From an optimization exercise on the open Yosys and OpenROAD flow, aimed at small area, a short achievable clock period and few clock cycles per item; shortcuts taken in it are not production practice.
RTL that was checked went through simulation tests only; none was proved equivalent to the original.
Some runs may be left out. An edit can pass the tests and still lose a function that they never use.
For run 3, only the layout was checked, not whether the RTL still works.
Power figures rest on the tool's default switching activity, not on a simulated workload.

==> design/flow/design.v <==
module multiplier_unsigned_b2 (
    input clk,
    input rstn,
    input      [1:0] a,
    input      [1:0] b,
    output reg [3:0] q
);
  wire [4:0] res_rom[0:15];
  assign res_rom[4'b0000] = 4'b0000;
  assign res_rom[4'b0001] = 4'b0000;
  assign res_rom[4'b0010] = 4'b0000;
  assign res_rom[4'b0011] = 4'b0000;
  assign res_rom[4'b0100] = 4'b0000;
  assign res_rom[4'b0101] = 4'b0001;
  assign res_rom[4'b0110] = 4'b0010;
  assign res_rom[4'b0111] = 4'b0011;
  assign res_rom[4'b1000] = 4'b0000;
  assign res_rom[4'b1001] = 4'b0010;
  assign res_rom[4'b1010] = 4'b0100;
  assign res_rom[4'b1011] = 4'b0110;
  assign res_rom[4'b1100] = 4'b0000;
  assign res_rom[4'b1101] = 4'b0011;
  assign res_rom[4'b1110] = 4'b0110;
  assign res_rom[4'b1111] = 4'b1001;
  always @(posedge clk) begin
    if (!rstn) begin
      q <= 4'b0;
    end else begin
      q <= res_rom[{a, b}];
    end
  end
endmodule
module conv_tap (
    input  [23:0] sel,
    input  [15:0] c,
    input  [17:0] t,
    input  [19:0] za,
    input  [19:0] zb,
    input  [4:0] zc,
    output [19:0] oa,
    output [19:0] ob,
    output [4:0] oc
);
  wire w1 = za[0] ^ ~((sel[0] & c[0]) | (sel[2] & t[0]));
  wire w2 = za[0] & ~((sel[0] & c[0]) | (sel[2] & t[0]));
  wire w3 = za[1] ^ ~((sel[0] & c[1]) | (sel[1] & c[0]) | (sel[2] & t[1])) ^ w2;
  wire w4 = (za[1] & ~((sel[0] & c[1]) | (sel[1] & c[0]) | (sel[2] & t[1]))) | (za[1] & w2) | (~((sel[0] & c[1]) | (sel[1] & c[0]) | (sel[2] & t[1])) & w2);
  wire w5 = za[2] ^ ~((sel[0] & c[2]) | (sel[1] & c[1]) | (sel[2] & t[2])) ^ ~((sel[3] & c[0]) | (sel[5] & t[0]));
  wire w6 = (za[2] & ~((sel[0] & c[2]) | (sel[1] & c[1]) | (sel[2] & t[2]))) | (za[2] & ~((sel[3] & c[0]) | (sel[5] & t[0]))) | (~((sel[0] & c[2]) | (sel[1] & c[1]) | (sel[2] & t[2])) & ~((sel[3] & c[0]) | (sel[5] & t[0])));
  wire w7 = w5 ^ w4;
  wire w8 = w5 & w4;
  wire w9 = za[3] ^ ~((sel[0] & c[3]) | (sel[1] & c[2]) | (sel[2] & t[3])) ^ ~((sel[3] & c[1]) | (sel[4] & c[0]) | (sel[5] & t[1]));
  wire w10 = (za[3] & ~((sel[0] & c[3]) | (sel[1] & c[2]) | (sel[2] & t[3]))) | (za[3] & ~((sel[3] & c[1]) | (sel[4] & c[0]) | (sel[5] & t[1]))) | (~((sel[0] & c[3]) | (sel[1] & c[2]) | (sel[2] & t[3])) & ~((sel[3] & c[1]) | (sel[4] & c[0]) | (sel[5] & t[1])));
  wire w11 = w6 ^ w9 ^ w8;
  wire w12 = (w6 & w9) | (w6 & w8) | (w9 & w8);
  wire w13 = za[4] ^ ~((sel[0] & c[4]) | (sel[1] & c[3]) | (sel[2] & t[4])) ^ ~((sel[3] & c[2]) | (sel[4] & c[1]) | (sel[5] & t[2]));
  wire w14 = (za[4] & ~((sel[0] & c[4]) | (sel[1] & c[3]) | (sel[2] & t[4]))) | (za[4] & ~((sel[3] & c[2]) | (sel[4] & c[1]) | (sel[5] & t[2]))) | (~((sel[0] & c[4]) | (sel[1] & c[3]) | (sel[2] & t[4])) & ~((sel[3] & c[2]) | (sel[4] & c[1]) | (sel[5] & t[2])));
  wire w15 = ~((sel[6] & c[0]) | (sel[8] & t[0])) ^ w10 ^ w13;
  wire w16 = (~((sel[6] & c[0]) | (sel[8] & t[0])) & w10) | (~((sel[6] & c[0]) | (sel[8] & t[0])) & w13) | (w10 & w13);
  wire w17 = w15 ^ w12;
  wire w18 = w15 & w12;
  wire w19 = za[5] ^ ~((sel[0] & c[5]) | (sel[1] & c[4]) | (sel[2] & t[5])) ^ ~((sel[3] & c[3]) | (sel[4] & c[2]) | (sel[5] & t[3]));
  wire w20 = (za[5] & ~((sel[0] & c[5]) | (sel[1] & c[4]) | (sel[2] & t[5]))) | (za[5] & ~((sel[3] & c[3]) | (sel[4] & c[2]) | (sel[5] & t[3]))) | (~((sel[0] & c[5]) | (sel[1] & c[4]) | (sel[2] & t[5])) & ~((sel[3] & c[3]) | (sel[4] & c[2]) | (sel[5] & t[3])));
  wire w21 = ~((sel[6] & c[1]) | (sel[7] & c[0]) | (sel[8] & t[1])) ^ w14 ^ w19;
  wire w22 = (~((sel[6] & c[1]) | (sel[7] & c[0]) | (sel[8] & t[1])) & w14) | (~((sel[6] & c[1]) | (sel[7] & c[0]) | (sel[8] & t[1])) & w19) | (w14 & w19);
  wire w23 = w16 ^ w21 ^ w18;
  wire w24 = (w16 & w21) | (w16 & w18) | (w21 & w18);
  wire w25 = za[6] ^ zb[6] ^ ~((sel[0] & c[6]) | (sel[1] & c[5]) | (sel[2] & t[6]));
  wire w26 = (za[6] & zb[6]) | (za[6] & ~((sel[0] & c[6]) | (sel[1] & c[5]) | (sel[2] & t[6]))) | (zb[6] & ~((sel[0] & c[6]) | (sel[1] & c[5]) | (sel[2] & t[6])));
  wire w27 = ~((sel[3] & c[4]) | (sel[4] & c[3]) | (sel[5] & t[4])) ^ ~((sel[6] & c[2]) | (sel[7] & c[1]) | (sel[8] & t[2])) ^ ~((sel[9] & c[0]) | (sel[11] & t[0]));
  wire w28 = (~((sel[3] & c[4]) | (sel[4] & c[3]) | (sel[5] & t[4])) & ~((sel[6] & c[2]) | (sel[7] & c[1]) | (sel[8] & t[2]))) | (~((sel[3] & c[4]) | (sel[4] & c[3]) | (sel[5] & t[4])) & ~((sel[9] & c[0]) | (sel[11] & t[0]))) | (~((sel[6] & c[2]) | (sel[7] & c[1]) | (sel[8] & t[2])) & ~((sel[9] & c[0]) | (sel[11] & t[0])));
  wire w29 = w20 ^ w25 ^ w27;
  wire w30 = (w20 & w25) | (w20 & w27) | (w25 & w27);
  wire w31 = w22 ^ w29;
  wire w32 = w22 & w29;
  wire w33 = za[7] ^ zb[7] ^ ~((sel[0] & c[7]) | (sel[1] & c[6]) | (sel[2] & t[7]));
  wire w34 = (za[7] & zb[7]) | (za[7] & ~((sel[0] & c[7]) | (sel[1] & c[6]) | (sel[2] & t[7]))) | (zb[7] & ~((sel[0] & c[7]) | (sel[1] & c[6]) | (sel[2] & t[7])));
  wire w35 = ~((sel[3] & c[5]) | (sel[4] & c[4]) | (sel[5] & t[5])) ^ ~((sel[6] & c[3]) | (sel[7] & c[2]) | (sel[8] & t[3])) ^ ~((sel[9] & c[1]) | (sel[10] & c[0]) | (sel[11] & t[1]));
  wire w36 = (~((sel[3] & c[5]) | (sel[4] & c[4]) | (sel[5] & t[5])) & ~((sel[6] & c[3]) | (sel[7] & c[2]) | (sel[8] & t[3]))) | (~((sel[3] & c[5]) | (sel[4] & c[4]) | (sel[5] & t[5])) & ~((sel[9] & c[1]) | (sel[10] & c[0]) | (sel[11] & t[1]))) | (~((sel[6] & c[3]) | (sel[7] & c[2]) | (sel[8] & t[3])) & ~((sel[9] & c[1]) | (sel[10] & c[0]) | (sel[11] & t[1])));
  wire w37 = w26 ^ w28 ^ w33;
  wire w38 = (w26 & w28) | (w26 & w33) | (w28 & w33);
  wire w39 = w35 ^ w30 ^ w37;
  wire w40 = (w35 & w30) | (w35 & w37) | (w30 & w37);
  wire w41 = za[8] ^ zb[8] ^ ~((sel[0] & c[8]) | (sel[1] & c[7]) | (sel[2] & t[8]));
  wire w42 = (za[8] & zb[8]) | (za[8] & ~((sel[0] & c[8]) | (sel[1] & c[7]) | (sel[2] & t[8]))) | (zb[8] & ~((sel[0] & c[8]) | (sel[1] & c[7]) | (sel[2] & t[8])));
  wire w43 = ~((sel[3] & c[6]) | (sel[4] & c[5]) | (sel[5] & t[6])) ^ ~((sel[6] & c[4]) | (sel[7] & c[3]) | (sel[8] & t[4])) ^ ~((sel[9] & c[2]) | (sel[10] & c[1]) | (sel[11] & t[2]));
  wire w44 = (~((sel[3] & c[6]) | (sel[4] & c[5]) | (sel[5] & t[6])) & ~((sel[6] & c[4]) | (sel[7] & c[3]) | (sel[8] & t[4]))) | (~((sel[3] & c[6]) | (sel[4] & c[5]) | (sel[5] & t[6])) & ~((sel[9] & c[2]) | (sel[10] & c[1]) | (sel[11] & t[2]))) | (~((sel[6] & c[4]) | (sel[7] & c[3]) | (sel[8] & t[4])) & ~((sel[9] & c[2]) | (sel[10] & c[1]) | (sel[11] & t[2])));
  wire w45 = ~((sel[12] & c[0]) | (sel[14] & t[0])) ^ w34 ^ w36;
  wire w46 = (~((sel[12] & c[0]) | (sel[14] & t[0])) & w34) | (~((sel[12] & c[0]) | (sel[14] & t[0])) & w36) | (w34 & w36);
  wire w47 = w41 ^ w43 ^ w38;
  wire w48 = (w41 & w43) | (w41 & w38) | (w43 & w38);
  wire w49 = w45 ^ w40;
  wire w50 = w45 & w40;
  wire w51 = za[9] ^ zb[9] ^ ~((sel[0] & c[9]) | (sel[1] & c[8]) | (sel[2] & t[9]));
  wire w52 = (za[9] & zb[9]) | (za[9] & ~((sel[0] & c[9]) | (sel[1] & c[8]) | (sel[2] & t[9]))) | (zb[9] & ~((sel[0] & c[9]) | (sel[1] & c[8]) | (sel[2] & t[9])));
  wire w53 = ~((sel[3] & c[7]) | (sel[4] & c[6]) | (sel[5] & t[7])) ^ ~((sel[6] & c[5]) | (sel[7] & c[4]) | (sel[8] & t[5])) ^ ~((sel[9] & c[3]) | (sel[10] & c[2]) | (sel[11] & t[3]));
  wire w54 = (~((sel[3] & c[7]) | (sel[4] & c[6]) | (sel[5] & t[7])) & ~((sel[6] & c[5]) | (sel[7] & c[4]) | (sel[8] & t[5]))) | (~((sel[3] & c[7]) | (sel[4] & c[6]) | (sel[5] & t[7])) & ~((sel[9] & c[3]) | (sel[10] & c[2]) | (sel[11] & t[3]))) | (~((sel[6] & c[5]) | (sel[7] & c[4]) | (sel[8] & t[5])) & ~((sel[9] & c[3]) | (sel[10] & c[2]) | (sel[11] & t[3])));
  wire w55 = ~((sel[12] & c[1]) | (sel[13] & c[0]) | (sel[14] & t[1])) ^ w42 ^ w44;
  wire w56 = (~((sel[12] & c[1]) | (sel[13] & c[0]) | (sel[14] & t[1])) & w42) | (~((sel[12] & c[1]) | (sel[13] & c[0]) | (sel[14] & t[1])) & w44) | (w42 & w44);
  wire w57 = w51 ^ w53 ^ w46;
  wire w58 = (w51 & w53) | (w51 & w46) | (w53 & w46);
  wire w59 = w55 ^ w48 ^ w57;
  wire w60 = (w55 & w48) | (w55 & w57) | (w48 & w57);
  wire w61 = za[10] ^ zb[10] ^ ~((sel[0] & c[10]) | (sel[1] & c[9]) | (sel[2] & t[10]));
  wire w62 = (za[10] & zb[10]) | (za[10] & ~((sel[0] & c[10]) | (sel[1] & c[9]) | (sel[2] & t[10]))) | (zb[10] & ~((sel[0] & c[10]) | (sel[1] & c[9]) | (sel[2] & t[10])));
  wire w63 = ~((sel[3] & c[8]) | (sel[4] & c[7]) | (sel[5] & t[8])) ^ ~((sel[6] & c[6]) | (sel[7] & c[5]) | (sel[8] & t[6])) ^ ~((sel[9] & c[4]) | (sel[10] & c[3]) | (sel[11] & t[4]));
  wire w64 = (~((sel[3] & c[8]) | (sel[4] & c[7]) | (sel[5] & t[8])) & ~((sel[6] & c[6]) | (sel[7] & c[5]) | (sel[8] & t[6]))) | (~((sel[3] & c[8]) | (sel[4] & c[7]) | (sel[5] & t[8])) & ~((sel[9] & c[4]) | (sel[10] & c[3]) | (sel[11] & t[4]))) | (~((sel[6] & c[6]) | (sel[7] & c[5]) | (sel[8] & t[6])) & ~((sel[9] & c[4]) | (sel[10] & c[3]) | (sel[11] & t[4])));
  wire w65 = ~((sel[12] & c[2]) | (sel[13] & c[1]) | (sel[14] & t[2])) ^ ~((sel[15] & c[0]) | (sel[17] & t[0])) ^ w52;
  wire w66 = (~((sel[12] & c[2]) | (sel[13] & c[1]) | (sel[14] & t[2])) & ~((sel[15] & c[0]) | (sel[17] & t[0]))) | (~((sel[12] & c[2]) | (sel[13] & c[1]) | (sel[14] & t[2])) & w52) | (~((sel[15] & c[0]) | (sel[17] & t[0])) & w52);
  wire w67 = w54 ^ w61 ^ w63;
  wire w68 = (w54 & w61) | (w54 & w63) | (w61 & w63);
  wire w69 = w56 ^ w65 ^ w67;
  wire w70 = (w56 & w65) | (w56 & w67) | (w65 & w67);
  wire w71 = w58 ^ w69;
  wire w72 = w58 & w69;
  wire w73 = za[11] ^ zb[11] ^ ~((sel[0] & c[11]) | (sel[1] & c[10]) | (sel[2] & t[11]));
  wire w74 = (za[11] & zb[11]) | (za[11] & ~((sel[0] & c[11]) | (sel[1] & c[10]) | (sel[2] & t[11]))) | (zb[11] & ~((sel[0] & c[11]) | (sel[1] & c[10]) | (sel[2] & t[11])));
  wire w75 = ~((sel[3] & c[9]) | (sel[4] & c[8]) | (sel[5] & t[9])) ^ ~((sel[6] & c[7]) | (sel[7] & c[6]) | (sel[8] & t[7])) ^ ~((sel[9] & c[5]) | (sel[10] & c[4]) | (sel[11] & t[5]));
  wire w76 = (~((sel[3] & c[9]) | (sel[4] & c[8]) | (sel[5] & t[9])) & ~((sel[6] & c[7]) | (sel[7] & c[6]) | (sel[8] & t[7]))) | (~((sel[3] & c[9]) | (sel[4] & c[8]) | (sel[5] & t[9])) & ~((sel[9] & c[5]) | (sel[10] & c[4]) | (sel[11] & t[5]))) | (~((sel[6] & c[7]) | (sel[7] & c[6]) | (sel[8] & t[7])) & ~((sel[9] & c[5]) | (sel[10] & c[4]) | (sel[11] & t[5])));
  wire w77 = ~((sel[12] & c[3]) | (sel[13] & c[2]) | (sel[14] & t[3])) ^ ~((sel[15] & c[1]) | (sel[16] & c[0]) | (sel[17] & t[1])) ^ w62;
  wire w78 = (~((sel[12] & c[3]) | (sel[13] & c[2]) | (sel[14] & t[3])) & ~((sel[15] & c[1]) | (sel[16] & c[0]) | (sel[17] & t[1]))) | (~((sel[12] & c[3]) | (sel[13] & c[2]) | (sel[14] & t[3])) & w62) | (~((sel[15] & c[1]) | (sel[16] & c[0]) | (sel[17] & t[1])) & w62);
  wire w79 = w64 ^ w73 ^ w75;
  wire w80 = (w64 & w73) | (w64 & w75) | (w73 & w75);
  wire w81 = w66 ^ w68 ^ w77;
  wire w82 = (w66 & w68) | (w66 & w77) | (w68 & w77);
  wire w83 = w79 ^ w70 ^ w81;
  wire w84 = (w79 & w70) | (w79 & w81) | (w70 & w81);
  wire w85 = za[12] ^ zb[12] ^ ~((sel[0] & c[12]) | (sel[1] & c[11]) | (sel[2] & t[12]));
  wire w86 = (za[12] & zb[12]) | (za[12] & ~((sel[0] & c[12]) | (sel[1] & c[11]) | (sel[2] & t[12]))) | (zb[12] & ~((sel[0] & c[12]) | (sel[1] & c[11]) | (sel[2] & t[12])));
  wire w87 = ~((sel[3] & c[10]) | (sel[4] & c[9]) | (sel[5] & t[10])) ^ ~((sel[6] & c[8]) | (sel[7] & c[7]) | (sel[8] & t[8])) ^ ~((sel[9] & c[6]) | (sel[10] & c[5]) | (sel[11] & t[6]));
  wire w88 = (~((sel[3] & c[10]) | (sel[4] & c[9]) | (sel[5] & t[10])) & ~((sel[6] & c[8]) | (sel[7] & c[7]) | (sel[8] & t[8]))) | (~((sel[3] & c[10]) | (sel[4] & c[9]) | (sel[5] & t[10])) & ~((sel[9] & c[6]) | (sel[10] & c[5]) | (sel[11] & t[6]))) | (~((sel[6] & c[8]) | (sel[7] & c[7]) | (sel[8] & t[8])) & ~((sel[9] & c[6]) | (sel[10] & c[5]) | (sel[11] & t[6])));
  wire w89 = ~((sel[12] & c[4]) | (sel[13] & c[3]) | (sel[14] & t[4])) ^ ~((sel[15] & c[2]) | (sel[16] & c[1]) | (sel[17] & t[2])) ^ ~((sel[18] & c[0]) | (sel[20] & t[0]));
  wire w90 = (~((sel[12] & c[4]) | (sel[13] & c[3]) | (sel[14] & t[4])) & ~((sel[15] & c[2]) | (sel[16] & c[1]) | (sel[17] & t[2]))) | (~((sel[12] & c[4]) | (sel[13] & c[3]) | (sel[14] & t[4])) & ~((sel[18] & c[0]) | (sel[20] & t[0]))) | (~((sel[15] & c[2]) | (sel[16] & c[1]) | (sel[17] & t[2])) & ~((sel[18] & c[0]) | (sel[20] & t[0])));
  wire w91 = w74 ^ w76 ^ w85;
  wire w92 = (w74 & w76) | (w74 & w85) | (w76 & w85);
  wire w93 = w87 ^ w89 ^ w78;
  wire w94 = (w87 & w89) | (w87 & w78) | (w89 & w78);
  wire w95 = w80 ^ w91 ^ w82;
  wire w96 = (w80 & w91) | (w80 & w82) | (w91 & w82);
  wire w97 = w93 ^ w95;
  wire w98 = w93 & w95;
  wire w99 = za[13] ^ zb[13] ^ ~((sel[0] & c[13]) | (sel[1] & c[12]) | (sel[2] & t[13]));
  wire w100 = (za[13] & zb[13]) | (za[13] & ~((sel[0] & c[13]) | (sel[1] & c[12]) | (sel[2] & t[13]))) | (zb[13] & ~((sel[0] & c[13]) | (sel[1] & c[12]) | (sel[2] & t[13])));
  wire w101 = ~((sel[3] & c[11]) | (sel[4] & c[10]) | (sel[5] & t[11])) ^ ~((sel[6] & c[9]) | (sel[7] & c[8]) | (sel[8] & t[9])) ^ ~((sel[9] & c[7]) | (sel[10] & c[6]) | (sel[11] & t[7]));
  wire w102 = (~((sel[3] & c[11]) | (sel[4] & c[10]) | (sel[5] & t[11])) & ~((sel[6] & c[9]) | (sel[7] & c[8]) | (sel[8] & t[9]))) | (~((sel[3] & c[11]) | (sel[4] & c[10]) | (sel[5] & t[11])) & ~((sel[9] & c[7]) | (sel[10] & c[6]) | (sel[11] & t[7]))) | (~((sel[6] & c[9]) | (sel[7] & c[8]) | (sel[8] & t[9])) & ~((sel[9] & c[7]) | (sel[10] & c[6]) | (sel[11] & t[7])));
  wire w103 = ~((sel[12] & c[5]) | (sel[13] & c[4]) | (sel[14] & t[5])) ^ ~((sel[15] & c[3]) | (sel[16] & c[2]) | (sel[17] & t[3])) ^ ~((sel[18] & c[1]) | (sel[19] & c[0]) | (sel[20] & t[1]));
  wire w104 = (~((sel[12] & c[5]) | (sel[13] & c[4]) | (sel[14] & t[5])) & ~((sel[15] & c[3]) | (sel[16] & c[2]) | (sel[17] & t[3]))) | (~((sel[12] & c[5]) | (sel[13] & c[4]) | (sel[14] & t[5])) & ~((sel[18] & c[1]) | (sel[19] & c[0]) | (sel[20] & t[1]))) | (~((sel[15] & c[3]) | (sel[16] & c[2]) | (sel[17] & t[3])) & ~((sel[18] & c[1]) | (sel[19] & c[0]) | (sel[20] & t[1])));
  wire w105 = w86 ^ w88 ^ w90;
  wire w106 = (w86 & w88) | (w86 & w90) | (w88 & w90);
  wire w107 = w99 ^ w101 ^ w103;
  wire w108 = (w99 & w101) | (w99 & w103) | (w101 & w103);
  wire w109 = w92 ^ w105 ^ w107;
  wire w110 = (w92 & w105) | (w92 & w107) | (w105 & w107);
  wire w111 = w94 ^ w109 ^ w96;
  wire w112 = (w94 & w109) | (w94 & w96) | (w109 & w96);
  wire w113 = za[14] ^ zb[14] ^ ~((sel[0] & c[14]) | (sel[1] & c[13]) | (sel[2] & t[14]));
  wire w114 = (za[14] & zb[14]) | (za[14] & ~((sel[0] & c[14]) | (sel[1] & c[13]) | (sel[2] & t[14]))) | (zb[14] & ~((sel[0] & c[14]) | (sel[1] & c[13]) | (sel[2] & t[14])));
  wire w115 = ~((sel[3] & c[12]) | (sel[4] & c[11]) | (sel[5] & t[12])) ^ ~((sel[6] & c[10]) | (sel[7] & c[9]) | (sel[8] & t[10])) ^ ~((sel[9] & c[8]) | (sel[10] & c[7]) | (sel[11] & t[8]));
  wire w116 = (~((sel[3] & c[12]) | (sel[4] & c[11]) | (sel[5] & t[12])) & ~((sel[6] & c[10]) | (sel[7] & c[9]) | (sel[8] & t[10]))) | (~((sel[3] & c[12]) | (sel[4] & c[11]) | (sel[5] & t[12])) & ~((sel[9] & c[8]) | (sel[10] & c[7]) | (sel[11] & t[8]))) | (~((sel[6] & c[10]) | (sel[7] & c[9]) | (sel[8] & t[10])) & ~((sel[9] & c[8]) | (sel[10] & c[7]) | (sel[11] & t[8])));
  wire w117 = ~((sel[12] & c[6]) | (sel[13] & c[5]) | (sel[14] & t[6])) ^ ~((sel[15] & c[4]) | (sel[16] & c[3]) | (sel[17] & t[4])) ^ ~((sel[18] & c[2]) | (sel[19] & c[1]) | (sel[20] & t[2]));
  wire w118 = (~((sel[12] & c[6]) | (sel[13] & c[5]) | (sel[14] & t[6])) & ~((sel[15] & c[4]) | (sel[16] & c[3]) | (sel[17] & t[4]))) | (~((sel[12] & c[6]) | (sel[13] & c[5]) | (sel[14] & t[6])) & ~((sel[18] & c[2]) | (sel[19] & c[1]) | (sel[20] & t[2]))) | (~((sel[15] & c[4]) | (sel[16] & c[3]) | (sel[17] & t[4])) & ~((sel[18] & c[2]) | (sel[19] & c[1]) | (sel[20] & t[2])));
  wire w119 = ~((sel[21] & c[0]) | (sel[23] & t[0])) ^ w100 ^ w102;
  wire w120 = (~((sel[21] & c[0]) | (sel[23] & t[0])) & w100) | (~((sel[21] & c[0]) | (sel[23] & t[0])) & w102) | (w100 & w102);
  wire w121 = w104 ^ w113 ^ w115;
  wire w122 = (w104 & w113) | (w104 & w115) | (w113 & w115);
  wire w123 = w117 ^ w106 ^ w108;
  wire w124 = (w117 & w106) | (w117 & w108) | (w106 & w108);
  wire w125 = w119 ^ w121 ^ w110;
  wire w126 = (w119 & w121) | (w119 & w110) | (w121 & w110);
  wire w127 = w123 ^ w125;
  wire w128 = w123 & w125;
  wire w129 = za[15] ^ zb[15] ^ ~((sel[0] & c[15]) | (sel[1] & c[14]) | (sel[2] & t[15]));
  wire w130 = (za[15] & zb[15]) | (za[15] & ~((sel[0] & c[15]) | (sel[1] & c[14]) | (sel[2] & t[15]))) | (zb[15] & ~((sel[0] & c[15]) | (sel[1] & c[14]) | (sel[2] & t[15])));
  wire w131 = ~((sel[3] & c[13]) | (sel[4] & c[12]) | (sel[5] & t[13])) ^ ~((sel[6] & c[11]) | (sel[7] & c[10]) | (sel[8] & t[11])) ^ ~((sel[9] & c[9]) | (sel[10] & c[8]) | (sel[11] & t[9]));
  wire w132 = (~((sel[3] & c[13]) | (sel[4] & c[12]) | (sel[5] & t[13])) & ~((sel[6] & c[11]) | (sel[7] & c[10]) | (sel[8] & t[11]))) | (~((sel[3] & c[13]) | (sel[4] & c[12]) | (sel[5] & t[13])) & ~((sel[9] & c[9]) | (sel[10] & c[8]) | (sel[11] & t[9]))) | (~((sel[6] & c[11]) | (sel[7] & c[10]) | (sel[8] & t[11])) & ~((sel[9] & c[9]) | (sel[10] & c[8]) | (sel[11] & t[9])));
  wire w133 = ~((sel[12] & c[7]) | (sel[13] & c[6]) | (sel[14] & t[7])) ^ ~((sel[15] & c[5]) | (sel[16] & c[4]) | (sel[17] & t[5])) ^ ~((sel[18] & c[3]) | (sel[19] & c[2]) | (sel[20] & t[3]));
  wire w134 = (~((sel[12] & c[7]) | (sel[13] & c[6]) | (sel[14] & t[7])) & ~((sel[15] & c[5]) | (sel[16] & c[4]) | (sel[17] & t[5]))) | (~((sel[12] & c[7]) | (sel[13] & c[6]) | (sel[14] & t[7])) & ~((sel[18] & c[3]) | (sel[19] & c[2]) | (sel[20] & t[3]))) | (~((sel[15] & c[5]) | (sel[16] & c[4]) | (sel[17] & t[5])) & ~((sel[18] & c[3]) | (sel[19] & c[2]) | (sel[20] & t[3])));
  wire w135 = ~((sel[21] & c[1]) | (sel[22] & c[0]) | (sel[23] & t[1])) ^ w114 ^ w116;
  wire w136 = (~((sel[21] & c[1]) | (sel[22] & c[0]) | (sel[23] & t[1])) & w114) | (~((sel[21] & c[1]) | (sel[22] & c[0]) | (sel[23] & t[1])) & w116) | (w114 & w116);
  wire w137 = w118 ^ w129 ^ w131;
  wire w138 = (w118 & w129) | (w118 & w131) | (w129 & w131);
  wire w139 = w133 ^ w120 ^ w122;
  wire w140 = (w133 & w120) | (w133 & w122) | (w120 & w122);
  wire w141 = w135 ^ w137 ^ w124;
  wire w142 = (w135 & w137) | (w135 & w124) | (w137 & w124);
  wire w143 = w139 ^ w141 ^ w126;
  wire w144 = (w139 & w141) | (w139 & w126) | (w141 & w126);
  wire w145 = za[16] ^ zb[16] ^ ~((sel[1] & c[15]) | (sel[2] & t[16]));
  wire w146 = (za[16] & zb[16]) | (za[16] & ~((sel[1] & c[15]) | (sel[2] & t[16]))) | (zb[16] & ~((sel[1] & c[15]) | (sel[2] & t[16])));
  wire w147 = ~((sel[3] & c[14]) | (sel[4] & c[13]) | (sel[5] & t[14])) ^ ~((sel[6] & c[12]) | (sel[7] & c[11]) | (sel[8] & t[12])) ^ ~((sel[9] & c[10]) | (sel[10] & c[9]) | (sel[11] & t[10]));
  wire w148 = (~((sel[3] & c[14]) | (sel[4] & c[13]) | (sel[5] & t[14])) & ~((sel[6] & c[12]) | (sel[7] & c[11]) | (sel[8] & t[12]))) | (~((sel[3] & c[14]) | (sel[4] & c[13]) | (sel[5] & t[14])) & ~((sel[9] & c[10]) | (sel[10] & c[9]) | (sel[11] & t[10]))) | (~((sel[6] & c[12]) | (sel[7] & c[11]) | (sel[8] & t[12])) & ~((sel[9] & c[10]) | (sel[10] & c[9]) | (sel[11] & t[10])));
  wire w149 = ~((sel[12] & c[8]) | (sel[13] & c[7]) | (sel[14] & t[8])) ^ ~((sel[15] & c[6]) | (sel[16] & c[5]) | (sel[17] & t[6])) ^ ~((sel[18] & c[4]) | (sel[19] & c[3]) | (sel[20] & t[4]));
  wire w150 = (~((sel[12] & c[8]) | (sel[13] & c[7]) | (sel[14] & t[8])) & ~((sel[15] & c[6]) | (sel[16] & c[5]) | (sel[17] & t[6]))) | (~((sel[12] & c[8]) | (sel[13] & c[7]) | (sel[14] & t[8])) & ~((sel[18] & c[4]) | (sel[19] & c[3]) | (sel[20] & t[4]))) | (~((sel[15] & c[6]) | (sel[16] & c[5]) | (sel[17] & t[6])) & ~((sel[18] & c[4]) | (sel[19] & c[3]) | (sel[20] & t[4])));
  wire w151 = ~((sel[21] & c[2]) | (sel[22] & c[1]) | (sel[23] & t[2])) ^ w130 ^ w132;
  wire w152 = (~((sel[21] & c[2]) | (sel[22] & c[1]) | (sel[23] & t[2])) & w130) | (~((sel[21] & c[2]) | (sel[22] & c[1]) | (sel[23] & t[2])) & w132) | (w130 & w132);
  wire w153 = w134 ^ w145 ^ w147;
  wire w154 = (w134 & w145) | (w134 & w147) | (w145 & w147);
  wire w155 = w149 ^ w136 ^ w138;
  wire w156 = (w149 & w136) | (w149 & w138) | (w136 & w138);
  wire w157 = w151 ^ w153 ^ w140;
  wire w158 = (w151 & w153) | (w151 & w140) | (w153 & w140);
  wire w159 = w155 ^ w142 ^ w157;
  wire w160 = (w155 & w142) | (w155 & w157) | (w142 & w157);
  wire w161 = za[17] ^ zb[17] ^ ~((sel[2] & t[17]));
  wire w162 = (za[17] & zb[17]) | (za[17] & ~((sel[2] & t[17]))) | (zb[17] & ~((sel[2] & t[17])));
  wire w163 = ~((sel[3] & c[15]) | (sel[4] & c[14]) | (sel[5] & t[15])) ^ ~((sel[6] & c[13]) | (sel[7] & c[12]) | (sel[8] & t[13])) ^ ~((sel[9] & c[11]) | (sel[10] & c[10]) | (sel[11] & t[11]));
  wire w164 = (~((sel[3] & c[15]) | (sel[4] & c[14]) | (sel[5] & t[15])) & ~((sel[6] & c[13]) | (sel[7] & c[12]) | (sel[8] & t[13]))) | (~((sel[3] & c[15]) | (sel[4] & c[14]) | (sel[5] & t[15])) & ~((sel[9] & c[11]) | (sel[10] & c[10]) | (sel[11] & t[11]))) | (~((sel[6] & c[13]) | (sel[7] & c[12]) | (sel[8] & t[13])) & ~((sel[9] & c[11]) | (sel[10] & c[10]) | (sel[11] & t[11])));
  wire w165 = ~((sel[12] & c[9]) | (sel[13] & c[8]) | (sel[14] & t[9])) ^ ~((sel[15] & c[7]) | (sel[16] & c[6]) | (sel[17] & t[7])) ^ ~((sel[18] & c[5]) | (sel[19] & c[4]) | (sel[20] & t[5]));
  wire w166 = (~((sel[12] & c[9]) | (sel[13] & c[8]) | (sel[14] & t[9])) & ~((sel[15] & c[7]) | (sel[16] & c[6]) | (sel[17] & t[7]))) | (~((sel[12] & c[9]) | (sel[13] & c[8]) | (sel[14] & t[9])) & ~((sel[18] & c[5]) | (sel[19] & c[4]) | (sel[20] & t[5]))) | (~((sel[15] & c[7]) | (sel[16] & c[6]) | (sel[17] & t[7])) & ~((sel[18] & c[5]) | (sel[19] & c[4]) | (sel[20] & t[5])));
  wire w167 = ~((sel[21] & c[3]) | (sel[22] & c[2]) | (sel[23] & t[3])) ^ w146 ^ w148;
  wire w168 = (~((sel[21] & c[3]) | (sel[22] & c[2]) | (sel[23] & t[3])) & w146) | (~((sel[21] & c[3]) | (sel[22] & c[2]) | (sel[23] & t[3])) & w148) | (w146 & w148);
  wire w169 = w150 ^ w161 ^ w163;
  wire w170 = (w150 & w161) | (w150 & w163) | (w161 & w163);
  wire w171 = w165 ^ w152 ^ w154;
  wire w172 = (w165 & w152) | (w165 & w154) | (w152 & w154);
  wire w173 = w167 ^ w169 ^ w156;
  wire w174 = (w167 & w169) | (w167 & w156) | (w169 & w156);
  wire w175 = w171 ^ w158 ^ w173;
  wire w176 = (w171 & w158) | (w171 & w173) | (w158 & w173);
  wire w177 = za[18] ^ zb[18] ^ ~((sel[4] & c[15]) | (sel[5] & t[16]));
  wire cy178 = (za[18] & zb[18]) | (za[18] & ~((sel[4] & c[15]) | (sel[5] & t[16]))) | (zb[18] & ~((sel[4] & c[15]) | (sel[5] & t[16])));
  wire w179 = ~((sel[6] & c[14]) | (sel[7] & c[13]) | (sel[8] & t[14])) ^ ~((sel[9] & c[12]) | (sel[10] & c[11]) | (sel[11] & t[12])) ^ ~((sel[12] & c[10]) | (sel[13] & c[9]) | (sel[14] & t[10]));
  wire cy180 = (~((sel[6] & c[14]) | (sel[7] & c[13]) | (sel[8] & t[14])) & ~((sel[9] & c[12]) | (sel[10] & c[11]) | (sel[11] & t[12]))) | (~((sel[6] & c[14]) | (sel[7] & c[13]) | (sel[8] & t[14])) & ~((sel[12] & c[10]) | (sel[13] & c[9]) | (sel[14] & t[10]))) | (~((sel[9] & c[12]) | (sel[10] & c[11]) | (sel[11] & t[12])) & ~((sel[12] & c[10]) | (sel[13] & c[9]) | (sel[14] & t[10])));
  wire w181 = ~((sel[15] & c[8]) | (sel[16] & c[7]) | (sel[17] & t[8])) ^ ~((sel[18] & c[6]) | (sel[19] & c[5]) | (sel[20] & t[6])) ^ ~((sel[21] & c[4]) | (sel[22] & c[3]) | (sel[23] & t[4]));
  wire cy182 = (~((sel[15] & c[8]) | (sel[16] & c[7]) | (sel[17] & t[8])) & ~((sel[18] & c[6]) | (sel[19] & c[5]) | (sel[20] & t[6]))) | (~((sel[15] & c[8]) | (sel[16] & c[7]) | (sel[17] & t[8])) & ~((sel[21] & c[4]) | (sel[22] & c[3]) | (sel[23] & t[4]))) | (~((sel[18] & c[6]) | (sel[19] & c[5]) | (sel[20] & t[6])) & ~((sel[21] & c[4]) | (sel[22] & c[3]) | (sel[23] & t[4])));
  wire w183 = w162 ^ w164 ^ w166;
  wire cy184 = (w162 & w164) | (w162 & w166) | (w164 & w166);
  wire w185 = w177 ^ w179 ^ w181;
  wire cy186 = (w177 & w179) | (w177 & w181) | (w179 & w181);
  wire w187 = w168 ^ w170 ^ w183;
  wire cy188 = (w168 & w170) | (w168 & w183) | (w170 & w183);
  wire w189 = w185 ^ w172 ^ w187;
  wire cy190 = (w185 & w172) | (w185 & w187) | (w172 & w187);
  wire w191 = w174 ^ w189;
  wire cy192 = w174 & w189;
  wire w193 = za[19] ^ ~((sel[5] & t[17]));
  wire w194 = w193 ^ cy178;
  wire w195 = w194 ^ cy192;
  wire w196 = zb[19] ^ ~((sel[6] & c[15]) | (sel[7] & c[14]) | (sel[8] & t[15]));
  wire w197 = w196 ^ cy180;
  wire w198 = zc[0] ^ ~((sel[9] & c[13]) | (sel[10] & c[12]) | (sel[11] & t[13]));
  wire w199 = w198 ^ cy182;
  wire w200 = zc[1] ^ ~((sel[12] & c[11]) | (sel[13] & c[10]) | (sel[14] & t[11]));
  wire w201 = w200 ^ cy184;
  wire w202 = zc[2] ^ ~((sel[15] & c[9]) | (sel[16] & c[8]) | (sel[17] & t[9]));
  wire w203 = w202 ^ cy186;
  wire w204 = zc[3] ^ ~((sel[18] & c[7]) | (sel[19] & c[6]) | (sel[20] & t[7]));
  wire w205 = w204 ^ cy188;
  wire w206 = zc[4] ^ ~((sel[21] & c[5]) | (sel[22] & c[4]) | (sel[23] & t[5]));
  wire w207 = w206 ^ cy190;
  assign oa = {w195, w176, w160, w144, w128, w112, w98, w84, w72, w60, w50, w47, w32, w24, w23, w17, w11, w7, w3, w1};
  assign ob = {w197, w191, w175, w159, w143, w127, w111, w97, w83, w71, w59, w49, w39, w31, 1'b0, 1'b0, 1'b0, 1'b0, 1'b0, 1'b0};
  assign oc = {w207, w205, w203, w201, w199};
endmodule
module conv_tap_last (
    input  [23:0] sel,
    input  [15:0] c,
    input  [17:0] t,
    output [19:0] oa,
    output [19:0] ob,
    output [4:0] oc
);
  wire w1 = 1'b1 ^ ~((sel[0] & c[1]) | (sel[1] & c[0]) | (sel[2] & t[1]));
  wire w2 = 1'b1 & ~((sel[0] & c[1]) | (sel[1] & c[0]) | (sel[2] & t[1]));
  wire w3 = ~((sel[0] & c[2]) | (sel[1] & c[1]) | (sel[2] & t[2])) ^ ~((sel[3] & c[0]) | (sel[5] & t[0])) ^ w2;
  wire w4 = (~((sel[0] & c[2]) | (sel[1] & c[1]) | (sel[2] & t[2])) & ~((sel[3] & c[0]) | (sel[5] & t[0]))) | (~((sel[0] & c[2]) | (sel[1] & c[1]) | (sel[2] & t[2])) & w2) | (~((sel[3] & c[0]) | (sel[5] & t[0])) & w2);
  wire w5 = ~((sel[0] & c[3]) | (sel[1] & c[2]) | (sel[2] & t[3])) ^ ~((sel[3] & c[1]) | (sel[4] & c[0]) | (sel[5] & t[1])) ^ w4;
  wire w6 = (~((sel[0] & c[3]) | (sel[1] & c[2]) | (sel[2] & t[3])) & ~((sel[3] & c[1]) | (sel[4] & c[0]) | (sel[5] & t[1]))) | (~((sel[0] & c[3]) | (sel[1] & c[2]) | (sel[2] & t[3])) & w4) | (~((sel[3] & c[1]) | (sel[4] & c[0]) | (sel[5] & t[1])) & w4);
  wire w7 = 1'b1 ^ ~((sel[0] & c[4]) | (sel[1] & c[3]) | (sel[2] & t[4])) ^ ~((sel[3] & c[2]) | (sel[4] & c[1]) | (sel[5] & t[2]));
  wire w8 = (1'b1 & ~((sel[0] & c[4]) | (sel[1] & c[3]) | (sel[2] & t[4]))) | (1'b1 & ~((sel[3] & c[2]) | (sel[4] & c[1]) | (sel[5] & t[2]))) | (~((sel[0] & c[4]) | (sel[1] & c[3]) | (sel[2] & t[4])) & ~((sel[3] & c[2]) | (sel[4] & c[1]) | (sel[5] & t[2])));
  wire w9 = ~((sel[6] & c[0]) | (sel[8] & t[0])) ^ w7 ^ w6;
  wire w10 = (~((sel[6] & c[0]) | (sel[8] & t[0])) & w7) | (~((sel[6] & c[0]) | (sel[8] & t[0])) & w6) | (w7 & w6);
  wire w11 = ~((sel[0] & c[5]) | (sel[1] & c[4]) | (sel[2] & t[5])) ^ ~((sel[3] & c[3]) | (sel[4] & c[2]) | (sel[5] & t[3])) ^ ~((sel[6] & c[1]) | (sel[7] & c[0]) | (sel[8] & t[1]));
  wire w12 = (~((sel[0] & c[5]) | (sel[1] & c[4]) | (sel[2] & t[5])) & ~((sel[3] & c[3]) | (sel[4] & c[2]) | (sel[5] & t[3]))) | (~((sel[0] & c[5]) | (sel[1] & c[4]) | (sel[2] & t[5])) & ~((sel[6] & c[1]) | (sel[7] & c[0]) | (sel[8] & t[1]))) | (~((sel[3] & c[3]) | (sel[4] & c[2]) | (sel[5] & t[3])) & ~((sel[6] & c[1]) | (sel[7] & c[0]) | (sel[8] & t[1])));
  wire w13 = w8 ^ w11 ^ w10;
  wire w14 = (w8 & w11) | (w8 & w10) | (w11 & w10);
  wire w15 = ~((sel[0] & c[6]) | (sel[1] & c[5]) | (sel[2] & t[6])) ^ ~((sel[3] & c[4]) | (sel[4] & c[3]) | (sel[5] & t[4])) ^ ~((sel[6] & c[2]) | (sel[7] & c[1]) | (sel[8] & t[2]));
  wire w16 = (~((sel[0] & c[6]) | (sel[1] & c[5]) | (sel[2] & t[6])) & ~((sel[3] & c[4]) | (sel[4] & c[3]) | (sel[5] & t[4]))) | (~((sel[0] & c[6]) | (sel[1] & c[5]) | (sel[2] & t[6])) & ~((sel[6] & c[2]) | (sel[7] & c[1]) | (sel[8] & t[2]))) | (~((sel[3] & c[4]) | (sel[4] & c[3]) | (sel[5] & t[4])) & ~((sel[6] & c[2]) | (sel[7] & c[1]) | (sel[8] & t[2])));
  wire w17 = ~((sel[9] & c[0]) | (sel[11] & t[0])) ^ w12 ^ w15;
  wire w18 = (~((sel[9] & c[0]) | (sel[11] & t[0])) & w12) | (~((sel[9] & c[0]) | (sel[11] & t[0])) & w15) | (w12 & w15);
  wire w19 = 1'b1 ^ ~((sel[0] & c[7]) | (sel[1] & c[6]) | (sel[2] & t[7])) ^ ~((sel[3] & c[5]) | (sel[4] & c[4]) | (sel[5] & t[5]));
  wire w20 = (1'b1 & ~((sel[0] & c[7]) | (sel[1] & c[6]) | (sel[2] & t[7]))) | (1'b1 & ~((sel[3] & c[5]) | (sel[4] & c[4]) | (sel[5] & t[5]))) | (~((sel[0] & c[7]) | (sel[1] & c[6]) | (sel[2] & t[7])) & ~((sel[3] & c[5]) | (sel[4] & c[4]) | (sel[5] & t[5])));
  wire w21 = ~((sel[6] & c[3]) | (sel[7] & c[2]) | (sel[8] & t[3])) ^ ~((sel[9] & c[1]) | (sel[10] & c[0]) | (sel[11] & t[1])) ^ w16;
  wire w22 = (~((sel[6] & c[3]) | (sel[7] & c[2]) | (sel[8] & t[3])) & ~((sel[9] & c[1]) | (sel[10] & c[0]) | (sel[11] & t[1]))) | (~((sel[6] & c[3]) | (sel[7] & c[2]) | (sel[8] & t[3])) & w16) | (~((sel[9] & c[1]) | (sel[10] & c[0]) | (sel[11] & t[1])) & w16);
  wire w23 = w19 ^ w18;
  wire w24 = w19 & w18;
  wire w25 = 1'b1 ^ ~((sel[0] & c[8]) | (sel[1] & c[7]) | (sel[2] & t[8])) ^ ~((sel[3] & c[6]) | (sel[4] & c[5]) | (sel[5] & t[6]));
  wire w26 = (1'b1 & ~((sel[0] & c[8]) | (sel[1] & c[7]) | (sel[2] & t[8]))) | (1'b1 & ~((sel[3] & c[6]) | (sel[4] & c[5]) | (sel[5] & t[6]))) | (~((sel[0] & c[8]) | (sel[1] & c[7]) | (sel[2] & t[8])) & ~((sel[3] & c[6]) | (sel[4] & c[5]) | (sel[5] & t[6])));
  wire w27 = ~((sel[6] & c[4]) | (sel[7] & c[3]) | (sel[8] & t[4])) ^ ~((sel[9] & c[2]) | (sel[10] & c[1]) | (sel[11] & t[2])) ^ ~((sel[12] & c[0]) | (sel[14] & t[0]));
  wire w28 = (~((sel[6] & c[4]) | (sel[7] & c[3]) | (sel[8] & t[4])) & ~((sel[9] & c[2]) | (sel[10] & c[1]) | (sel[11] & t[2]))) | (~((sel[6] & c[4]) | (sel[7] & c[3]) | (sel[8] & t[4])) & ~((sel[12] & c[0]) | (sel[14] & t[0]))) | (~((sel[9] & c[2]) | (sel[10] & c[1]) | (sel[11] & t[2])) & ~((sel[12] & c[0]) | (sel[14] & t[0])));
  wire w29 = w20 ^ w25 ^ w27;
  wire w30 = (w20 & w25) | (w20 & w27) | (w25 & w27);
  wire w31 = w22 ^ w29;
  wire w32 = w22 & w29;
  wire w33 = 1'b1 ^ ~((sel[0] & c[9]) | (sel[1] & c[8]) | (sel[2] & t[9])) ^ ~((sel[3] & c[7]) | (sel[4] & c[6]) | (sel[5] & t[7]));
  wire w34 = (1'b1 & ~((sel[0] & c[9]) | (sel[1] & c[8]) | (sel[2] & t[9]))) | (1'b1 & ~((sel[3] & c[7]) | (sel[4] & c[6]) | (sel[5] & t[7]))) | (~((sel[0] & c[9]) | (sel[1] & c[8]) | (sel[2] & t[9])) & ~((sel[3] & c[7]) | (sel[4] & c[6]) | (sel[5] & t[7])));
  wire w35 = ~((sel[6] & c[5]) | (sel[7] & c[4]) | (sel[8] & t[5])) ^ ~((sel[9] & c[3]) | (sel[10] & c[2]) | (sel[11] & t[3])) ^ ~((sel[12] & c[1]) | (sel[13] & c[0]) | (sel[14] & t[1]));
  wire w36 = (~((sel[6] & c[5]) | (sel[7] & c[4]) | (sel[8] & t[5])) & ~((sel[9] & c[3]) | (sel[10] & c[2]) | (sel[11] & t[3]))) | (~((sel[6] & c[5]) | (sel[7] & c[4]) | (sel[8] & t[5])) & ~((sel[12] & c[1]) | (sel[13] & c[0]) | (sel[14] & t[1]))) | (~((sel[9] & c[3]) | (sel[10] & c[2]) | (sel[11] & t[3])) & ~((sel[12] & c[1]) | (sel[13] & c[0]) | (sel[14] & t[1])));
  wire w37 = w26 ^ w28 ^ w33;
  wire w38 = (w26 & w28) | (w26 & w33) | (w28 & w33);
  wire w39 = w35 ^ w30 ^ w37;
  wire w40 = (w35 & w30) | (w35 & w37) | (w30 & w37);
  wire w41 = 1'b1 ^ ~((sel[0] & c[10]) | (sel[1] & c[9]) | (sel[2] & t[10])) ^ ~((sel[3] & c[8]) | (sel[4] & c[7]) | (sel[5] & t[8]));
  wire w42 = (1'b1 & ~((sel[0] & c[10]) | (sel[1] & c[9]) | (sel[2] & t[10]))) | (1'b1 & ~((sel[3] & c[8]) | (sel[4] & c[7]) | (sel[5] & t[8]))) | (~((sel[0] & c[10]) | (sel[1] & c[9]) | (sel[2] & t[10])) & ~((sel[3] & c[8]) | (sel[4] & c[7]) | (sel[5] & t[8])));
  wire w43 = ~((sel[6] & c[6]) | (sel[7] & c[5]) | (sel[8] & t[6])) ^ ~((sel[9] & c[4]) | (sel[10] & c[3]) | (sel[11] & t[4])) ^ ~((sel[12] & c[2]) | (sel[13] & c[1]) | (sel[14] & t[2]));
  wire w44 = (~((sel[6] & c[6]) | (sel[7] & c[5]) | (sel[8] & t[6])) & ~((sel[9] & c[4]) | (sel[10] & c[3]) | (sel[11] & t[4]))) | (~((sel[6] & c[6]) | (sel[7] & c[5]) | (sel[8] & t[6])) & ~((sel[12] & c[2]) | (sel[13] & c[1]) | (sel[14] & t[2]))) | (~((sel[9] & c[4]) | (sel[10] & c[3]) | (sel[11] & t[4])) & ~((sel[12] & c[2]) | (sel[13] & c[1]) | (sel[14] & t[2])));
  wire w45 = ~((sel[15] & c[0]) | (sel[17] & t[0])) ^ w34 ^ w36;
  wire w46 = (~((sel[15] & c[0]) | (sel[17] & t[0])) & w34) | (~((sel[15] & c[0]) | (sel[17] & t[0])) & w36) | (w34 & w36);
  wire w47 = w41 ^ w43 ^ w38;
  wire w48 = (w41 & w43) | (w41 & w38) | (w43 & w38);
  wire w49 = w45 ^ w40;
  wire w50 = w45 & w40;
  wire w51 = ~((sel[0] & c[11]) | (sel[1] & c[10]) | (sel[2] & t[11])) ^ ~((sel[3] & c[9]) | (sel[4] & c[8]) | (sel[5] & t[9])) ^ ~((sel[6] & c[7]) | (sel[7] & c[6]) | (sel[8] & t[7]));
  wire w52 = (~((sel[0] & c[11]) | (sel[1] & c[10]) | (sel[2] & t[11])) & ~((sel[3] & c[9]) | (sel[4] & c[8]) | (sel[5] & t[9]))) | (~((sel[0] & c[11]) | (sel[1] & c[10]) | (sel[2] & t[11])) & ~((sel[6] & c[7]) | (sel[7] & c[6]) | (sel[8] & t[7]))) | (~((sel[3] & c[9]) | (sel[4] & c[8]) | (sel[5] & t[9])) & ~((sel[6] & c[7]) | (sel[7] & c[6]) | (sel[8] & t[7])));
  wire w53 = ~((sel[9] & c[5]) | (sel[10] & c[4]) | (sel[11] & t[5])) ^ ~((sel[12] & c[3]) | (sel[13] & c[2]) | (sel[14] & t[3])) ^ ~((sel[15] & c[1]) | (sel[16] & c[0]) | (sel[17] & t[1]));
  wire w54 = (~((sel[9] & c[5]) | (sel[10] & c[4]) | (sel[11] & t[5])) & ~((sel[12] & c[3]) | (sel[13] & c[2]) | (sel[14] & t[3]))) | (~((sel[9] & c[5]) | (sel[10] & c[4]) | (sel[11] & t[5])) & ~((sel[15] & c[1]) | (sel[16] & c[0]) | (sel[17] & t[1]))) | (~((sel[12] & c[3]) | (sel[13] & c[2]) | (sel[14] & t[3])) & ~((sel[15] & c[1]) | (sel[16] & c[0]) | (sel[17] & t[1])));
  wire w55 = w42 ^ w44 ^ w51;
  wire w56 = (w42 & w44) | (w42 & w51) | (w44 & w51);
  wire w57 = w53 ^ w46 ^ w55;
  wire w58 = (w53 & w46) | (w53 & w55) | (w46 & w55);
  wire w59 = w48 ^ w57;
  wire w60 = w48 & w57;
  wire w61 = ~((sel[0] & c[12]) | (sel[1] & c[11]) | (sel[2] & t[12])) ^ ~((sel[3] & c[10]) | (sel[4] & c[9]) | (sel[5] & t[10])) ^ ~((sel[6] & c[8]) | (sel[7] & c[7]) | (sel[8] & t[8]));
  wire w62 = (~((sel[0] & c[12]) | (sel[1] & c[11]) | (sel[2] & t[12])) & ~((sel[3] & c[10]) | (sel[4] & c[9]) | (sel[5] & t[10]))) | (~((sel[0] & c[12]) | (sel[1] & c[11]) | (sel[2] & t[12])) & ~((sel[6] & c[8]) | (sel[7] & c[7]) | (sel[8] & t[8]))) | (~((sel[3] & c[10]) | (sel[4] & c[9]) | (sel[5] & t[10])) & ~((sel[6] & c[8]) | (sel[7] & c[7]) | (sel[8] & t[8])));
  wire w63 = ~((sel[9] & c[6]) | (sel[10] & c[5]) | (sel[11] & t[6])) ^ ~((sel[12] & c[4]) | (sel[13] & c[3]) | (sel[14] & t[4])) ^ ~((sel[15] & c[2]) | (sel[16] & c[1]) | (sel[17] & t[2]));
  wire w64 = (~((sel[9] & c[6]) | (sel[10] & c[5]) | (sel[11] & t[6])) & ~((sel[12] & c[4]) | (sel[13] & c[3]) | (sel[14] & t[4]))) | (~((sel[9] & c[6]) | (sel[10] & c[5]) | (sel[11] & t[6])) & ~((sel[15] & c[2]) | (sel[16] & c[1]) | (sel[17] & t[2]))) | (~((sel[12] & c[4]) | (sel[13] & c[3]) | (sel[14] & t[4])) & ~((sel[15] & c[2]) | (sel[16] & c[1]) | (sel[17] & t[2])));
  wire w65 = ~((sel[18] & c[0]) | (sel[20] & t[0])) ^ w52 ^ w54;
  wire w66 = (~((sel[18] & c[0]) | (sel[20] & t[0])) & w52) | (~((sel[18] & c[0]) | (sel[20] & t[0])) & w54) | (w52 & w54);
  wire w67 = w61 ^ w63 ^ w56;
  wire w68 = (w61 & w63) | (w61 & w56) | (w63 & w56);
  wire w69 = w65 ^ w58 ^ w67;
  wire w70 = (w65 & w58) | (w65 & w67) | (w58 & w67);
  wire w71 = 1'b1 ^ ~((sel[0] & c[13]) | (sel[1] & c[12]) | (sel[2] & t[13])) ^ ~((sel[3] & c[11]) | (sel[4] & c[10]) | (sel[5] & t[11]));
  wire w72 = (1'b1 & ~((sel[0] & c[13]) | (sel[1] & c[12]) | (sel[2] & t[13]))) | (1'b1 & ~((sel[3] & c[11]) | (sel[4] & c[10]) | (sel[5] & t[11]))) | (~((sel[0] & c[13]) | (sel[1] & c[12]) | (sel[2] & t[13])) & ~((sel[3] & c[11]) | (sel[4] & c[10]) | (sel[5] & t[11])));
  wire w73 = ~((sel[6] & c[9]) | (sel[7] & c[8]) | (sel[8] & t[9])) ^ ~((sel[9] & c[7]) | (sel[10] & c[6]) | (sel[11] & t[7])) ^ ~((sel[12] & c[5]) | (sel[13] & c[4]) | (sel[14] & t[5]));
  wire w74 = (~((sel[6] & c[9]) | (sel[7] & c[8]) | (sel[8] & t[9])) & ~((sel[9] & c[7]) | (sel[10] & c[6]) | (sel[11] & t[7]))) | (~((sel[6] & c[9]) | (sel[7] & c[8]) | (sel[8] & t[9])) & ~((sel[12] & c[5]) | (sel[13] & c[4]) | (sel[14] & t[5]))) | (~((sel[9] & c[7]) | (sel[10] & c[6]) | (sel[11] & t[7])) & ~((sel[12] & c[5]) | (sel[13] & c[4]) | (sel[14] & t[5])));
  wire w75 = ~((sel[15] & c[3]) | (sel[16] & c[2]) | (sel[17] & t[3])) ^ ~((sel[18] & c[1]) | (sel[19] & c[0]) | (sel[20] & t[1])) ^ w62;
  wire w76 = (~((sel[15] & c[3]) | (sel[16] & c[2]) | (sel[17] & t[3])) & ~((sel[18] & c[1]) | (sel[19] & c[0]) | (sel[20] & t[1]))) | (~((sel[15] & c[3]) | (sel[16] & c[2]) | (sel[17] & t[3])) & w62) | (~((sel[18] & c[1]) | (sel[19] & c[0]) | (sel[20] & t[1])) & w62);
  wire w77 = w64 ^ w71 ^ w73;
  wire w78 = (w64 & w71) | (w64 & w73) | (w71 & w73);
  wire w79 = w66 ^ w75 ^ w77;
  wire w80 = (w66 & w75) | (w66 & w77) | (w75 & w77);
  wire w81 = w68 ^ w79;
  wire w82 = w68 & w79;
  wire w83 = 1'b1 ^ ~((sel[0] & c[14]) | (sel[1] & c[13]) | (sel[2] & t[14])) ^ ~((sel[3] & c[12]) | (sel[4] & c[11]) | (sel[5] & t[12]));
  wire w84 = (1'b1 & ~((sel[0] & c[14]) | (sel[1] & c[13]) | (sel[2] & t[14]))) | (1'b1 & ~((sel[3] & c[12]) | (sel[4] & c[11]) | (sel[5] & t[12]))) | (~((sel[0] & c[14]) | (sel[1] & c[13]) | (sel[2] & t[14])) & ~((sel[3] & c[12]) | (sel[4] & c[11]) | (sel[5] & t[12])));
  wire w85 = ~((sel[6] & c[10]) | (sel[7] & c[9]) | (sel[8] & t[10])) ^ ~((sel[9] & c[8]) | (sel[10] & c[7]) | (sel[11] & t[8])) ^ ~((sel[12] & c[6]) | (sel[13] & c[5]) | (sel[14] & t[6]));
  wire w86 = (~((sel[6] & c[10]) | (sel[7] & c[9]) | (sel[8] & t[10])) & ~((sel[9] & c[8]) | (sel[10] & c[7]) | (sel[11] & t[8]))) | (~((sel[6] & c[10]) | (sel[7] & c[9]) | (sel[8] & t[10])) & ~((sel[12] & c[6]) | (sel[13] & c[5]) | (sel[14] & t[6]))) | (~((sel[9] & c[8]) | (sel[10] & c[7]) | (sel[11] & t[8])) & ~((sel[12] & c[6]) | (sel[13] & c[5]) | (sel[14] & t[6])));
  wire w87 = ~((sel[15] & c[4]) | (sel[16] & c[3]) | (sel[17] & t[4])) ^ ~((sel[18] & c[2]) | (sel[19] & c[1]) | (sel[20] & t[2])) ^ ~((sel[21] & c[0]) | (sel[23] & t[0]));
  wire w88 = (~((sel[15] & c[4]) | (sel[16] & c[3]) | (sel[17] & t[4])) & ~((sel[18] & c[2]) | (sel[19] & c[1]) | (sel[20] & t[2]))) | (~((sel[15] & c[4]) | (sel[16] & c[3]) | (sel[17] & t[4])) & ~((sel[21] & c[0]) | (sel[23] & t[0]))) | (~((sel[18] & c[2]) | (sel[19] & c[1]) | (sel[20] & t[2])) & ~((sel[21] & c[0]) | (sel[23] & t[0])));
  wire w89 = w72 ^ w74 ^ w83;
  wire w90 = (w72 & w74) | (w72 & w83) | (w74 & w83);
  wire w91 = w85 ^ w87 ^ w76;
  wire w92 = (w85 & w87) | (w85 & w76) | (w87 & w76);
  wire w93 = w78 ^ w89 ^ w91;
  wire w94 = (w78 & w89) | (w78 & w91) | (w89 & w91);
  wire w95 = w80 ^ w82;
  wire w96 = w80 & w82;
  wire w97 = 1'b1 ^ ~((sel[0] & c[15]) | (sel[1] & c[14]) | (sel[2] & t[15])) ^ ~((sel[3] & c[13]) | (sel[4] & c[12]) | (sel[5] & t[13]));
  wire w98 = (1'b1 & ~((sel[0] & c[15]) | (sel[1] & c[14]) | (sel[2] & t[15]))) | (1'b1 & ~((sel[3] & c[13]) | (sel[4] & c[12]) | (sel[5] & t[13]))) | (~((sel[0] & c[15]) | (sel[1] & c[14]) | (sel[2] & t[15])) & ~((sel[3] & c[13]) | (sel[4] & c[12]) | (sel[5] & t[13])));
  wire w99 = ~((sel[6] & c[11]) | (sel[7] & c[10]) | (sel[8] & t[11])) ^ ~((sel[9] & c[9]) | (sel[10] & c[8]) | (sel[11] & t[9])) ^ ~((sel[12] & c[7]) | (sel[13] & c[6]) | (sel[14] & t[7]));
  wire w100 = (~((sel[6] & c[11]) | (sel[7] & c[10]) | (sel[8] & t[11])) & ~((sel[9] & c[9]) | (sel[10] & c[8]) | (sel[11] & t[9]))) | (~((sel[6] & c[11]) | (sel[7] & c[10]) | (sel[8] & t[11])) & ~((sel[12] & c[7]) | (sel[13] & c[6]) | (sel[14] & t[7]))) | (~((sel[9] & c[9]) | (sel[10] & c[8]) | (sel[11] & t[9])) & ~((sel[12] & c[7]) | (sel[13] & c[6]) | (sel[14] & t[7])));
  wire w101 = ~((sel[15] & c[5]) | (sel[16] & c[4]) | (sel[17] & t[5])) ^ ~((sel[18] & c[3]) | (sel[19] & c[2]) | (sel[20] & t[3])) ^ ~((sel[21] & c[1]) | (sel[22] & c[0]) | (sel[23] & t[1]));
  wire w102 = (~((sel[15] & c[5]) | (sel[16] & c[4]) | (sel[17] & t[5])) & ~((sel[18] & c[3]) | (sel[19] & c[2]) | (sel[20] & t[3]))) | (~((sel[15] & c[5]) | (sel[16] & c[4]) | (sel[17] & t[5])) & ~((sel[21] & c[1]) | (sel[22] & c[0]) | (sel[23] & t[1]))) | (~((sel[18] & c[3]) | (sel[19] & c[2]) | (sel[20] & t[3])) & ~((sel[21] & c[1]) | (sel[22] & c[0]) | (sel[23] & t[1])));
  wire w103 = w84 ^ w86 ^ w88;
  wire w104 = (w84 & w86) | (w84 & w88) | (w86 & w88);
  wire w105 = w97 ^ w99 ^ w101;
  wire w106 = (w97 & w99) | (w97 & w101) | (w99 & w101);
  wire w107 = w90 ^ w103 ^ w105;
  wire w108 = (w90 & w103) | (w90 & w105) | (w103 & w105);
  wire w109 = w92 ^ w107 ^ w94;
  wire w110 = (w92 & w107) | (w92 & w94) | (w107 & w94);
  wire w111 = ~((sel[1] & c[15]) | (sel[2] & t[16])) ^ ~((sel[3] & c[14]) | (sel[4] & c[13]) | (sel[5] & t[14])) ^ ~((sel[6] & c[12]) | (sel[7] & c[11]) | (sel[8] & t[12]));
  wire w112 = (~((sel[1] & c[15]) | (sel[2] & t[16])) & ~((sel[3] & c[14]) | (sel[4] & c[13]) | (sel[5] & t[14]))) | (~((sel[1] & c[15]) | (sel[2] & t[16])) & ~((sel[6] & c[12]) | (sel[7] & c[11]) | (sel[8] & t[12]))) | (~((sel[3] & c[14]) | (sel[4] & c[13]) | (sel[5] & t[14])) & ~((sel[6] & c[12]) | (sel[7] & c[11]) | (sel[8] & t[12])));
  wire w113 = ~((sel[9] & c[10]) | (sel[10] & c[9]) | (sel[11] & t[10])) ^ ~((sel[12] & c[8]) | (sel[13] & c[7]) | (sel[14] & t[8])) ^ ~((sel[15] & c[6]) | (sel[16] & c[5]) | (sel[17] & t[6]));
  wire w114 = (~((sel[9] & c[10]) | (sel[10] & c[9]) | (sel[11] & t[10])) & ~((sel[12] & c[8]) | (sel[13] & c[7]) | (sel[14] & t[8]))) | (~((sel[9] & c[10]) | (sel[10] & c[9]) | (sel[11] & t[10])) & ~((sel[15] & c[6]) | (sel[16] & c[5]) | (sel[17] & t[6]))) | (~((sel[12] & c[8]) | (sel[13] & c[7]) | (sel[14] & t[8])) & ~((sel[15] & c[6]) | (sel[16] & c[5]) | (sel[17] & t[6])));
  wire w115 = ~((sel[18] & c[4]) | (sel[19] & c[3]) | (sel[20] & t[4])) ^ ~((sel[21] & c[2]) | (sel[22] & c[1]) | (sel[23] & t[2])) ^ w98;
  wire w116 = (~((sel[18] & c[4]) | (sel[19] & c[3]) | (sel[20] & t[4])) & ~((sel[21] & c[2]) | (sel[22] & c[1]) | (sel[23] & t[2]))) | (~((sel[18] & c[4]) | (sel[19] & c[3]) | (sel[20] & t[4])) & w98) | (~((sel[21] & c[2]) | (sel[22] & c[1]) | (sel[23] & t[2])) & w98);
  wire w117 = w100 ^ w102 ^ w111;
  wire w118 = (w100 & w102) | (w100 & w111) | (w102 & w111);
  wire w119 = w113 ^ w104 ^ w106;
  wire w120 = (w113 & w104) | (w113 & w106) | (w104 & w106);
  wire w121 = w115 ^ w117 ^ w108;
  wire w122 = (w115 & w117) | (w115 & w108) | (w117 & w108);
  wire w123 = w119 ^ w121;
  wire w124 = w119 & w121;
  wire w125 = 1'b1 ^ ~((sel[2] & t[17])) ^ ~((sel[3] & c[15]) | (sel[4] & c[14]) | (sel[5] & t[15]));
  wire w126 = (1'b1 & ~((sel[2] & t[17]))) | (1'b1 & ~((sel[3] & c[15]) | (sel[4] & c[14]) | (sel[5] & t[15]))) | (~((sel[2] & t[17])) & ~((sel[3] & c[15]) | (sel[4] & c[14]) | (sel[5] & t[15])));
  wire w127 = ~((sel[6] & c[13]) | (sel[7] & c[12]) | (sel[8] & t[13])) ^ ~((sel[9] & c[11]) | (sel[10] & c[10]) | (sel[11] & t[11])) ^ ~((sel[12] & c[9]) | (sel[13] & c[8]) | (sel[14] & t[9]));
  wire w128 = (~((sel[6] & c[13]) | (sel[7] & c[12]) | (sel[8] & t[13])) & ~((sel[9] & c[11]) | (sel[10] & c[10]) | (sel[11] & t[11]))) | (~((sel[6] & c[13]) | (sel[7] & c[12]) | (sel[8] & t[13])) & ~((sel[12] & c[9]) | (sel[13] & c[8]) | (sel[14] & t[9]))) | (~((sel[9] & c[11]) | (sel[10] & c[10]) | (sel[11] & t[11])) & ~((sel[12] & c[9]) | (sel[13] & c[8]) | (sel[14] & t[9])));
  wire w129 = ~((sel[15] & c[7]) | (sel[16] & c[6]) | (sel[17] & t[7])) ^ ~((sel[18] & c[5]) | (sel[19] & c[4]) | (sel[20] & t[5])) ^ ~((sel[21] & c[3]) | (sel[22] & c[2]) | (sel[23] & t[3]));
  wire w130 = (~((sel[15] & c[7]) | (sel[16] & c[6]) | (sel[17] & t[7])) & ~((sel[18] & c[5]) | (sel[19] & c[4]) | (sel[20] & t[5]))) | (~((sel[15] & c[7]) | (sel[16] & c[6]) | (sel[17] & t[7])) & ~((sel[21] & c[3]) | (sel[22] & c[2]) | (sel[23] & t[3]))) | (~((sel[18] & c[5]) | (sel[19] & c[4]) | (sel[20] & t[5])) & ~((sel[21] & c[3]) | (sel[22] & c[2]) | (sel[23] & t[3])));
  wire w131 = w112 ^ w114 ^ w125;
  wire w132 = (w112 & w114) | (w112 & w125) | (w114 & w125);
  wire w133 = w127 ^ w129 ^ w116;
  wire w134 = (w127 & w129) | (w127 & w116) | (w129 & w116);
  wire w135 = w118 ^ w131 ^ w120;
  wire w136 = (w118 & w131) | (w118 & w120) | (w131 & w120);
  wire w137 = w133 ^ w135 ^ w122;
  wire w138 = (w133 & w135) | (w133 & w122) | (w135 & w122);
  wire w139 = 1'b1 ^ ~((sel[4] & c[15]) | (sel[5] & t[16])) ^ ~((sel[6] & c[14]) | (sel[7] & c[13]) | (sel[8] & t[14]));
  wire cy140 = (1'b1 & ~((sel[4] & c[15]) | (sel[5] & t[16]))) | (1'b1 & ~((sel[6] & c[14]) | (sel[7] & c[13]) | (sel[8] & t[14]))) | (~((sel[4] & c[15]) | (sel[5] & t[16])) & ~((sel[6] & c[14]) | (sel[7] & c[13]) | (sel[8] & t[14])));
  wire w141 = ~((sel[9] & c[12]) | (sel[10] & c[11]) | (sel[11] & t[12])) ^ ~((sel[12] & c[10]) | (sel[13] & c[9]) | (sel[14] & t[10])) ^ ~((sel[15] & c[8]) | (sel[16] & c[7]) | (sel[17] & t[8]));
  wire cy142 = (~((sel[9] & c[12]) | (sel[10] & c[11]) | (sel[11] & t[12])) & ~((sel[12] & c[10]) | (sel[13] & c[9]) | (sel[14] & t[10]))) | (~((sel[9] & c[12]) | (sel[10] & c[11]) | (sel[11] & t[12])) & ~((sel[15] & c[8]) | (sel[16] & c[7]) | (sel[17] & t[8]))) | (~((sel[12] & c[10]) | (sel[13] & c[9]) | (sel[14] & t[10])) & ~((sel[15] & c[8]) | (sel[16] & c[7]) | (sel[17] & t[8])));
  wire w143 = ~((sel[18] & c[6]) | (sel[19] & c[5]) | (sel[20] & t[6])) ^ ~((sel[21] & c[4]) | (sel[22] & c[3]) | (sel[23] & t[4])) ^ w126;
  wire cy144 = (~((sel[18] & c[6]) | (sel[19] & c[5]) | (sel[20] & t[6])) & ~((sel[21] & c[4]) | (sel[22] & c[3]) | (sel[23] & t[4]))) | (~((sel[18] & c[6]) | (sel[19] & c[5]) | (sel[20] & t[6])) & w126) | (~((sel[21] & c[4]) | (sel[22] & c[3]) | (sel[23] & t[4])) & w126);
  wire w145 = w128 ^ w130 ^ w139;
  wire cy146 = (w128 & w130) | (w128 & w139) | (w130 & w139);
  wire w147 = w141 ^ w132 ^ w143;
  wire cy148 = (w141 & w132) | (w141 & w143) | (w132 & w143);
  wire w149 = w145 ^ w134 ^ w147;
  wire cy150 = (w145 & w134) | (w145 & w147) | (w134 & w147);
  wire w151 = w136 ^ w149;
  wire cy152 = w136 & w149;
  wire w153 = ~((sel[5] & t[17])) ^ cy140;
  wire w154 = ~((sel[6] & c[15]) | (sel[7] & c[14]) | (sel[8] & t[15])) ^ cy142;
  wire w155 = ~((sel[9] & c[13]) | (sel[10] & c[12]) | (sel[11] & t[13])) ^ cy144;
  wire w156 = ~((sel[12] & c[11]) | (sel[13] & c[10]) | (sel[14] & t[11])) ^ cy146;
  wire w157 = ~((sel[15] & c[9]) | (sel[16] & c[8]) | (sel[17] & t[9])) ^ cy148;
  wire w158 = ~((sel[18] & c[7]) | (sel[19] & c[6]) | (sel[20] & t[7])) ^ cy150;
  wire w159 = ~((sel[21] & c[5]) | (sel[22] & c[4]) | (sel[23] & t[5])) ^ cy152;
  assign oa = {w153, w138, w124, w110, w96, w93, w70, w60, w50, w47, w32, w24, w21, w14, w13, w9, w5, w3, w1, ~((sel[0] & c[0]) | (sel[2] & t[0]))};
  assign ob = {w154, w151, w137, w123, w109, w95, w81, w69, w59, w49, w39, w31, w23, w17, 1'b0, 1'b0, 1'b0, 1'b0, 1'b0, 1'b0};
  assign oc = {w159, w158, w157, w156, w155};
endmodule
module conv_head (
    input  [41:0] sel,
    input  [15:0] c,
    input  [17:0] t3,
    input  [18:0] t5,
    input  [18:0] t7,
    input  [19:0] za,
    input  [19:0] zb,
    input  [4:0] zc,
    output        c4,
    output [19:0] s0,
    output [19:0] s1,
    output [ 3:0] g0,
    output [ 3:0] g1,
    output [ 3:0] hx
);
  wire w1 = za[3] ^ ~((sel[0] & c[3]) | (sel[1] & c[2]) | (sel[2] & t3[3]) | (sel[3] & c[1]) | (sel[4] & t5[3]) | (sel[5] & t3[2]) | (sel[6] & t7[3]));
  wire w2 = za[3] & ~((sel[0] & c[3]) | (sel[1] & c[2]) | (sel[2] & t3[3]) | (sel[3] & c[1]) | (sel[4] & t5[3]) | (sel[5] & t3[2]) | (sel[6] & t7[3]));
  wire w3 = za[4] ^ ~((sel[0] & c[4]) | (sel[1] & c[3]) | (sel[2] & t3[4]) | (sel[3] & c[2]) | (sel[4] & t5[4]) | (sel[5] & t3[3]) | (sel[6] & t7[4])) ^ ~((sel[7] & c[1]) | (sel[8] & c[0]) | (sel[9] & t3[1]) | (sel[11] & t5[1]) | (sel[12] & t3[0]) | (sel[13] & t7[1]));
  wire w4 = (za[4] & ~((sel[0] & c[4]) | (sel[1] & c[3]) | (sel[2] & t3[4]) | (sel[3] & c[2]) | (sel[4] & t5[4]) | (sel[5] & t3[3]) | (sel[6] & t7[4]))) | (za[4] & ~((sel[7] & c[1]) | (sel[8] & c[0]) | (sel[9] & t3[1]) | (sel[11] & t5[1]) | (sel[12] & t3[0]) | (sel[13] & t7[1]))) | (~((sel[0] & c[4]) | (sel[1] & c[3]) | (sel[2] & t3[4]) | (sel[3] & c[2]) | (sel[4] & t5[4]) | (sel[5] & t3[3]) | (sel[6] & t7[4])) & ~((sel[7] & c[1]) | (sel[8] & c[0]) | (sel[9] & t3[1]) | (sel[11] & t5[1]) | (sel[12] & t3[0]) | (sel[13] & t7[1])));
  wire w5 = za[5] ^ ~((sel[0] & c[5]) | (sel[1] & c[4]) | (sel[2] & t3[5]) | (sel[3] & c[3]) | (sel[4] & t5[5]) | (sel[5] & t3[4]) | (sel[6] & t7[5])) ^ ~((sel[7] & c[2]) | (sel[8] & c[1]) | (sel[9] & t3[2]) | (sel[10] & c[0]) | (sel[11] & t5[2]) | (sel[12] & t3[1]) | (sel[13] & t7[2]));
  wire w6 = (za[5] & ~((sel[0] & c[5]) | (sel[1] & c[4]) | (sel[2] & t3[5]) | (sel[3] & c[3]) | (sel[4] & t5[5]) | (sel[5] & t3[4]) | (sel[6] & t7[5]))) | (za[5] & ~((sel[7] & c[2]) | (sel[8] & c[1]) | (sel[9] & t3[2]) | (sel[10] & c[0]) | (sel[11] & t5[2]) | (sel[12] & t3[1]) | (sel[13] & t7[2]))) | (~((sel[0] & c[5]) | (sel[1] & c[4]) | (sel[2] & t3[5]) | (sel[3] & c[3]) | (sel[4] & t5[5]) | (sel[5] & t3[4]) | (sel[6] & t7[5])) & ~((sel[7] & c[2]) | (sel[8] & c[1]) | (sel[9] & t3[2]) | (sel[10] & c[0]) | (sel[11] & t5[2]) | (sel[12] & t3[1]) | (sel[13] & t7[2])));
  wire w7 = za[6] ^ zb[6] ^ ~((sel[0] & c[6]) | (sel[1] & c[5]) | (sel[2] & t3[6]) | (sel[3] & c[4]) | (sel[4] & t5[6]) | (sel[5] & t3[5]) | (sel[6] & t7[6]));
  wire w8 = (za[6] & zb[6]) | (za[6] & ~((sel[0] & c[6]) | (sel[1] & c[5]) | (sel[2] & t3[6]) | (sel[3] & c[4]) | (sel[4] & t5[6]) | (sel[5] & t3[5]) | (sel[6] & t7[6]))) | (zb[6] & ~((sel[0] & c[6]) | (sel[1] & c[5]) | (sel[2] & t3[6]) | (sel[3] & c[4]) | (sel[4] & t5[6]) | (sel[5] & t3[5]) | (sel[6] & t7[6])));
  wire w9 = ~((sel[7] & c[3]) | (sel[8] & c[2]) | (sel[9] & t3[3]) | (sel[10] & c[1]) | (sel[11] & t5[3]) | (sel[12] & t3[2]) | (sel[13] & t7[3])) ^ ~((sel[14] & c[0]) | (sel[16] & t3[0]) | (sel[18] & t5[0]) | (sel[20] & t7[0])) ^ w6;
  wire w10 = (~((sel[7] & c[3]) | (sel[8] & c[2]) | (sel[9] & t3[3]) | (sel[10] & c[1]) | (sel[11] & t5[3]) | (sel[12] & t3[2]) | (sel[13] & t7[3])) & ~((sel[14] & c[0]) | (sel[16] & t3[0]) | (sel[18] & t5[0]) | (sel[20] & t7[0]))) | (~((sel[7] & c[3]) | (sel[8] & c[2]) | (sel[9] & t3[3]) | (sel[10] & c[1]) | (sel[11] & t5[3]) | (sel[12] & t3[2]) | (sel[13] & t7[3])) & w6) | (~((sel[14] & c[0]) | (sel[16] & t3[0]) | (sel[18] & t5[0]) | (sel[20] & t7[0])) & w6);
  wire w11 = za[7] ^ zb[7] ^ ~((sel[0] & c[7]) | (sel[1] & c[6]) | (sel[2] & t3[7]) | (sel[3] & c[5]) | (sel[4] & t5[7]) | (sel[5] & t3[6]) | (sel[6] & t7[7]));
  wire w12 = (za[7] & zb[7]) | (za[7] & ~((sel[0] & c[7]) | (sel[1] & c[6]) | (sel[2] & t3[7]) | (sel[3] & c[5]) | (sel[4] & t5[7]) | (sel[5] & t3[6]) | (sel[6] & t7[7]))) | (zb[7] & ~((sel[0] & c[7]) | (sel[1] & c[6]) | (sel[2] & t3[7]) | (sel[3] & c[5]) | (sel[4] & t5[7]) | (sel[5] & t3[6]) | (sel[6] & t7[7])));
  wire w13 = ~((sel[7] & c[4]) | (sel[8] & c[3]) | (sel[9] & t3[4]) | (sel[10] & c[2]) | (sel[11] & t5[4]) | (sel[12] & t3[3]) | (sel[13] & t7[4])) ^ ~((sel[14] & c[1]) | (sel[15] & c[0]) | (sel[16] & t3[1]) | (sel[18] & t5[1]) | (sel[19] & t3[0]) | (sel[20] & t7[1])) ^ w8;
  wire w14 = (~((sel[7] & c[4]) | (sel[8] & c[3]) | (sel[9] & t3[4]) | (sel[10] & c[2]) | (sel[11] & t5[4]) | (sel[12] & t3[3]) | (sel[13] & t7[4])) & ~((sel[14] & c[1]) | (sel[15] & c[0]) | (sel[16] & t3[1]) | (sel[18] & t5[1]) | (sel[19] & t3[0]) | (sel[20] & t7[1]))) | (~((sel[7] & c[4]) | (sel[8] & c[3]) | (sel[9] & t3[4]) | (sel[10] & c[2]) | (sel[11] & t5[4]) | (sel[12] & t3[3]) | (sel[13] & t7[4])) & w8) | (~((sel[14] & c[1]) | (sel[15] & c[0]) | (sel[16] & t3[1]) | (sel[18] & t5[1]) | (sel[19] & t3[0]) | (sel[20] & t7[1])) & w8);
  wire w15 = w11 ^ w10;
  wire w16 = w11 & w10;
  wire w17 = za[8] ^ zb[8] ^ ~((sel[0] & c[8]) | (sel[1] & c[7]) | (sel[2] & t3[8]) | (sel[3] & c[6]) | (sel[4] & t5[8]) | (sel[5] & t3[7]) | (sel[6] & t7[8]));
  wire w18 = (za[8] & zb[8]) | (za[8] & ~((sel[0] & c[8]) | (sel[1] & c[7]) | (sel[2] & t3[8]) | (sel[3] & c[6]) | (sel[4] & t5[8]) | (sel[5] & t3[7]) | (sel[6] & t7[8]))) | (zb[8] & ~((sel[0] & c[8]) | (sel[1] & c[7]) | (sel[2] & t3[8]) | (sel[3] & c[6]) | (sel[4] & t5[8]) | (sel[5] & t3[7]) | (sel[6] & t7[8])));
  wire w19 = ~((sel[7] & c[5]) | (sel[8] & c[4]) | (sel[9] & t3[5]) | (sel[10] & c[3]) | (sel[11] & t5[5]) | (sel[12] & t3[4]) | (sel[13] & t7[5])) ^ ~((sel[14] & c[2]) | (sel[15] & c[1]) | (sel[16] & t3[2]) | (sel[17] & c[0]) | (sel[18] & t5[2]) | (sel[19] & t3[1]) | (sel[20] & t7[2])) ^ w12;
  wire w20 = (~((sel[7] & c[5]) | (sel[8] & c[4]) | (sel[9] & t3[5]) | (sel[10] & c[3]) | (sel[11] & t5[5]) | (sel[12] & t3[4]) | (sel[13] & t7[5])) & ~((sel[14] & c[2]) | (sel[15] & c[1]) | (sel[16] & t3[2]) | (sel[17] & c[0]) | (sel[18] & t5[2]) | (sel[19] & t3[1]) | (sel[20] & t7[2]))) | (~((sel[7] & c[5]) | (sel[8] & c[4]) | (sel[9] & t3[5]) | (sel[10] & c[3]) | (sel[11] & t5[5]) | (sel[12] & t3[4]) | (sel[13] & t7[5])) & w12) | (~((sel[14] & c[2]) | (sel[15] & c[1]) | (sel[16] & t3[2]) | (sel[17] & c[0]) | (sel[18] & t5[2]) | (sel[19] & t3[1]) | (sel[20] & t7[2])) & w12);
  wire w21 = w17 ^ w14 ^ w19;
  wire w22 = (w17 & w14) | (w17 & w19) | (w14 & w19);
  wire w23 = za[9] ^ zb[9] ^ ~((sel[0] & c[9]) | (sel[1] & c[8]) | (sel[2] & t3[9]) | (sel[3] & c[7]) | (sel[4] & t5[9]) | (sel[5] & t3[8]) | (sel[6] & t7[9]));
  wire w24 = (za[9] & zb[9]) | (za[9] & ~((sel[0] & c[9]) | (sel[1] & c[8]) | (sel[2] & t3[9]) | (sel[3] & c[7]) | (sel[4] & t5[9]) | (sel[5] & t3[8]) | (sel[6] & t7[9]))) | (zb[9] & ~((sel[0] & c[9]) | (sel[1] & c[8]) | (sel[2] & t3[9]) | (sel[3] & c[7]) | (sel[4] & t5[9]) | (sel[5] & t3[8]) | (sel[6] & t7[9])));
  wire w25 = ~((sel[7] & c[6]) | (sel[8] & c[5]) | (sel[9] & t3[6]) | (sel[10] & c[4]) | (sel[11] & t5[6]) | (sel[12] & t3[5]) | (sel[13] & t7[6])) ^ ~((sel[14] & c[3]) | (sel[15] & c[2]) | (sel[16] & t3[3]) | (sel[17] & c[1]) | (sel[18] & t5[3]) | (sel[19] & t3[2]) | (sel[20] & t7[3])) ^ ~((sel[21] & c[0]) | (sel[23] & t3[0]) | (sel[25] & t5[0]) | (sel[27] & t7[0]));
  wire w26 = (~((sel[7] & c[6]) | (sel[8] & c[5]) | (sel[9] & t3[6]) | (sel[10] & c[4]) | (sel[11] & t5[6]) | (sel[12] & t3[5]) | (sel[13] & t7[6])) & ~((sel[14] & c[3]) | (sel[15] & c[2]) | (sel[16] & t3[3]) | (sel[17] & c[1]) | (sel[18] & t5[3]) | (sel[19] & t3[2]) | (sel[20] & t7[3]))) | (~((sel[7] & c[6]) | (sel[8] & c[5]) | (sel[9] & t3[6]) | (sel[10] & c[4]) | (sel[11] & t5[6]) | (sel[12] & t3[5]) | (sel[13] & t7[6])) & ~((sel[21] & c[0]) | (sel[23] & t3[0]) | (sel[25] & t5[0]) | (sel[27] & t7[0]))) | (~((sel[14] & c[3]) | (sel[15] & c[2]) | (sel[16] & t3[3]) | (sel[17] & c[1]) | (sel[18] & t5[3]) | (sel[19] & t3[2]) | (sel[20] & t7[3])) & ~((sel[21] & c[0]) | (sel[23] & t3[0]) | (sel[25] & t5[0]) | (sel[27] & t7[0])));
  wire w27 = w18 ^ w23 ^ w25;
  wire w28 = (w18 & w23) | (w18 & w25) | (w23 & w25);
  wire w29 = w20 ^ w27;
  wire w30 = w20 & w27;
  wire w31 = za[10] ^ zb[10] ^ ~((sel[0] & c[10]) | (sel[1] & c[9]) | (sel[2] & t3[10]) | (sel[3] & c[8]) | (sel[4] & t5[10]) | (sel[5] & t3[9]) | (sel[6] & t7[10]));
  wire w32 = (za[10] & zb[10]) | (za[10] & ~((sel[0] & c[10]) | (sel[1] & c[9]) | (sel[2] & t3[10]) | (sel[3] & c[8]) | (sel[4] & t5[10]) | (sel[5] & t3[9]) | (sel[6] & t7[10]))) | (zb[10] & ~((sel[0] & c[10]) | (sel[1] & c[9]) | (sel[2] & t3[10]) | (sel[3] & c[8]) | (sel[4] & t5[10]) | (sel[5] & t3[9]) | (sel[6] & t7[10])));
  wire w33 = ~((sel[7] & c[7]) | (sel[8] & c[6]) | (sel[9] & t3[7]) | (sel[10] & c[5]) | (sel[11] & t5[7]) | (sel[12] & t3[6]) | (sel[13] & t7[7])) ^ ~((sel[14] & c[4]) | (sel[15] & c[3]) | (sel[16] & t3[4]) | (sel[17] & c[2]) | (sel[18] & t5[4]) | (sel[19] & t3[3]) | (sel[20] & t7[4])) ^ ~((sel[21] & c[1]) | (sel[22] & c[0]) | (sel[23] & t3[1]) | (sel[25] & t5[1]) | (sel[26] & t3[0]) | (sel[27] & t7[1]));
  wire w34 = (~((sel[7] & c[7]) | (sel[8] & c[6]) | (sel[9] & t3[7]) | (sel[10] & c[5]) | (sel[11] & t5[7]) | (sel[12] & t3[6]) | (sel[13] & t7[7])) & ~((sel[14] & c[4]) | (sel[15] & c[3]) | (sel[16] & t3[4]) | (sel[17] & c[2]) | (sel[18] & t5[4]) | (sel[19] & t3[3]) | (sel[20] & t7[4]))) | (~((sel[7] & c[7]) | (sel[8] & c[6]) | (sel[9] & t3[7]) | (sel[10] & c[5]) | (sel[11] & t5[7]) | (sel[12] & t3[6]) | (sel[13] & t7[7])) & ~((sel[21] & c[1]) | (sel[22] & c[0]) | (sel[23] & t3[1]) | (sel[25] & t5[1]) | (sel[26] & t3[0]) | (sel[27] & t7[1]))) | (~((sel[14] & c[4]) | (sel[15] & c[3]) | (sel[16] & t3[4]) | (sel[17] & c[2]) | (sel[18] & t5[4]) | (sel[19] & t3[3]) | (sel[20] & t7[4])) & ~((sel[21] & c[1]) | (sel[22] & c[0]) | (sel[23] & t3[1]) | (sel[25] & t5[1]) | (sel[26] & t3[0]) | (sel[27] & t7[1])));
  wire w35 = w24 ^ w26 ^ w31;
  wire w36 = (w24 & w26) | (w24 & w31) | (w26 & w31);
  wire w37 = w33 ^ w28 ^ w35;
  wire w38 = (w33 & w28) | (w33 & w35) | (w28 & w35);
  wire w39 = za[11] ^ zb[11] ^ ~((sel[0] & c[11]) | (sel[1] & c[10]) | (sel[2] & t3[11]) | (sel[3] & c[9]) | (sel[4] & t5[11]) | (sel[5] & t3[10]) | (sel[6] & t7[11]));
  wire w40 = (za[11] & zb[11]) | (za[11] & ~((sel[0] & c[11]) | (sel[1] & c[10]) | (sel[2] & t3[11]) | (sel[3] & c[9]) | (sel[4] & t5[11]) | (sel[5] & t3[10]) | (sel[6] & t7[11]))) | (zb[11] & ~((sel[0] & c[11]) | (sel[1] & c[10]) | (sel[2] & t3[11]) | (sel[3] & c[9]) | (sel[4] & t5[11]) | (sel[5] & t3[10]) | (sel[6] & t7[11])));
  wire w41 = ~((sel[7] & c[8]) | (sel[8] & c[7]) | (sel[9] & t3[8]) | (sel[10] & c[6]) | (sel[11] & t5[8]) | (sel[12] & t3[7]) | (sel[13] & t7[8])) ^ ~((sel[14] & c[5]) | (sel[15] & c[4]) | (sel[16] & t3[5]) | (sel[17] & c[3]) | (sel[18] & t5[5]) | (sel[19] & t3[4]) | (sel[20] & t7[5])) ^ ~((sel[21] & c[2]) | (sel[22] & c[1]) | (sel[23] & t3[2]) | (sel[24] & c[0]) | (sel[25] & t5[2]) | (sel[26] & t3[1]) | (sel[27] & t7[2]));
  wire w42 = (~((sel[7] & c[8]) | (sel[8] & c[7]) | (sel[9] & t3[8]) | (sel[10] & c[6]) | (sel[11] & t5[8]) | (sel[12] & t3[7]) | (sel[13] & t7[8])) & ~((sel[14] & c[5]) | (sel[15] & c[4]) | (sel[16] & t3[5]) | (sel[17] & c[3]) | (sel[18] & t5[5]) | (sel[19] & t3[4]) | (sel[20] & t7[5]))) | (~((sel[7] & c[8]) | (sel[8] & c[7]) | (sel[9] & t3[8]) | (sel[10] & c[6]) | (sel[11] & t5[8]) | (sel[12] & t3[7]) | (sel[13] & t7[8])) & ~((sel[21] & c[2]) | (sel[22] & c[1]) | (sel[23] & t3[2]) | (sel[24] & c[0]) | (sel[25] & t5[2]) | (sel[26] & t3[1]) | (sel[27] & t7[2]))) | (~((sel[14] & c[5]) | (sel[15] & c[4]) | (sel[16] & t3[5]) | (sel[17] & c[3]) | (sel[18] & t5[5]) | (sel[19] & t3[4]) | (sel[20] & t7[5])) & ~((sel[21] & c[2]) | (sel[22] & c[1]) | (sel[23] & t3[2]) | (sel[24] & c[0]) | (sel[25] & t5[2]) | (sel[26] & t3[1]) | (sel[27] & t7[2])));
  wire w43 = w32 ^ w34 ^ w39;
  wire w44 = (w32 & w34) | (w32 & w39) | (w34 & w39);
  wire w45 = w41 ^ w36 ^ w43;
  wire w46 = (w41 & w36) | (w41 & w43) | (w36 & w43);
  wire w47 = za[12] ^ zb[12] ^ ~((sel[0] & c[12]) | (sel[1] & c[11]) | (sel[2] & t3[12]) | (sel[3] & c[10]) | (sel[4] & t5[12]) | (sel[5] & t3[11]) | (sel[6] & t7[12]));
  wire w48 = (za[12] & zb[12]) | (za[12] & ~((sel[0] & c[12]) | (sel[1] & c[11]) | (sel[2] & t3[12]) | (sel[3] & c[10]) | (sel[4] & t5[12]) | (sel[5] & t3[11]) | (sel[6] & t7[12]))) | (zb[12] & ~((sel[0] & c[12]) | (sel[1] & c[11]) | (sel[2] & t3[12]) | (sel[3] & c[10]) | (sel[4] & t5[12]) | (sel[5] & t3[11]) | (sel[6] & t7[12])));
  wire w49 = ~((sel[7] & c[9]) | (sel[8] & c[8]) | (sel[9] & t3[9]) | (sel[10] & c[7]) | (sel[11] & t5[9]) | (sel[12] & t3[8]) | (sel[13] & t7[9])) ^ ~((sel[14] & c[6]) | (sel[15] & c[5]) | (sel[16] & t3[6]) | (sel[17] & c[4]) | (sel[18] & t5[6]) | (sel[19] & t3[5]) | (sel[20] & t7[6])) ^ ~((sel[21] & c[3]) | (sel[22] & c[2]) | (sel[23] & t3[3]) | (sel[24] & c[1]) | (sel[25] & t5[3]) | (sel[26] & t3[2]) | (sel[27] & t7[3]));
  wire w50 = (~((sel[7] & c[9]) | (sel[8] & c[8]) | (sel[9] & t3[9]) | (sel[10] & c[7]) | (sel[11] & t5[9]) | (sel[12] & t3[8]) | (sel[13] & t7[9])) & ~((sel[14] & c[6]) | (sel[15] & c[5]) | (sel[16] & t3[6]) | (sel[17] & c[4]) | (sel[18] & t5[6]) | (sel[19] & t3[5]) | (sel[20] & t7[6]))) | (~((sel[7] & c[9]) | (sel[8] & c[8]) | (sel[9] & t3[9]) | (sel[10] & c[7]) | (sel[11] & t5[9]) | (sel[12] & t3[8]) | (sel[13] & t7[9])) & ~((sel[21] & c[3]) | (sel[22] & c[2]) | (sel[23] & t3[3]) | (sel[24] & c[1]) | (sel[25] & t5[3]) | (sel[26] & t3[2]) | (sel[27] & t7[3]))) | (~((sel[14] & c[6]) | (sel[15] & c[5]) | (sel[16] & t3[6]) | (sel[17] & c[4]) | (sel[18] & t5[6]) | (sel[19] & t3[5]) | (sel[20] & t7[6])) & ~((sel[21] & c[3]) | (sel[22] & c[2]) | (sel[23] & t3[3]) | (sel[24] & c[1]) | (sel[25] & t5[3]) | (sel[26] & t3[2]) | (sel[27] & t7[3])));
  wire w51 = ~((sel[28] & c[0]) | (sel[30] & t3[0]) | (sel[32] & t5[0]) | (sel[34] & t7[0])) ^ w40 ^ w42;
  wire w52 = (~((sel[28] & c[0]) | (sel[30] & t3[0]) | (sel[32] & t5[0]) | (sel[34] & t7[0])) & w40) | (~((sel[28] & c[0]) | (sel[30] & t3[0]) | (sel[32] & t5[0]) | (sel[34] & t7[0])) & w42) | (w40 & w42);
  wire w53 = w47 ^ w49 ^ w44;
  wire w54 = (w47 & w49) | (w47 & w44) | (w49 & w44);
  wire w55 = w51 ^ w46;
  wire w56 = w51 & w46;
  wire w57 = za[13] ^ zb[13] ^ ~((sel[0] & c[13]) | (sel[1] & c[12]) | (sel[2] & t3[13]) | (sel[3] & c[11]) | (sel[4] & t5[13]) | (sel[5] & t3[12]) | (sel[6] & t7[13]));
  wire w58 = (za[13] & zb[13]) | (za[13] & ~((sel[0] & c[13]) | (sel[1] & c[12]) | (sel[2] & t3[13]) | (sel[3] & c[11]) | (sel[4] & t5[13]) | (sel[5] & t3[12]) | (sel[6] & t7[13]))) | (zb[13] & ~((sel[0] & c[13]) | (sel[1] & c[12]) | (sel[2] & t3[13]) | (sel[3] & c[11]) | (sel[4] & t5[13]) | (sel[5] & t3[12]) | (sel[6] & t7[13])));
  wire w59 = ~((sel[7] & c[10]) | (sel[8] & c[9]) | (sel[9] & t3[10]) | (sel[10] & c[8]) | (sel[11] & t5[10]) | (sel[12] & t3[9]) | (sel[13] & t7[10])) ^ ~((sel[14] & c[7]) | (sel[15] & c[6]) | (sel[16] & t3[7]) | (sel[17] & c[5]) | (sel[18] & t5[7]) | (sel[19] & t3[6]) | (sel[20] & t7[7])) ^ ~((sel[21] & c[4]) | (sel[22] & c[3]) | (sel[23] & t3[4]) | (sel[24] & c[2]) | (sel[25] & t5[4]) | (sel[26] & t3[3]) | (sel[27] & t7[4]));
  wire w60 = (~((sel[7] & c[10]) | (sel[8] & c[9]) | (sel[9] & t3[10]) | (sel[10] & c[8]) | (sel[11] & t5[10]) | (sel[12] & t3[9]) | (sel[13] & t7[10])) & ~((sel[14] & c[7]) | (sel[15] & c[6]) | (sel[16] & t3[7]) | (sel[17] & c[5]) | (sel[18] & t5[7]) | (sel[19] & t3[6]) | (sel[20] & t7[7]))) | (~((sel[7] & c[10]) | (sel[8] & c[9]) | (sel[9] & t3[10]) | (sel[10] & c[8]) | (sel[11] & t5[10]) | (sel[12] & t3[9]) | (sel[13] & t7[10])) & ~((sel[21] & c[4]) | (sel[22] & c[3]) | (sel[23] & t3[4]) | (sel[24] & c[2]) | (sel[25] & t5[4]) | (sel[26] & t3[3]) | (sel[27] & t7[4]))) | (~((sel[14] & c[7]) | (sel[15] & c[6]) | (sel[16] & t3[7]) | (sel[17] & c[5]) | (sel[18] & t5[7]) | (sel[19] & t3[6]) | (sel[20] & t7[7])) & ~((sel[21] & c[4]) | (sel[22] & c[3]) | (sel[23] & t3[4]) | (sel[24] & c[2]) | (sel[25] & t5[4]) | (sel[26] & t3[3]) | (sel[27] & t7[4])));
  wire w61 = ~((sel[28] & c[1]) | (sel[29] & c[0]) | (sel[30] & t3[1]) | (sel[32] & t5[1]) | (sel[33] & t3[0]) | (sel[34] & t7[1])) ^ w48 ^ w50;
  wire w62 = (~((sel[28] & c[1]) | (sel[29] & c[0]) | (sel[30] & t3[1]) | (sel[32] & t5[1]) | (sel[33] & t3[0]) | (sel[34] & t7[1])) & w48) | (~((sel[28] & c[1]) | (sel[29] & c[0]) | (sel[30] & t3[1]) | (sel[32] & t5[1]) | (sel[33] & t3[0]) | (sel[34] & t7[1])) & w50) | (w48 & w50);
  wire w63 = w57 ^ w59 ^ w52;
  wire w64 = (w57 & w59) | (w57 & w52) | (w59 & w52);
  wire w65 = w61 ^ w54 ^ w63;
  wire w66 = (w61 & w54) | (w61 & w63) | (w54 & w63);
  wire w67 = za[14] ^ zb[14] ^ ~((sel[0] & c[14]) | (sel[1] & c[13]) | (sel[2] & t3[14]) | (sel[3] & c[12]) | (sel[4] & t5[14]) | (sel[5] & t3[13]) | (sel[6] & t7[14]));
  wire w68 = (za[14] & zb[14]) | (za[14] & ~((sel[0] & c[14]) | (sel[1] & c[13]) | (sel[2] & t3[14]) | (sel[3] & c[12]) | (sel[4] & t5[14]) | (sel[5] & t3[13]) | (sel[6] & t7[14]))) | (zb[14] & ~((sel[0] & c[14]) | (sel[1] & c[13]) | (sel[2] & t3[14]) | (sel[3] & c[12]) | (sel[4] & t5[14]) | (sel[5] & t3[13]) | (sel[6] & t7[14])));
  wire w69 = ~((sel[7] & c[11]) | (sel[8] & c[10]) | (sel[9] & t3[11]) | (sel[10] & c[9]) | (sel[11] & t5[11]) | (sel[12] & t3[10]) | (sel[13] & t7[11])) ^ ~((sel[14] & c[8]) | (sel[15] & c[7]) | (sel[16] & t3[8]) | (sel[17] & c[6]) | (sel[18] & t5[8]) | (sel[19] & t3[7]) | (sel[20] & t7[8])) ^ ~((sel[21] & c[5]) | (sel[22] & c[4]) | (sel[23] & t3[5]) | (sel[24] & c[3]) | (sel[25] & t5[5]) | (sel[26] & t3[4]) | (sel[27] & t7[5]));
  wire w70 = (~((sel[7] & c[11]) | (sel[8] & c[10]) | (sel[9] & t3[11]) | (sel[10] & c[9]) | (sel[11] & t5[11]) | (sel[12] & t3[10]) | (sel[13] & t7[11])) & ~((sel[14] & c[8]) | (sel[15] & c[7]) | (sel[16] & t3[8]) | (sel[17] & c[6]) | (sel[18] & t5[8]) | (sel[19] & t3[7]) | (sel[20] & t7[8]))) | (~((sel[7] & c[11]) | (sel[8] & c[10]) | (sel[9] & t3[11]) | (sel[10] & c[9]) | (sel[11] & t5[11]) | (sel[12] & t3[10]) | (sel[13] & t7[11])) & ~((sel[21] & c[5]) | (sel[22] & c[4]) | (sel[23] & t3[5]) | (sel[24] & c[3]) | (sel[25] & t5[5]) | (sel[26] & t3[4]) | (sel[27] & t7[5]))) | (~((sel[14] & c[8]) | (sel[15] & c[7]) | (sel[16] & t3[8]) | (sel[17] & c[6]) | (sel[18] & t5[8]) | (sel[19] & t3[7]) | (sel[20] & t7[8])) & ~((sel[21] & c[5]) | (sel[22] & c[4]) | (sel[23] & t3[5]) | (sel[24] & c[3]) | (sel[25] & t5[5]) | (sel[26] & t3[4]) | (sel[27] & t7[5])));
  wire w71 = ~((sel[28] & c[2]) | (sel[29] & c[1]) | (sel[30] & t3[2]) | (sel[31] & c[0]) | (sel[32] & t5[2]) | (sel[33] & t3[1]) | (sel[34] & t7[2])) ^ w58 ^ w60;
  wire w72 = (~((sel[28] & c[2]) | (sel[29] & c[1]) | (sel[30] & t3[2]) | (sel[31] & c[0]) | (sel[32] & t5[2]) | (sel[33] & t3[1]) | (sel[34] & t7[2])) & w58) | (~((sel[28] & c[2]) | (sel[29] & c[1]) | (sel[30] & t3[2]) | (sel[31] & c[0]) | (sel[32] & t5[2]) | (sel[33] & t3[1]) | (sel[34] & t7[2])) & w60) | (w58 & w60);
  wire w73 = w67 ^ w69 ^ w62;
  wire w74 = (w67 & w69) | (w67 & w62) | (w69 & w62);
  wire w75 = w71 ^ w64 ^ w73;
  wire w76 = (w71 & w64) | (w71 & w73) | (w64 & w73);
  wire w77 = za[15] ^ zb[15] ^ ~((sel[0] & c[15]) | (sel[1] & c[14]) | (sel[2] & t3[15]) | (sel[3] & c[13]) | (sel[4] & t5[15]) | (sel[5] & t3[14]) | (sel[6] & t7[15]));
  wire w78 = (za[15] & zb[15]) | (za[15] & ~((sel[0] & c[15]) | (sel[1] & c[14]) | (sel[2] & t3[15]) | (sel[3] & c[13]) | (sel[4] & t5[15]) | (sel[5] & t3[14]) | (sel[6] & t7[15]))) | (zb[15] & ~((sel[0] & c[15]) | (sel[1] & c[14]) | (sel[2] & t3[15]) | (sel[3] & c[13]) | (sel[4] & t5[15]) | (sel[5] & t3[14]) | (sel[6] & t7[15])));
  wire w79 = ~((sel[7] & c[12]) | (sel[8] & c[11]) | (sel[9] & t3[12]) | (sel[10] & c[10]) | (sel[11] & t5[12]) | (sel[12] & t3[11]) | (sel[13] & t7[12])) ^ ~((sel[14] & c[9]) | (sel[15] & c[8]) | (sel[16] & t3[9]) | (sel[17] & c[7]) | (sel[18] & t5[9]) | (sel[19] & t3[8]) | (sel[20] & t7[9])) ^ ~((sel[21] & c[6]) | (sel[22] & c[5]) | (sel[23] & t3[6]) | (sel[24] & c[4]) | (sel[25] & t5[6]) | (sel[26] & t3[5]) | (sel[27] & t7[6]));
  wire w80 = (~((sel[7] & c[12]) | (sel[8] & c[11]) | (sel[9] & t3[12]) | (sel[10] & c[10]) | (sel[11] & t5[12]) | (sel[12] & t3[11]) | (sel[13] & t7[12])) & ~((sel[14] & c[9]) | (sel[15] & c[8]) | (sel[16] & t3[9]) | (sel[17] & c[7]) | (sel[18] & t5[9]) | (sel[19] & t3[8]) | (sel[20] & t7[9]))) | (~((sel[7] & c[12]) | (sel[8] & c[11]) | (sel[9] & t3[12]) | (sel[10] & c[10]) | (sel[11] & t5[12]) | (sel[12] & t3[11]) | (sel[13] & t7[12])) & ~((sel[21] & c[6]) | (sel[22] & c[5]) | (sel[23] & t3[6]) | (sel[24] & c[4]) | (sel[25] & t5[6]) | (sel[26] & t3[5]) | (sel[27] & t7[6]))) | (~((sel[14] & c[9]) | (sel[15] & c[8]) | (sel[16] & t3[9]) | (sel[17] & c[7]) | (sel[18] & t5[9]) | (sel[19] & t3[8]) | (sel[20] & t7[9])) & ~((sel[21] & c[6]) | (sel[22] & c[5]) | (sel[23] & t3[6]) | (sel[24] & c[4]) | (sel[25] & t5[6]) | (sel[26] & t3[5]) | (sel[27] & t7[6])));
  wire w81 = ~((sel[28] & c[3]) | (sel[29] & c[2]) | (sel[30] & t3[3]) | (sel[31] & c[1]) | (sel[32] & t5[3]) | (sel[33] & t3[2]) | (sel[34] & t7[3])) ^ ~((sel[35] & c[0]) | (sel[37] & t3[0]) | (sel[39] & t5[0]) | (sel[41] & t7[0])) ^ w68;
  wire w82 = (~((sel[28] & c[3]) | (sel[29] & c[2]) | (sel[30] & t3[3]) | (sel[31] & c[1]) | (sel[32] & t5[3]) | (sel[33] & t3[2]) | (sel[34] & t7[3])) & ~((sel[35] & c[0]) | (sel[37] & t3[0]) | (sel[39] & t5[0]) | (sel[41] & t7[0]))) | (~((sel[28] & c[3]) | (sel[29] & c[2]) | (sel[30] & t3[3]) | (sel[31] & c[1]) | (sel[32] & t5[3]) | (sel[33] & t3[2]) | (sel[34] & t7[3])) & w68) | (~((sel[35] & c[0]) | (sel[37] & t3[0]) | (sel[39] & t5[0]) | (sel[41] & t7[0])) & w68);
  wire w83 = w70 ^ w77 ^ w79;
  wire w84 = (w70 & w77) | (w70 & w79) | (w77 & w79);
  wire w85 = w72 ^ w81 ^ w83;
  wire w86 = (w72 & w81) | (w72 & w83) | (w81 & w83);
  wire w87 = w74 ^ w85;
  wire w88 = w74 & w85;
  wire w89 = za[16] ^ zb[16] ^ ~((sel[1] & c[15]) | (sel[2] & t3[16]) | (sel[3] & c[14]) | (sel[4] & t5[16]) | (sel[5] & t3[15]) | (sel[6] & t7[16]));
  wire w90 = (za[16] & zb[16]) | (za[16] & ~((sel[1] & c[15]) | (sel[2] & t3[16]) | (sel[3] & c[14]) | (sel[4] & t5[16]) | (sel[5] & t3[15]) | (sel[6] & t7[16]))) | (zb[16] & ~((sel[1] & c[15]) | (sel[2] & t3[16]) | (sel[3] & c[14]) | (sel[4] & t5[16]) | (sel[5] & t3[15]) | (sel[6] & t7[16])));
  wire w91 = ~((sel[7] & c[13]) | (sel[8] & c[12]) | (sel[9] & t3[13]) | (sel[10] & c[11]) | (sel[11] & t5[13]) | (sel[12] & t3[12]) | (sel[13] & t7[13])) ^ ~((sel[14] & c[10]) | (sel[15] & c[9]) | (sel[16] & t3[10]) | (sel[17] & c[8]) | (sel[18] & t5[10]) | (sel[19] & t3[9]) | (sel[20] & t7[10])) ^ ~((sel[21] & c[7]) | (sel[22] & c[6]) | (sel[23] & t3[7]) | (sel[24] & c[5]) | (sel[25] & t5[7]) | (sel[26] & t3[6]) | (sel[27] & t7[7]));
  wire w92 = (~((sel[7] & c[13]) | (sel[8] & c[12]) | (sel[9] & t3[13]) | (sel[10] & c[11]) | (sel[11] & t5[13]) | (sel[12] & t3[12]) | (sel[13] & t7[13])) & ~((sel[14] & c[10]) | (sel[15] & c[9]) | (sel[16] & t3[10]) | (sel[17] & c[8]) | (sel[18] & t5[10]) | (sel[19] & t3[9]) | (sel[20] & t7[10]))) | (~((sel[7] & c[13]) | (sel[8] & c[12]) | (sel[9] & t3[13]) | (sel[10] & c[11]) | (sel[11] & t5[13]) | (sel[12] & t3[12]) | (sel[13] & t7[13])) & ~((sel[21] & c[7]) | (sel[22] & c[6]) | (sel[23] & t3[7]) | (sel[24] & c[5]) | (sel[25] & t5[7]) | (sel[26] & t3[6]) | (sel[27] & t7[7]))) | (~((sel[14] & c[10]) | (sel[15] & c[9]) | (sel[16] & t3[10]) | (sel[17] & c[8]) | (sel[18] & t5[10]) | (sel[19] & t3[9]) | (sel[20] & t7[10])) & ~((sel[21] & c[7]) | (sel[22] & c[6]) | (sel[23] & t3[7]) | (sel[24] & c[5]) | (sel[25] & t5[7]) | (sel[26] & t3[6]) | (sel[27] & t7[7])));
  wire w93 = ~((sel[28] & c[4]) | (sel[29] & c[3]) | (sel[30] & t3[4]) | (sel[31] & c[2]) | (sel[32] & t5[4]) | (sel[33] & t3[3]) | (sel[34] & t7[4])) ^ ~((sel[35] & c[1]) | (sel[36] & c[0]) | (sel[37] & t3[1]) | (sel[39] & t5[1]) | (sel[40] & t3[0]) | (sel[41] & t7[1])) ^ w78;
  wire w94 = (~((sel[28] & c[4]) | (sel[29] & c[3]) | (sel[30] & t3[4]) | (sel[31] & c[2]) | (sel[32] & t5[4]) | (sel[33] & t3[3]) | (sel[34] & t7[4])) & ~((sel[35] & c[1]) | (sel[36] & c[0]) | (sel[37] & t3[1]) | (sel[39] & t5[1]) | (sel[40] & t3[0]) | (sel[41] & t7[1]))) | (~((sel[28] & c[4]) | (sel[29] & c[3]) | (sel[30] & t3[4]) | (sel[31] & c[2]) | (sel[32] & t5[4]) | (sel[33] & t3[3]) | (sel[34] & t7[4])) & w78) | (~((sel[35] & c[1]) | (sel[36] & c[0]) | (sel[37] & t3[1]) | (sel[39] & t5[1]) | (sel[40] & t3[0]) | (sel[41] & t7[1])) & w78);
  wire w95 = w80 ^ w89 ^ w91;
  wire w96 = (w80 & w89) | (w80 & w91) | (w89 & w91);
  wire w97 = w82 ^ w84 ^ w93;
  wire w98 = (w82 & w84) | (w82 & w93) | (w84 & w93);
  wire w99 = w95 ^ w86 ^ w97;
  wire w100 = (w95 & w86) | (w95 & w97) | (w86 & w97);
  wire w101 = za[17] ^ zb[17] ^ ~((sel[2] & t3[17]) | (sel[3] & c[15]) | (sel[4] & t5[17]) | (sel[5] & t3[16]) | (sel[6] & t7[17]));
  wire w102 = (za[17] & zb[17]) | (za[17] & ~((sel[2] & t3[17]) | (sel[3] & c[15]) | (sel[4] & t5[17]) | (sel[5] & t3[16]) | (sel[6] & t7[17]))) | (zb[17] & ~((sel[2] & t3[17]) | (sel[3] & c[15]) | (sel[4] & t5[17]) | (sel[5] & t3[16]) | (sel[6] & t7[17])));
  wire w103 = ~((sel[7] & c[14]) | (sel[8] & c[13]) | (sel[9] & t3[14]) | (sel[10] & c[12]) | (sel[11] & t5[14]) | (sel[12] & t3[13]) | (sel[13] & t7[14])) ^ ~((sel[14] & c[11]) | (sel[15] & c[10]) | (sel[16] & t3[11]) | (sel[17] & c[9]) | (sel[18] & t5[11]) | (sel[19] & t3[10]) | (sel[20] & t7[11])) ^ ~((sel[21] & c[8]) | (sel[22] & c[7]) | (sel[23] & t3[8]) | (sel[24] & c[6]) | (sel[25] & t5[8]) | (sel[26] & t3[7]) | (sel[27] & t7[8]));
  wire w104 = (~((sel[7] & c[14]) | (sel[8] & c[13]) | (sel[9] & t3[14]) | (sel[10] & c[12]) | (sel[11] & t5[14]) | (sel[12] & t3[13]) | (sel[13] & t7[14])) & ~((sel[14] & c[11]) | (sel[15] & c[10]) | (sel[16] & t3[11]) | (sel[17] & c[9]) | (sel[18] & t5[11]) | (sel[19] & t3[10]) | (sel[20] & t7[11]))) | (~((sel[7] & c[14]) | (sel[8] & c[13]) | (sel[9] & t3[14]) | (sel[10] & c[12]) | (sel[11] & t5[14]) | (sel[12] & t3[13]) | (sel[13] & t7[14])) & ~((sel[21] & c[8]) | (sel[22] & c[7]) | (sel[23] & t3[8]) | (sel[24] & c[6]) | (sel[25] & t5[8]) | (sel[26] & t3[7]) | (sel[27] & t7[8]))) | (~((sel[14] & c[11]) | (sel[15] & c[10]) | (sel[16] & t3[11]) | (sel[17] & c[9]) | (sel[18] & t5[11]) | (sel[19] & t3[10]) | (sel[20] & t7[11])) & ~((sel[21] & c[8]) | (sel[22] & c[7]) | (sel[23] & t3[8]) | (sel[24] & c[6]) | (sel[25] & t5[8]) | (sel[26] & t3[7]) | (sel[27] & t7[8])));
  wire w105 = ~((sel[28] & c[5]) | (sel[29] & c[4]) | (sel[30] & t3[5]) | (sel[31] & c[3]) | (sel[32] & t5[5]) | (sel[33] & t3[4]) | (sel[34] & t7[5])) ^ ~((sel[35] & c[2]) | (sel[36] & c[1]) | (sel[37] & t3[2]) | (sel[38] & c[0]) | (sel[39] & t5[2]) | (sel[40] & t3[1]) | (sel[41] & t7[2])) ^ w90;
  wire w106 = (~((sel[28] & c[5]) | (sel[29] & c[4]) | (sel[30] & t3[5]) | (sel[31] & c[3]) | (sel[32] & t5[5]) | (sel[33] & t3[4]) | (sel[34] & t7[5])) & ~((sel[35] & c[2]) | (sel[36] & c[1]) | (sel[37] & t3[2]) | (sel[38] & c[0]) | (sel[39] & t5[2]) | (sel[40] & t3[1]) | (sel[41] & t7[2]))) | (~((sel[28] & c[5]) | (sel[29] & c[4]) | (sel[30] & t3[5]) | (sel[31] & c[3]) | (sel[32] & t5[5]) | (sel[33] & t3[4]) | (sel[34] & t7[5])) & w90) | (~((sel[35] & c[2]) | (sel[36] & c[1]) | (sel[37] & t3[2]) | (sel[38] & c[0]) | (sel[39] & t5[2]) | (sel[40] & t3[1]) | (sel[41] & t7[2])) & w90);
  wire w107 = w92 ^ w101 ^ w103;
  wire w108 = (w92 & w101) | (w92 & w103) | (w101 & w103);
  wire w109 = w94 ^ w96 ^ w105;
  wire w110 = (w94 & w96) | (w94 & w105) | (w96 & w105);
  wire w111 = w107 ^ w98 ^ w109;
  wire w112 = (w107 & w98) | (w107 & w109) | (w98 & w109);
  wire w113 = za[18] ^ zb[18] ^ ~((sel[4] & t5[18]) | (sel[5] & t3[17]) | (sel[6] & t7[18]));
  wire cy114 = (za[18] & zb[18]) | (za[18] & ~((sel[4] & t5[18]) | (sel[5] & t3[17]) | (sel[6] & t7[18]))) | (zb[18] & ~((sel[4] & t5[18]) | (sel[5] & t3[17]) | (sel[6] & t7[18])));
  wire w115 = ~((sel[7] & c[15]) | (sel[8] & c[14]) | (sel[9] & t3[15]) | (sel[10] & c[13]) | (sel[11] & t5[15]) | (sel[12] & t3[14]) | (sel[13] & t7[15])) ^ ~((sel[14] & c[12]) | (sel[15] & c[11]) | (sel[16] & t3[12]) | (sel[17] & c[10]) | (sel[18] & t5[12]) | (sel[19] & t3[11]) | (sel[20] & t7[12])) ^ ~((sel[21] & c[9]) | (sel[22] & c[8]) | (sel[23] & t3[9]) | (sel[24] & c[7]) | (sel[25] & t5[9]) | (sel[26] & t3[8]) | (sel[27] & t7[9]));
  wire cy116 = (~((sel[7] & c[15]) | (sel[8] & c[14]) | (sel[9] & t3[15]) | (sel[10] & c[13]) | (sel[11] & t5[15]) | (sel[12] & t3[14]) | (sel[13] & t7[15])) & ~((sel[14] & c[12]) | (sel[15] & c[11]) | (sel[16] & t3[12]) | (sel[17] & c[10]) | (sel[18] & t5[12]) | (sel[19] & t3[11]) | (sel[20] & t7[12]))) | (~((sel[7] & c[15]) | (sel[8] & c[14]) | (sel[9] & t3[15]) | (sel[10] & c[13]) | (sel[11] & t5[15]) | (sel[12] & t3[14]) | (sel[13] & t7[15])) & ~((sel[21] & c[9]) | (sel[22] & c[8]) | (sel[23] & t3[9]) | (sel[24] & c[7]) | (sel[25] & t5[9]) | (sel[26] & t3[8]) | (sel[27] & t7[9]))) | (~((sel[14] & c[12]) | (sel[15] & c[11]) | (sel[16] & t3[12]) | (sel[17] & c[10]) | (sel[18] & t5[12]) | (sel[19] & t3[11]) | (sel[20] & t7[12])) & ~((sel[21] & c[9]) | (sel[22] & c[8]) | (sel[23] & t3[9]) | (sel[24] & c[7]) | (sel[25] & t5[9]) | (sel[26] & t3[8]) | (sel[27] & t7[9])));
  wire w117 = ~((sel[28] & c[6]) | (sel[29] & c[5]) | (sel[30] & t3[6]) | (sel[31] & c[4]) | (sel[32] & t5[6]) | (sel[33] & t3[5]) | (sel[34] & t7[6])) ^ ~((sel[35] & c[3]) | (sel[36] & c[2]) | (sel[37] & t3[3]) | (sel[38] & c[1]) | (sel[39] & t5[3]) | (sel[40] & t3[2]) | (sel[41] & t7[3])) ^ w102;
  wire cy118 = (~((sel[28] & c[6]) | (sel[29] & c[5]) | (sel[30] & t3[6]) | (sel[31] & c[4]) | (sel[32] & t5[6]) | (sel[33] & t3[5]) | (sel[34] & t7[6])) & ~((sel[35] & c[3]) | (sel[36] & c[2]) | (sel[37] & t3[3]) | (sel[38] & c[1]) | (sel[39] & t5[3]) | (sel[40] & t3[2]) | (sel[41] & t7[3]))) | (~((sel[28] & c[6]) | (sel[29] & c[5]) | (sel[30] & t3[6]) | (sel[31] & c[4]) | (sel[32] & t5[6]) | (sel[33] & t3[5]) | (sel[34] & t7[6])) & w102) | (~((sel[35] & c[3]) | (sel[36] & c[2]) | (sel[37] & t3[3]) | (sel[38] & c[1]) | (sel[39] & t5[3]) | (sel[40] & t3[2]) | (sel[41] & t7[3])) & w102);
  wire w119 = w104 ^ w113 ^ w115;
  wire cy120 = (w104 & w113) | (w104 & w115) | (w113 & w115);
  wire w121 = w106 ^ w108 ^ w117;
  wire cy122 = (w106 & w108) | (w106 & w117) | (w108 & w117);
  wire w123 = w119 ^ w110 ^ w121;
  wire cy124 = (w119 & w110) | (w119 & w121) | (w110 & w121);
  wire w125 = za[19] ^ zc[4];
  wire w126 = w125 ^ cy114;
  wire w127 = zb[19] ^ ~((sel[8] & c[15]) | (sel[9] & t3[16]) | (sel[10] & c[14]) | (sel[11] & t5[16]) | (sel[12] & t3[15]) | (sel[13] & t7[16]));
  wire w128 = w127 ^ cy116;
  wire w129 = zc[0] ^ ~((sel[14] & c[13]) | (sel[15] & c[12]) | (sel[16] & t3[13]) | (sel[17] & c[11]) | (sel[18] & t5[13]) | (sel[19] & t3[12]) | (sel[20] & t7[13]));
  wire w130 = w129 ^ cy118;
  wire w131 = zc[1] ^ ~((sel[21] & c[10]) | (sel[22] & c[9]) | (sel[23] & t3[10]) | (sel[24] & c[8]) | (sel[25] & t5[10]) | (sel[26] & t3[9]) | (sel[27] & t7[10]));
  wire w132 = w131 ^ cy120;
  wire w133 = zc[2] ^ ~((sel[28] & c[7]) | (sel[29] & c[6]) | (sel[30] & t3[7]) | (sel[31] & c[5]) | (sel[32] & t5[7]) | (sel[33] & t3[6]) | (sel[34] & t7[7]));
  wire w134 = w133 ^ cy122;
  wire w135 = zc[3] ^ ~((sel[35] & c[4]) | (sel[36] & c[3]) | (sel[37] & t3[4]) | (sel[38] & c[2]) | (sel[39] & t5[4]) | (sel[40] & t3[3]) | (sel[41] & t7[4]));
  wire w136 = w135 ^ cy124;
  wire [19:0] r1 = {w126, w112, w100, w88, w76, w66, w56, w53, w38, w30, w22, w16, w13, w7, w4, w2, ~((sel[7] & c[0]) | (sel[9] & t3[0]) | (sel[11] & t5[0]) | (sel[13] & t7[0])), ~((sel[0] & c[2]) | (sel[1] & c[1]) | (sel[2] & t3[2]) | (sel[3] & c[0]) | (sel[4] & t5[2]) | (sel[5] & t3[1]) | (sel[6] & t7[2])), ~((sel[0] & c[1]) | (sel[1] & c[0]) | (sel[2] & t3[1]) | (sel[4] & t5[1]) | (sel[5] & t3[0]) | (sel[6] & t7[1])), ~((sel[0] & c[0]) | (sel[2] & t3[0]) | (sel[4] & t5[0]) | (sel[6] & t7[0]))};
  wire [19:0] r2 = {w128, w123, w111, w99, w87, w75, w65, w55, w45, w37, w29, w21, w15, w9, w5, w3, w1, za[2], za[1], za[0]};
  wire [19:0] a = ~r1;
  wire [19:0] b = ~r2;
  wire [4:0] l0 = {1'b0, a[3:0]} + {1'b0, b[3:0]};
  assign c4 = l0[4];
  genvar g;
  generate
    for (g = 1; g < 5; g = g + 1) begin : g_grp
      wire [4:0] e0 = {1'b0, a[4*g+3:4*g]} + {1'b0, b[4*g+3:4*g]};
      wire [4:0] e1 = {1'b0, a[4*g+3:4*g]} + {1'b0, b[4*g+3:4*g]} + 5'd1;
      assign s0[4*g+3:4*g] = e0[3:0];
      assign s1[4*g+3:4*g] = e1[3:0];
      assign g0[g-1] = e0[4];
      assign g1[g-1] = e1[4];
    end
  endgenerate
  assign hx = {w136, w134, w132, w130};
  assign s0[3:0] = 4'd0;
  assign s1[3:0] = 4'd0;
endmodule
module conv_tail (
    input         c4,
    input  [19:0] s0,
    input  [19:0] s1,
    input  [ 3:0] g0,
    input  [ 3:0] g1,
    input  [ 3:0] hx,
    output [15:0] y
);
  wire c8  = g0[0] | (g1[0] & c4);
  wire c12 = g0[1] | (g1[1] & g0[0]) | (g1[1] & g1[0] & c4);
  wire c16 = g0[2] | (g1[2] & g0[1]) | (g1[2] & g1[1] & g0[0]) | (g1[2] & g1[1] & g1[0] & c4);
  assign y[ 3: 0] = c4  ? s1[ 7: 4] : s0[ 7: 4];
  assign y[ 7: 4] = c8  ? s1[11: 8] : s0[11: 8];
  assign y[11: 8] = c12 ? s1[15:12] : s0[15:12];
  wire [3:0] y3 = c16 ? s1[19:16] : s0[19:16];
  assign y[15:12] = {y3[3] ^ hx[0] ^ hx[1] ^ hx[2] ^ hx[3], y3[2:0]};
endmodule
module conv_sel4 (
    input  [15:0] x,
    input         en,
    output [23:0] sel
);
  genvar i;
  generate
    for (i = 0; i < 8; i = i + 1) begin : g_dig
      assign sel[3*i]   = en & ~x[2*i+1] &  x[2*i];
      assign sel[3*i+1] = en &  x[2*i+1] & ~x[2*i];
      assign sel[3*i+2] = en &  x[2*i+1] &  x[2*i];
    end
  endgenerate
endmodule
module conv_sel8 (
    input  [15:0] x,
    output [41:0] sel
);
  wire [17:0] xx = {2'b00, x};
  genvar i, v;
  generate
    for (i = 0; i < 6; i = i + 1) begin : g_dig
      for (v = 1; v < 8; v = v + 1) begin : g_val
        assign sel[7*i+v-1] = (xx[3*i+2:3*i] == v);
      end
    end
  endgenerate
endmodule
module convolution_core_timemultiplex #(
    parameter CONV_CORE_DEPTH = 32,
    parameter DATA_BITWIDTH = 16,
    parameter OUTPUT_SHIFT_BITS = 4
) (
    input clk,
    input rstn,
    input                     data_in_enable,
    input [DATA_BITWIDTH-1:0] data_in,
    output                         data_pp_out_enable,
    output     [DATA_BITWIDTH-1:0] data_pp_out,
    output reg                     data_res_out_enable,
    output     [DATA_BITWIDTH-1:0] data_res_out,
    input             p_sel,
    input      [ 3:0] p_strb,
    input      [31:0] p_addr,
    input      [31:0] p_wdata,
    input             p_ce,
    input             p_we,
    output reg        p_rdy,
    output reg [31:0] p_rdata
);
  localparam N = 32;   
  localparam W = 16;   
  localparam AW = 20;   
  localparam S_CLEAR = 2'd0;
  localparam S_IDLE = 2'd1;
  localparam S_WBUSY = 2'd2;
  reg  [1:0] state;
  reg  [5:0] cnt;
  reg  [4:0] ring_idx;   
  wire       clr = !rstn || (state == S_CLEAR);
  wire       rot = (state == S_WBUSY);
  wire       in_range = (p_addr[31:5] == 27'd0);
  wire [4:0] aidx = p_addr[4:0];
  wire       match = (ring_idx == aidx);
  wire       req = p_sel && p_ce && (state == S_IDLE);
  wire       wr_start = req && p_we && in_range;
  reg  [1:0] state_nxt;
  always @(*) begin
    state_nxt = state;
    if (!rstn) state_nxt = S_CLEAR;
    else begin
      case (state)
        S_CLEAR: if (cnt == 6'd32) state_nxt = S_IDLE;
        S_WBUSY: if (cnt == 6'd30) state_nxt = S_IDLE;
        default: if (wr_start) state_nxt = S_WBUSY;
      endcase
    end
  end
  reg feed_d, feed_r;
  always @(posedge clk) begin
    state  <= state_nxt;
    feed_d <= (state_nxt == S_IDLE);
    feed_r <= (state_nxt == S_WBUSY);
    if (!rstn) begin
      cnt      <= 6'd0;
      p_rdy    <= 1'b0;
      ring_idx <= 5'd0;
    end else begin
      ring_idx <= ring_idx + 5'd1;
      p_rdy    <= 1'b0;
      case (state)
        S_CLEAR: cnt <= cnt + 6'd1;
        S_WBUSY: begin
          cnt <= cnt + 6'd1;
          if (cnt == 6'd30) p_rdy <= 1'b1;
        end
        default: begin
          cnt <= 6'd0;
          if (req) begin
            if (p_we) begin
              if (!in_range) p_rdy <= 1'b1;
            end else if (!in_range || match) begin
              p_rdy <= 1'b1;
            end
          end
        end
      endcase
    end
  end
  reg  [  W-1:0] clo [0:N-1];   
  reg  [  W+1:0] c3  [0:N-1];   
  reg  [  W+2:0] c5_0;   
  reg  [  W+2:0] c7_0;   
  reg  [  W-1:0] ring[0:N-1];   
  wire [  W-1:0] wv = clr ? {W{1'b0}} : p_wdata[W-1:0];
  wire [  W+1:0] wd_3 = {2'b00, wv} + {1'b0, wv, 1'b0};
  wire [  W+2:0] wd_5 = {3'b000, wv} + {1'b0, wv, 2'b00};
  wire [  W+2:0] wd_7 = {wv, 3'b000} - {3'b000, wv};
  wire [  W-1:0] wd_hi = clr ? {W{1'b0}} : p_wdata[31:W];
  genvar k;
  generate
    for (k = 0; k < N; k = k + 1) begin : g_coef
      always @(posedge clk) begin
        if (clr || (wr_start && aidx == k)) begin
          clo[k] <= wv;
          c3[k]  <= wd_3;
        end
      end
    end
    for (k = 1; k < N; k = k + 1) begin : g_ring
      always @(posedge clk) ring[k] <= ring[k-1];
    end
  endgenerate
  always @(posedge clk) begin
    if (clr || (wr_start && aidx == 5'd0)) begin
      c5_0 <= wd_5;
      c7_0 <= wd_7;
    end
  end
  wire ring_ins = clr || ((wr_start || rot) && in_range && match);
  always @(posedge clk) ring[0] <= ring_ins ? wd_hi : ring[N-1];
  always @(posedge clk) begin
    p_rdata <= in_range ? {ring[N-1], clo[aidx]} : 32'd0;
  end
  reg [W-1:0] x[0:N-1];
  wire shift = clr || data_in_enable || rot;
  always @(posedge clk) begin
    if (shift) x[0] <= clr ? {W{1'b0}} : (rot ? x[N-2] : data_in);
  end
  generate
    for (k = 1; k < N - 1; k = k + 1) begin : g_win
      always @(posedge clk) if (shift) x[k] <= x[k-1];
    end
  endgenerate
  always @(posedge clk) begin
    if (clr) x[N-1] <= {W{1'b0}};
    else if (data_in_enable) x[N-1] <= x[N-2];
  end
  assign data_pp_out = x[N-1];
  reg [N-1:0] en_hist;
  always @(posedge clk) begin
    if (!rstn) en_hist <= {N{1'b0}};
    else en_hist <= {en_hist[N-2:0], data_in_enable};
  end
  assign data_pp_out_enable = en_hist[N-1];
  wire [23:0] sel_d, sel_r, sel;
  conv_sel4 u_sel_d (.x(data_in), .en(feed_d), .sel(sel_d));
  conv_sel4 u_sel_r (.x(x[N-2]), .en(feed_r), .sel(sel_r));
  assign sel = sel_d | sel_r;
  reg  [AW-1:0] za[1:N-1];
  reg  [AW-1:0] zb[1:N-1];
  reg  [4:0] zc[1:N-1];   
  wire [AW-1:0] na[1:N-1];
  wire [AW-1:0] nb[1:N-1];
  wire [4:0] nc[1:N-1];
  generate
    for (k = 1; k < N - 1; k = k + 1) begin : g_chain
      conv_tap u_tap (
          .sel(sel), .c(clo[k]), .t(c3[k]), .za(za[k+1]), .zb(zb[k+1]), .zc(zc[k+1]),
          .oa(na[k]), .ob(nb[k]), .oc(nc[k])
      );
    end
  endgenerate
  conv_tap_last u_tap_last (
      .sel(sel), .c(clo[N-1]), .t(c3[N-1]), .oa(na[N-1]), .ob(nb[N-1]), .oc(nc[N-1])
  );
  generate
    for (k = 1; k < N; k = k + 1) begin : g_chain_reg
      always @(posedge clk) begin
        if (shift) begin
          za[k] <= na[k];
          zb[k] <= nb[k];
          zc[k] <= nc[k];
        end
      end
    end
  endgenerate
  wire [41:0] sel8;
  conv_sel8 u_sel8 (.x(data_in), .sel(sel8));
  wire        h_c4;
  wire [19:0] h_s0, h_s1;
  wire [ 3:0] h_g0, h_g1, h_hx;
  conv_head u_head (
      .sel(sel8), .c(clo[0]), .t3(c3[0]), .t5(c5_0), .t7(c7_0), .za(za[1]), .zb(zb[1]), .zc(zc[1]),
      .c4(h_c4), .s0(h_s0), .s1(h_s1), .g0(h_g0), .g1(h_g1), .hx(h_hx)
  );
  reg        q_c4;
  reg [19:4] q_s0, q_s1;
  reg [ 2:0] q_g0, q_g1;
  reg [ 3:0] q_hx;
  always @(posedge clk) begin
    data_res_out_enable <= rstn && data_in_enable;
    q_c4 <= h_c4;
    q_s0 <= h_s0[19:4];
    q_s1 <= h_s1[19:4];
    q_g0 <= h_g0[2:0];
    q_g1 <= h_g1[2:0];
    q_hx <= h_hx;
  end
  conv_tail u_tail (
      .c4(q_c4), .s0({q_s0, 4'd0}), .s1({q_s1, 4'd0}), .g0({1'b0, q_g0}), .g1({1'b0, q_g1}), .hx(q_hx),
      .y(data_res_out)
  );
endmodule
==> design/flow/flow/run.sh <==
#!/bin/bash
# Layout flow: the standard synthesis, then a netlist pass that removes
# the inverters Yosys's adder extraction leaves around full-adder cells
# (flow/invopt.py, which swaps adders for their self-dual form where that
# saves inverters), then the standard layout from the edited netlist.
# The ports are buffered with plain buffers (buf_4) rather than the delay
# cell that buffer_ports picks by itself, which timing repair cannot swap
# because the platform keeps cell footprints when it resizes. The global
# router gets its own layer capacities (flow/fastroute.tcl).
set -euo pipefail
export BUFFER_PORTS_ARGS="-buffer_cell sky130_fd_sc_hd__buf_4"
export FASTROUTE_TCL="$PWD/flow/fastroute.tcl"
bash standard.sh synth > synth.log 2>&1
R=orfs/results/${FLOW_PLATFORM}/convolution_core_timemultiplex/base
cp "$R/1_2_yosys.v" "$R/1_2_yosys.std.v"
python3 flow/invopt.py "$R/1_2_yosys.std.v" "$R/1_2_yosys.v" > invopt.log 2>&1
bash standard.sh > layout.log 2>&1
==> design/flow/flow/fastroute.tcl <==
# Global routing layers for this design. Its cells are dense in pins, and the
# detailed router's violations sit on met1, so the global router is given
# less met1 and met2 capacity than the platform's default (0.2 on every
# layer) and moves more of the wiring up to met3 and met4.
set_global_routing_layer_adjustment met1 0.6
set_global_routing_layer_adjustment met2 0.4
set_global_routing_layer_adjustment met3-$::env(MAX_ROUTING_LAYER) 0.2

set_routing_layers -clock $::env(MIN_CLK_ROUTING_LAYER)-$::env(MAX_ROUTING_LAYER)
set_routing_layers -signal $::env(MIN_ROUTING_LAYER)-$::env(MAX_ROUTING_LAYER)
==> design/flow/flow/invopt.py <==
#!/usr/bin/env python3
"""Removes inverters around full-adder cells of a flat gate-level netlist.

A full adder is self-dual: FA(~a, ~b, ~c) = ~FA(a, b, c) for both outputs.
So an adder may be swapped for its dual (inputs and outputs complemented)
without changing the function. This pass swaps adders greedily whenever that
lowers the number of inverters, and deletes inverters left with no load.
Usage: invopt.py IN.v OUT.v
"""
import re
import sys
from collections import defaultdict

PFX = "sky130_fd_sc_hd__"
INV_RE = re.compile(r"^" + PFX + r"(inv|clkinv)_\d+$")
FA_RE = re.compile(r"^" + PFX + r"fa_\d+$")
OUT_PINS = {"X", "Y", "Q", "Q_N", "SUM", "COUT", "HI", "LO"}

src = open(sys.argv[1]).read()
mstart = src.index("module ")
mend = src.index("endmodule", mstart)
head_end = mstart
# split module body into items ending with ';'
body = src[mstart:mend]
items = []
depth = 0
cur = ""
i = 0
# Items are separated by ';' outside of parentheses (attributes (* *) are kept with items).
for ch in body:
    cur += ch
    if ch == "(":
        depth += 1
    elif ch == ")":
        depth -= 1
    elif ch == ";" and depth == 0:
        items.append(cur)
        cur = ""
tail = cur

inst_re = re.compile(r"^\s*(?:\(\*.*?\*\)\s*)*(" + PFX + r"\w+)\s+(\S+)\s*\((.*)\)\s*;\s*$", re.S)
pin_re = re.compile(r"\.(\w+)\s*\(\s*((?:\\\S+\s)|[^()\s]+(?:\s*\[[^\]]*\])?)\s*\)")

cells = {}  # name -> [type, {pin: net}]
order = []
other = []  # (index, text)
for k, it in enumerate(items):
    m = inst_re.match(it)
    if m:
        typ, name, conns = m.group(1), m.group(2), m.group(3)
        pins = {}
        for p, n in pin_re.findall(conns):
            pins[p] = n.strip()
        cells[name] = [typ, pins]
        order.append(("cell", name))
    else:
        order.append(("text", it))

# nets used in non-cell text (assigns, ports) are treated as fixed
fixed = set()
for kind, v in order:
    if kind == "text" and ("assign" in v or "output" in v or "input" in v):
        for tok in re.findall(r"\\\S+|[A-Za-z_][\w$]*(?:\s*\[\d+\])?", v):
            fixed.add(tok.strip())

drv = {}
loads = defaultdict(set)  # net -> set of (cell, pin)


def index():
    drv.clear()
    loads.clear()
    for name, (typ, pins) in cells.items():
        for p, n in pins.items():
            if p in OUT_PINS:
                drv[n] = (name, p)
            else:
                loads[n].add((name, p))


index()
newid = [0]
new_wires = []


def new_net():
    newid[0] += 1
    n = "_invopt_%d_" % newid[0]
    new_wires.append(n)
    return n


def is_inv(name):
    return INV_RE.match(cells[name][0]) is not None


def inv_of(n):
    """An existing inverter whose input is n, or None."""
    for (c, p) in loads.get(n, ()):
        if p == "A" and is_inv(c):
            return c
    return None


def connect(c, p, n):
    old = cells[c][1][p]
    if p in OUT_PINS:
        if drv.get(old) == (c, p):
            del drv[old]
        drv[n] = (c, p)
    else:
        loads[old].discard((c, p))
        loads[n].add((c, p))
    cells[c][1][p] = n


def remove_cell(c):
    for p, n in cells[c][1].items():
        if p in OUT_PINS:
            if drv.get(n) == (c, p):
                del drv[n]
        else:
            loads[n].discard((c, p))
    del cells[c]


ninv = [0]


def add_inv(a, y):
    ninv[0] += 1
    name = "_invopt_inv_%d_" % ninv[0]
    cells[name] = [PFX + "inv_1", {"A": a, "Y": y}]
    order.append(("cell", name))
    drv[y] = (name, "Y")
    loads[a].add((name, "A"))
    return name


def flip_gain(f):
    """Change in inverter count if adder f is swapped for its dual."""
    typ, pins = cells[f]
    d = 0
    for p in ("A", "B", "CIN"):
        n = pins[p]
        dv = drv.get(n)
        if dv and is_inv(dv[0]) and n not in fixed:
            # the input inverter can be bypassed; it goes away if f is its only load
            if len(loads[n]) == 1:
                d -= 1
        else:
            if inv_of(n) is None:
                d += 1
    for p in ("COUT", "SUM"):
        m = pins[p]
        if m in fixed:
            d += 1
            continue
        ld = loads.get(m, ())
        invs = [c for (c, q) in ld if q == "A" and is_inv(c) and cells[c][1]["Y"] not in fixed]
        nonv = len(ld) - len(invs)
        d -= len(invs)
        if nonv > 0:
            d += 1
    return d


def flip(f):
    typ, pins = cells[f]
    for p in ("A", "B", "CIN"):
        n = pins[p]
        dv = drv.get(n)
        if dv and is_inv(dv[0]) and n not in fixed:
            a = cells[dv[0]][1]["A"]
            connect(f, p, a)
            if not loads[n] and n not in fixed:
                remove_cell(dv[0])
        else:
            iv = inv_of(n)
            if iv is None:
                y = new_net()
                add_inv(n, y)
            else:
                y = cells[iv][1]["Y"]
            connect(f, p, y)
    for p in ("COUT", "SUM"):
        m = pins[p]
        m2 = new_net()
        connect(f, p, m2)
        ld = list(loads.get(m, ()))
        need_m = False
        for (c, q) in ld:
            if q == "A" and is_inv(c) and cells[c][1]["Y"] not in fixed:
                y = cells[c][1]["Y"]
                for (c2, q2) in list(loads.get(y, ())):
                    connect(c2, q2, m2)
                remove_cell(c)
            else:
                need_m = True
        if need_m or m in fixed:
            add_inv(m2, m)


def count_inv():
    return sum(1 for c in cells if is_inv(c))


before = count_inv()
fas = [c for c in cells if FA_RE.match(cells[c][0])]
for it in range(20):
    changed = 0
    for f in fas:
        if f in cells and flip_gain(f) < 0:
            flip(f)
            changed += 1
    if not changed:
        break
after = count_inv()
sys.stderr.write("invopt: %d adders, inverters %d -> %d\n" % (len(fas), before, after))

# write back
out = [src[:mstart]]
# add wire declarations right after the module header item (first item is the header)
first = True
for kind, v in order:
    if kind == "text":
        out.append(v)
        if first:
            first = False
            for w in new_wires:
                out.append("\n  wire %s;" % w)
    else:
        if v not in cells:
            continue
        typ, pins = cells[v]
        conn = ",\n".join("    .%s(%s%s)" % (p, n, " " if n.startswith("\\") else "") for p, n in pins.items())
        out.append("\n  %s %s (\n%s\n  );" % (typ, v, conn))
out.append(tail)
out.append(src[mend:])
open(sys.argv[2], "w").write("".join(out))
==> design/flow/standard.sh <==
#!/bin/bash
# synth_recipe.tcl (not shown) runs the flow's synth.tcl, then flattens the netlist and writes it again
# the make line also repeats each setting of config.mk as NAME=value (left out here)
make -C /OpenROAD-flow-scripts/flow DESIGN_CONFIG=/design/flow/config.mk WORK_HOME=/design/flow/orfs CLKGATE_MAP_FILE= SYNTH_SCRIPT=/design/flow/synth_recipe.tcl "${@:-finish}"
==> design/flow/config.mk <==
export PLATFORM = sky130hd
export DESIGN_NAME = convolution_core_timemultiplex
export DESIGN_NICKNAME = convolution_core_timemultiplex
export VERILOG_FILES = /design/flow/design.v
export SDC_FILE = /design/flow/constraint.sdc
export NUM_CORES = 4
export LEC_CHECK = 0
export CAP_MARGIN = 20
export CELL_PAD_IN_SITES_DETAIL_PLACEMENT = 1
export CELL_PAD_IN_SITES_GLOBAL_PLACEMENT = 1
export CORE_MARGIN = 2
export CORE_UTILIZATION = 35
export PLACE_DENSITY = 0.5
export SETUP_SLACK_MARGIN = 0.5
export SLEW_MARGIN = 20
==> design/flow/constraint.sdc <==
create_clock -name core_clock -period 5.0 [get_ports {clk}]
set_input_delay 1.0000 -clock core_clock [delete_from_list [all_inputs] [get_ports {clk}]]
set_output_delay 1.0000 -clock core_clock [all_outputs]
set_load 0.01 [all_outputs]
Fig. 1: run 1, where the registers sit
Scale: 1 px per um. Other sequential cells in the stronger gray, the rest of the logic in the fainter gray.
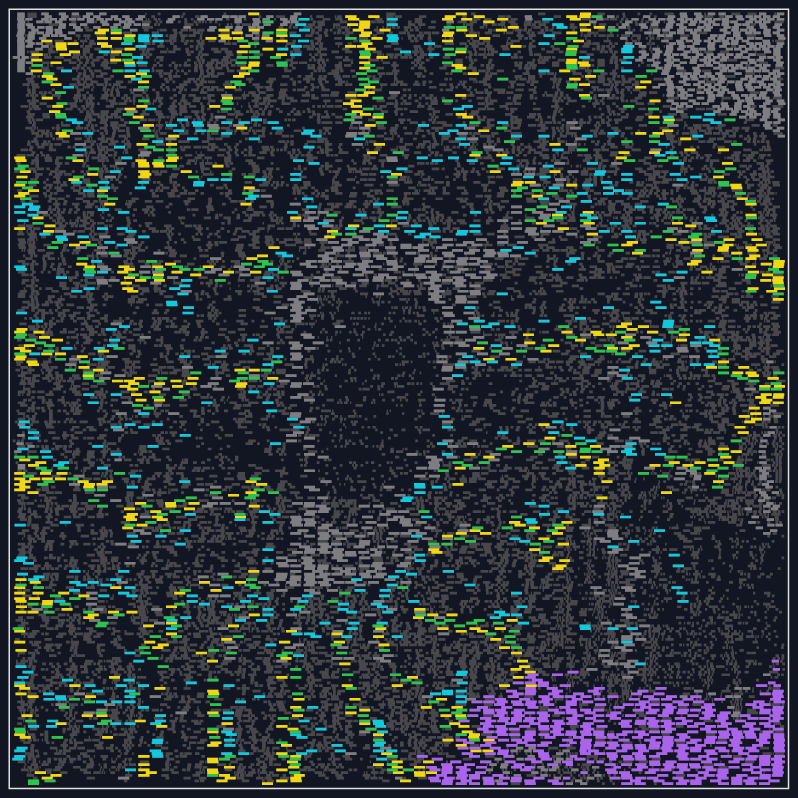
Key: cyan = c3 [sequential cells 544, where widely spread]; green = zb [sequential cells 434, where widely spread]; purple = x [sequential cells 512, where south-east]; yellow = za [sequential cells 620, where widely spread]
Another 1337 sequential cells are not colored.
Layout Utilization: 43.0%
sequential portion of the cell area: 37.8%
Seq. pwr: 0.0322 W
FF/Latch Area: 97000 sq um

Fig. 2: run 1, metal 2
Scale: 1 px per um. Cells faint in the background.
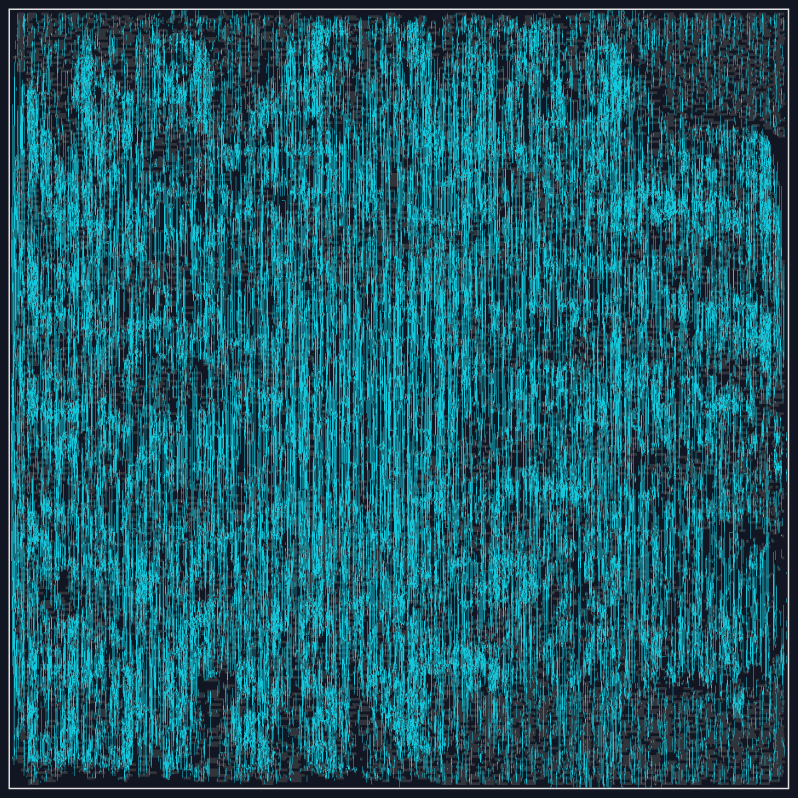
The longest straight run is 188 um. The wires run mostly vertical. 17014 nets have wire on it.
met2 Usage GRT: 65.5%
Post-Route WL: 1160 mm
vias after detailed routing: 157000

Fig. 3: run 1, critical path on the layout
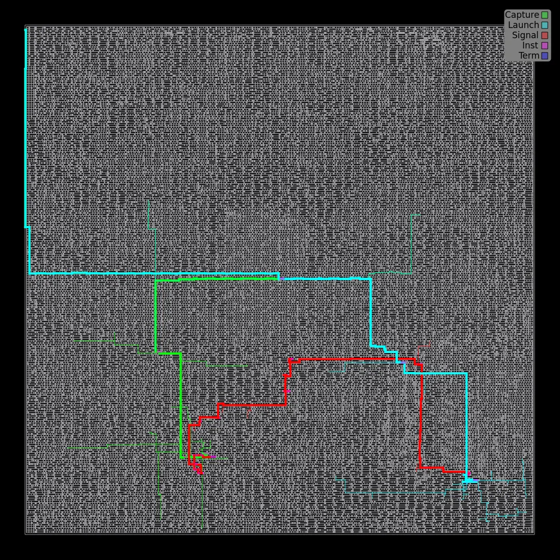
fin crit period: 4.88 ns
setup total negative slack: 0 ns
post-route setup slack: 0.116 ns

Fig. 4: run 1, pin map
Scale: 0.5 px per um. Pins as bars across the die edge, other pins in gray.
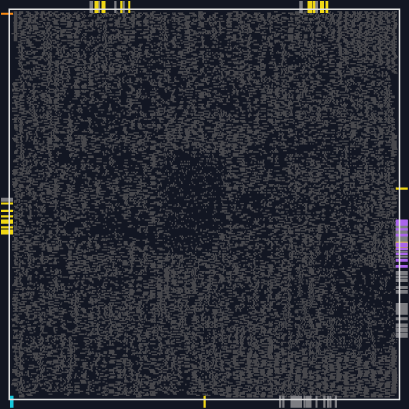
Key: cyan = p_strb [pins 4, direction input, edge south]; orange = clk [pins 1, direction input, edge west]; purple = data_res_out [pins 16, direction output, edge east]; yellow = p_rdata [pins 32, direction output, edge 16 north, 11 west, 4 east, 1 south]

==> results.ini, run 1 <==
[timing]
hold_viol=0
tightest_slew_ns=1.29
slew-limit-headroom_pct=14.3
max_freq_mhz=205
fin_crit_sh_pct=97.7
fin_skew_ns=0.0976
worst_hold_slack_ns=0.168
rsz0062_at_grt=true
maxSlewViolCount=0
setup_viol=0

[power_and_ir_drop]
power_switching_w=0.0180
comb_power_share_pct=11.4
p_sw_share_pct=25.2
leakagePower_nw=80.8
p_clk_share_pct=43.5
power.internal_w=0.0535
p_per_area_nw_per_um2=278
pwr-share-seq_pct=45.1
vdd_drop_max_v=0.000393

[clocking]
hold_buffers=0
worstSkewPairLatency_ns=1.10
cts-root-buf=clkbuf_16
clock_path_buffers=4
cts_sinks=3447
cts_tree=built
numCtsBuffers=396
htree_levels=5
clk_pin_slew_worst_paths_ns=0.06

[placed_design]
gp_congestion=1.07
dp_hpwl_mm=849
dp_worst_setup_slack_ns=-0.881
dp.cells=22400
portBuffers=152

[routing]
vias_per_cell=6.56
drtAntennaViolNets=0
drt_pass1_iterations=22
drc=0
wl_per_cell_um=48.4
drtIter0Drc=20500

[worst_setup_path]
end_kind=register
worst_ep_arrival_time_ns=5.67
critical_path.slowest_cell=a222oi_1
worstPathRequired_ns=5.79
startpoint_type=register
crit_type=register to register
cp_slowest_stage_delay_ns=0.64
r2r_cells=14
crit_fanout=7
cpMostUsedCell=buf_12
crit_chain=buf_12 > buf_12 > a32o_4 > buf_12 > buf_12 > buf_16 > buf_4 > buf_6 > a222oi_1 > fa_1 > fa_2 > fa_2 > fa_1 > fa_1

[finish]
finalNetCount=18300
instances_no_fill=23900
drive_gt1_share_pct=25.0
syn2layout_area_growth_pct=22.5
multiInputGateArea_sq_um=106000
fillers=58400

[global_route]
grt_overflow=0
grt_max_degree=167
groute.usage.overall_pct=49.9
grt_antenna_before_repair=185
grt_pass1_wl_mm=1540
grt_pass1_vias=183000

[floorplan]
die_height_um=778
rows=284
start_util_pct=35.1
fp.coreArea_sq_um=597000
die_x_um=778
die-area_sq_um=605000
ios=157

[worst_hold_path]
hold_depth=3
hold_path.class=input pin to register

[synth]
syn_area_sq_um=209000
yosys_warnings=15
syn-mean-instance-area_sq_um=15.0
netlist_instances=14000

[job]
max_cap_viol_count=0

[outcome]
status=no timing/DRC/antenna violations

Testbench counts for the RTL of run 1, summed over its fixed seeds: cycles 384, items 384.
==> run 1: flip-flops by register name, summed over array words and instances (netlist names), 4 cells and up <==
name / count
ring: 512
c5_0: 17
cnt: 6
za: 620
c7_0: 17
zb: 434
ring_idx: 5
p_rdata: 32
clo: 512
zc: 155
q_hx: 4
x: 512
en_hist: 32
c3: 544
q_s1: 16
q_s0: 16
==> run 1: power groups by stage <==
stage	clock network (W)	logic [W]	registers, W
floorplan	0	0.00422	0.0325
global placement	0	0.00746	0.0328
detailed placement	0	0.00758	0.0328
CTS	0.0317	0.00765	0.0322
global route	0.0326	0.00910	0.0323
finish	0.0311	0.00818	0.0322
==> run 1: critical path: cells and delay by family, from the launching register on <==
kind / cells / cell delay, ns
buffers and inverters: 7 / 0.95
DFF: 1 / 0.33
AOI/OAI and AO/OA: 2 / 1.04
adders and majority gates: 5 / 2.30
==> run 1: per-layer routing <==
layer	share of wire, %	track usage (%)	vias up
met4	10	37.9	156
met2	40	65.5	13400
met1	30	66.6	79600
met3	19	36.5	4328
met5	0.28	4.73	-
li1	-	-	59300
==> run 1: cell type report <==
class                   count  area share (%)
inverters                 382           0.564
multi-input cells        8256            41.4
clock buffers             486            4.16
clock inverters           251            1.20
flip-flops and latches   3447            37.8
well taps                8008            3.90
repair buffers           2615            10.6
diodes                    453           0.442
==> run 1: placed cells by master (no fill, tap or decap), types with 77 or more instances in the layout <==
cell type	n
a21oi_1	93
a221oi_1	77
a222oi_1	2802
a22oi_1	157
and2_1	111
buf_12	369
buf_16	87
buf_4	2051
clkbuf_16	432
dfxtp_1	649
diode_2	453
edfxtp_1	2795
fa_1	2473
fa_2	256
ha_1	332
inv_1	356
nand2_1	361
nor2_1	156
nor2b_1	93
o21ai_0	91
xnor2_1	342
xor2_1	153
==> run 1: what timing repair did <==
| item | in CTS | in global routing |
|---|---|---|
| setup endpoints to repair | 581 | 596 |
| buffers inserted | 94 | 118 |
| gates cloned | 25 | 24 |
| resized for setup | 229 | 348 |
| pin swaps | 179 | 332 |
==> run 1: final timing paths <==
kind	slack [ns]	from	to
min	0.17	p_wdata[16]	ring[0][0]$_DFF_P_
min reg2reg	0.27	ring[8][11]$_DFF_P_	ring[9][11]$_DFF_P_
max	0.12	feed_r$_DFF_P_	zb[12][16]$_DFFE_PP_
max reg2reg	0.12	feed_r$_DFF_P_	zb[12][16]$_DFFE_PP_
==> run 1: stage by stage <==
stage / area, sq um / power, W
2_1_floorplan: 210000 / 0.0368
3_3_place_gp: 235000 / 0.0403
3_5_place_dp: 235000 / 0.0404
4_1_cts: 252000 / 0.0716
5_1_grt: 256000 / 0.0740
6_report: 257000 / 0.0714
==> run 1 -> run 2 <==
--- a/design/flow/config.mk
+++ b/design/flow/config.mk
@@ -11,5 +11,5 @@
 export CORE_MARGIN = 2
 export CORE_UTILIZATION = 35
 export PLACE_DENSITY = 0.5
-export SETUP_SLACK_MARGIN = 0.5
+export SETUP_SLACK_MARGIN = 1.0
 export SLEW_MARGIN = 20
Fig. 5: run 2, pin map
Scale: 0.5 px per um. Pins as bars across the die edge, other pins in gray.
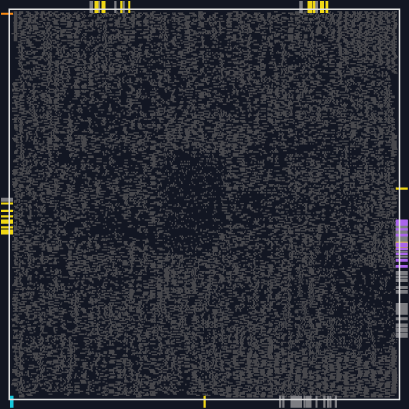
Key: purple = data_res_out [pins 16, direction output, edge east]; orange = clk [pins 1, direction input, edge west]; yellow = p_rdata [pins 32, direction output, edge 16 north, 11 west, 4 east, 1 south]; cyan = p_strb [pins 4, direction input, edge south]
All pins by edge: 81 east, 32 north, 29 south, 15 west.

Fig. 6: run 2, metal 2
Scale: 1 px per um. Cells faint in the background.
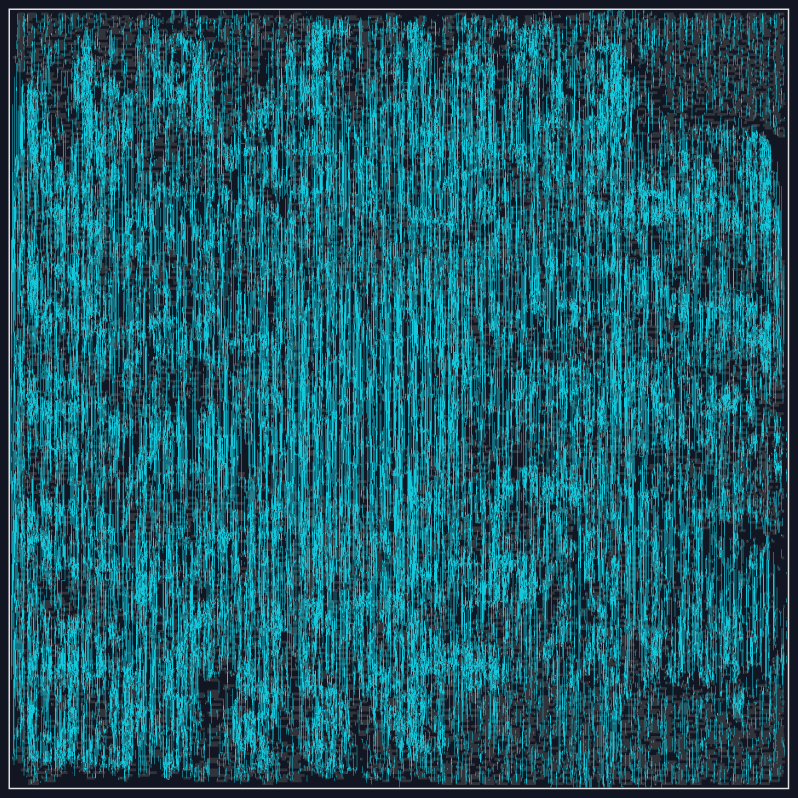
vias after detailed routing: 157000
Post-Route WL: 1150 mm

==> results.ini, run 2 <==
[timing]
setup_viol=0  ; unchanged
fin_skew_ns=0.0988  ; was 0.0976 ns
slew-limit-headroom_pct=16.2  ; was 14.3%
fin_crit_sh_pct=98.2  ; was 97.7%
maxSlewViolCount=0  ; unchanged
tightest_slew_ns=1.26  ; was 1.29 ns
min_period_ns=4.91  ; was 4.88 ns
max_freq_mhz=204  ; was 205 MHz

[power_and_ir_drop]
power_switching_w=0.0180  ; about the same
leakagePower_nw=80.6  ; was 80.8 nW
p_sw_share_pct=25.2  ; about the same
pwr-share-seq_pct=45.0  ; was 45.1%
comb_power_share_pct=11.5  ; was 11.4%
vdd_drop_max_v=0.000391  ; was 0.000393 V
p_per_area_nw_per_um2=279  ; was 278 nW/um^2
totalPowerFinal_w=0.0715  ; was 0.0714 W
p_clk_share_pct=43.4  ; was 43.5%

[clocking]
cts_tree=built  ; unchanged
hold_buffers=0  ; unchanged
numCtsBuffers=396  ; unchanged
clk_pin_slew_worst_paths_ns=0.06  ; about the same
cts_sinks=3447  ; unchanged
htree_levels=5  ; unchanged
clock_path_buffers=4  ; unchanged
cts-root-buf=clkbuf_16  ; unchanged

[floorplan]
start_util_pct=35.1  ; unchanged
rows=284  ; unchanged
die_x_um=778  ; unchanged
die_height_um=778  ; unchanged
fp.coreArea_sq_um=597000  ; unchanged
ios=157  ; unchanged

[finish]
regMostFlops=za  ; unchanged
mostFrequentLayoutCells=2802 x a222oi_1, 2795 x edfxtp_1, 2495 x fa_1, 2028 x buf_4, 649 x dfxtp_1  ; was 2802 x a222oi_1, 2795 x edfxtp_1, 2473 x fa_1, 2051 x buf_4, 649 x dfxtp_1
instances_no_fill=23900  ; about the same
layout_commonest_cell=a222oi_1  ; unchanged
largest_register_ffs=620  ; unchanged
finalNetCount=18300  ; about the same
top_regs=za: 620 flops, c3: 544 flops  ; unchanged
drive_gt1_share_pct=24.7  ; was 25.0%
syn2layout_area_growth_pct=22.3  ; was 22.5%

[worst_setup_path]
crit_type=register to register  ; unchanged
end_kind=register  ; unchanged
worstPathRequired_ns=5.84  ; was 5.79 ns
crit_fanout=18  ; was 7
startpoint_type=register  ; unchanged
worst_ep_arrival_time_ns=5.75  ; was 5.67 ns

[global_route]
grt_pass1_vias=183000  ; unchanged
grt_antenna_before_repair=189  ; was 185
groute.usage.overall_pct=49.9  ; unchanged
grt_overflow=0  ; unchanged
grt_max_degree=167  ; unchanged
grt_pass1_wl_mm=1540  ; unchanged

[routing]
drt_pass1_iterations=17  ; was 22
drc=0  ; unchanged
drtAntennaViolNets=0  ; unchanged
vias_per_cell=6.56  ; about the same
drtIter0Drc=20200  ; was 20500
wl_per_cell_um=48.2  ; was 48.4 um

[synth]
netlist_instances=14000  ; unchanged
syn-mean-instance-area_sq_um=15.0  ; unchanged
syn_area_sq_um=209000  ; unchanged
yosys_warnings=15  ; unchanged

[outcome]
status=no timing/DRC/antenna violations  ; unchanged

[worst_hold_path]
hold_path.class=input pin to register  ; unchanged

[placed_design]
gp_congestion=1.07  ; unchanged
dp_hpwl_mm=849  ; unchanged
dp.cells=22400  ; unchanged
portBuffers=152  ; unchanged

[job]
max_cap_viol_count=0  ; unchanged

[run 2: cell types whose count changed in the layout (fill, tap and decap cells not counted), sizes merged]
cell / delta
buf: -19
diode: +17
clkbuf: -8
bufbuf: +1
[run 2: worst max-delay path, cell delays in order (launching register included)]
cell and delay [ns]:
dfxtp_2 0.33, buf_12 0.13, buf_12 0.14, buf_4 0.14
nand3_1 0.11, nand2_4 0.10, buf_12 0.17, buf_12 0.19
buf_12 0.16, a222oi_1 0.51, fa_1 0.57, fa_1 0.40
fa_1 0.42, fa_1 0.47, ha_2 0.22, xor2_2 0.19
xnor2_2 0.15, xnor2_2 0.28
[run 2: worst paths after layout]
path                                           from  cells past startpoint  slack [ns]              endpoint
worst min-delay path                    p_wdata[16]                      3        0.17    ring[0][0]$_DFF_P_
worst max-delay path                 feed_r$_DFF_P_                     17        0.09  za[22][19]$_DFFE_PP_
worst min register to register  ring[8][11]$_DFF_P_                      0        0.27   ring[9][11]$_DFF_P_
worst max register to register       feed_r$_DFF_P_                     17        0.09  za[22][19]$_DFFE_PP_
[run 2: area by class of cell]
| class | count | area, sq um |
|---|---|---|
| diodes | 470 | 1180 |
| clock buffers | 486 | 10700 |
| clock inverters | 251 | 3090 |
| fillers | 58400 | 341000 |
| inverters | 382 | 1450 |
| multi-input cells | 8256 | 106000 |
| flip-flops and latches | 3447 | 97000 |
| well taps | 8008 | 10000 |
| repair buffers | 2589 | 26800 |
[run 2: metal layers]
layer / routed length (um) / vias to the layer above / part of all wire [%] / track usage, %
met3: 215000 / 4312 / 19 / 36.5
li1: - / 59300 / - / -
met1: 351000 / 79400 / 30 / 66.6
met4: 118000 / 161 / 10 / 37.9
met2: 465000 / 13500 / 40 / 65.5
met5: 2740 / - / 0.24 / 4.73
[run 2: metrics by stage]
step,hold WS [ns],instance area [sq um],utilization (%),worst slack (ns),TNS (ns)
final,0.172,256000,42.9,0.0877,0
after detailed placement,0.313,235000,39.4,-0.881,-273.20
after global routing,0.177,256000,42.8,-0.0234,-0.0537
after CTS,0.105,252000,42.1,0.146,0
after global placement,0.310,235000,39.3,-0.854,-252.97
after floorplan,0.310,210000,-,-48.86,-
[run 2: repair_timing]
action / 4_1_cts / 5_1_grt
pin swaps: 179 / 322
resized for setup: 229 / 318
buffers inserted: 94 / 101
gates cloned: 25 / 15
endpoints found under the setup margin: 1109 / 1162
[run 2: power groups by stage]
stage	registers, W	clock network (W)	logic, W
after floorplan	0.0325	0	0.00422
after global placement	0.0328	0	0.00746
after detailed placement	0.0328	0	0.00758
after CTS	0.0322	0.0317	0.00765
after global routing	0.0323	0.0326	0.00915
final	0.0322	0.0311	0.00824
Fig. 7: run 2, critical path on the layout
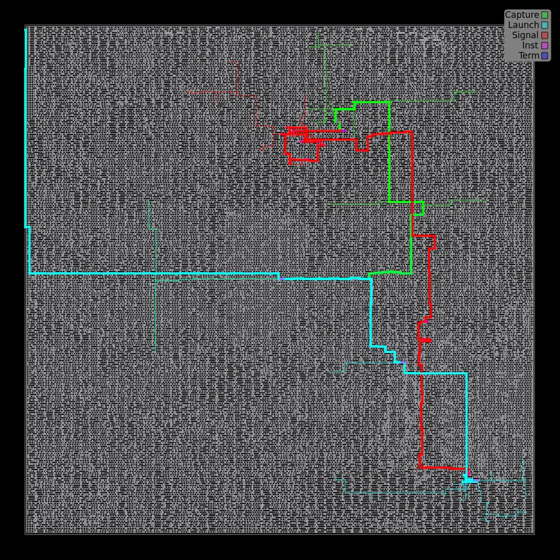

==> run 3: a larger rewrite; changed files in full <==
removed: design/flow/flow/run.sh
removed: design/flow/flow/fastroute.tcl
removed: design/flow/flow/invopt.py
removed: design/flow/standard.sh
==> design/flow/design.v <==
module multiplier_unsigned_b2 (
    input clk,
    input rstn,
    input      [1:0] a,
    input      [1:0] b,
    output reg [3:0] q
);
  wire [4:0] res_rom[0:15];
  assign res_rom[4'b0000] = 4'b0000;
  assign res_rom[4'b0001] = 4'b0000;
  assign res_rom[4'b0010] = 4'b0000;
  assign res_rom[4'b0011] = 4'b0000;
  assign res_rom[4'b0100] = 4'b0000;
  assign res_rom[4'b0101] = 4'b0001;
  assign res_rom[4'b0110] = 4'b0010;
  assign res_rom[4'b0111] = 4'b0011;
  assign res_rom[4'b1000] = 4'b0000;
  assign res_rom[4'b1001] = 4'b0010;
  assign res_rom[4'b1010] = 4'b0100;
  assign res_rom[4'b1011] = 4'b0110;
  assign res_rom[4'b1100] = 4'b0000;
  assign res_rom[4'b1101] = 4'b0011;
  assign res_rom[4'b1110] = 4'b0110;
  assign res_rom[4'b1111] = 4'b1001;
  always @(posedge clk) begin
    if (!rstn) begin
      q <= 4'b0;
    end else begin
      q <= res_rom[{a, b}];
    end
  end
endmodule
module multiplier_unsigned #(
    parameter BITWIDTH_INPUT = 4
) (
    input clk,
    input rstn,
    input  [      BITWIDTH_INPUT - 1:0] a,
    input  [      BITWIDTH_INPUT - 1:0] b,
    output [(BITWIDTH_INPUT * 2) - 1:0] q
);
  generate
    if (BITWIDTH_INPUT > 2) begin : g_normal_mul
      reg [(BITWIDTH_INPUT * 2) - 1:0] q_buf;
      assign q = q_buf;
      wire [(BITWIDTH_INPUT / 2) - 1:0] a_h;
      wire [(BITWIDTH_INPUT / 2) - 1:0] a_l;
      wire [(BITWIDTH_INPUT / 2) - 1:0] b_h;
      wire [(BITWIDTH_INPUT / 2) - 1:0] b_l;
      assign a_h = a[BITWIDTH_INPUT-1:(BITWIDTH_INPUT/2)];
      assign a_l = a[(BITWIDTH_INPUT/2)-1:0];
      assign b_h = b[BITWIDTH_INPUT-1:(BITWIDTH_INPUT/2)];
      assign b_l = b[(BITWIDTH_INPUT/2)-1:0];
      wire [BITWIDTH_INPUT-1:0] q_bl_hh;
      multiplier_unsigned #(
          .BITWIDTH_INPUT(BITWIDTH_INPUT / 2)
      ) multiplier_unsigned_hh_inst (
          .clk (clk),
          .rstn(rstn),
          .a(a_h),
          .b(b_h),
          .q(q_bl_hh)
      );
      wire [BITWIDTH_INPUT-1:0] q_bl_hl;
      multiplier_unsigned #(
          .BITWIDTH_INPUT(BITWIDTH_INPUT / 2)
      ) multiplier_unsigned_hl_inst (
          .clk (clk),
          .rstn(rstn),
          .a(a_h),
          .b(b_l),
          .q(q_bl_hl)
      );
      wire [BITWIDTH_INPUT-1:0] q_bl_lh;
      multiplier_unsigned #(
          .BITWIDTH_INPUT(BITWIDTH_INPUT / 2)
      ) multiplier_unsigned_lh_inst (
          .clk (clk),
          .rstn(rstn),
          .a(a_l),
          .b(b_h),
          .q(q_bl_lh)
      );
      wire [BITWIDTH_INPUT-1:0] q_bl_ll;
      multiplier_unsigned #(
          .BITWIDTH_INPUT(BITWIDTH_INPUT / 2)
      ) multiplier_unsigned_ll_inst (
          .clk (clk),
          .rstn(rstn),
          .a(a_l),
          .b(b_l),
          .q(q_bl_ll)
      );
      reg [(BITWIDTH_INPUT * 2) - 1:0] q_buf_0;
      always @(posedge clk) begin
        if (!rstn) begin
          q_buf_0 <= {(2 * BITWIDTH_INPUT) {1'b0}};
        end else begin
          q_buf_0 <= {q_bl_hh, {(BITWIDTH_INPUT) {1'b0}}} + {q_bl_hl, {(BITWIDTH_INPUT / 2) {1'b0}}};
        end
      end
      reg [(BITWIDTH_INPUT * 2) - 1:0] q_buf_1;
      always @(posedge clk) begin
        if (!rstn) begin
          q_buf_1 <= {(2 * BITWIDTH_INPUT) {1'b0}};
        end else begin
          q_buf_1 <= {q_bl_lh, {(BITWIDTH_INPUT / 2) {1'b0}}} + q_bl_ll;
        end
      end
      always @(posedge clk) begin
        if (!rstn) begin
          q_buf <= {(2 * BITWIDTH_INPUT) {1'b0}};
        end else begin
          q_buf <= q_buf_0 + q_buf_1;
        end
      end
    end else begin : g_b2_mul
      multiplier_unsigned_b2 multiplier_unsigned_b2_inst (
          .clk (clk),
          .rstn(rstn),
          .a(a),
          .b(b),
          .q(q)
      );
    end
  endgenerate
endmodule
module convolution_core_timemultiplex #(
    parameter CONV_CORE_DEPTH = 32,
    parameter DATA_BITWIDTH = 16,
    parameter OUTPUT_SHIFT_BITS = 4
) (
    input clk,
    input rstn,
    input                     data_in_enable,
    input [DATA_BITWIDTH-1:0] data_in,
    output                         data_pp_out_enable,
    output     [DATA_BITWIDTH-1:0] data_pp_out,
    output reg                     data_res_out_enable,
    output reg [DATA_BITWIDTH-1:0] data_res_out,
    input             p_sel,
    input      [ 3:0] p_strb,
    input      [31:0] p_addr,
    input      [31:0] p_wdata,
    input             p_ce,
    input             p_we,
    output reg        p_rdy,
    output reg [31:0] p_rdata
);
  localparam CONF_BUF_LENGTH = CONV_CORE_DEPTH;
  reg  [31:0] conf_buf    [ 0:CONF_BUF_LENGTH - 1];
  wire        p_addr_in_range = (p_addr < CONF_BUF_LENGTH);
  wire [$clog2(CONF_BUF_LENGTH)-1:0] p_addr_idx = p_addr[$clog2(CONF_BUF_LENGTH)-1:0];
  reg  [31:0] conf_buf_ci;
  reg  [ 7:0] apb_state;
  localparam APB_RESET = 8'h00;
  localparam APB_IDEL = 8'h01;
  localparam APB_WRITE = 8'h02;
  localparam APB_READ = 8'h03;
  always @(posedge clk) begin
    if (!rstn) begin
      conf_buf_ci <= 32'h0;
      p_rdy       <= 1'b0;
      p_rdata     <= 32'h0;
      apb_state   <= APB_RESET;
    end else begin
      case (apb_state)
        APB_RESET: begin
          conf_buf[conf_buf_ci[$clog2(CONF_BUF_LENGTH)-1:0]] <= 32'h0;
          if (conf_buf_ci < CONF_BUF_LENGTH - 1) begin
            conf_buf_ci <= conf_buf_ci + 1;
            apb_state   <= APB_RESET;
          end else begin
            conf_buf_ci <= 32'h0;
            apb_state   <= APB_IDEL;
          end
          p_rdy   <= 1'b0;
          p_rdata <= 32'h0;
        end
        APB_IDEL: begin
          conf_buf_ci <= 32'h0;
          p_rdy       <= 1'b0;
          p_rdata     <= 32'h0;
          if (p_sel) begin
            if (p_we) begin
              apb_state <= APB_WRITE;
            end else begin
              apb_state <= APB_READ;
            end
          end else begin
            apb_state <= APB_IDEL;
          end
        end
        APB_WRITE: begin
          conf_buf_ci <= 32'h0;
          if (p_ce) begin
            p_rdy            <= 1'b1;
            if (p_addr_in_range) begin
              conf_buf[p_addr_idx] <= p_wdata;
            end
            apb_state        <= APB_IDEL;
          end else begin
            p_rdy <= 1'b0;
            apb_state <= APB_WRITE;
          end
          p_rdata <= 32'h0;
        end
        APB_READ: begin
          conf_buf_ci <= 32'h0;
          if (p_ce) begin
            p_rdy     <= 1'b1;
            p_rdata   <= p_addr_in_range ? conf_buf[p_addr_idx] : 32'h0;
            apb_state <= APB_IDEL;
          end else begin
            p_rdy     <= 1'b0;
            p_rdata   <= 32'h0;
            apb_state <= APB_READ;
          end
        end
        default: begin
          conf_buf_ci <= 32'h0;
          p_rdy       <= 1'b0;
          p_rdata     <= 32'h0;
          apb_state   <= APB_RESET;
        end
      endcase
    end
  end
  genvar gen_i;
  genvar gen_j;
  genvar gen_k;
  reg [DATA_BITWIDTH-1:0] conv_pipeline[0:CONV_CORE_DEPTH - 1];
  generate
    for (gen_i = 1; gen_i < CONV_CORE_DEPTH; gen_i = gen_i + 1) begin : g_conv_pipeline
      always @(posedge clk) begin
        if (!rstn) begin
          conv_pipeline[gen_i] <= {DATA_BITWIDTH{1'b0}};
        end else begin
          if (data_in_enable) begin
            conv_pipeline[gen_i] <= conv_pipeline[gen_i-1];
          end else begin
            conv_pipeline[gen_i] <= conv_pipeline[gen_i];
          end
        end
      end
    end
  endgenerate
  always @(posedge clk) begin
    if (!rstn) begin
      conv_pipeline[0] <= {DATA_BITWIDTH{1'b0}};
    end else begin
      if (data_in_enable) begin
        conv_pipeline[0] <= data_in;
      end else begin
        conv_pipeline[0] <= conv_pipeline[0];
      end
    end
  end
  assign data_pp_out = conv_pipeline[CONV_CORE_DEPTH-1];
  reg [CONV_CORE_DEPTH - 1:0] data_pp_out_enable_buf;
  generate
    for (gen_i = 1; gen_i < CONV_CORE_DEPTH; gen_i = gen_i + 1) begin : g_data_pp_out_enable_buf
      always @(posedge clk) begin
        if (!rstn) begin
          data_pp_out_enable_buf[gen_i] <= 1'b0;
        end else begin
          data_pp_out_enable_buf[gen_i] <= data_pp_out_enable_buf[gen_i-1];
        end
      end
    end
  endgenerate
  always @(posedge clk) begin
    if (!rstn) begin
      data_pp_out_enable_buf[0] <= 1'b0;
    end else begin
      data_pp_out_enable_buf[0] <= data_in_enable;
    end
  end
  assign data_pp_out_enable = data_pp_out_enable_buf[CONV_CORE_DEPTH-1];
  reg [$clog2(CONV_CORE_DEPTH)-1:0] mul_op_index;
  always @(posedge clk) begin
    if (!rstn) begin
      mul_op_index <= {$clog2(CONV_CORE_DEPTH) {1'b0}};
    end else begin
      if (data_in_enable) begin
        mul_op_index <= {$clog2(CONV_CORE_DEPTH) {1'b0}};
      end else begin
        if (mul_op_index != {$clog2(CONV_CORE_DEPTH) {1'b1}}) begin
          mul_op_index <= mul_op_index + 1;
        end else begin
          mul_op_index <= mul_op_index;
        end
      end
    end
  end
  wire [               31:0] conv_arg = conf_buf[mul_op_index];
  wire [2*DATA_BITWIDTH-1:0] mul_res;
  multiplier_unsigned #(
      .BITWIDTH_INPUT(DATA_BITWIDTH)
  ) multiplier_unsigned_inst (
      .clk (clk),
      .rstn(rstn),
      .a(conv_pipeline[mul_op_index]),
      .b(conv_arg[DATA_BITWIDTH-1:0]),
      .q(mul_res)
  );
  reg [31:0] delay_cnt;
  always @(posedge clk) begin
    if (!rstn) begin
      delay_cnt <= {32{1'b0}};
    end else begin
      if (data_in_enable) begin
        delay_cnt <= {32{1'b0}};
      end else begin
        if (delay_cnt < $clog2(DATA_BITWIDTH) * 2 - 1) begin
          delay_cnt <= delay_cnt + 1;
        end else begin
          delay_cnt <= delay_cnt;
        end
      end
    end
  end
  reg [$clog2(CONV_CORE_DEPTH)-1:0] adder_cnt;
  reg [        2*DATA_BITWIDTH-1:0] adder_bufs_0;
  always @(posedge clk) begin
    if (!rstn) begin
      adder_cnt    <= {$clog2(CONV_CORE_DEPTH) {1'b0}};
      adder_bufs_0 <= {(2 * DATA_BITWIDTH) {1'b0}};
    end else begin
      if (delay_cnt < $clog2(DATA_BITWIDTH) * 2 - 1) begin
        adder_cnt    <= {$clog2(CONV_CORE_DEPTH) {1'b0}};
        adder_bufs_0 <= {(2 * DATA_BITWIDTH) {1'b0}};
      end else begin
        if (adder_cnt != CONV_CORE_DEPTH - 1) begin
          adder_cnt    <= adder_cnt + 1;
          adder_bufs_0 <= adder_bufs_0 + mul_res;
        end else begin
          adder_cnt    <= adder_cnt;
          adder_bufs_0 <= adder_bufs_0;
        end
      end
    end
  end
  reg [$clog2(CONV_CORE_DEPTH)-1:0] adder_cnt_buf[0:1];
  always @(posedge clk) begin
    if (!rstn) begin
      adder_cnt_buf[0] <= 1'b0;
      adder_cnt_buf[1] <= 1'b0;
    end else begin
      adder_cnt_buf[0] <= adder_cnt;
      adder_cnt_buf[1] <= adder_cnt_buf[0];
    end
  end
  reg res_pending;
  always @(posedge clk) begin
    if (!rstn) begin
      res_pending <= 1'b0;
    end else begin
      if (data_in_enable) begin
        res_pending <= 1'b1;
      end else if ((adder_cnt_buf[0] == CONV_CORE_DEPTH - 1) && (adder_cnt_buf[1] != CONV_CORE_DEPTH - 1)) begin
        res_pending <= 1'b0;
      end
    end
  end
  wire [2*DATA_BITWIDTH-1:0] adder_bufs_1 = adder_bufs_0 + mul_res;
  always @(posedge clk) begin
    if (!rstn) begin
      data_res_out_enable <= 1'b0;
      data_res_out        <= {DATA_BITWIDTH{1'b0}};
    end else begin
      if (res_pending && (adder_cnt_buf[0] == CONV_CORE_DEPTH - 1) && (adder_cnt_buf[1] != CONV_CORE_DEPTH - 1)) begin
        data_res_out_enable <= 1'b1;
        data_res_out        <= adder_bufs_1[DATA_BITWIDTH-1+OUTPUT_SHIFT_BITS:OUTPUT_SHIFT_BITS];
      end else begin
        data_res_out_enable <= 1'b0;
        data_res_out        <= {DATA_BITWIDTH{1'b0}};
      end
    end
  end
endmodule   
==> design/flow/run.sh <==
#!/bin/bash
# synth_recipe.tcl (not shown) runs the flow's synth.tcl, then flattens the netlist and writes it again
# the make line also repeats each setting of config.mk as NAME=value (left out here)
make -C /OpenROAD-flow-scripts/flow DESIGN_CONFIG=/design/flow/config.mk WORK_HOME=/design/flow/orfs CLKGATE_MAP_FILE= SYNTH_SCRIPT=/design/flow/synth_recipe.tcl finish
==> design/flow/config.mk <==
export PLATFORM = sky130hd
export DESIGN_NAME = convolution_core_timemultiplex
export DESIGN_NICKNAME = convolution_core_timemultiplex
export VERILOG_FILES = /design/flow/design.v
export SDC_FILE = /design/flow/constraint.sdc
export NUM_CORES = 4
export LEC_CHECK = 0
export CAP_MARGIN = 20
export CORE_MARGIN = 2
export CORE_UTILIZATION = 40
export SLEW_MARGIN = 20
Fig. 8: run 3, critical path on the layout
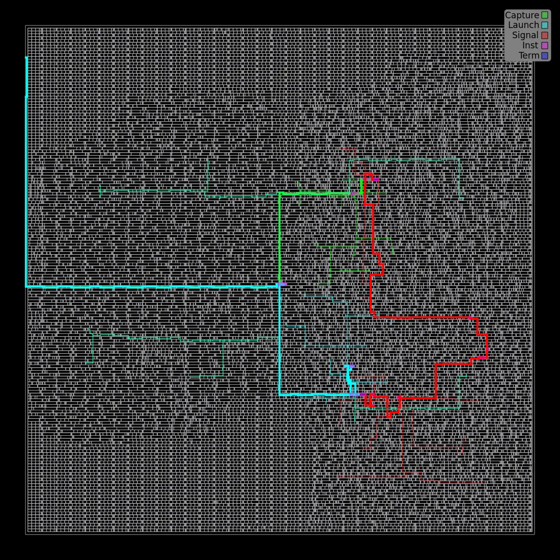
post-route setup slack: 0.594 ns
post-route insts no fill: 10500
Layout Utilization: 46.2%
fin crit period: 4.41 ns

Fig. 9: run 3, where the registers sit
Scale: 1.5 px per um. Other sequential cells in the stronger gray, the rest of the logic in the fainter gray.
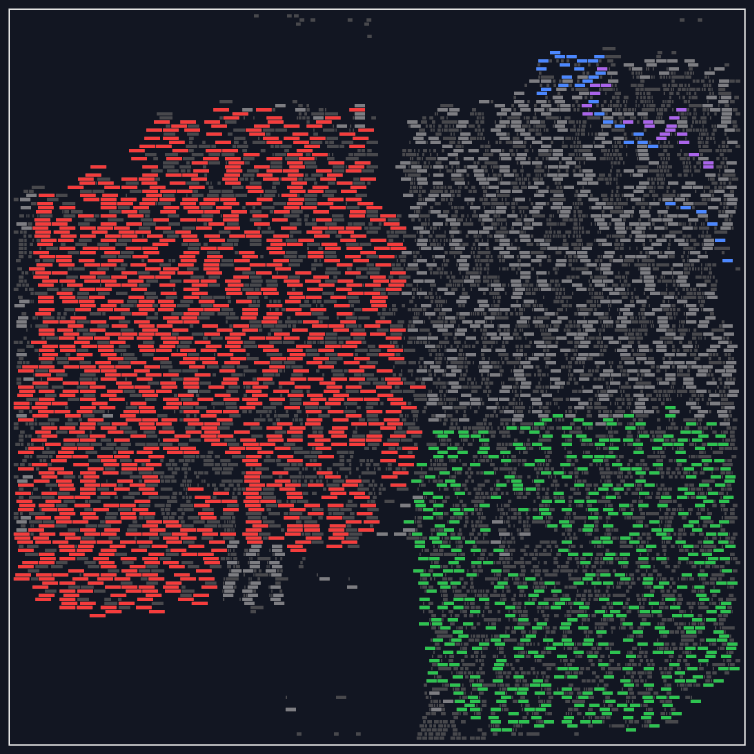
Key: red = conf_buf [sequential cells 1024]; green = conv_pipeline [sequential cells 512, where south-east]; purple = multiplier_unsigned_inst.g_normal_mul.q_buf [sequential cells 20, where north-east]; blue = data_pp_out_enable_buf [sequential cells 32, where north-east]
Another 731 sequential cells are not colored.
sequential portion of the cell area: 52.3%
Seq. pwr: 0.0200 W
FF/Latch Area: 56700 sq um

==> results.ini, run 3 <==
[clocking]
numCtsBuffers=231  ; was 396
worstSkewPairLatency_ns=0.88  ; was 1.10 ns
cts_resized=0  ; was 229
cts-root-buf=clkbuf_16  ; unchanged
post_cts_buffers=0  ; was 94
clk_pin_slew_worst_paths_ns=0.07  ; was 0.06 ns

[timing]
maxSlewViolCount=0  ; unchanged
rsz0062_at_grt=false  ; was true
max_freq_mhz=227  ; was 204 MHz
tightest_slew_ns=1.11  ; was 1.26 ns
fin_crit_sh_pct=88.1  ; was 98.2%
setup_viol=0  ; unchanged

[power_and_ir_drop]
power.internal_w=0.0308  ; was 0.0535 W
power_switching_w=0.00884  ; was 0.0180 W
totalPowerFinal_w=0.0396  ; was 0.0715 W
leakagePower_nw=37.7  ; was 80.6 nW
pwr-share-seq_pct=50.5  ; was 45.0%

[finish]
multiInputGateArea_sq_um=35400  ; was 106000 sq um
mostFrequentLayoutCells=1289 x dfxtp_1, 1024 x edfxtp_1, 897 x nor2_1, 630 x mux2i_1, 402 x mux4_2  ; was 2802 x a222oi_1, 2795 x edfxtp_1, 2495 x fa_1, 2028 x buf_4, 649 x dfxtp_1
drive_gt1_share_pct=15.6  ; was 24.7%

[global_route]
grt_pass1_wl_mm=374  ; was 1540 mm
grt_antenna_before_repair=6  ; was 189
grt_max_degree=207  ; was 167

[routing]
wl_per_cell_um=24.0  ; was 48.2 um
drtAntennaViolNets=0  ; unchanged
vias_per_cell=5.50  ; was 6.56
routed_wl_mm=252  ; was 1150 mm
drtIter0Drc=5688  ; was 20200
route.vias.total=57600  ; was 157000
drc=0  ; unchanged

[synth]
yosys_warnings=9  ; was 15
netlist_instances=6932  ; was 14000

[worst_setup_path]
end_kind=register  ; unchanged
worst_ep_arrival_time_ns=5.18  ; was 5.75 ns
crit_fanout=17  ; was 18
timing.rr.start=mul_op_index[1]$_SDFFE_PP0P_  ; was feed_r$_DFF_P_
worstPathRequired_ns=5.78  ; was 5.84 ns

[worst_hold_path]
hold_path.class=register to register  ; was input pin to register

[placed_design]
dpl_cell_area_sq_um=101000  ; was 235000 sq um
portBuffers=152  ; unchanged

[outcome]
status=no timing/DRC/antenna violations  ; unchanged

[floorplan]
fp.coreArea_sq_um=235000  ; was 597000 sq um

## run 3: routing by layer
layer	part of all wire [%]	vias to the layer above	GRT usage, %
li1	-	26000	-
met4	3.1	2	6.46
met1	42	29200	28.0
met5	0.0048	-	0
met3	6.4	461	3.24
met2	48	1899	34.7
## run 3: cells by family (layout without fill, tap and decap cells)
group | after synthesis | in the layout | synth area share, %
XOR/XNOR | 163 | 163 | 1.51
AND/OR/NAND/NOR | 1719 | 1719 | 8.81
adder cells (fa/ha/maj) | 236 | 236 | 3.47
AO/OA/AOI/OAI | 823 | 823 | 6.56
other | 1 | 27 | 0.00398
buffers and inverters | 618 | 995 | 2.86
flip-flops | 2319 | 2319 | 60.1
multiplexers | 1053 | 1053 | 16.7
## run 3: critical path: stages, from the launching register on
cell and delay (ns):
dfxtp_1 0.35, inv_1 0.10, ha_1 0.73, and4b_1 1.00
a22o_1 0.23, a221oi_1 0.05, nand4_1 0.27, o31a_1 0.84
nand2_1 0.47, nor2_1 0.20
## run 3: power by group through the flow
stage	clock network [W]	registers, W	logic [W]
after floorplan	0	0.0203	0.00132
after global placement	0	0.0204	0.00190
after detailed placement	0	0.0204	0.00191
after CTS	0.0180	0.0200	0.00192
after global routing	0.0188	0.0200	0.00206
final	0.0177	0.0200	0.00191
## run 3: cell type report
| class | instances | area share [%] |
|---|---|---|
| diodes | 1 | 0.00231 |
| clock buffers | 311 | 6.02 |
| clock inverters | 118 | 1.22 |
| inverters | 181 | 0.634 |
| multi-input cells | 4020 | 32.6 |
| flip-flops and latches | 2319 | 52.3 |
| well taps | 3150 | 3.64 |
| repair buffers | 385 | 3.53 |
## run 3: metrics by stage
stage | hold slack (ns) | setup WS, ns
floorplan | 0.412 | 0.781
global placement | 0.414 | 0.637
detailed placement | 0.417 | 0.605
CTS | 0.416 | 0.671
global route | 0.436 | 0.399
finish | 0.418 | 0.594
## run 3: worst max-delay path by stage
| stage | cells after the start | end | from |
|---|---|---|---|
| finish | 9 | register | mul_op_index[1]$_SDFFE_PP0P_ |
| global route | 9 | register | mul_op_index[1]$_SDFFE_PP0P_ |
| CTS | 9 | register | mul_op_index[1]$_SDFFE_PP0P_ |
| detailed placement | 8 | conf_buf[18][12]$_DFFE_PP_ | p_addr[8] |
| global placement | 8 | conf_buf[18][15]$_DFFE_PP_ | p_addr[31] |
| floorplan | 6 | conf_buf[31][0]$_DFFE_PP_ | p_addr[25] |

## port drivers added, routing unchanged
Ports are ideal in the flow. The routed layouts listed here were re-timed in OpenROAD. Step 1 (the two cells are an assumption about what drives the block):
set clk [get_ports {clk}]
set_driving_cell -lib_cell sky130_fd_sc_hd__clkbuf_16 $clk
set_driving_cell -lib_cell sky130_fd_sc_hd__buf_2 [delete_from_list [all_inputs] $clk]
Step 2 also shifts input and output timing later by t, the mid clock arrival at the registers, as if the neighbouring blocks saw the same clock. a / b / c = no drivers / after step 1 / after step 2; a / b = the first two.
run | shift t [ns] | setup WS [ns] | latest minus earliest clock arrival (ns) | worst slew at a driven data input, ns
run 1 | 1.191 | 0.116 / 0.116 / -0.880 | 0.108 / 0.107 | 0.33
run 2 | 1.188 | 0.088 / 0.088 / -0.912 | 0.106 / 0.105 | 0.33
run 3 | 0.956 | 0.594 / 0.594 / 0.594 | 0.061 / 0.061 | 0.09
With both steps, setup timing fails in run 1 and run 2, where it was met with ideal ports. The setup slack of run 2, which loses most, moves by 0.000 ns with the drivers and by -1.000 ns with both steps.
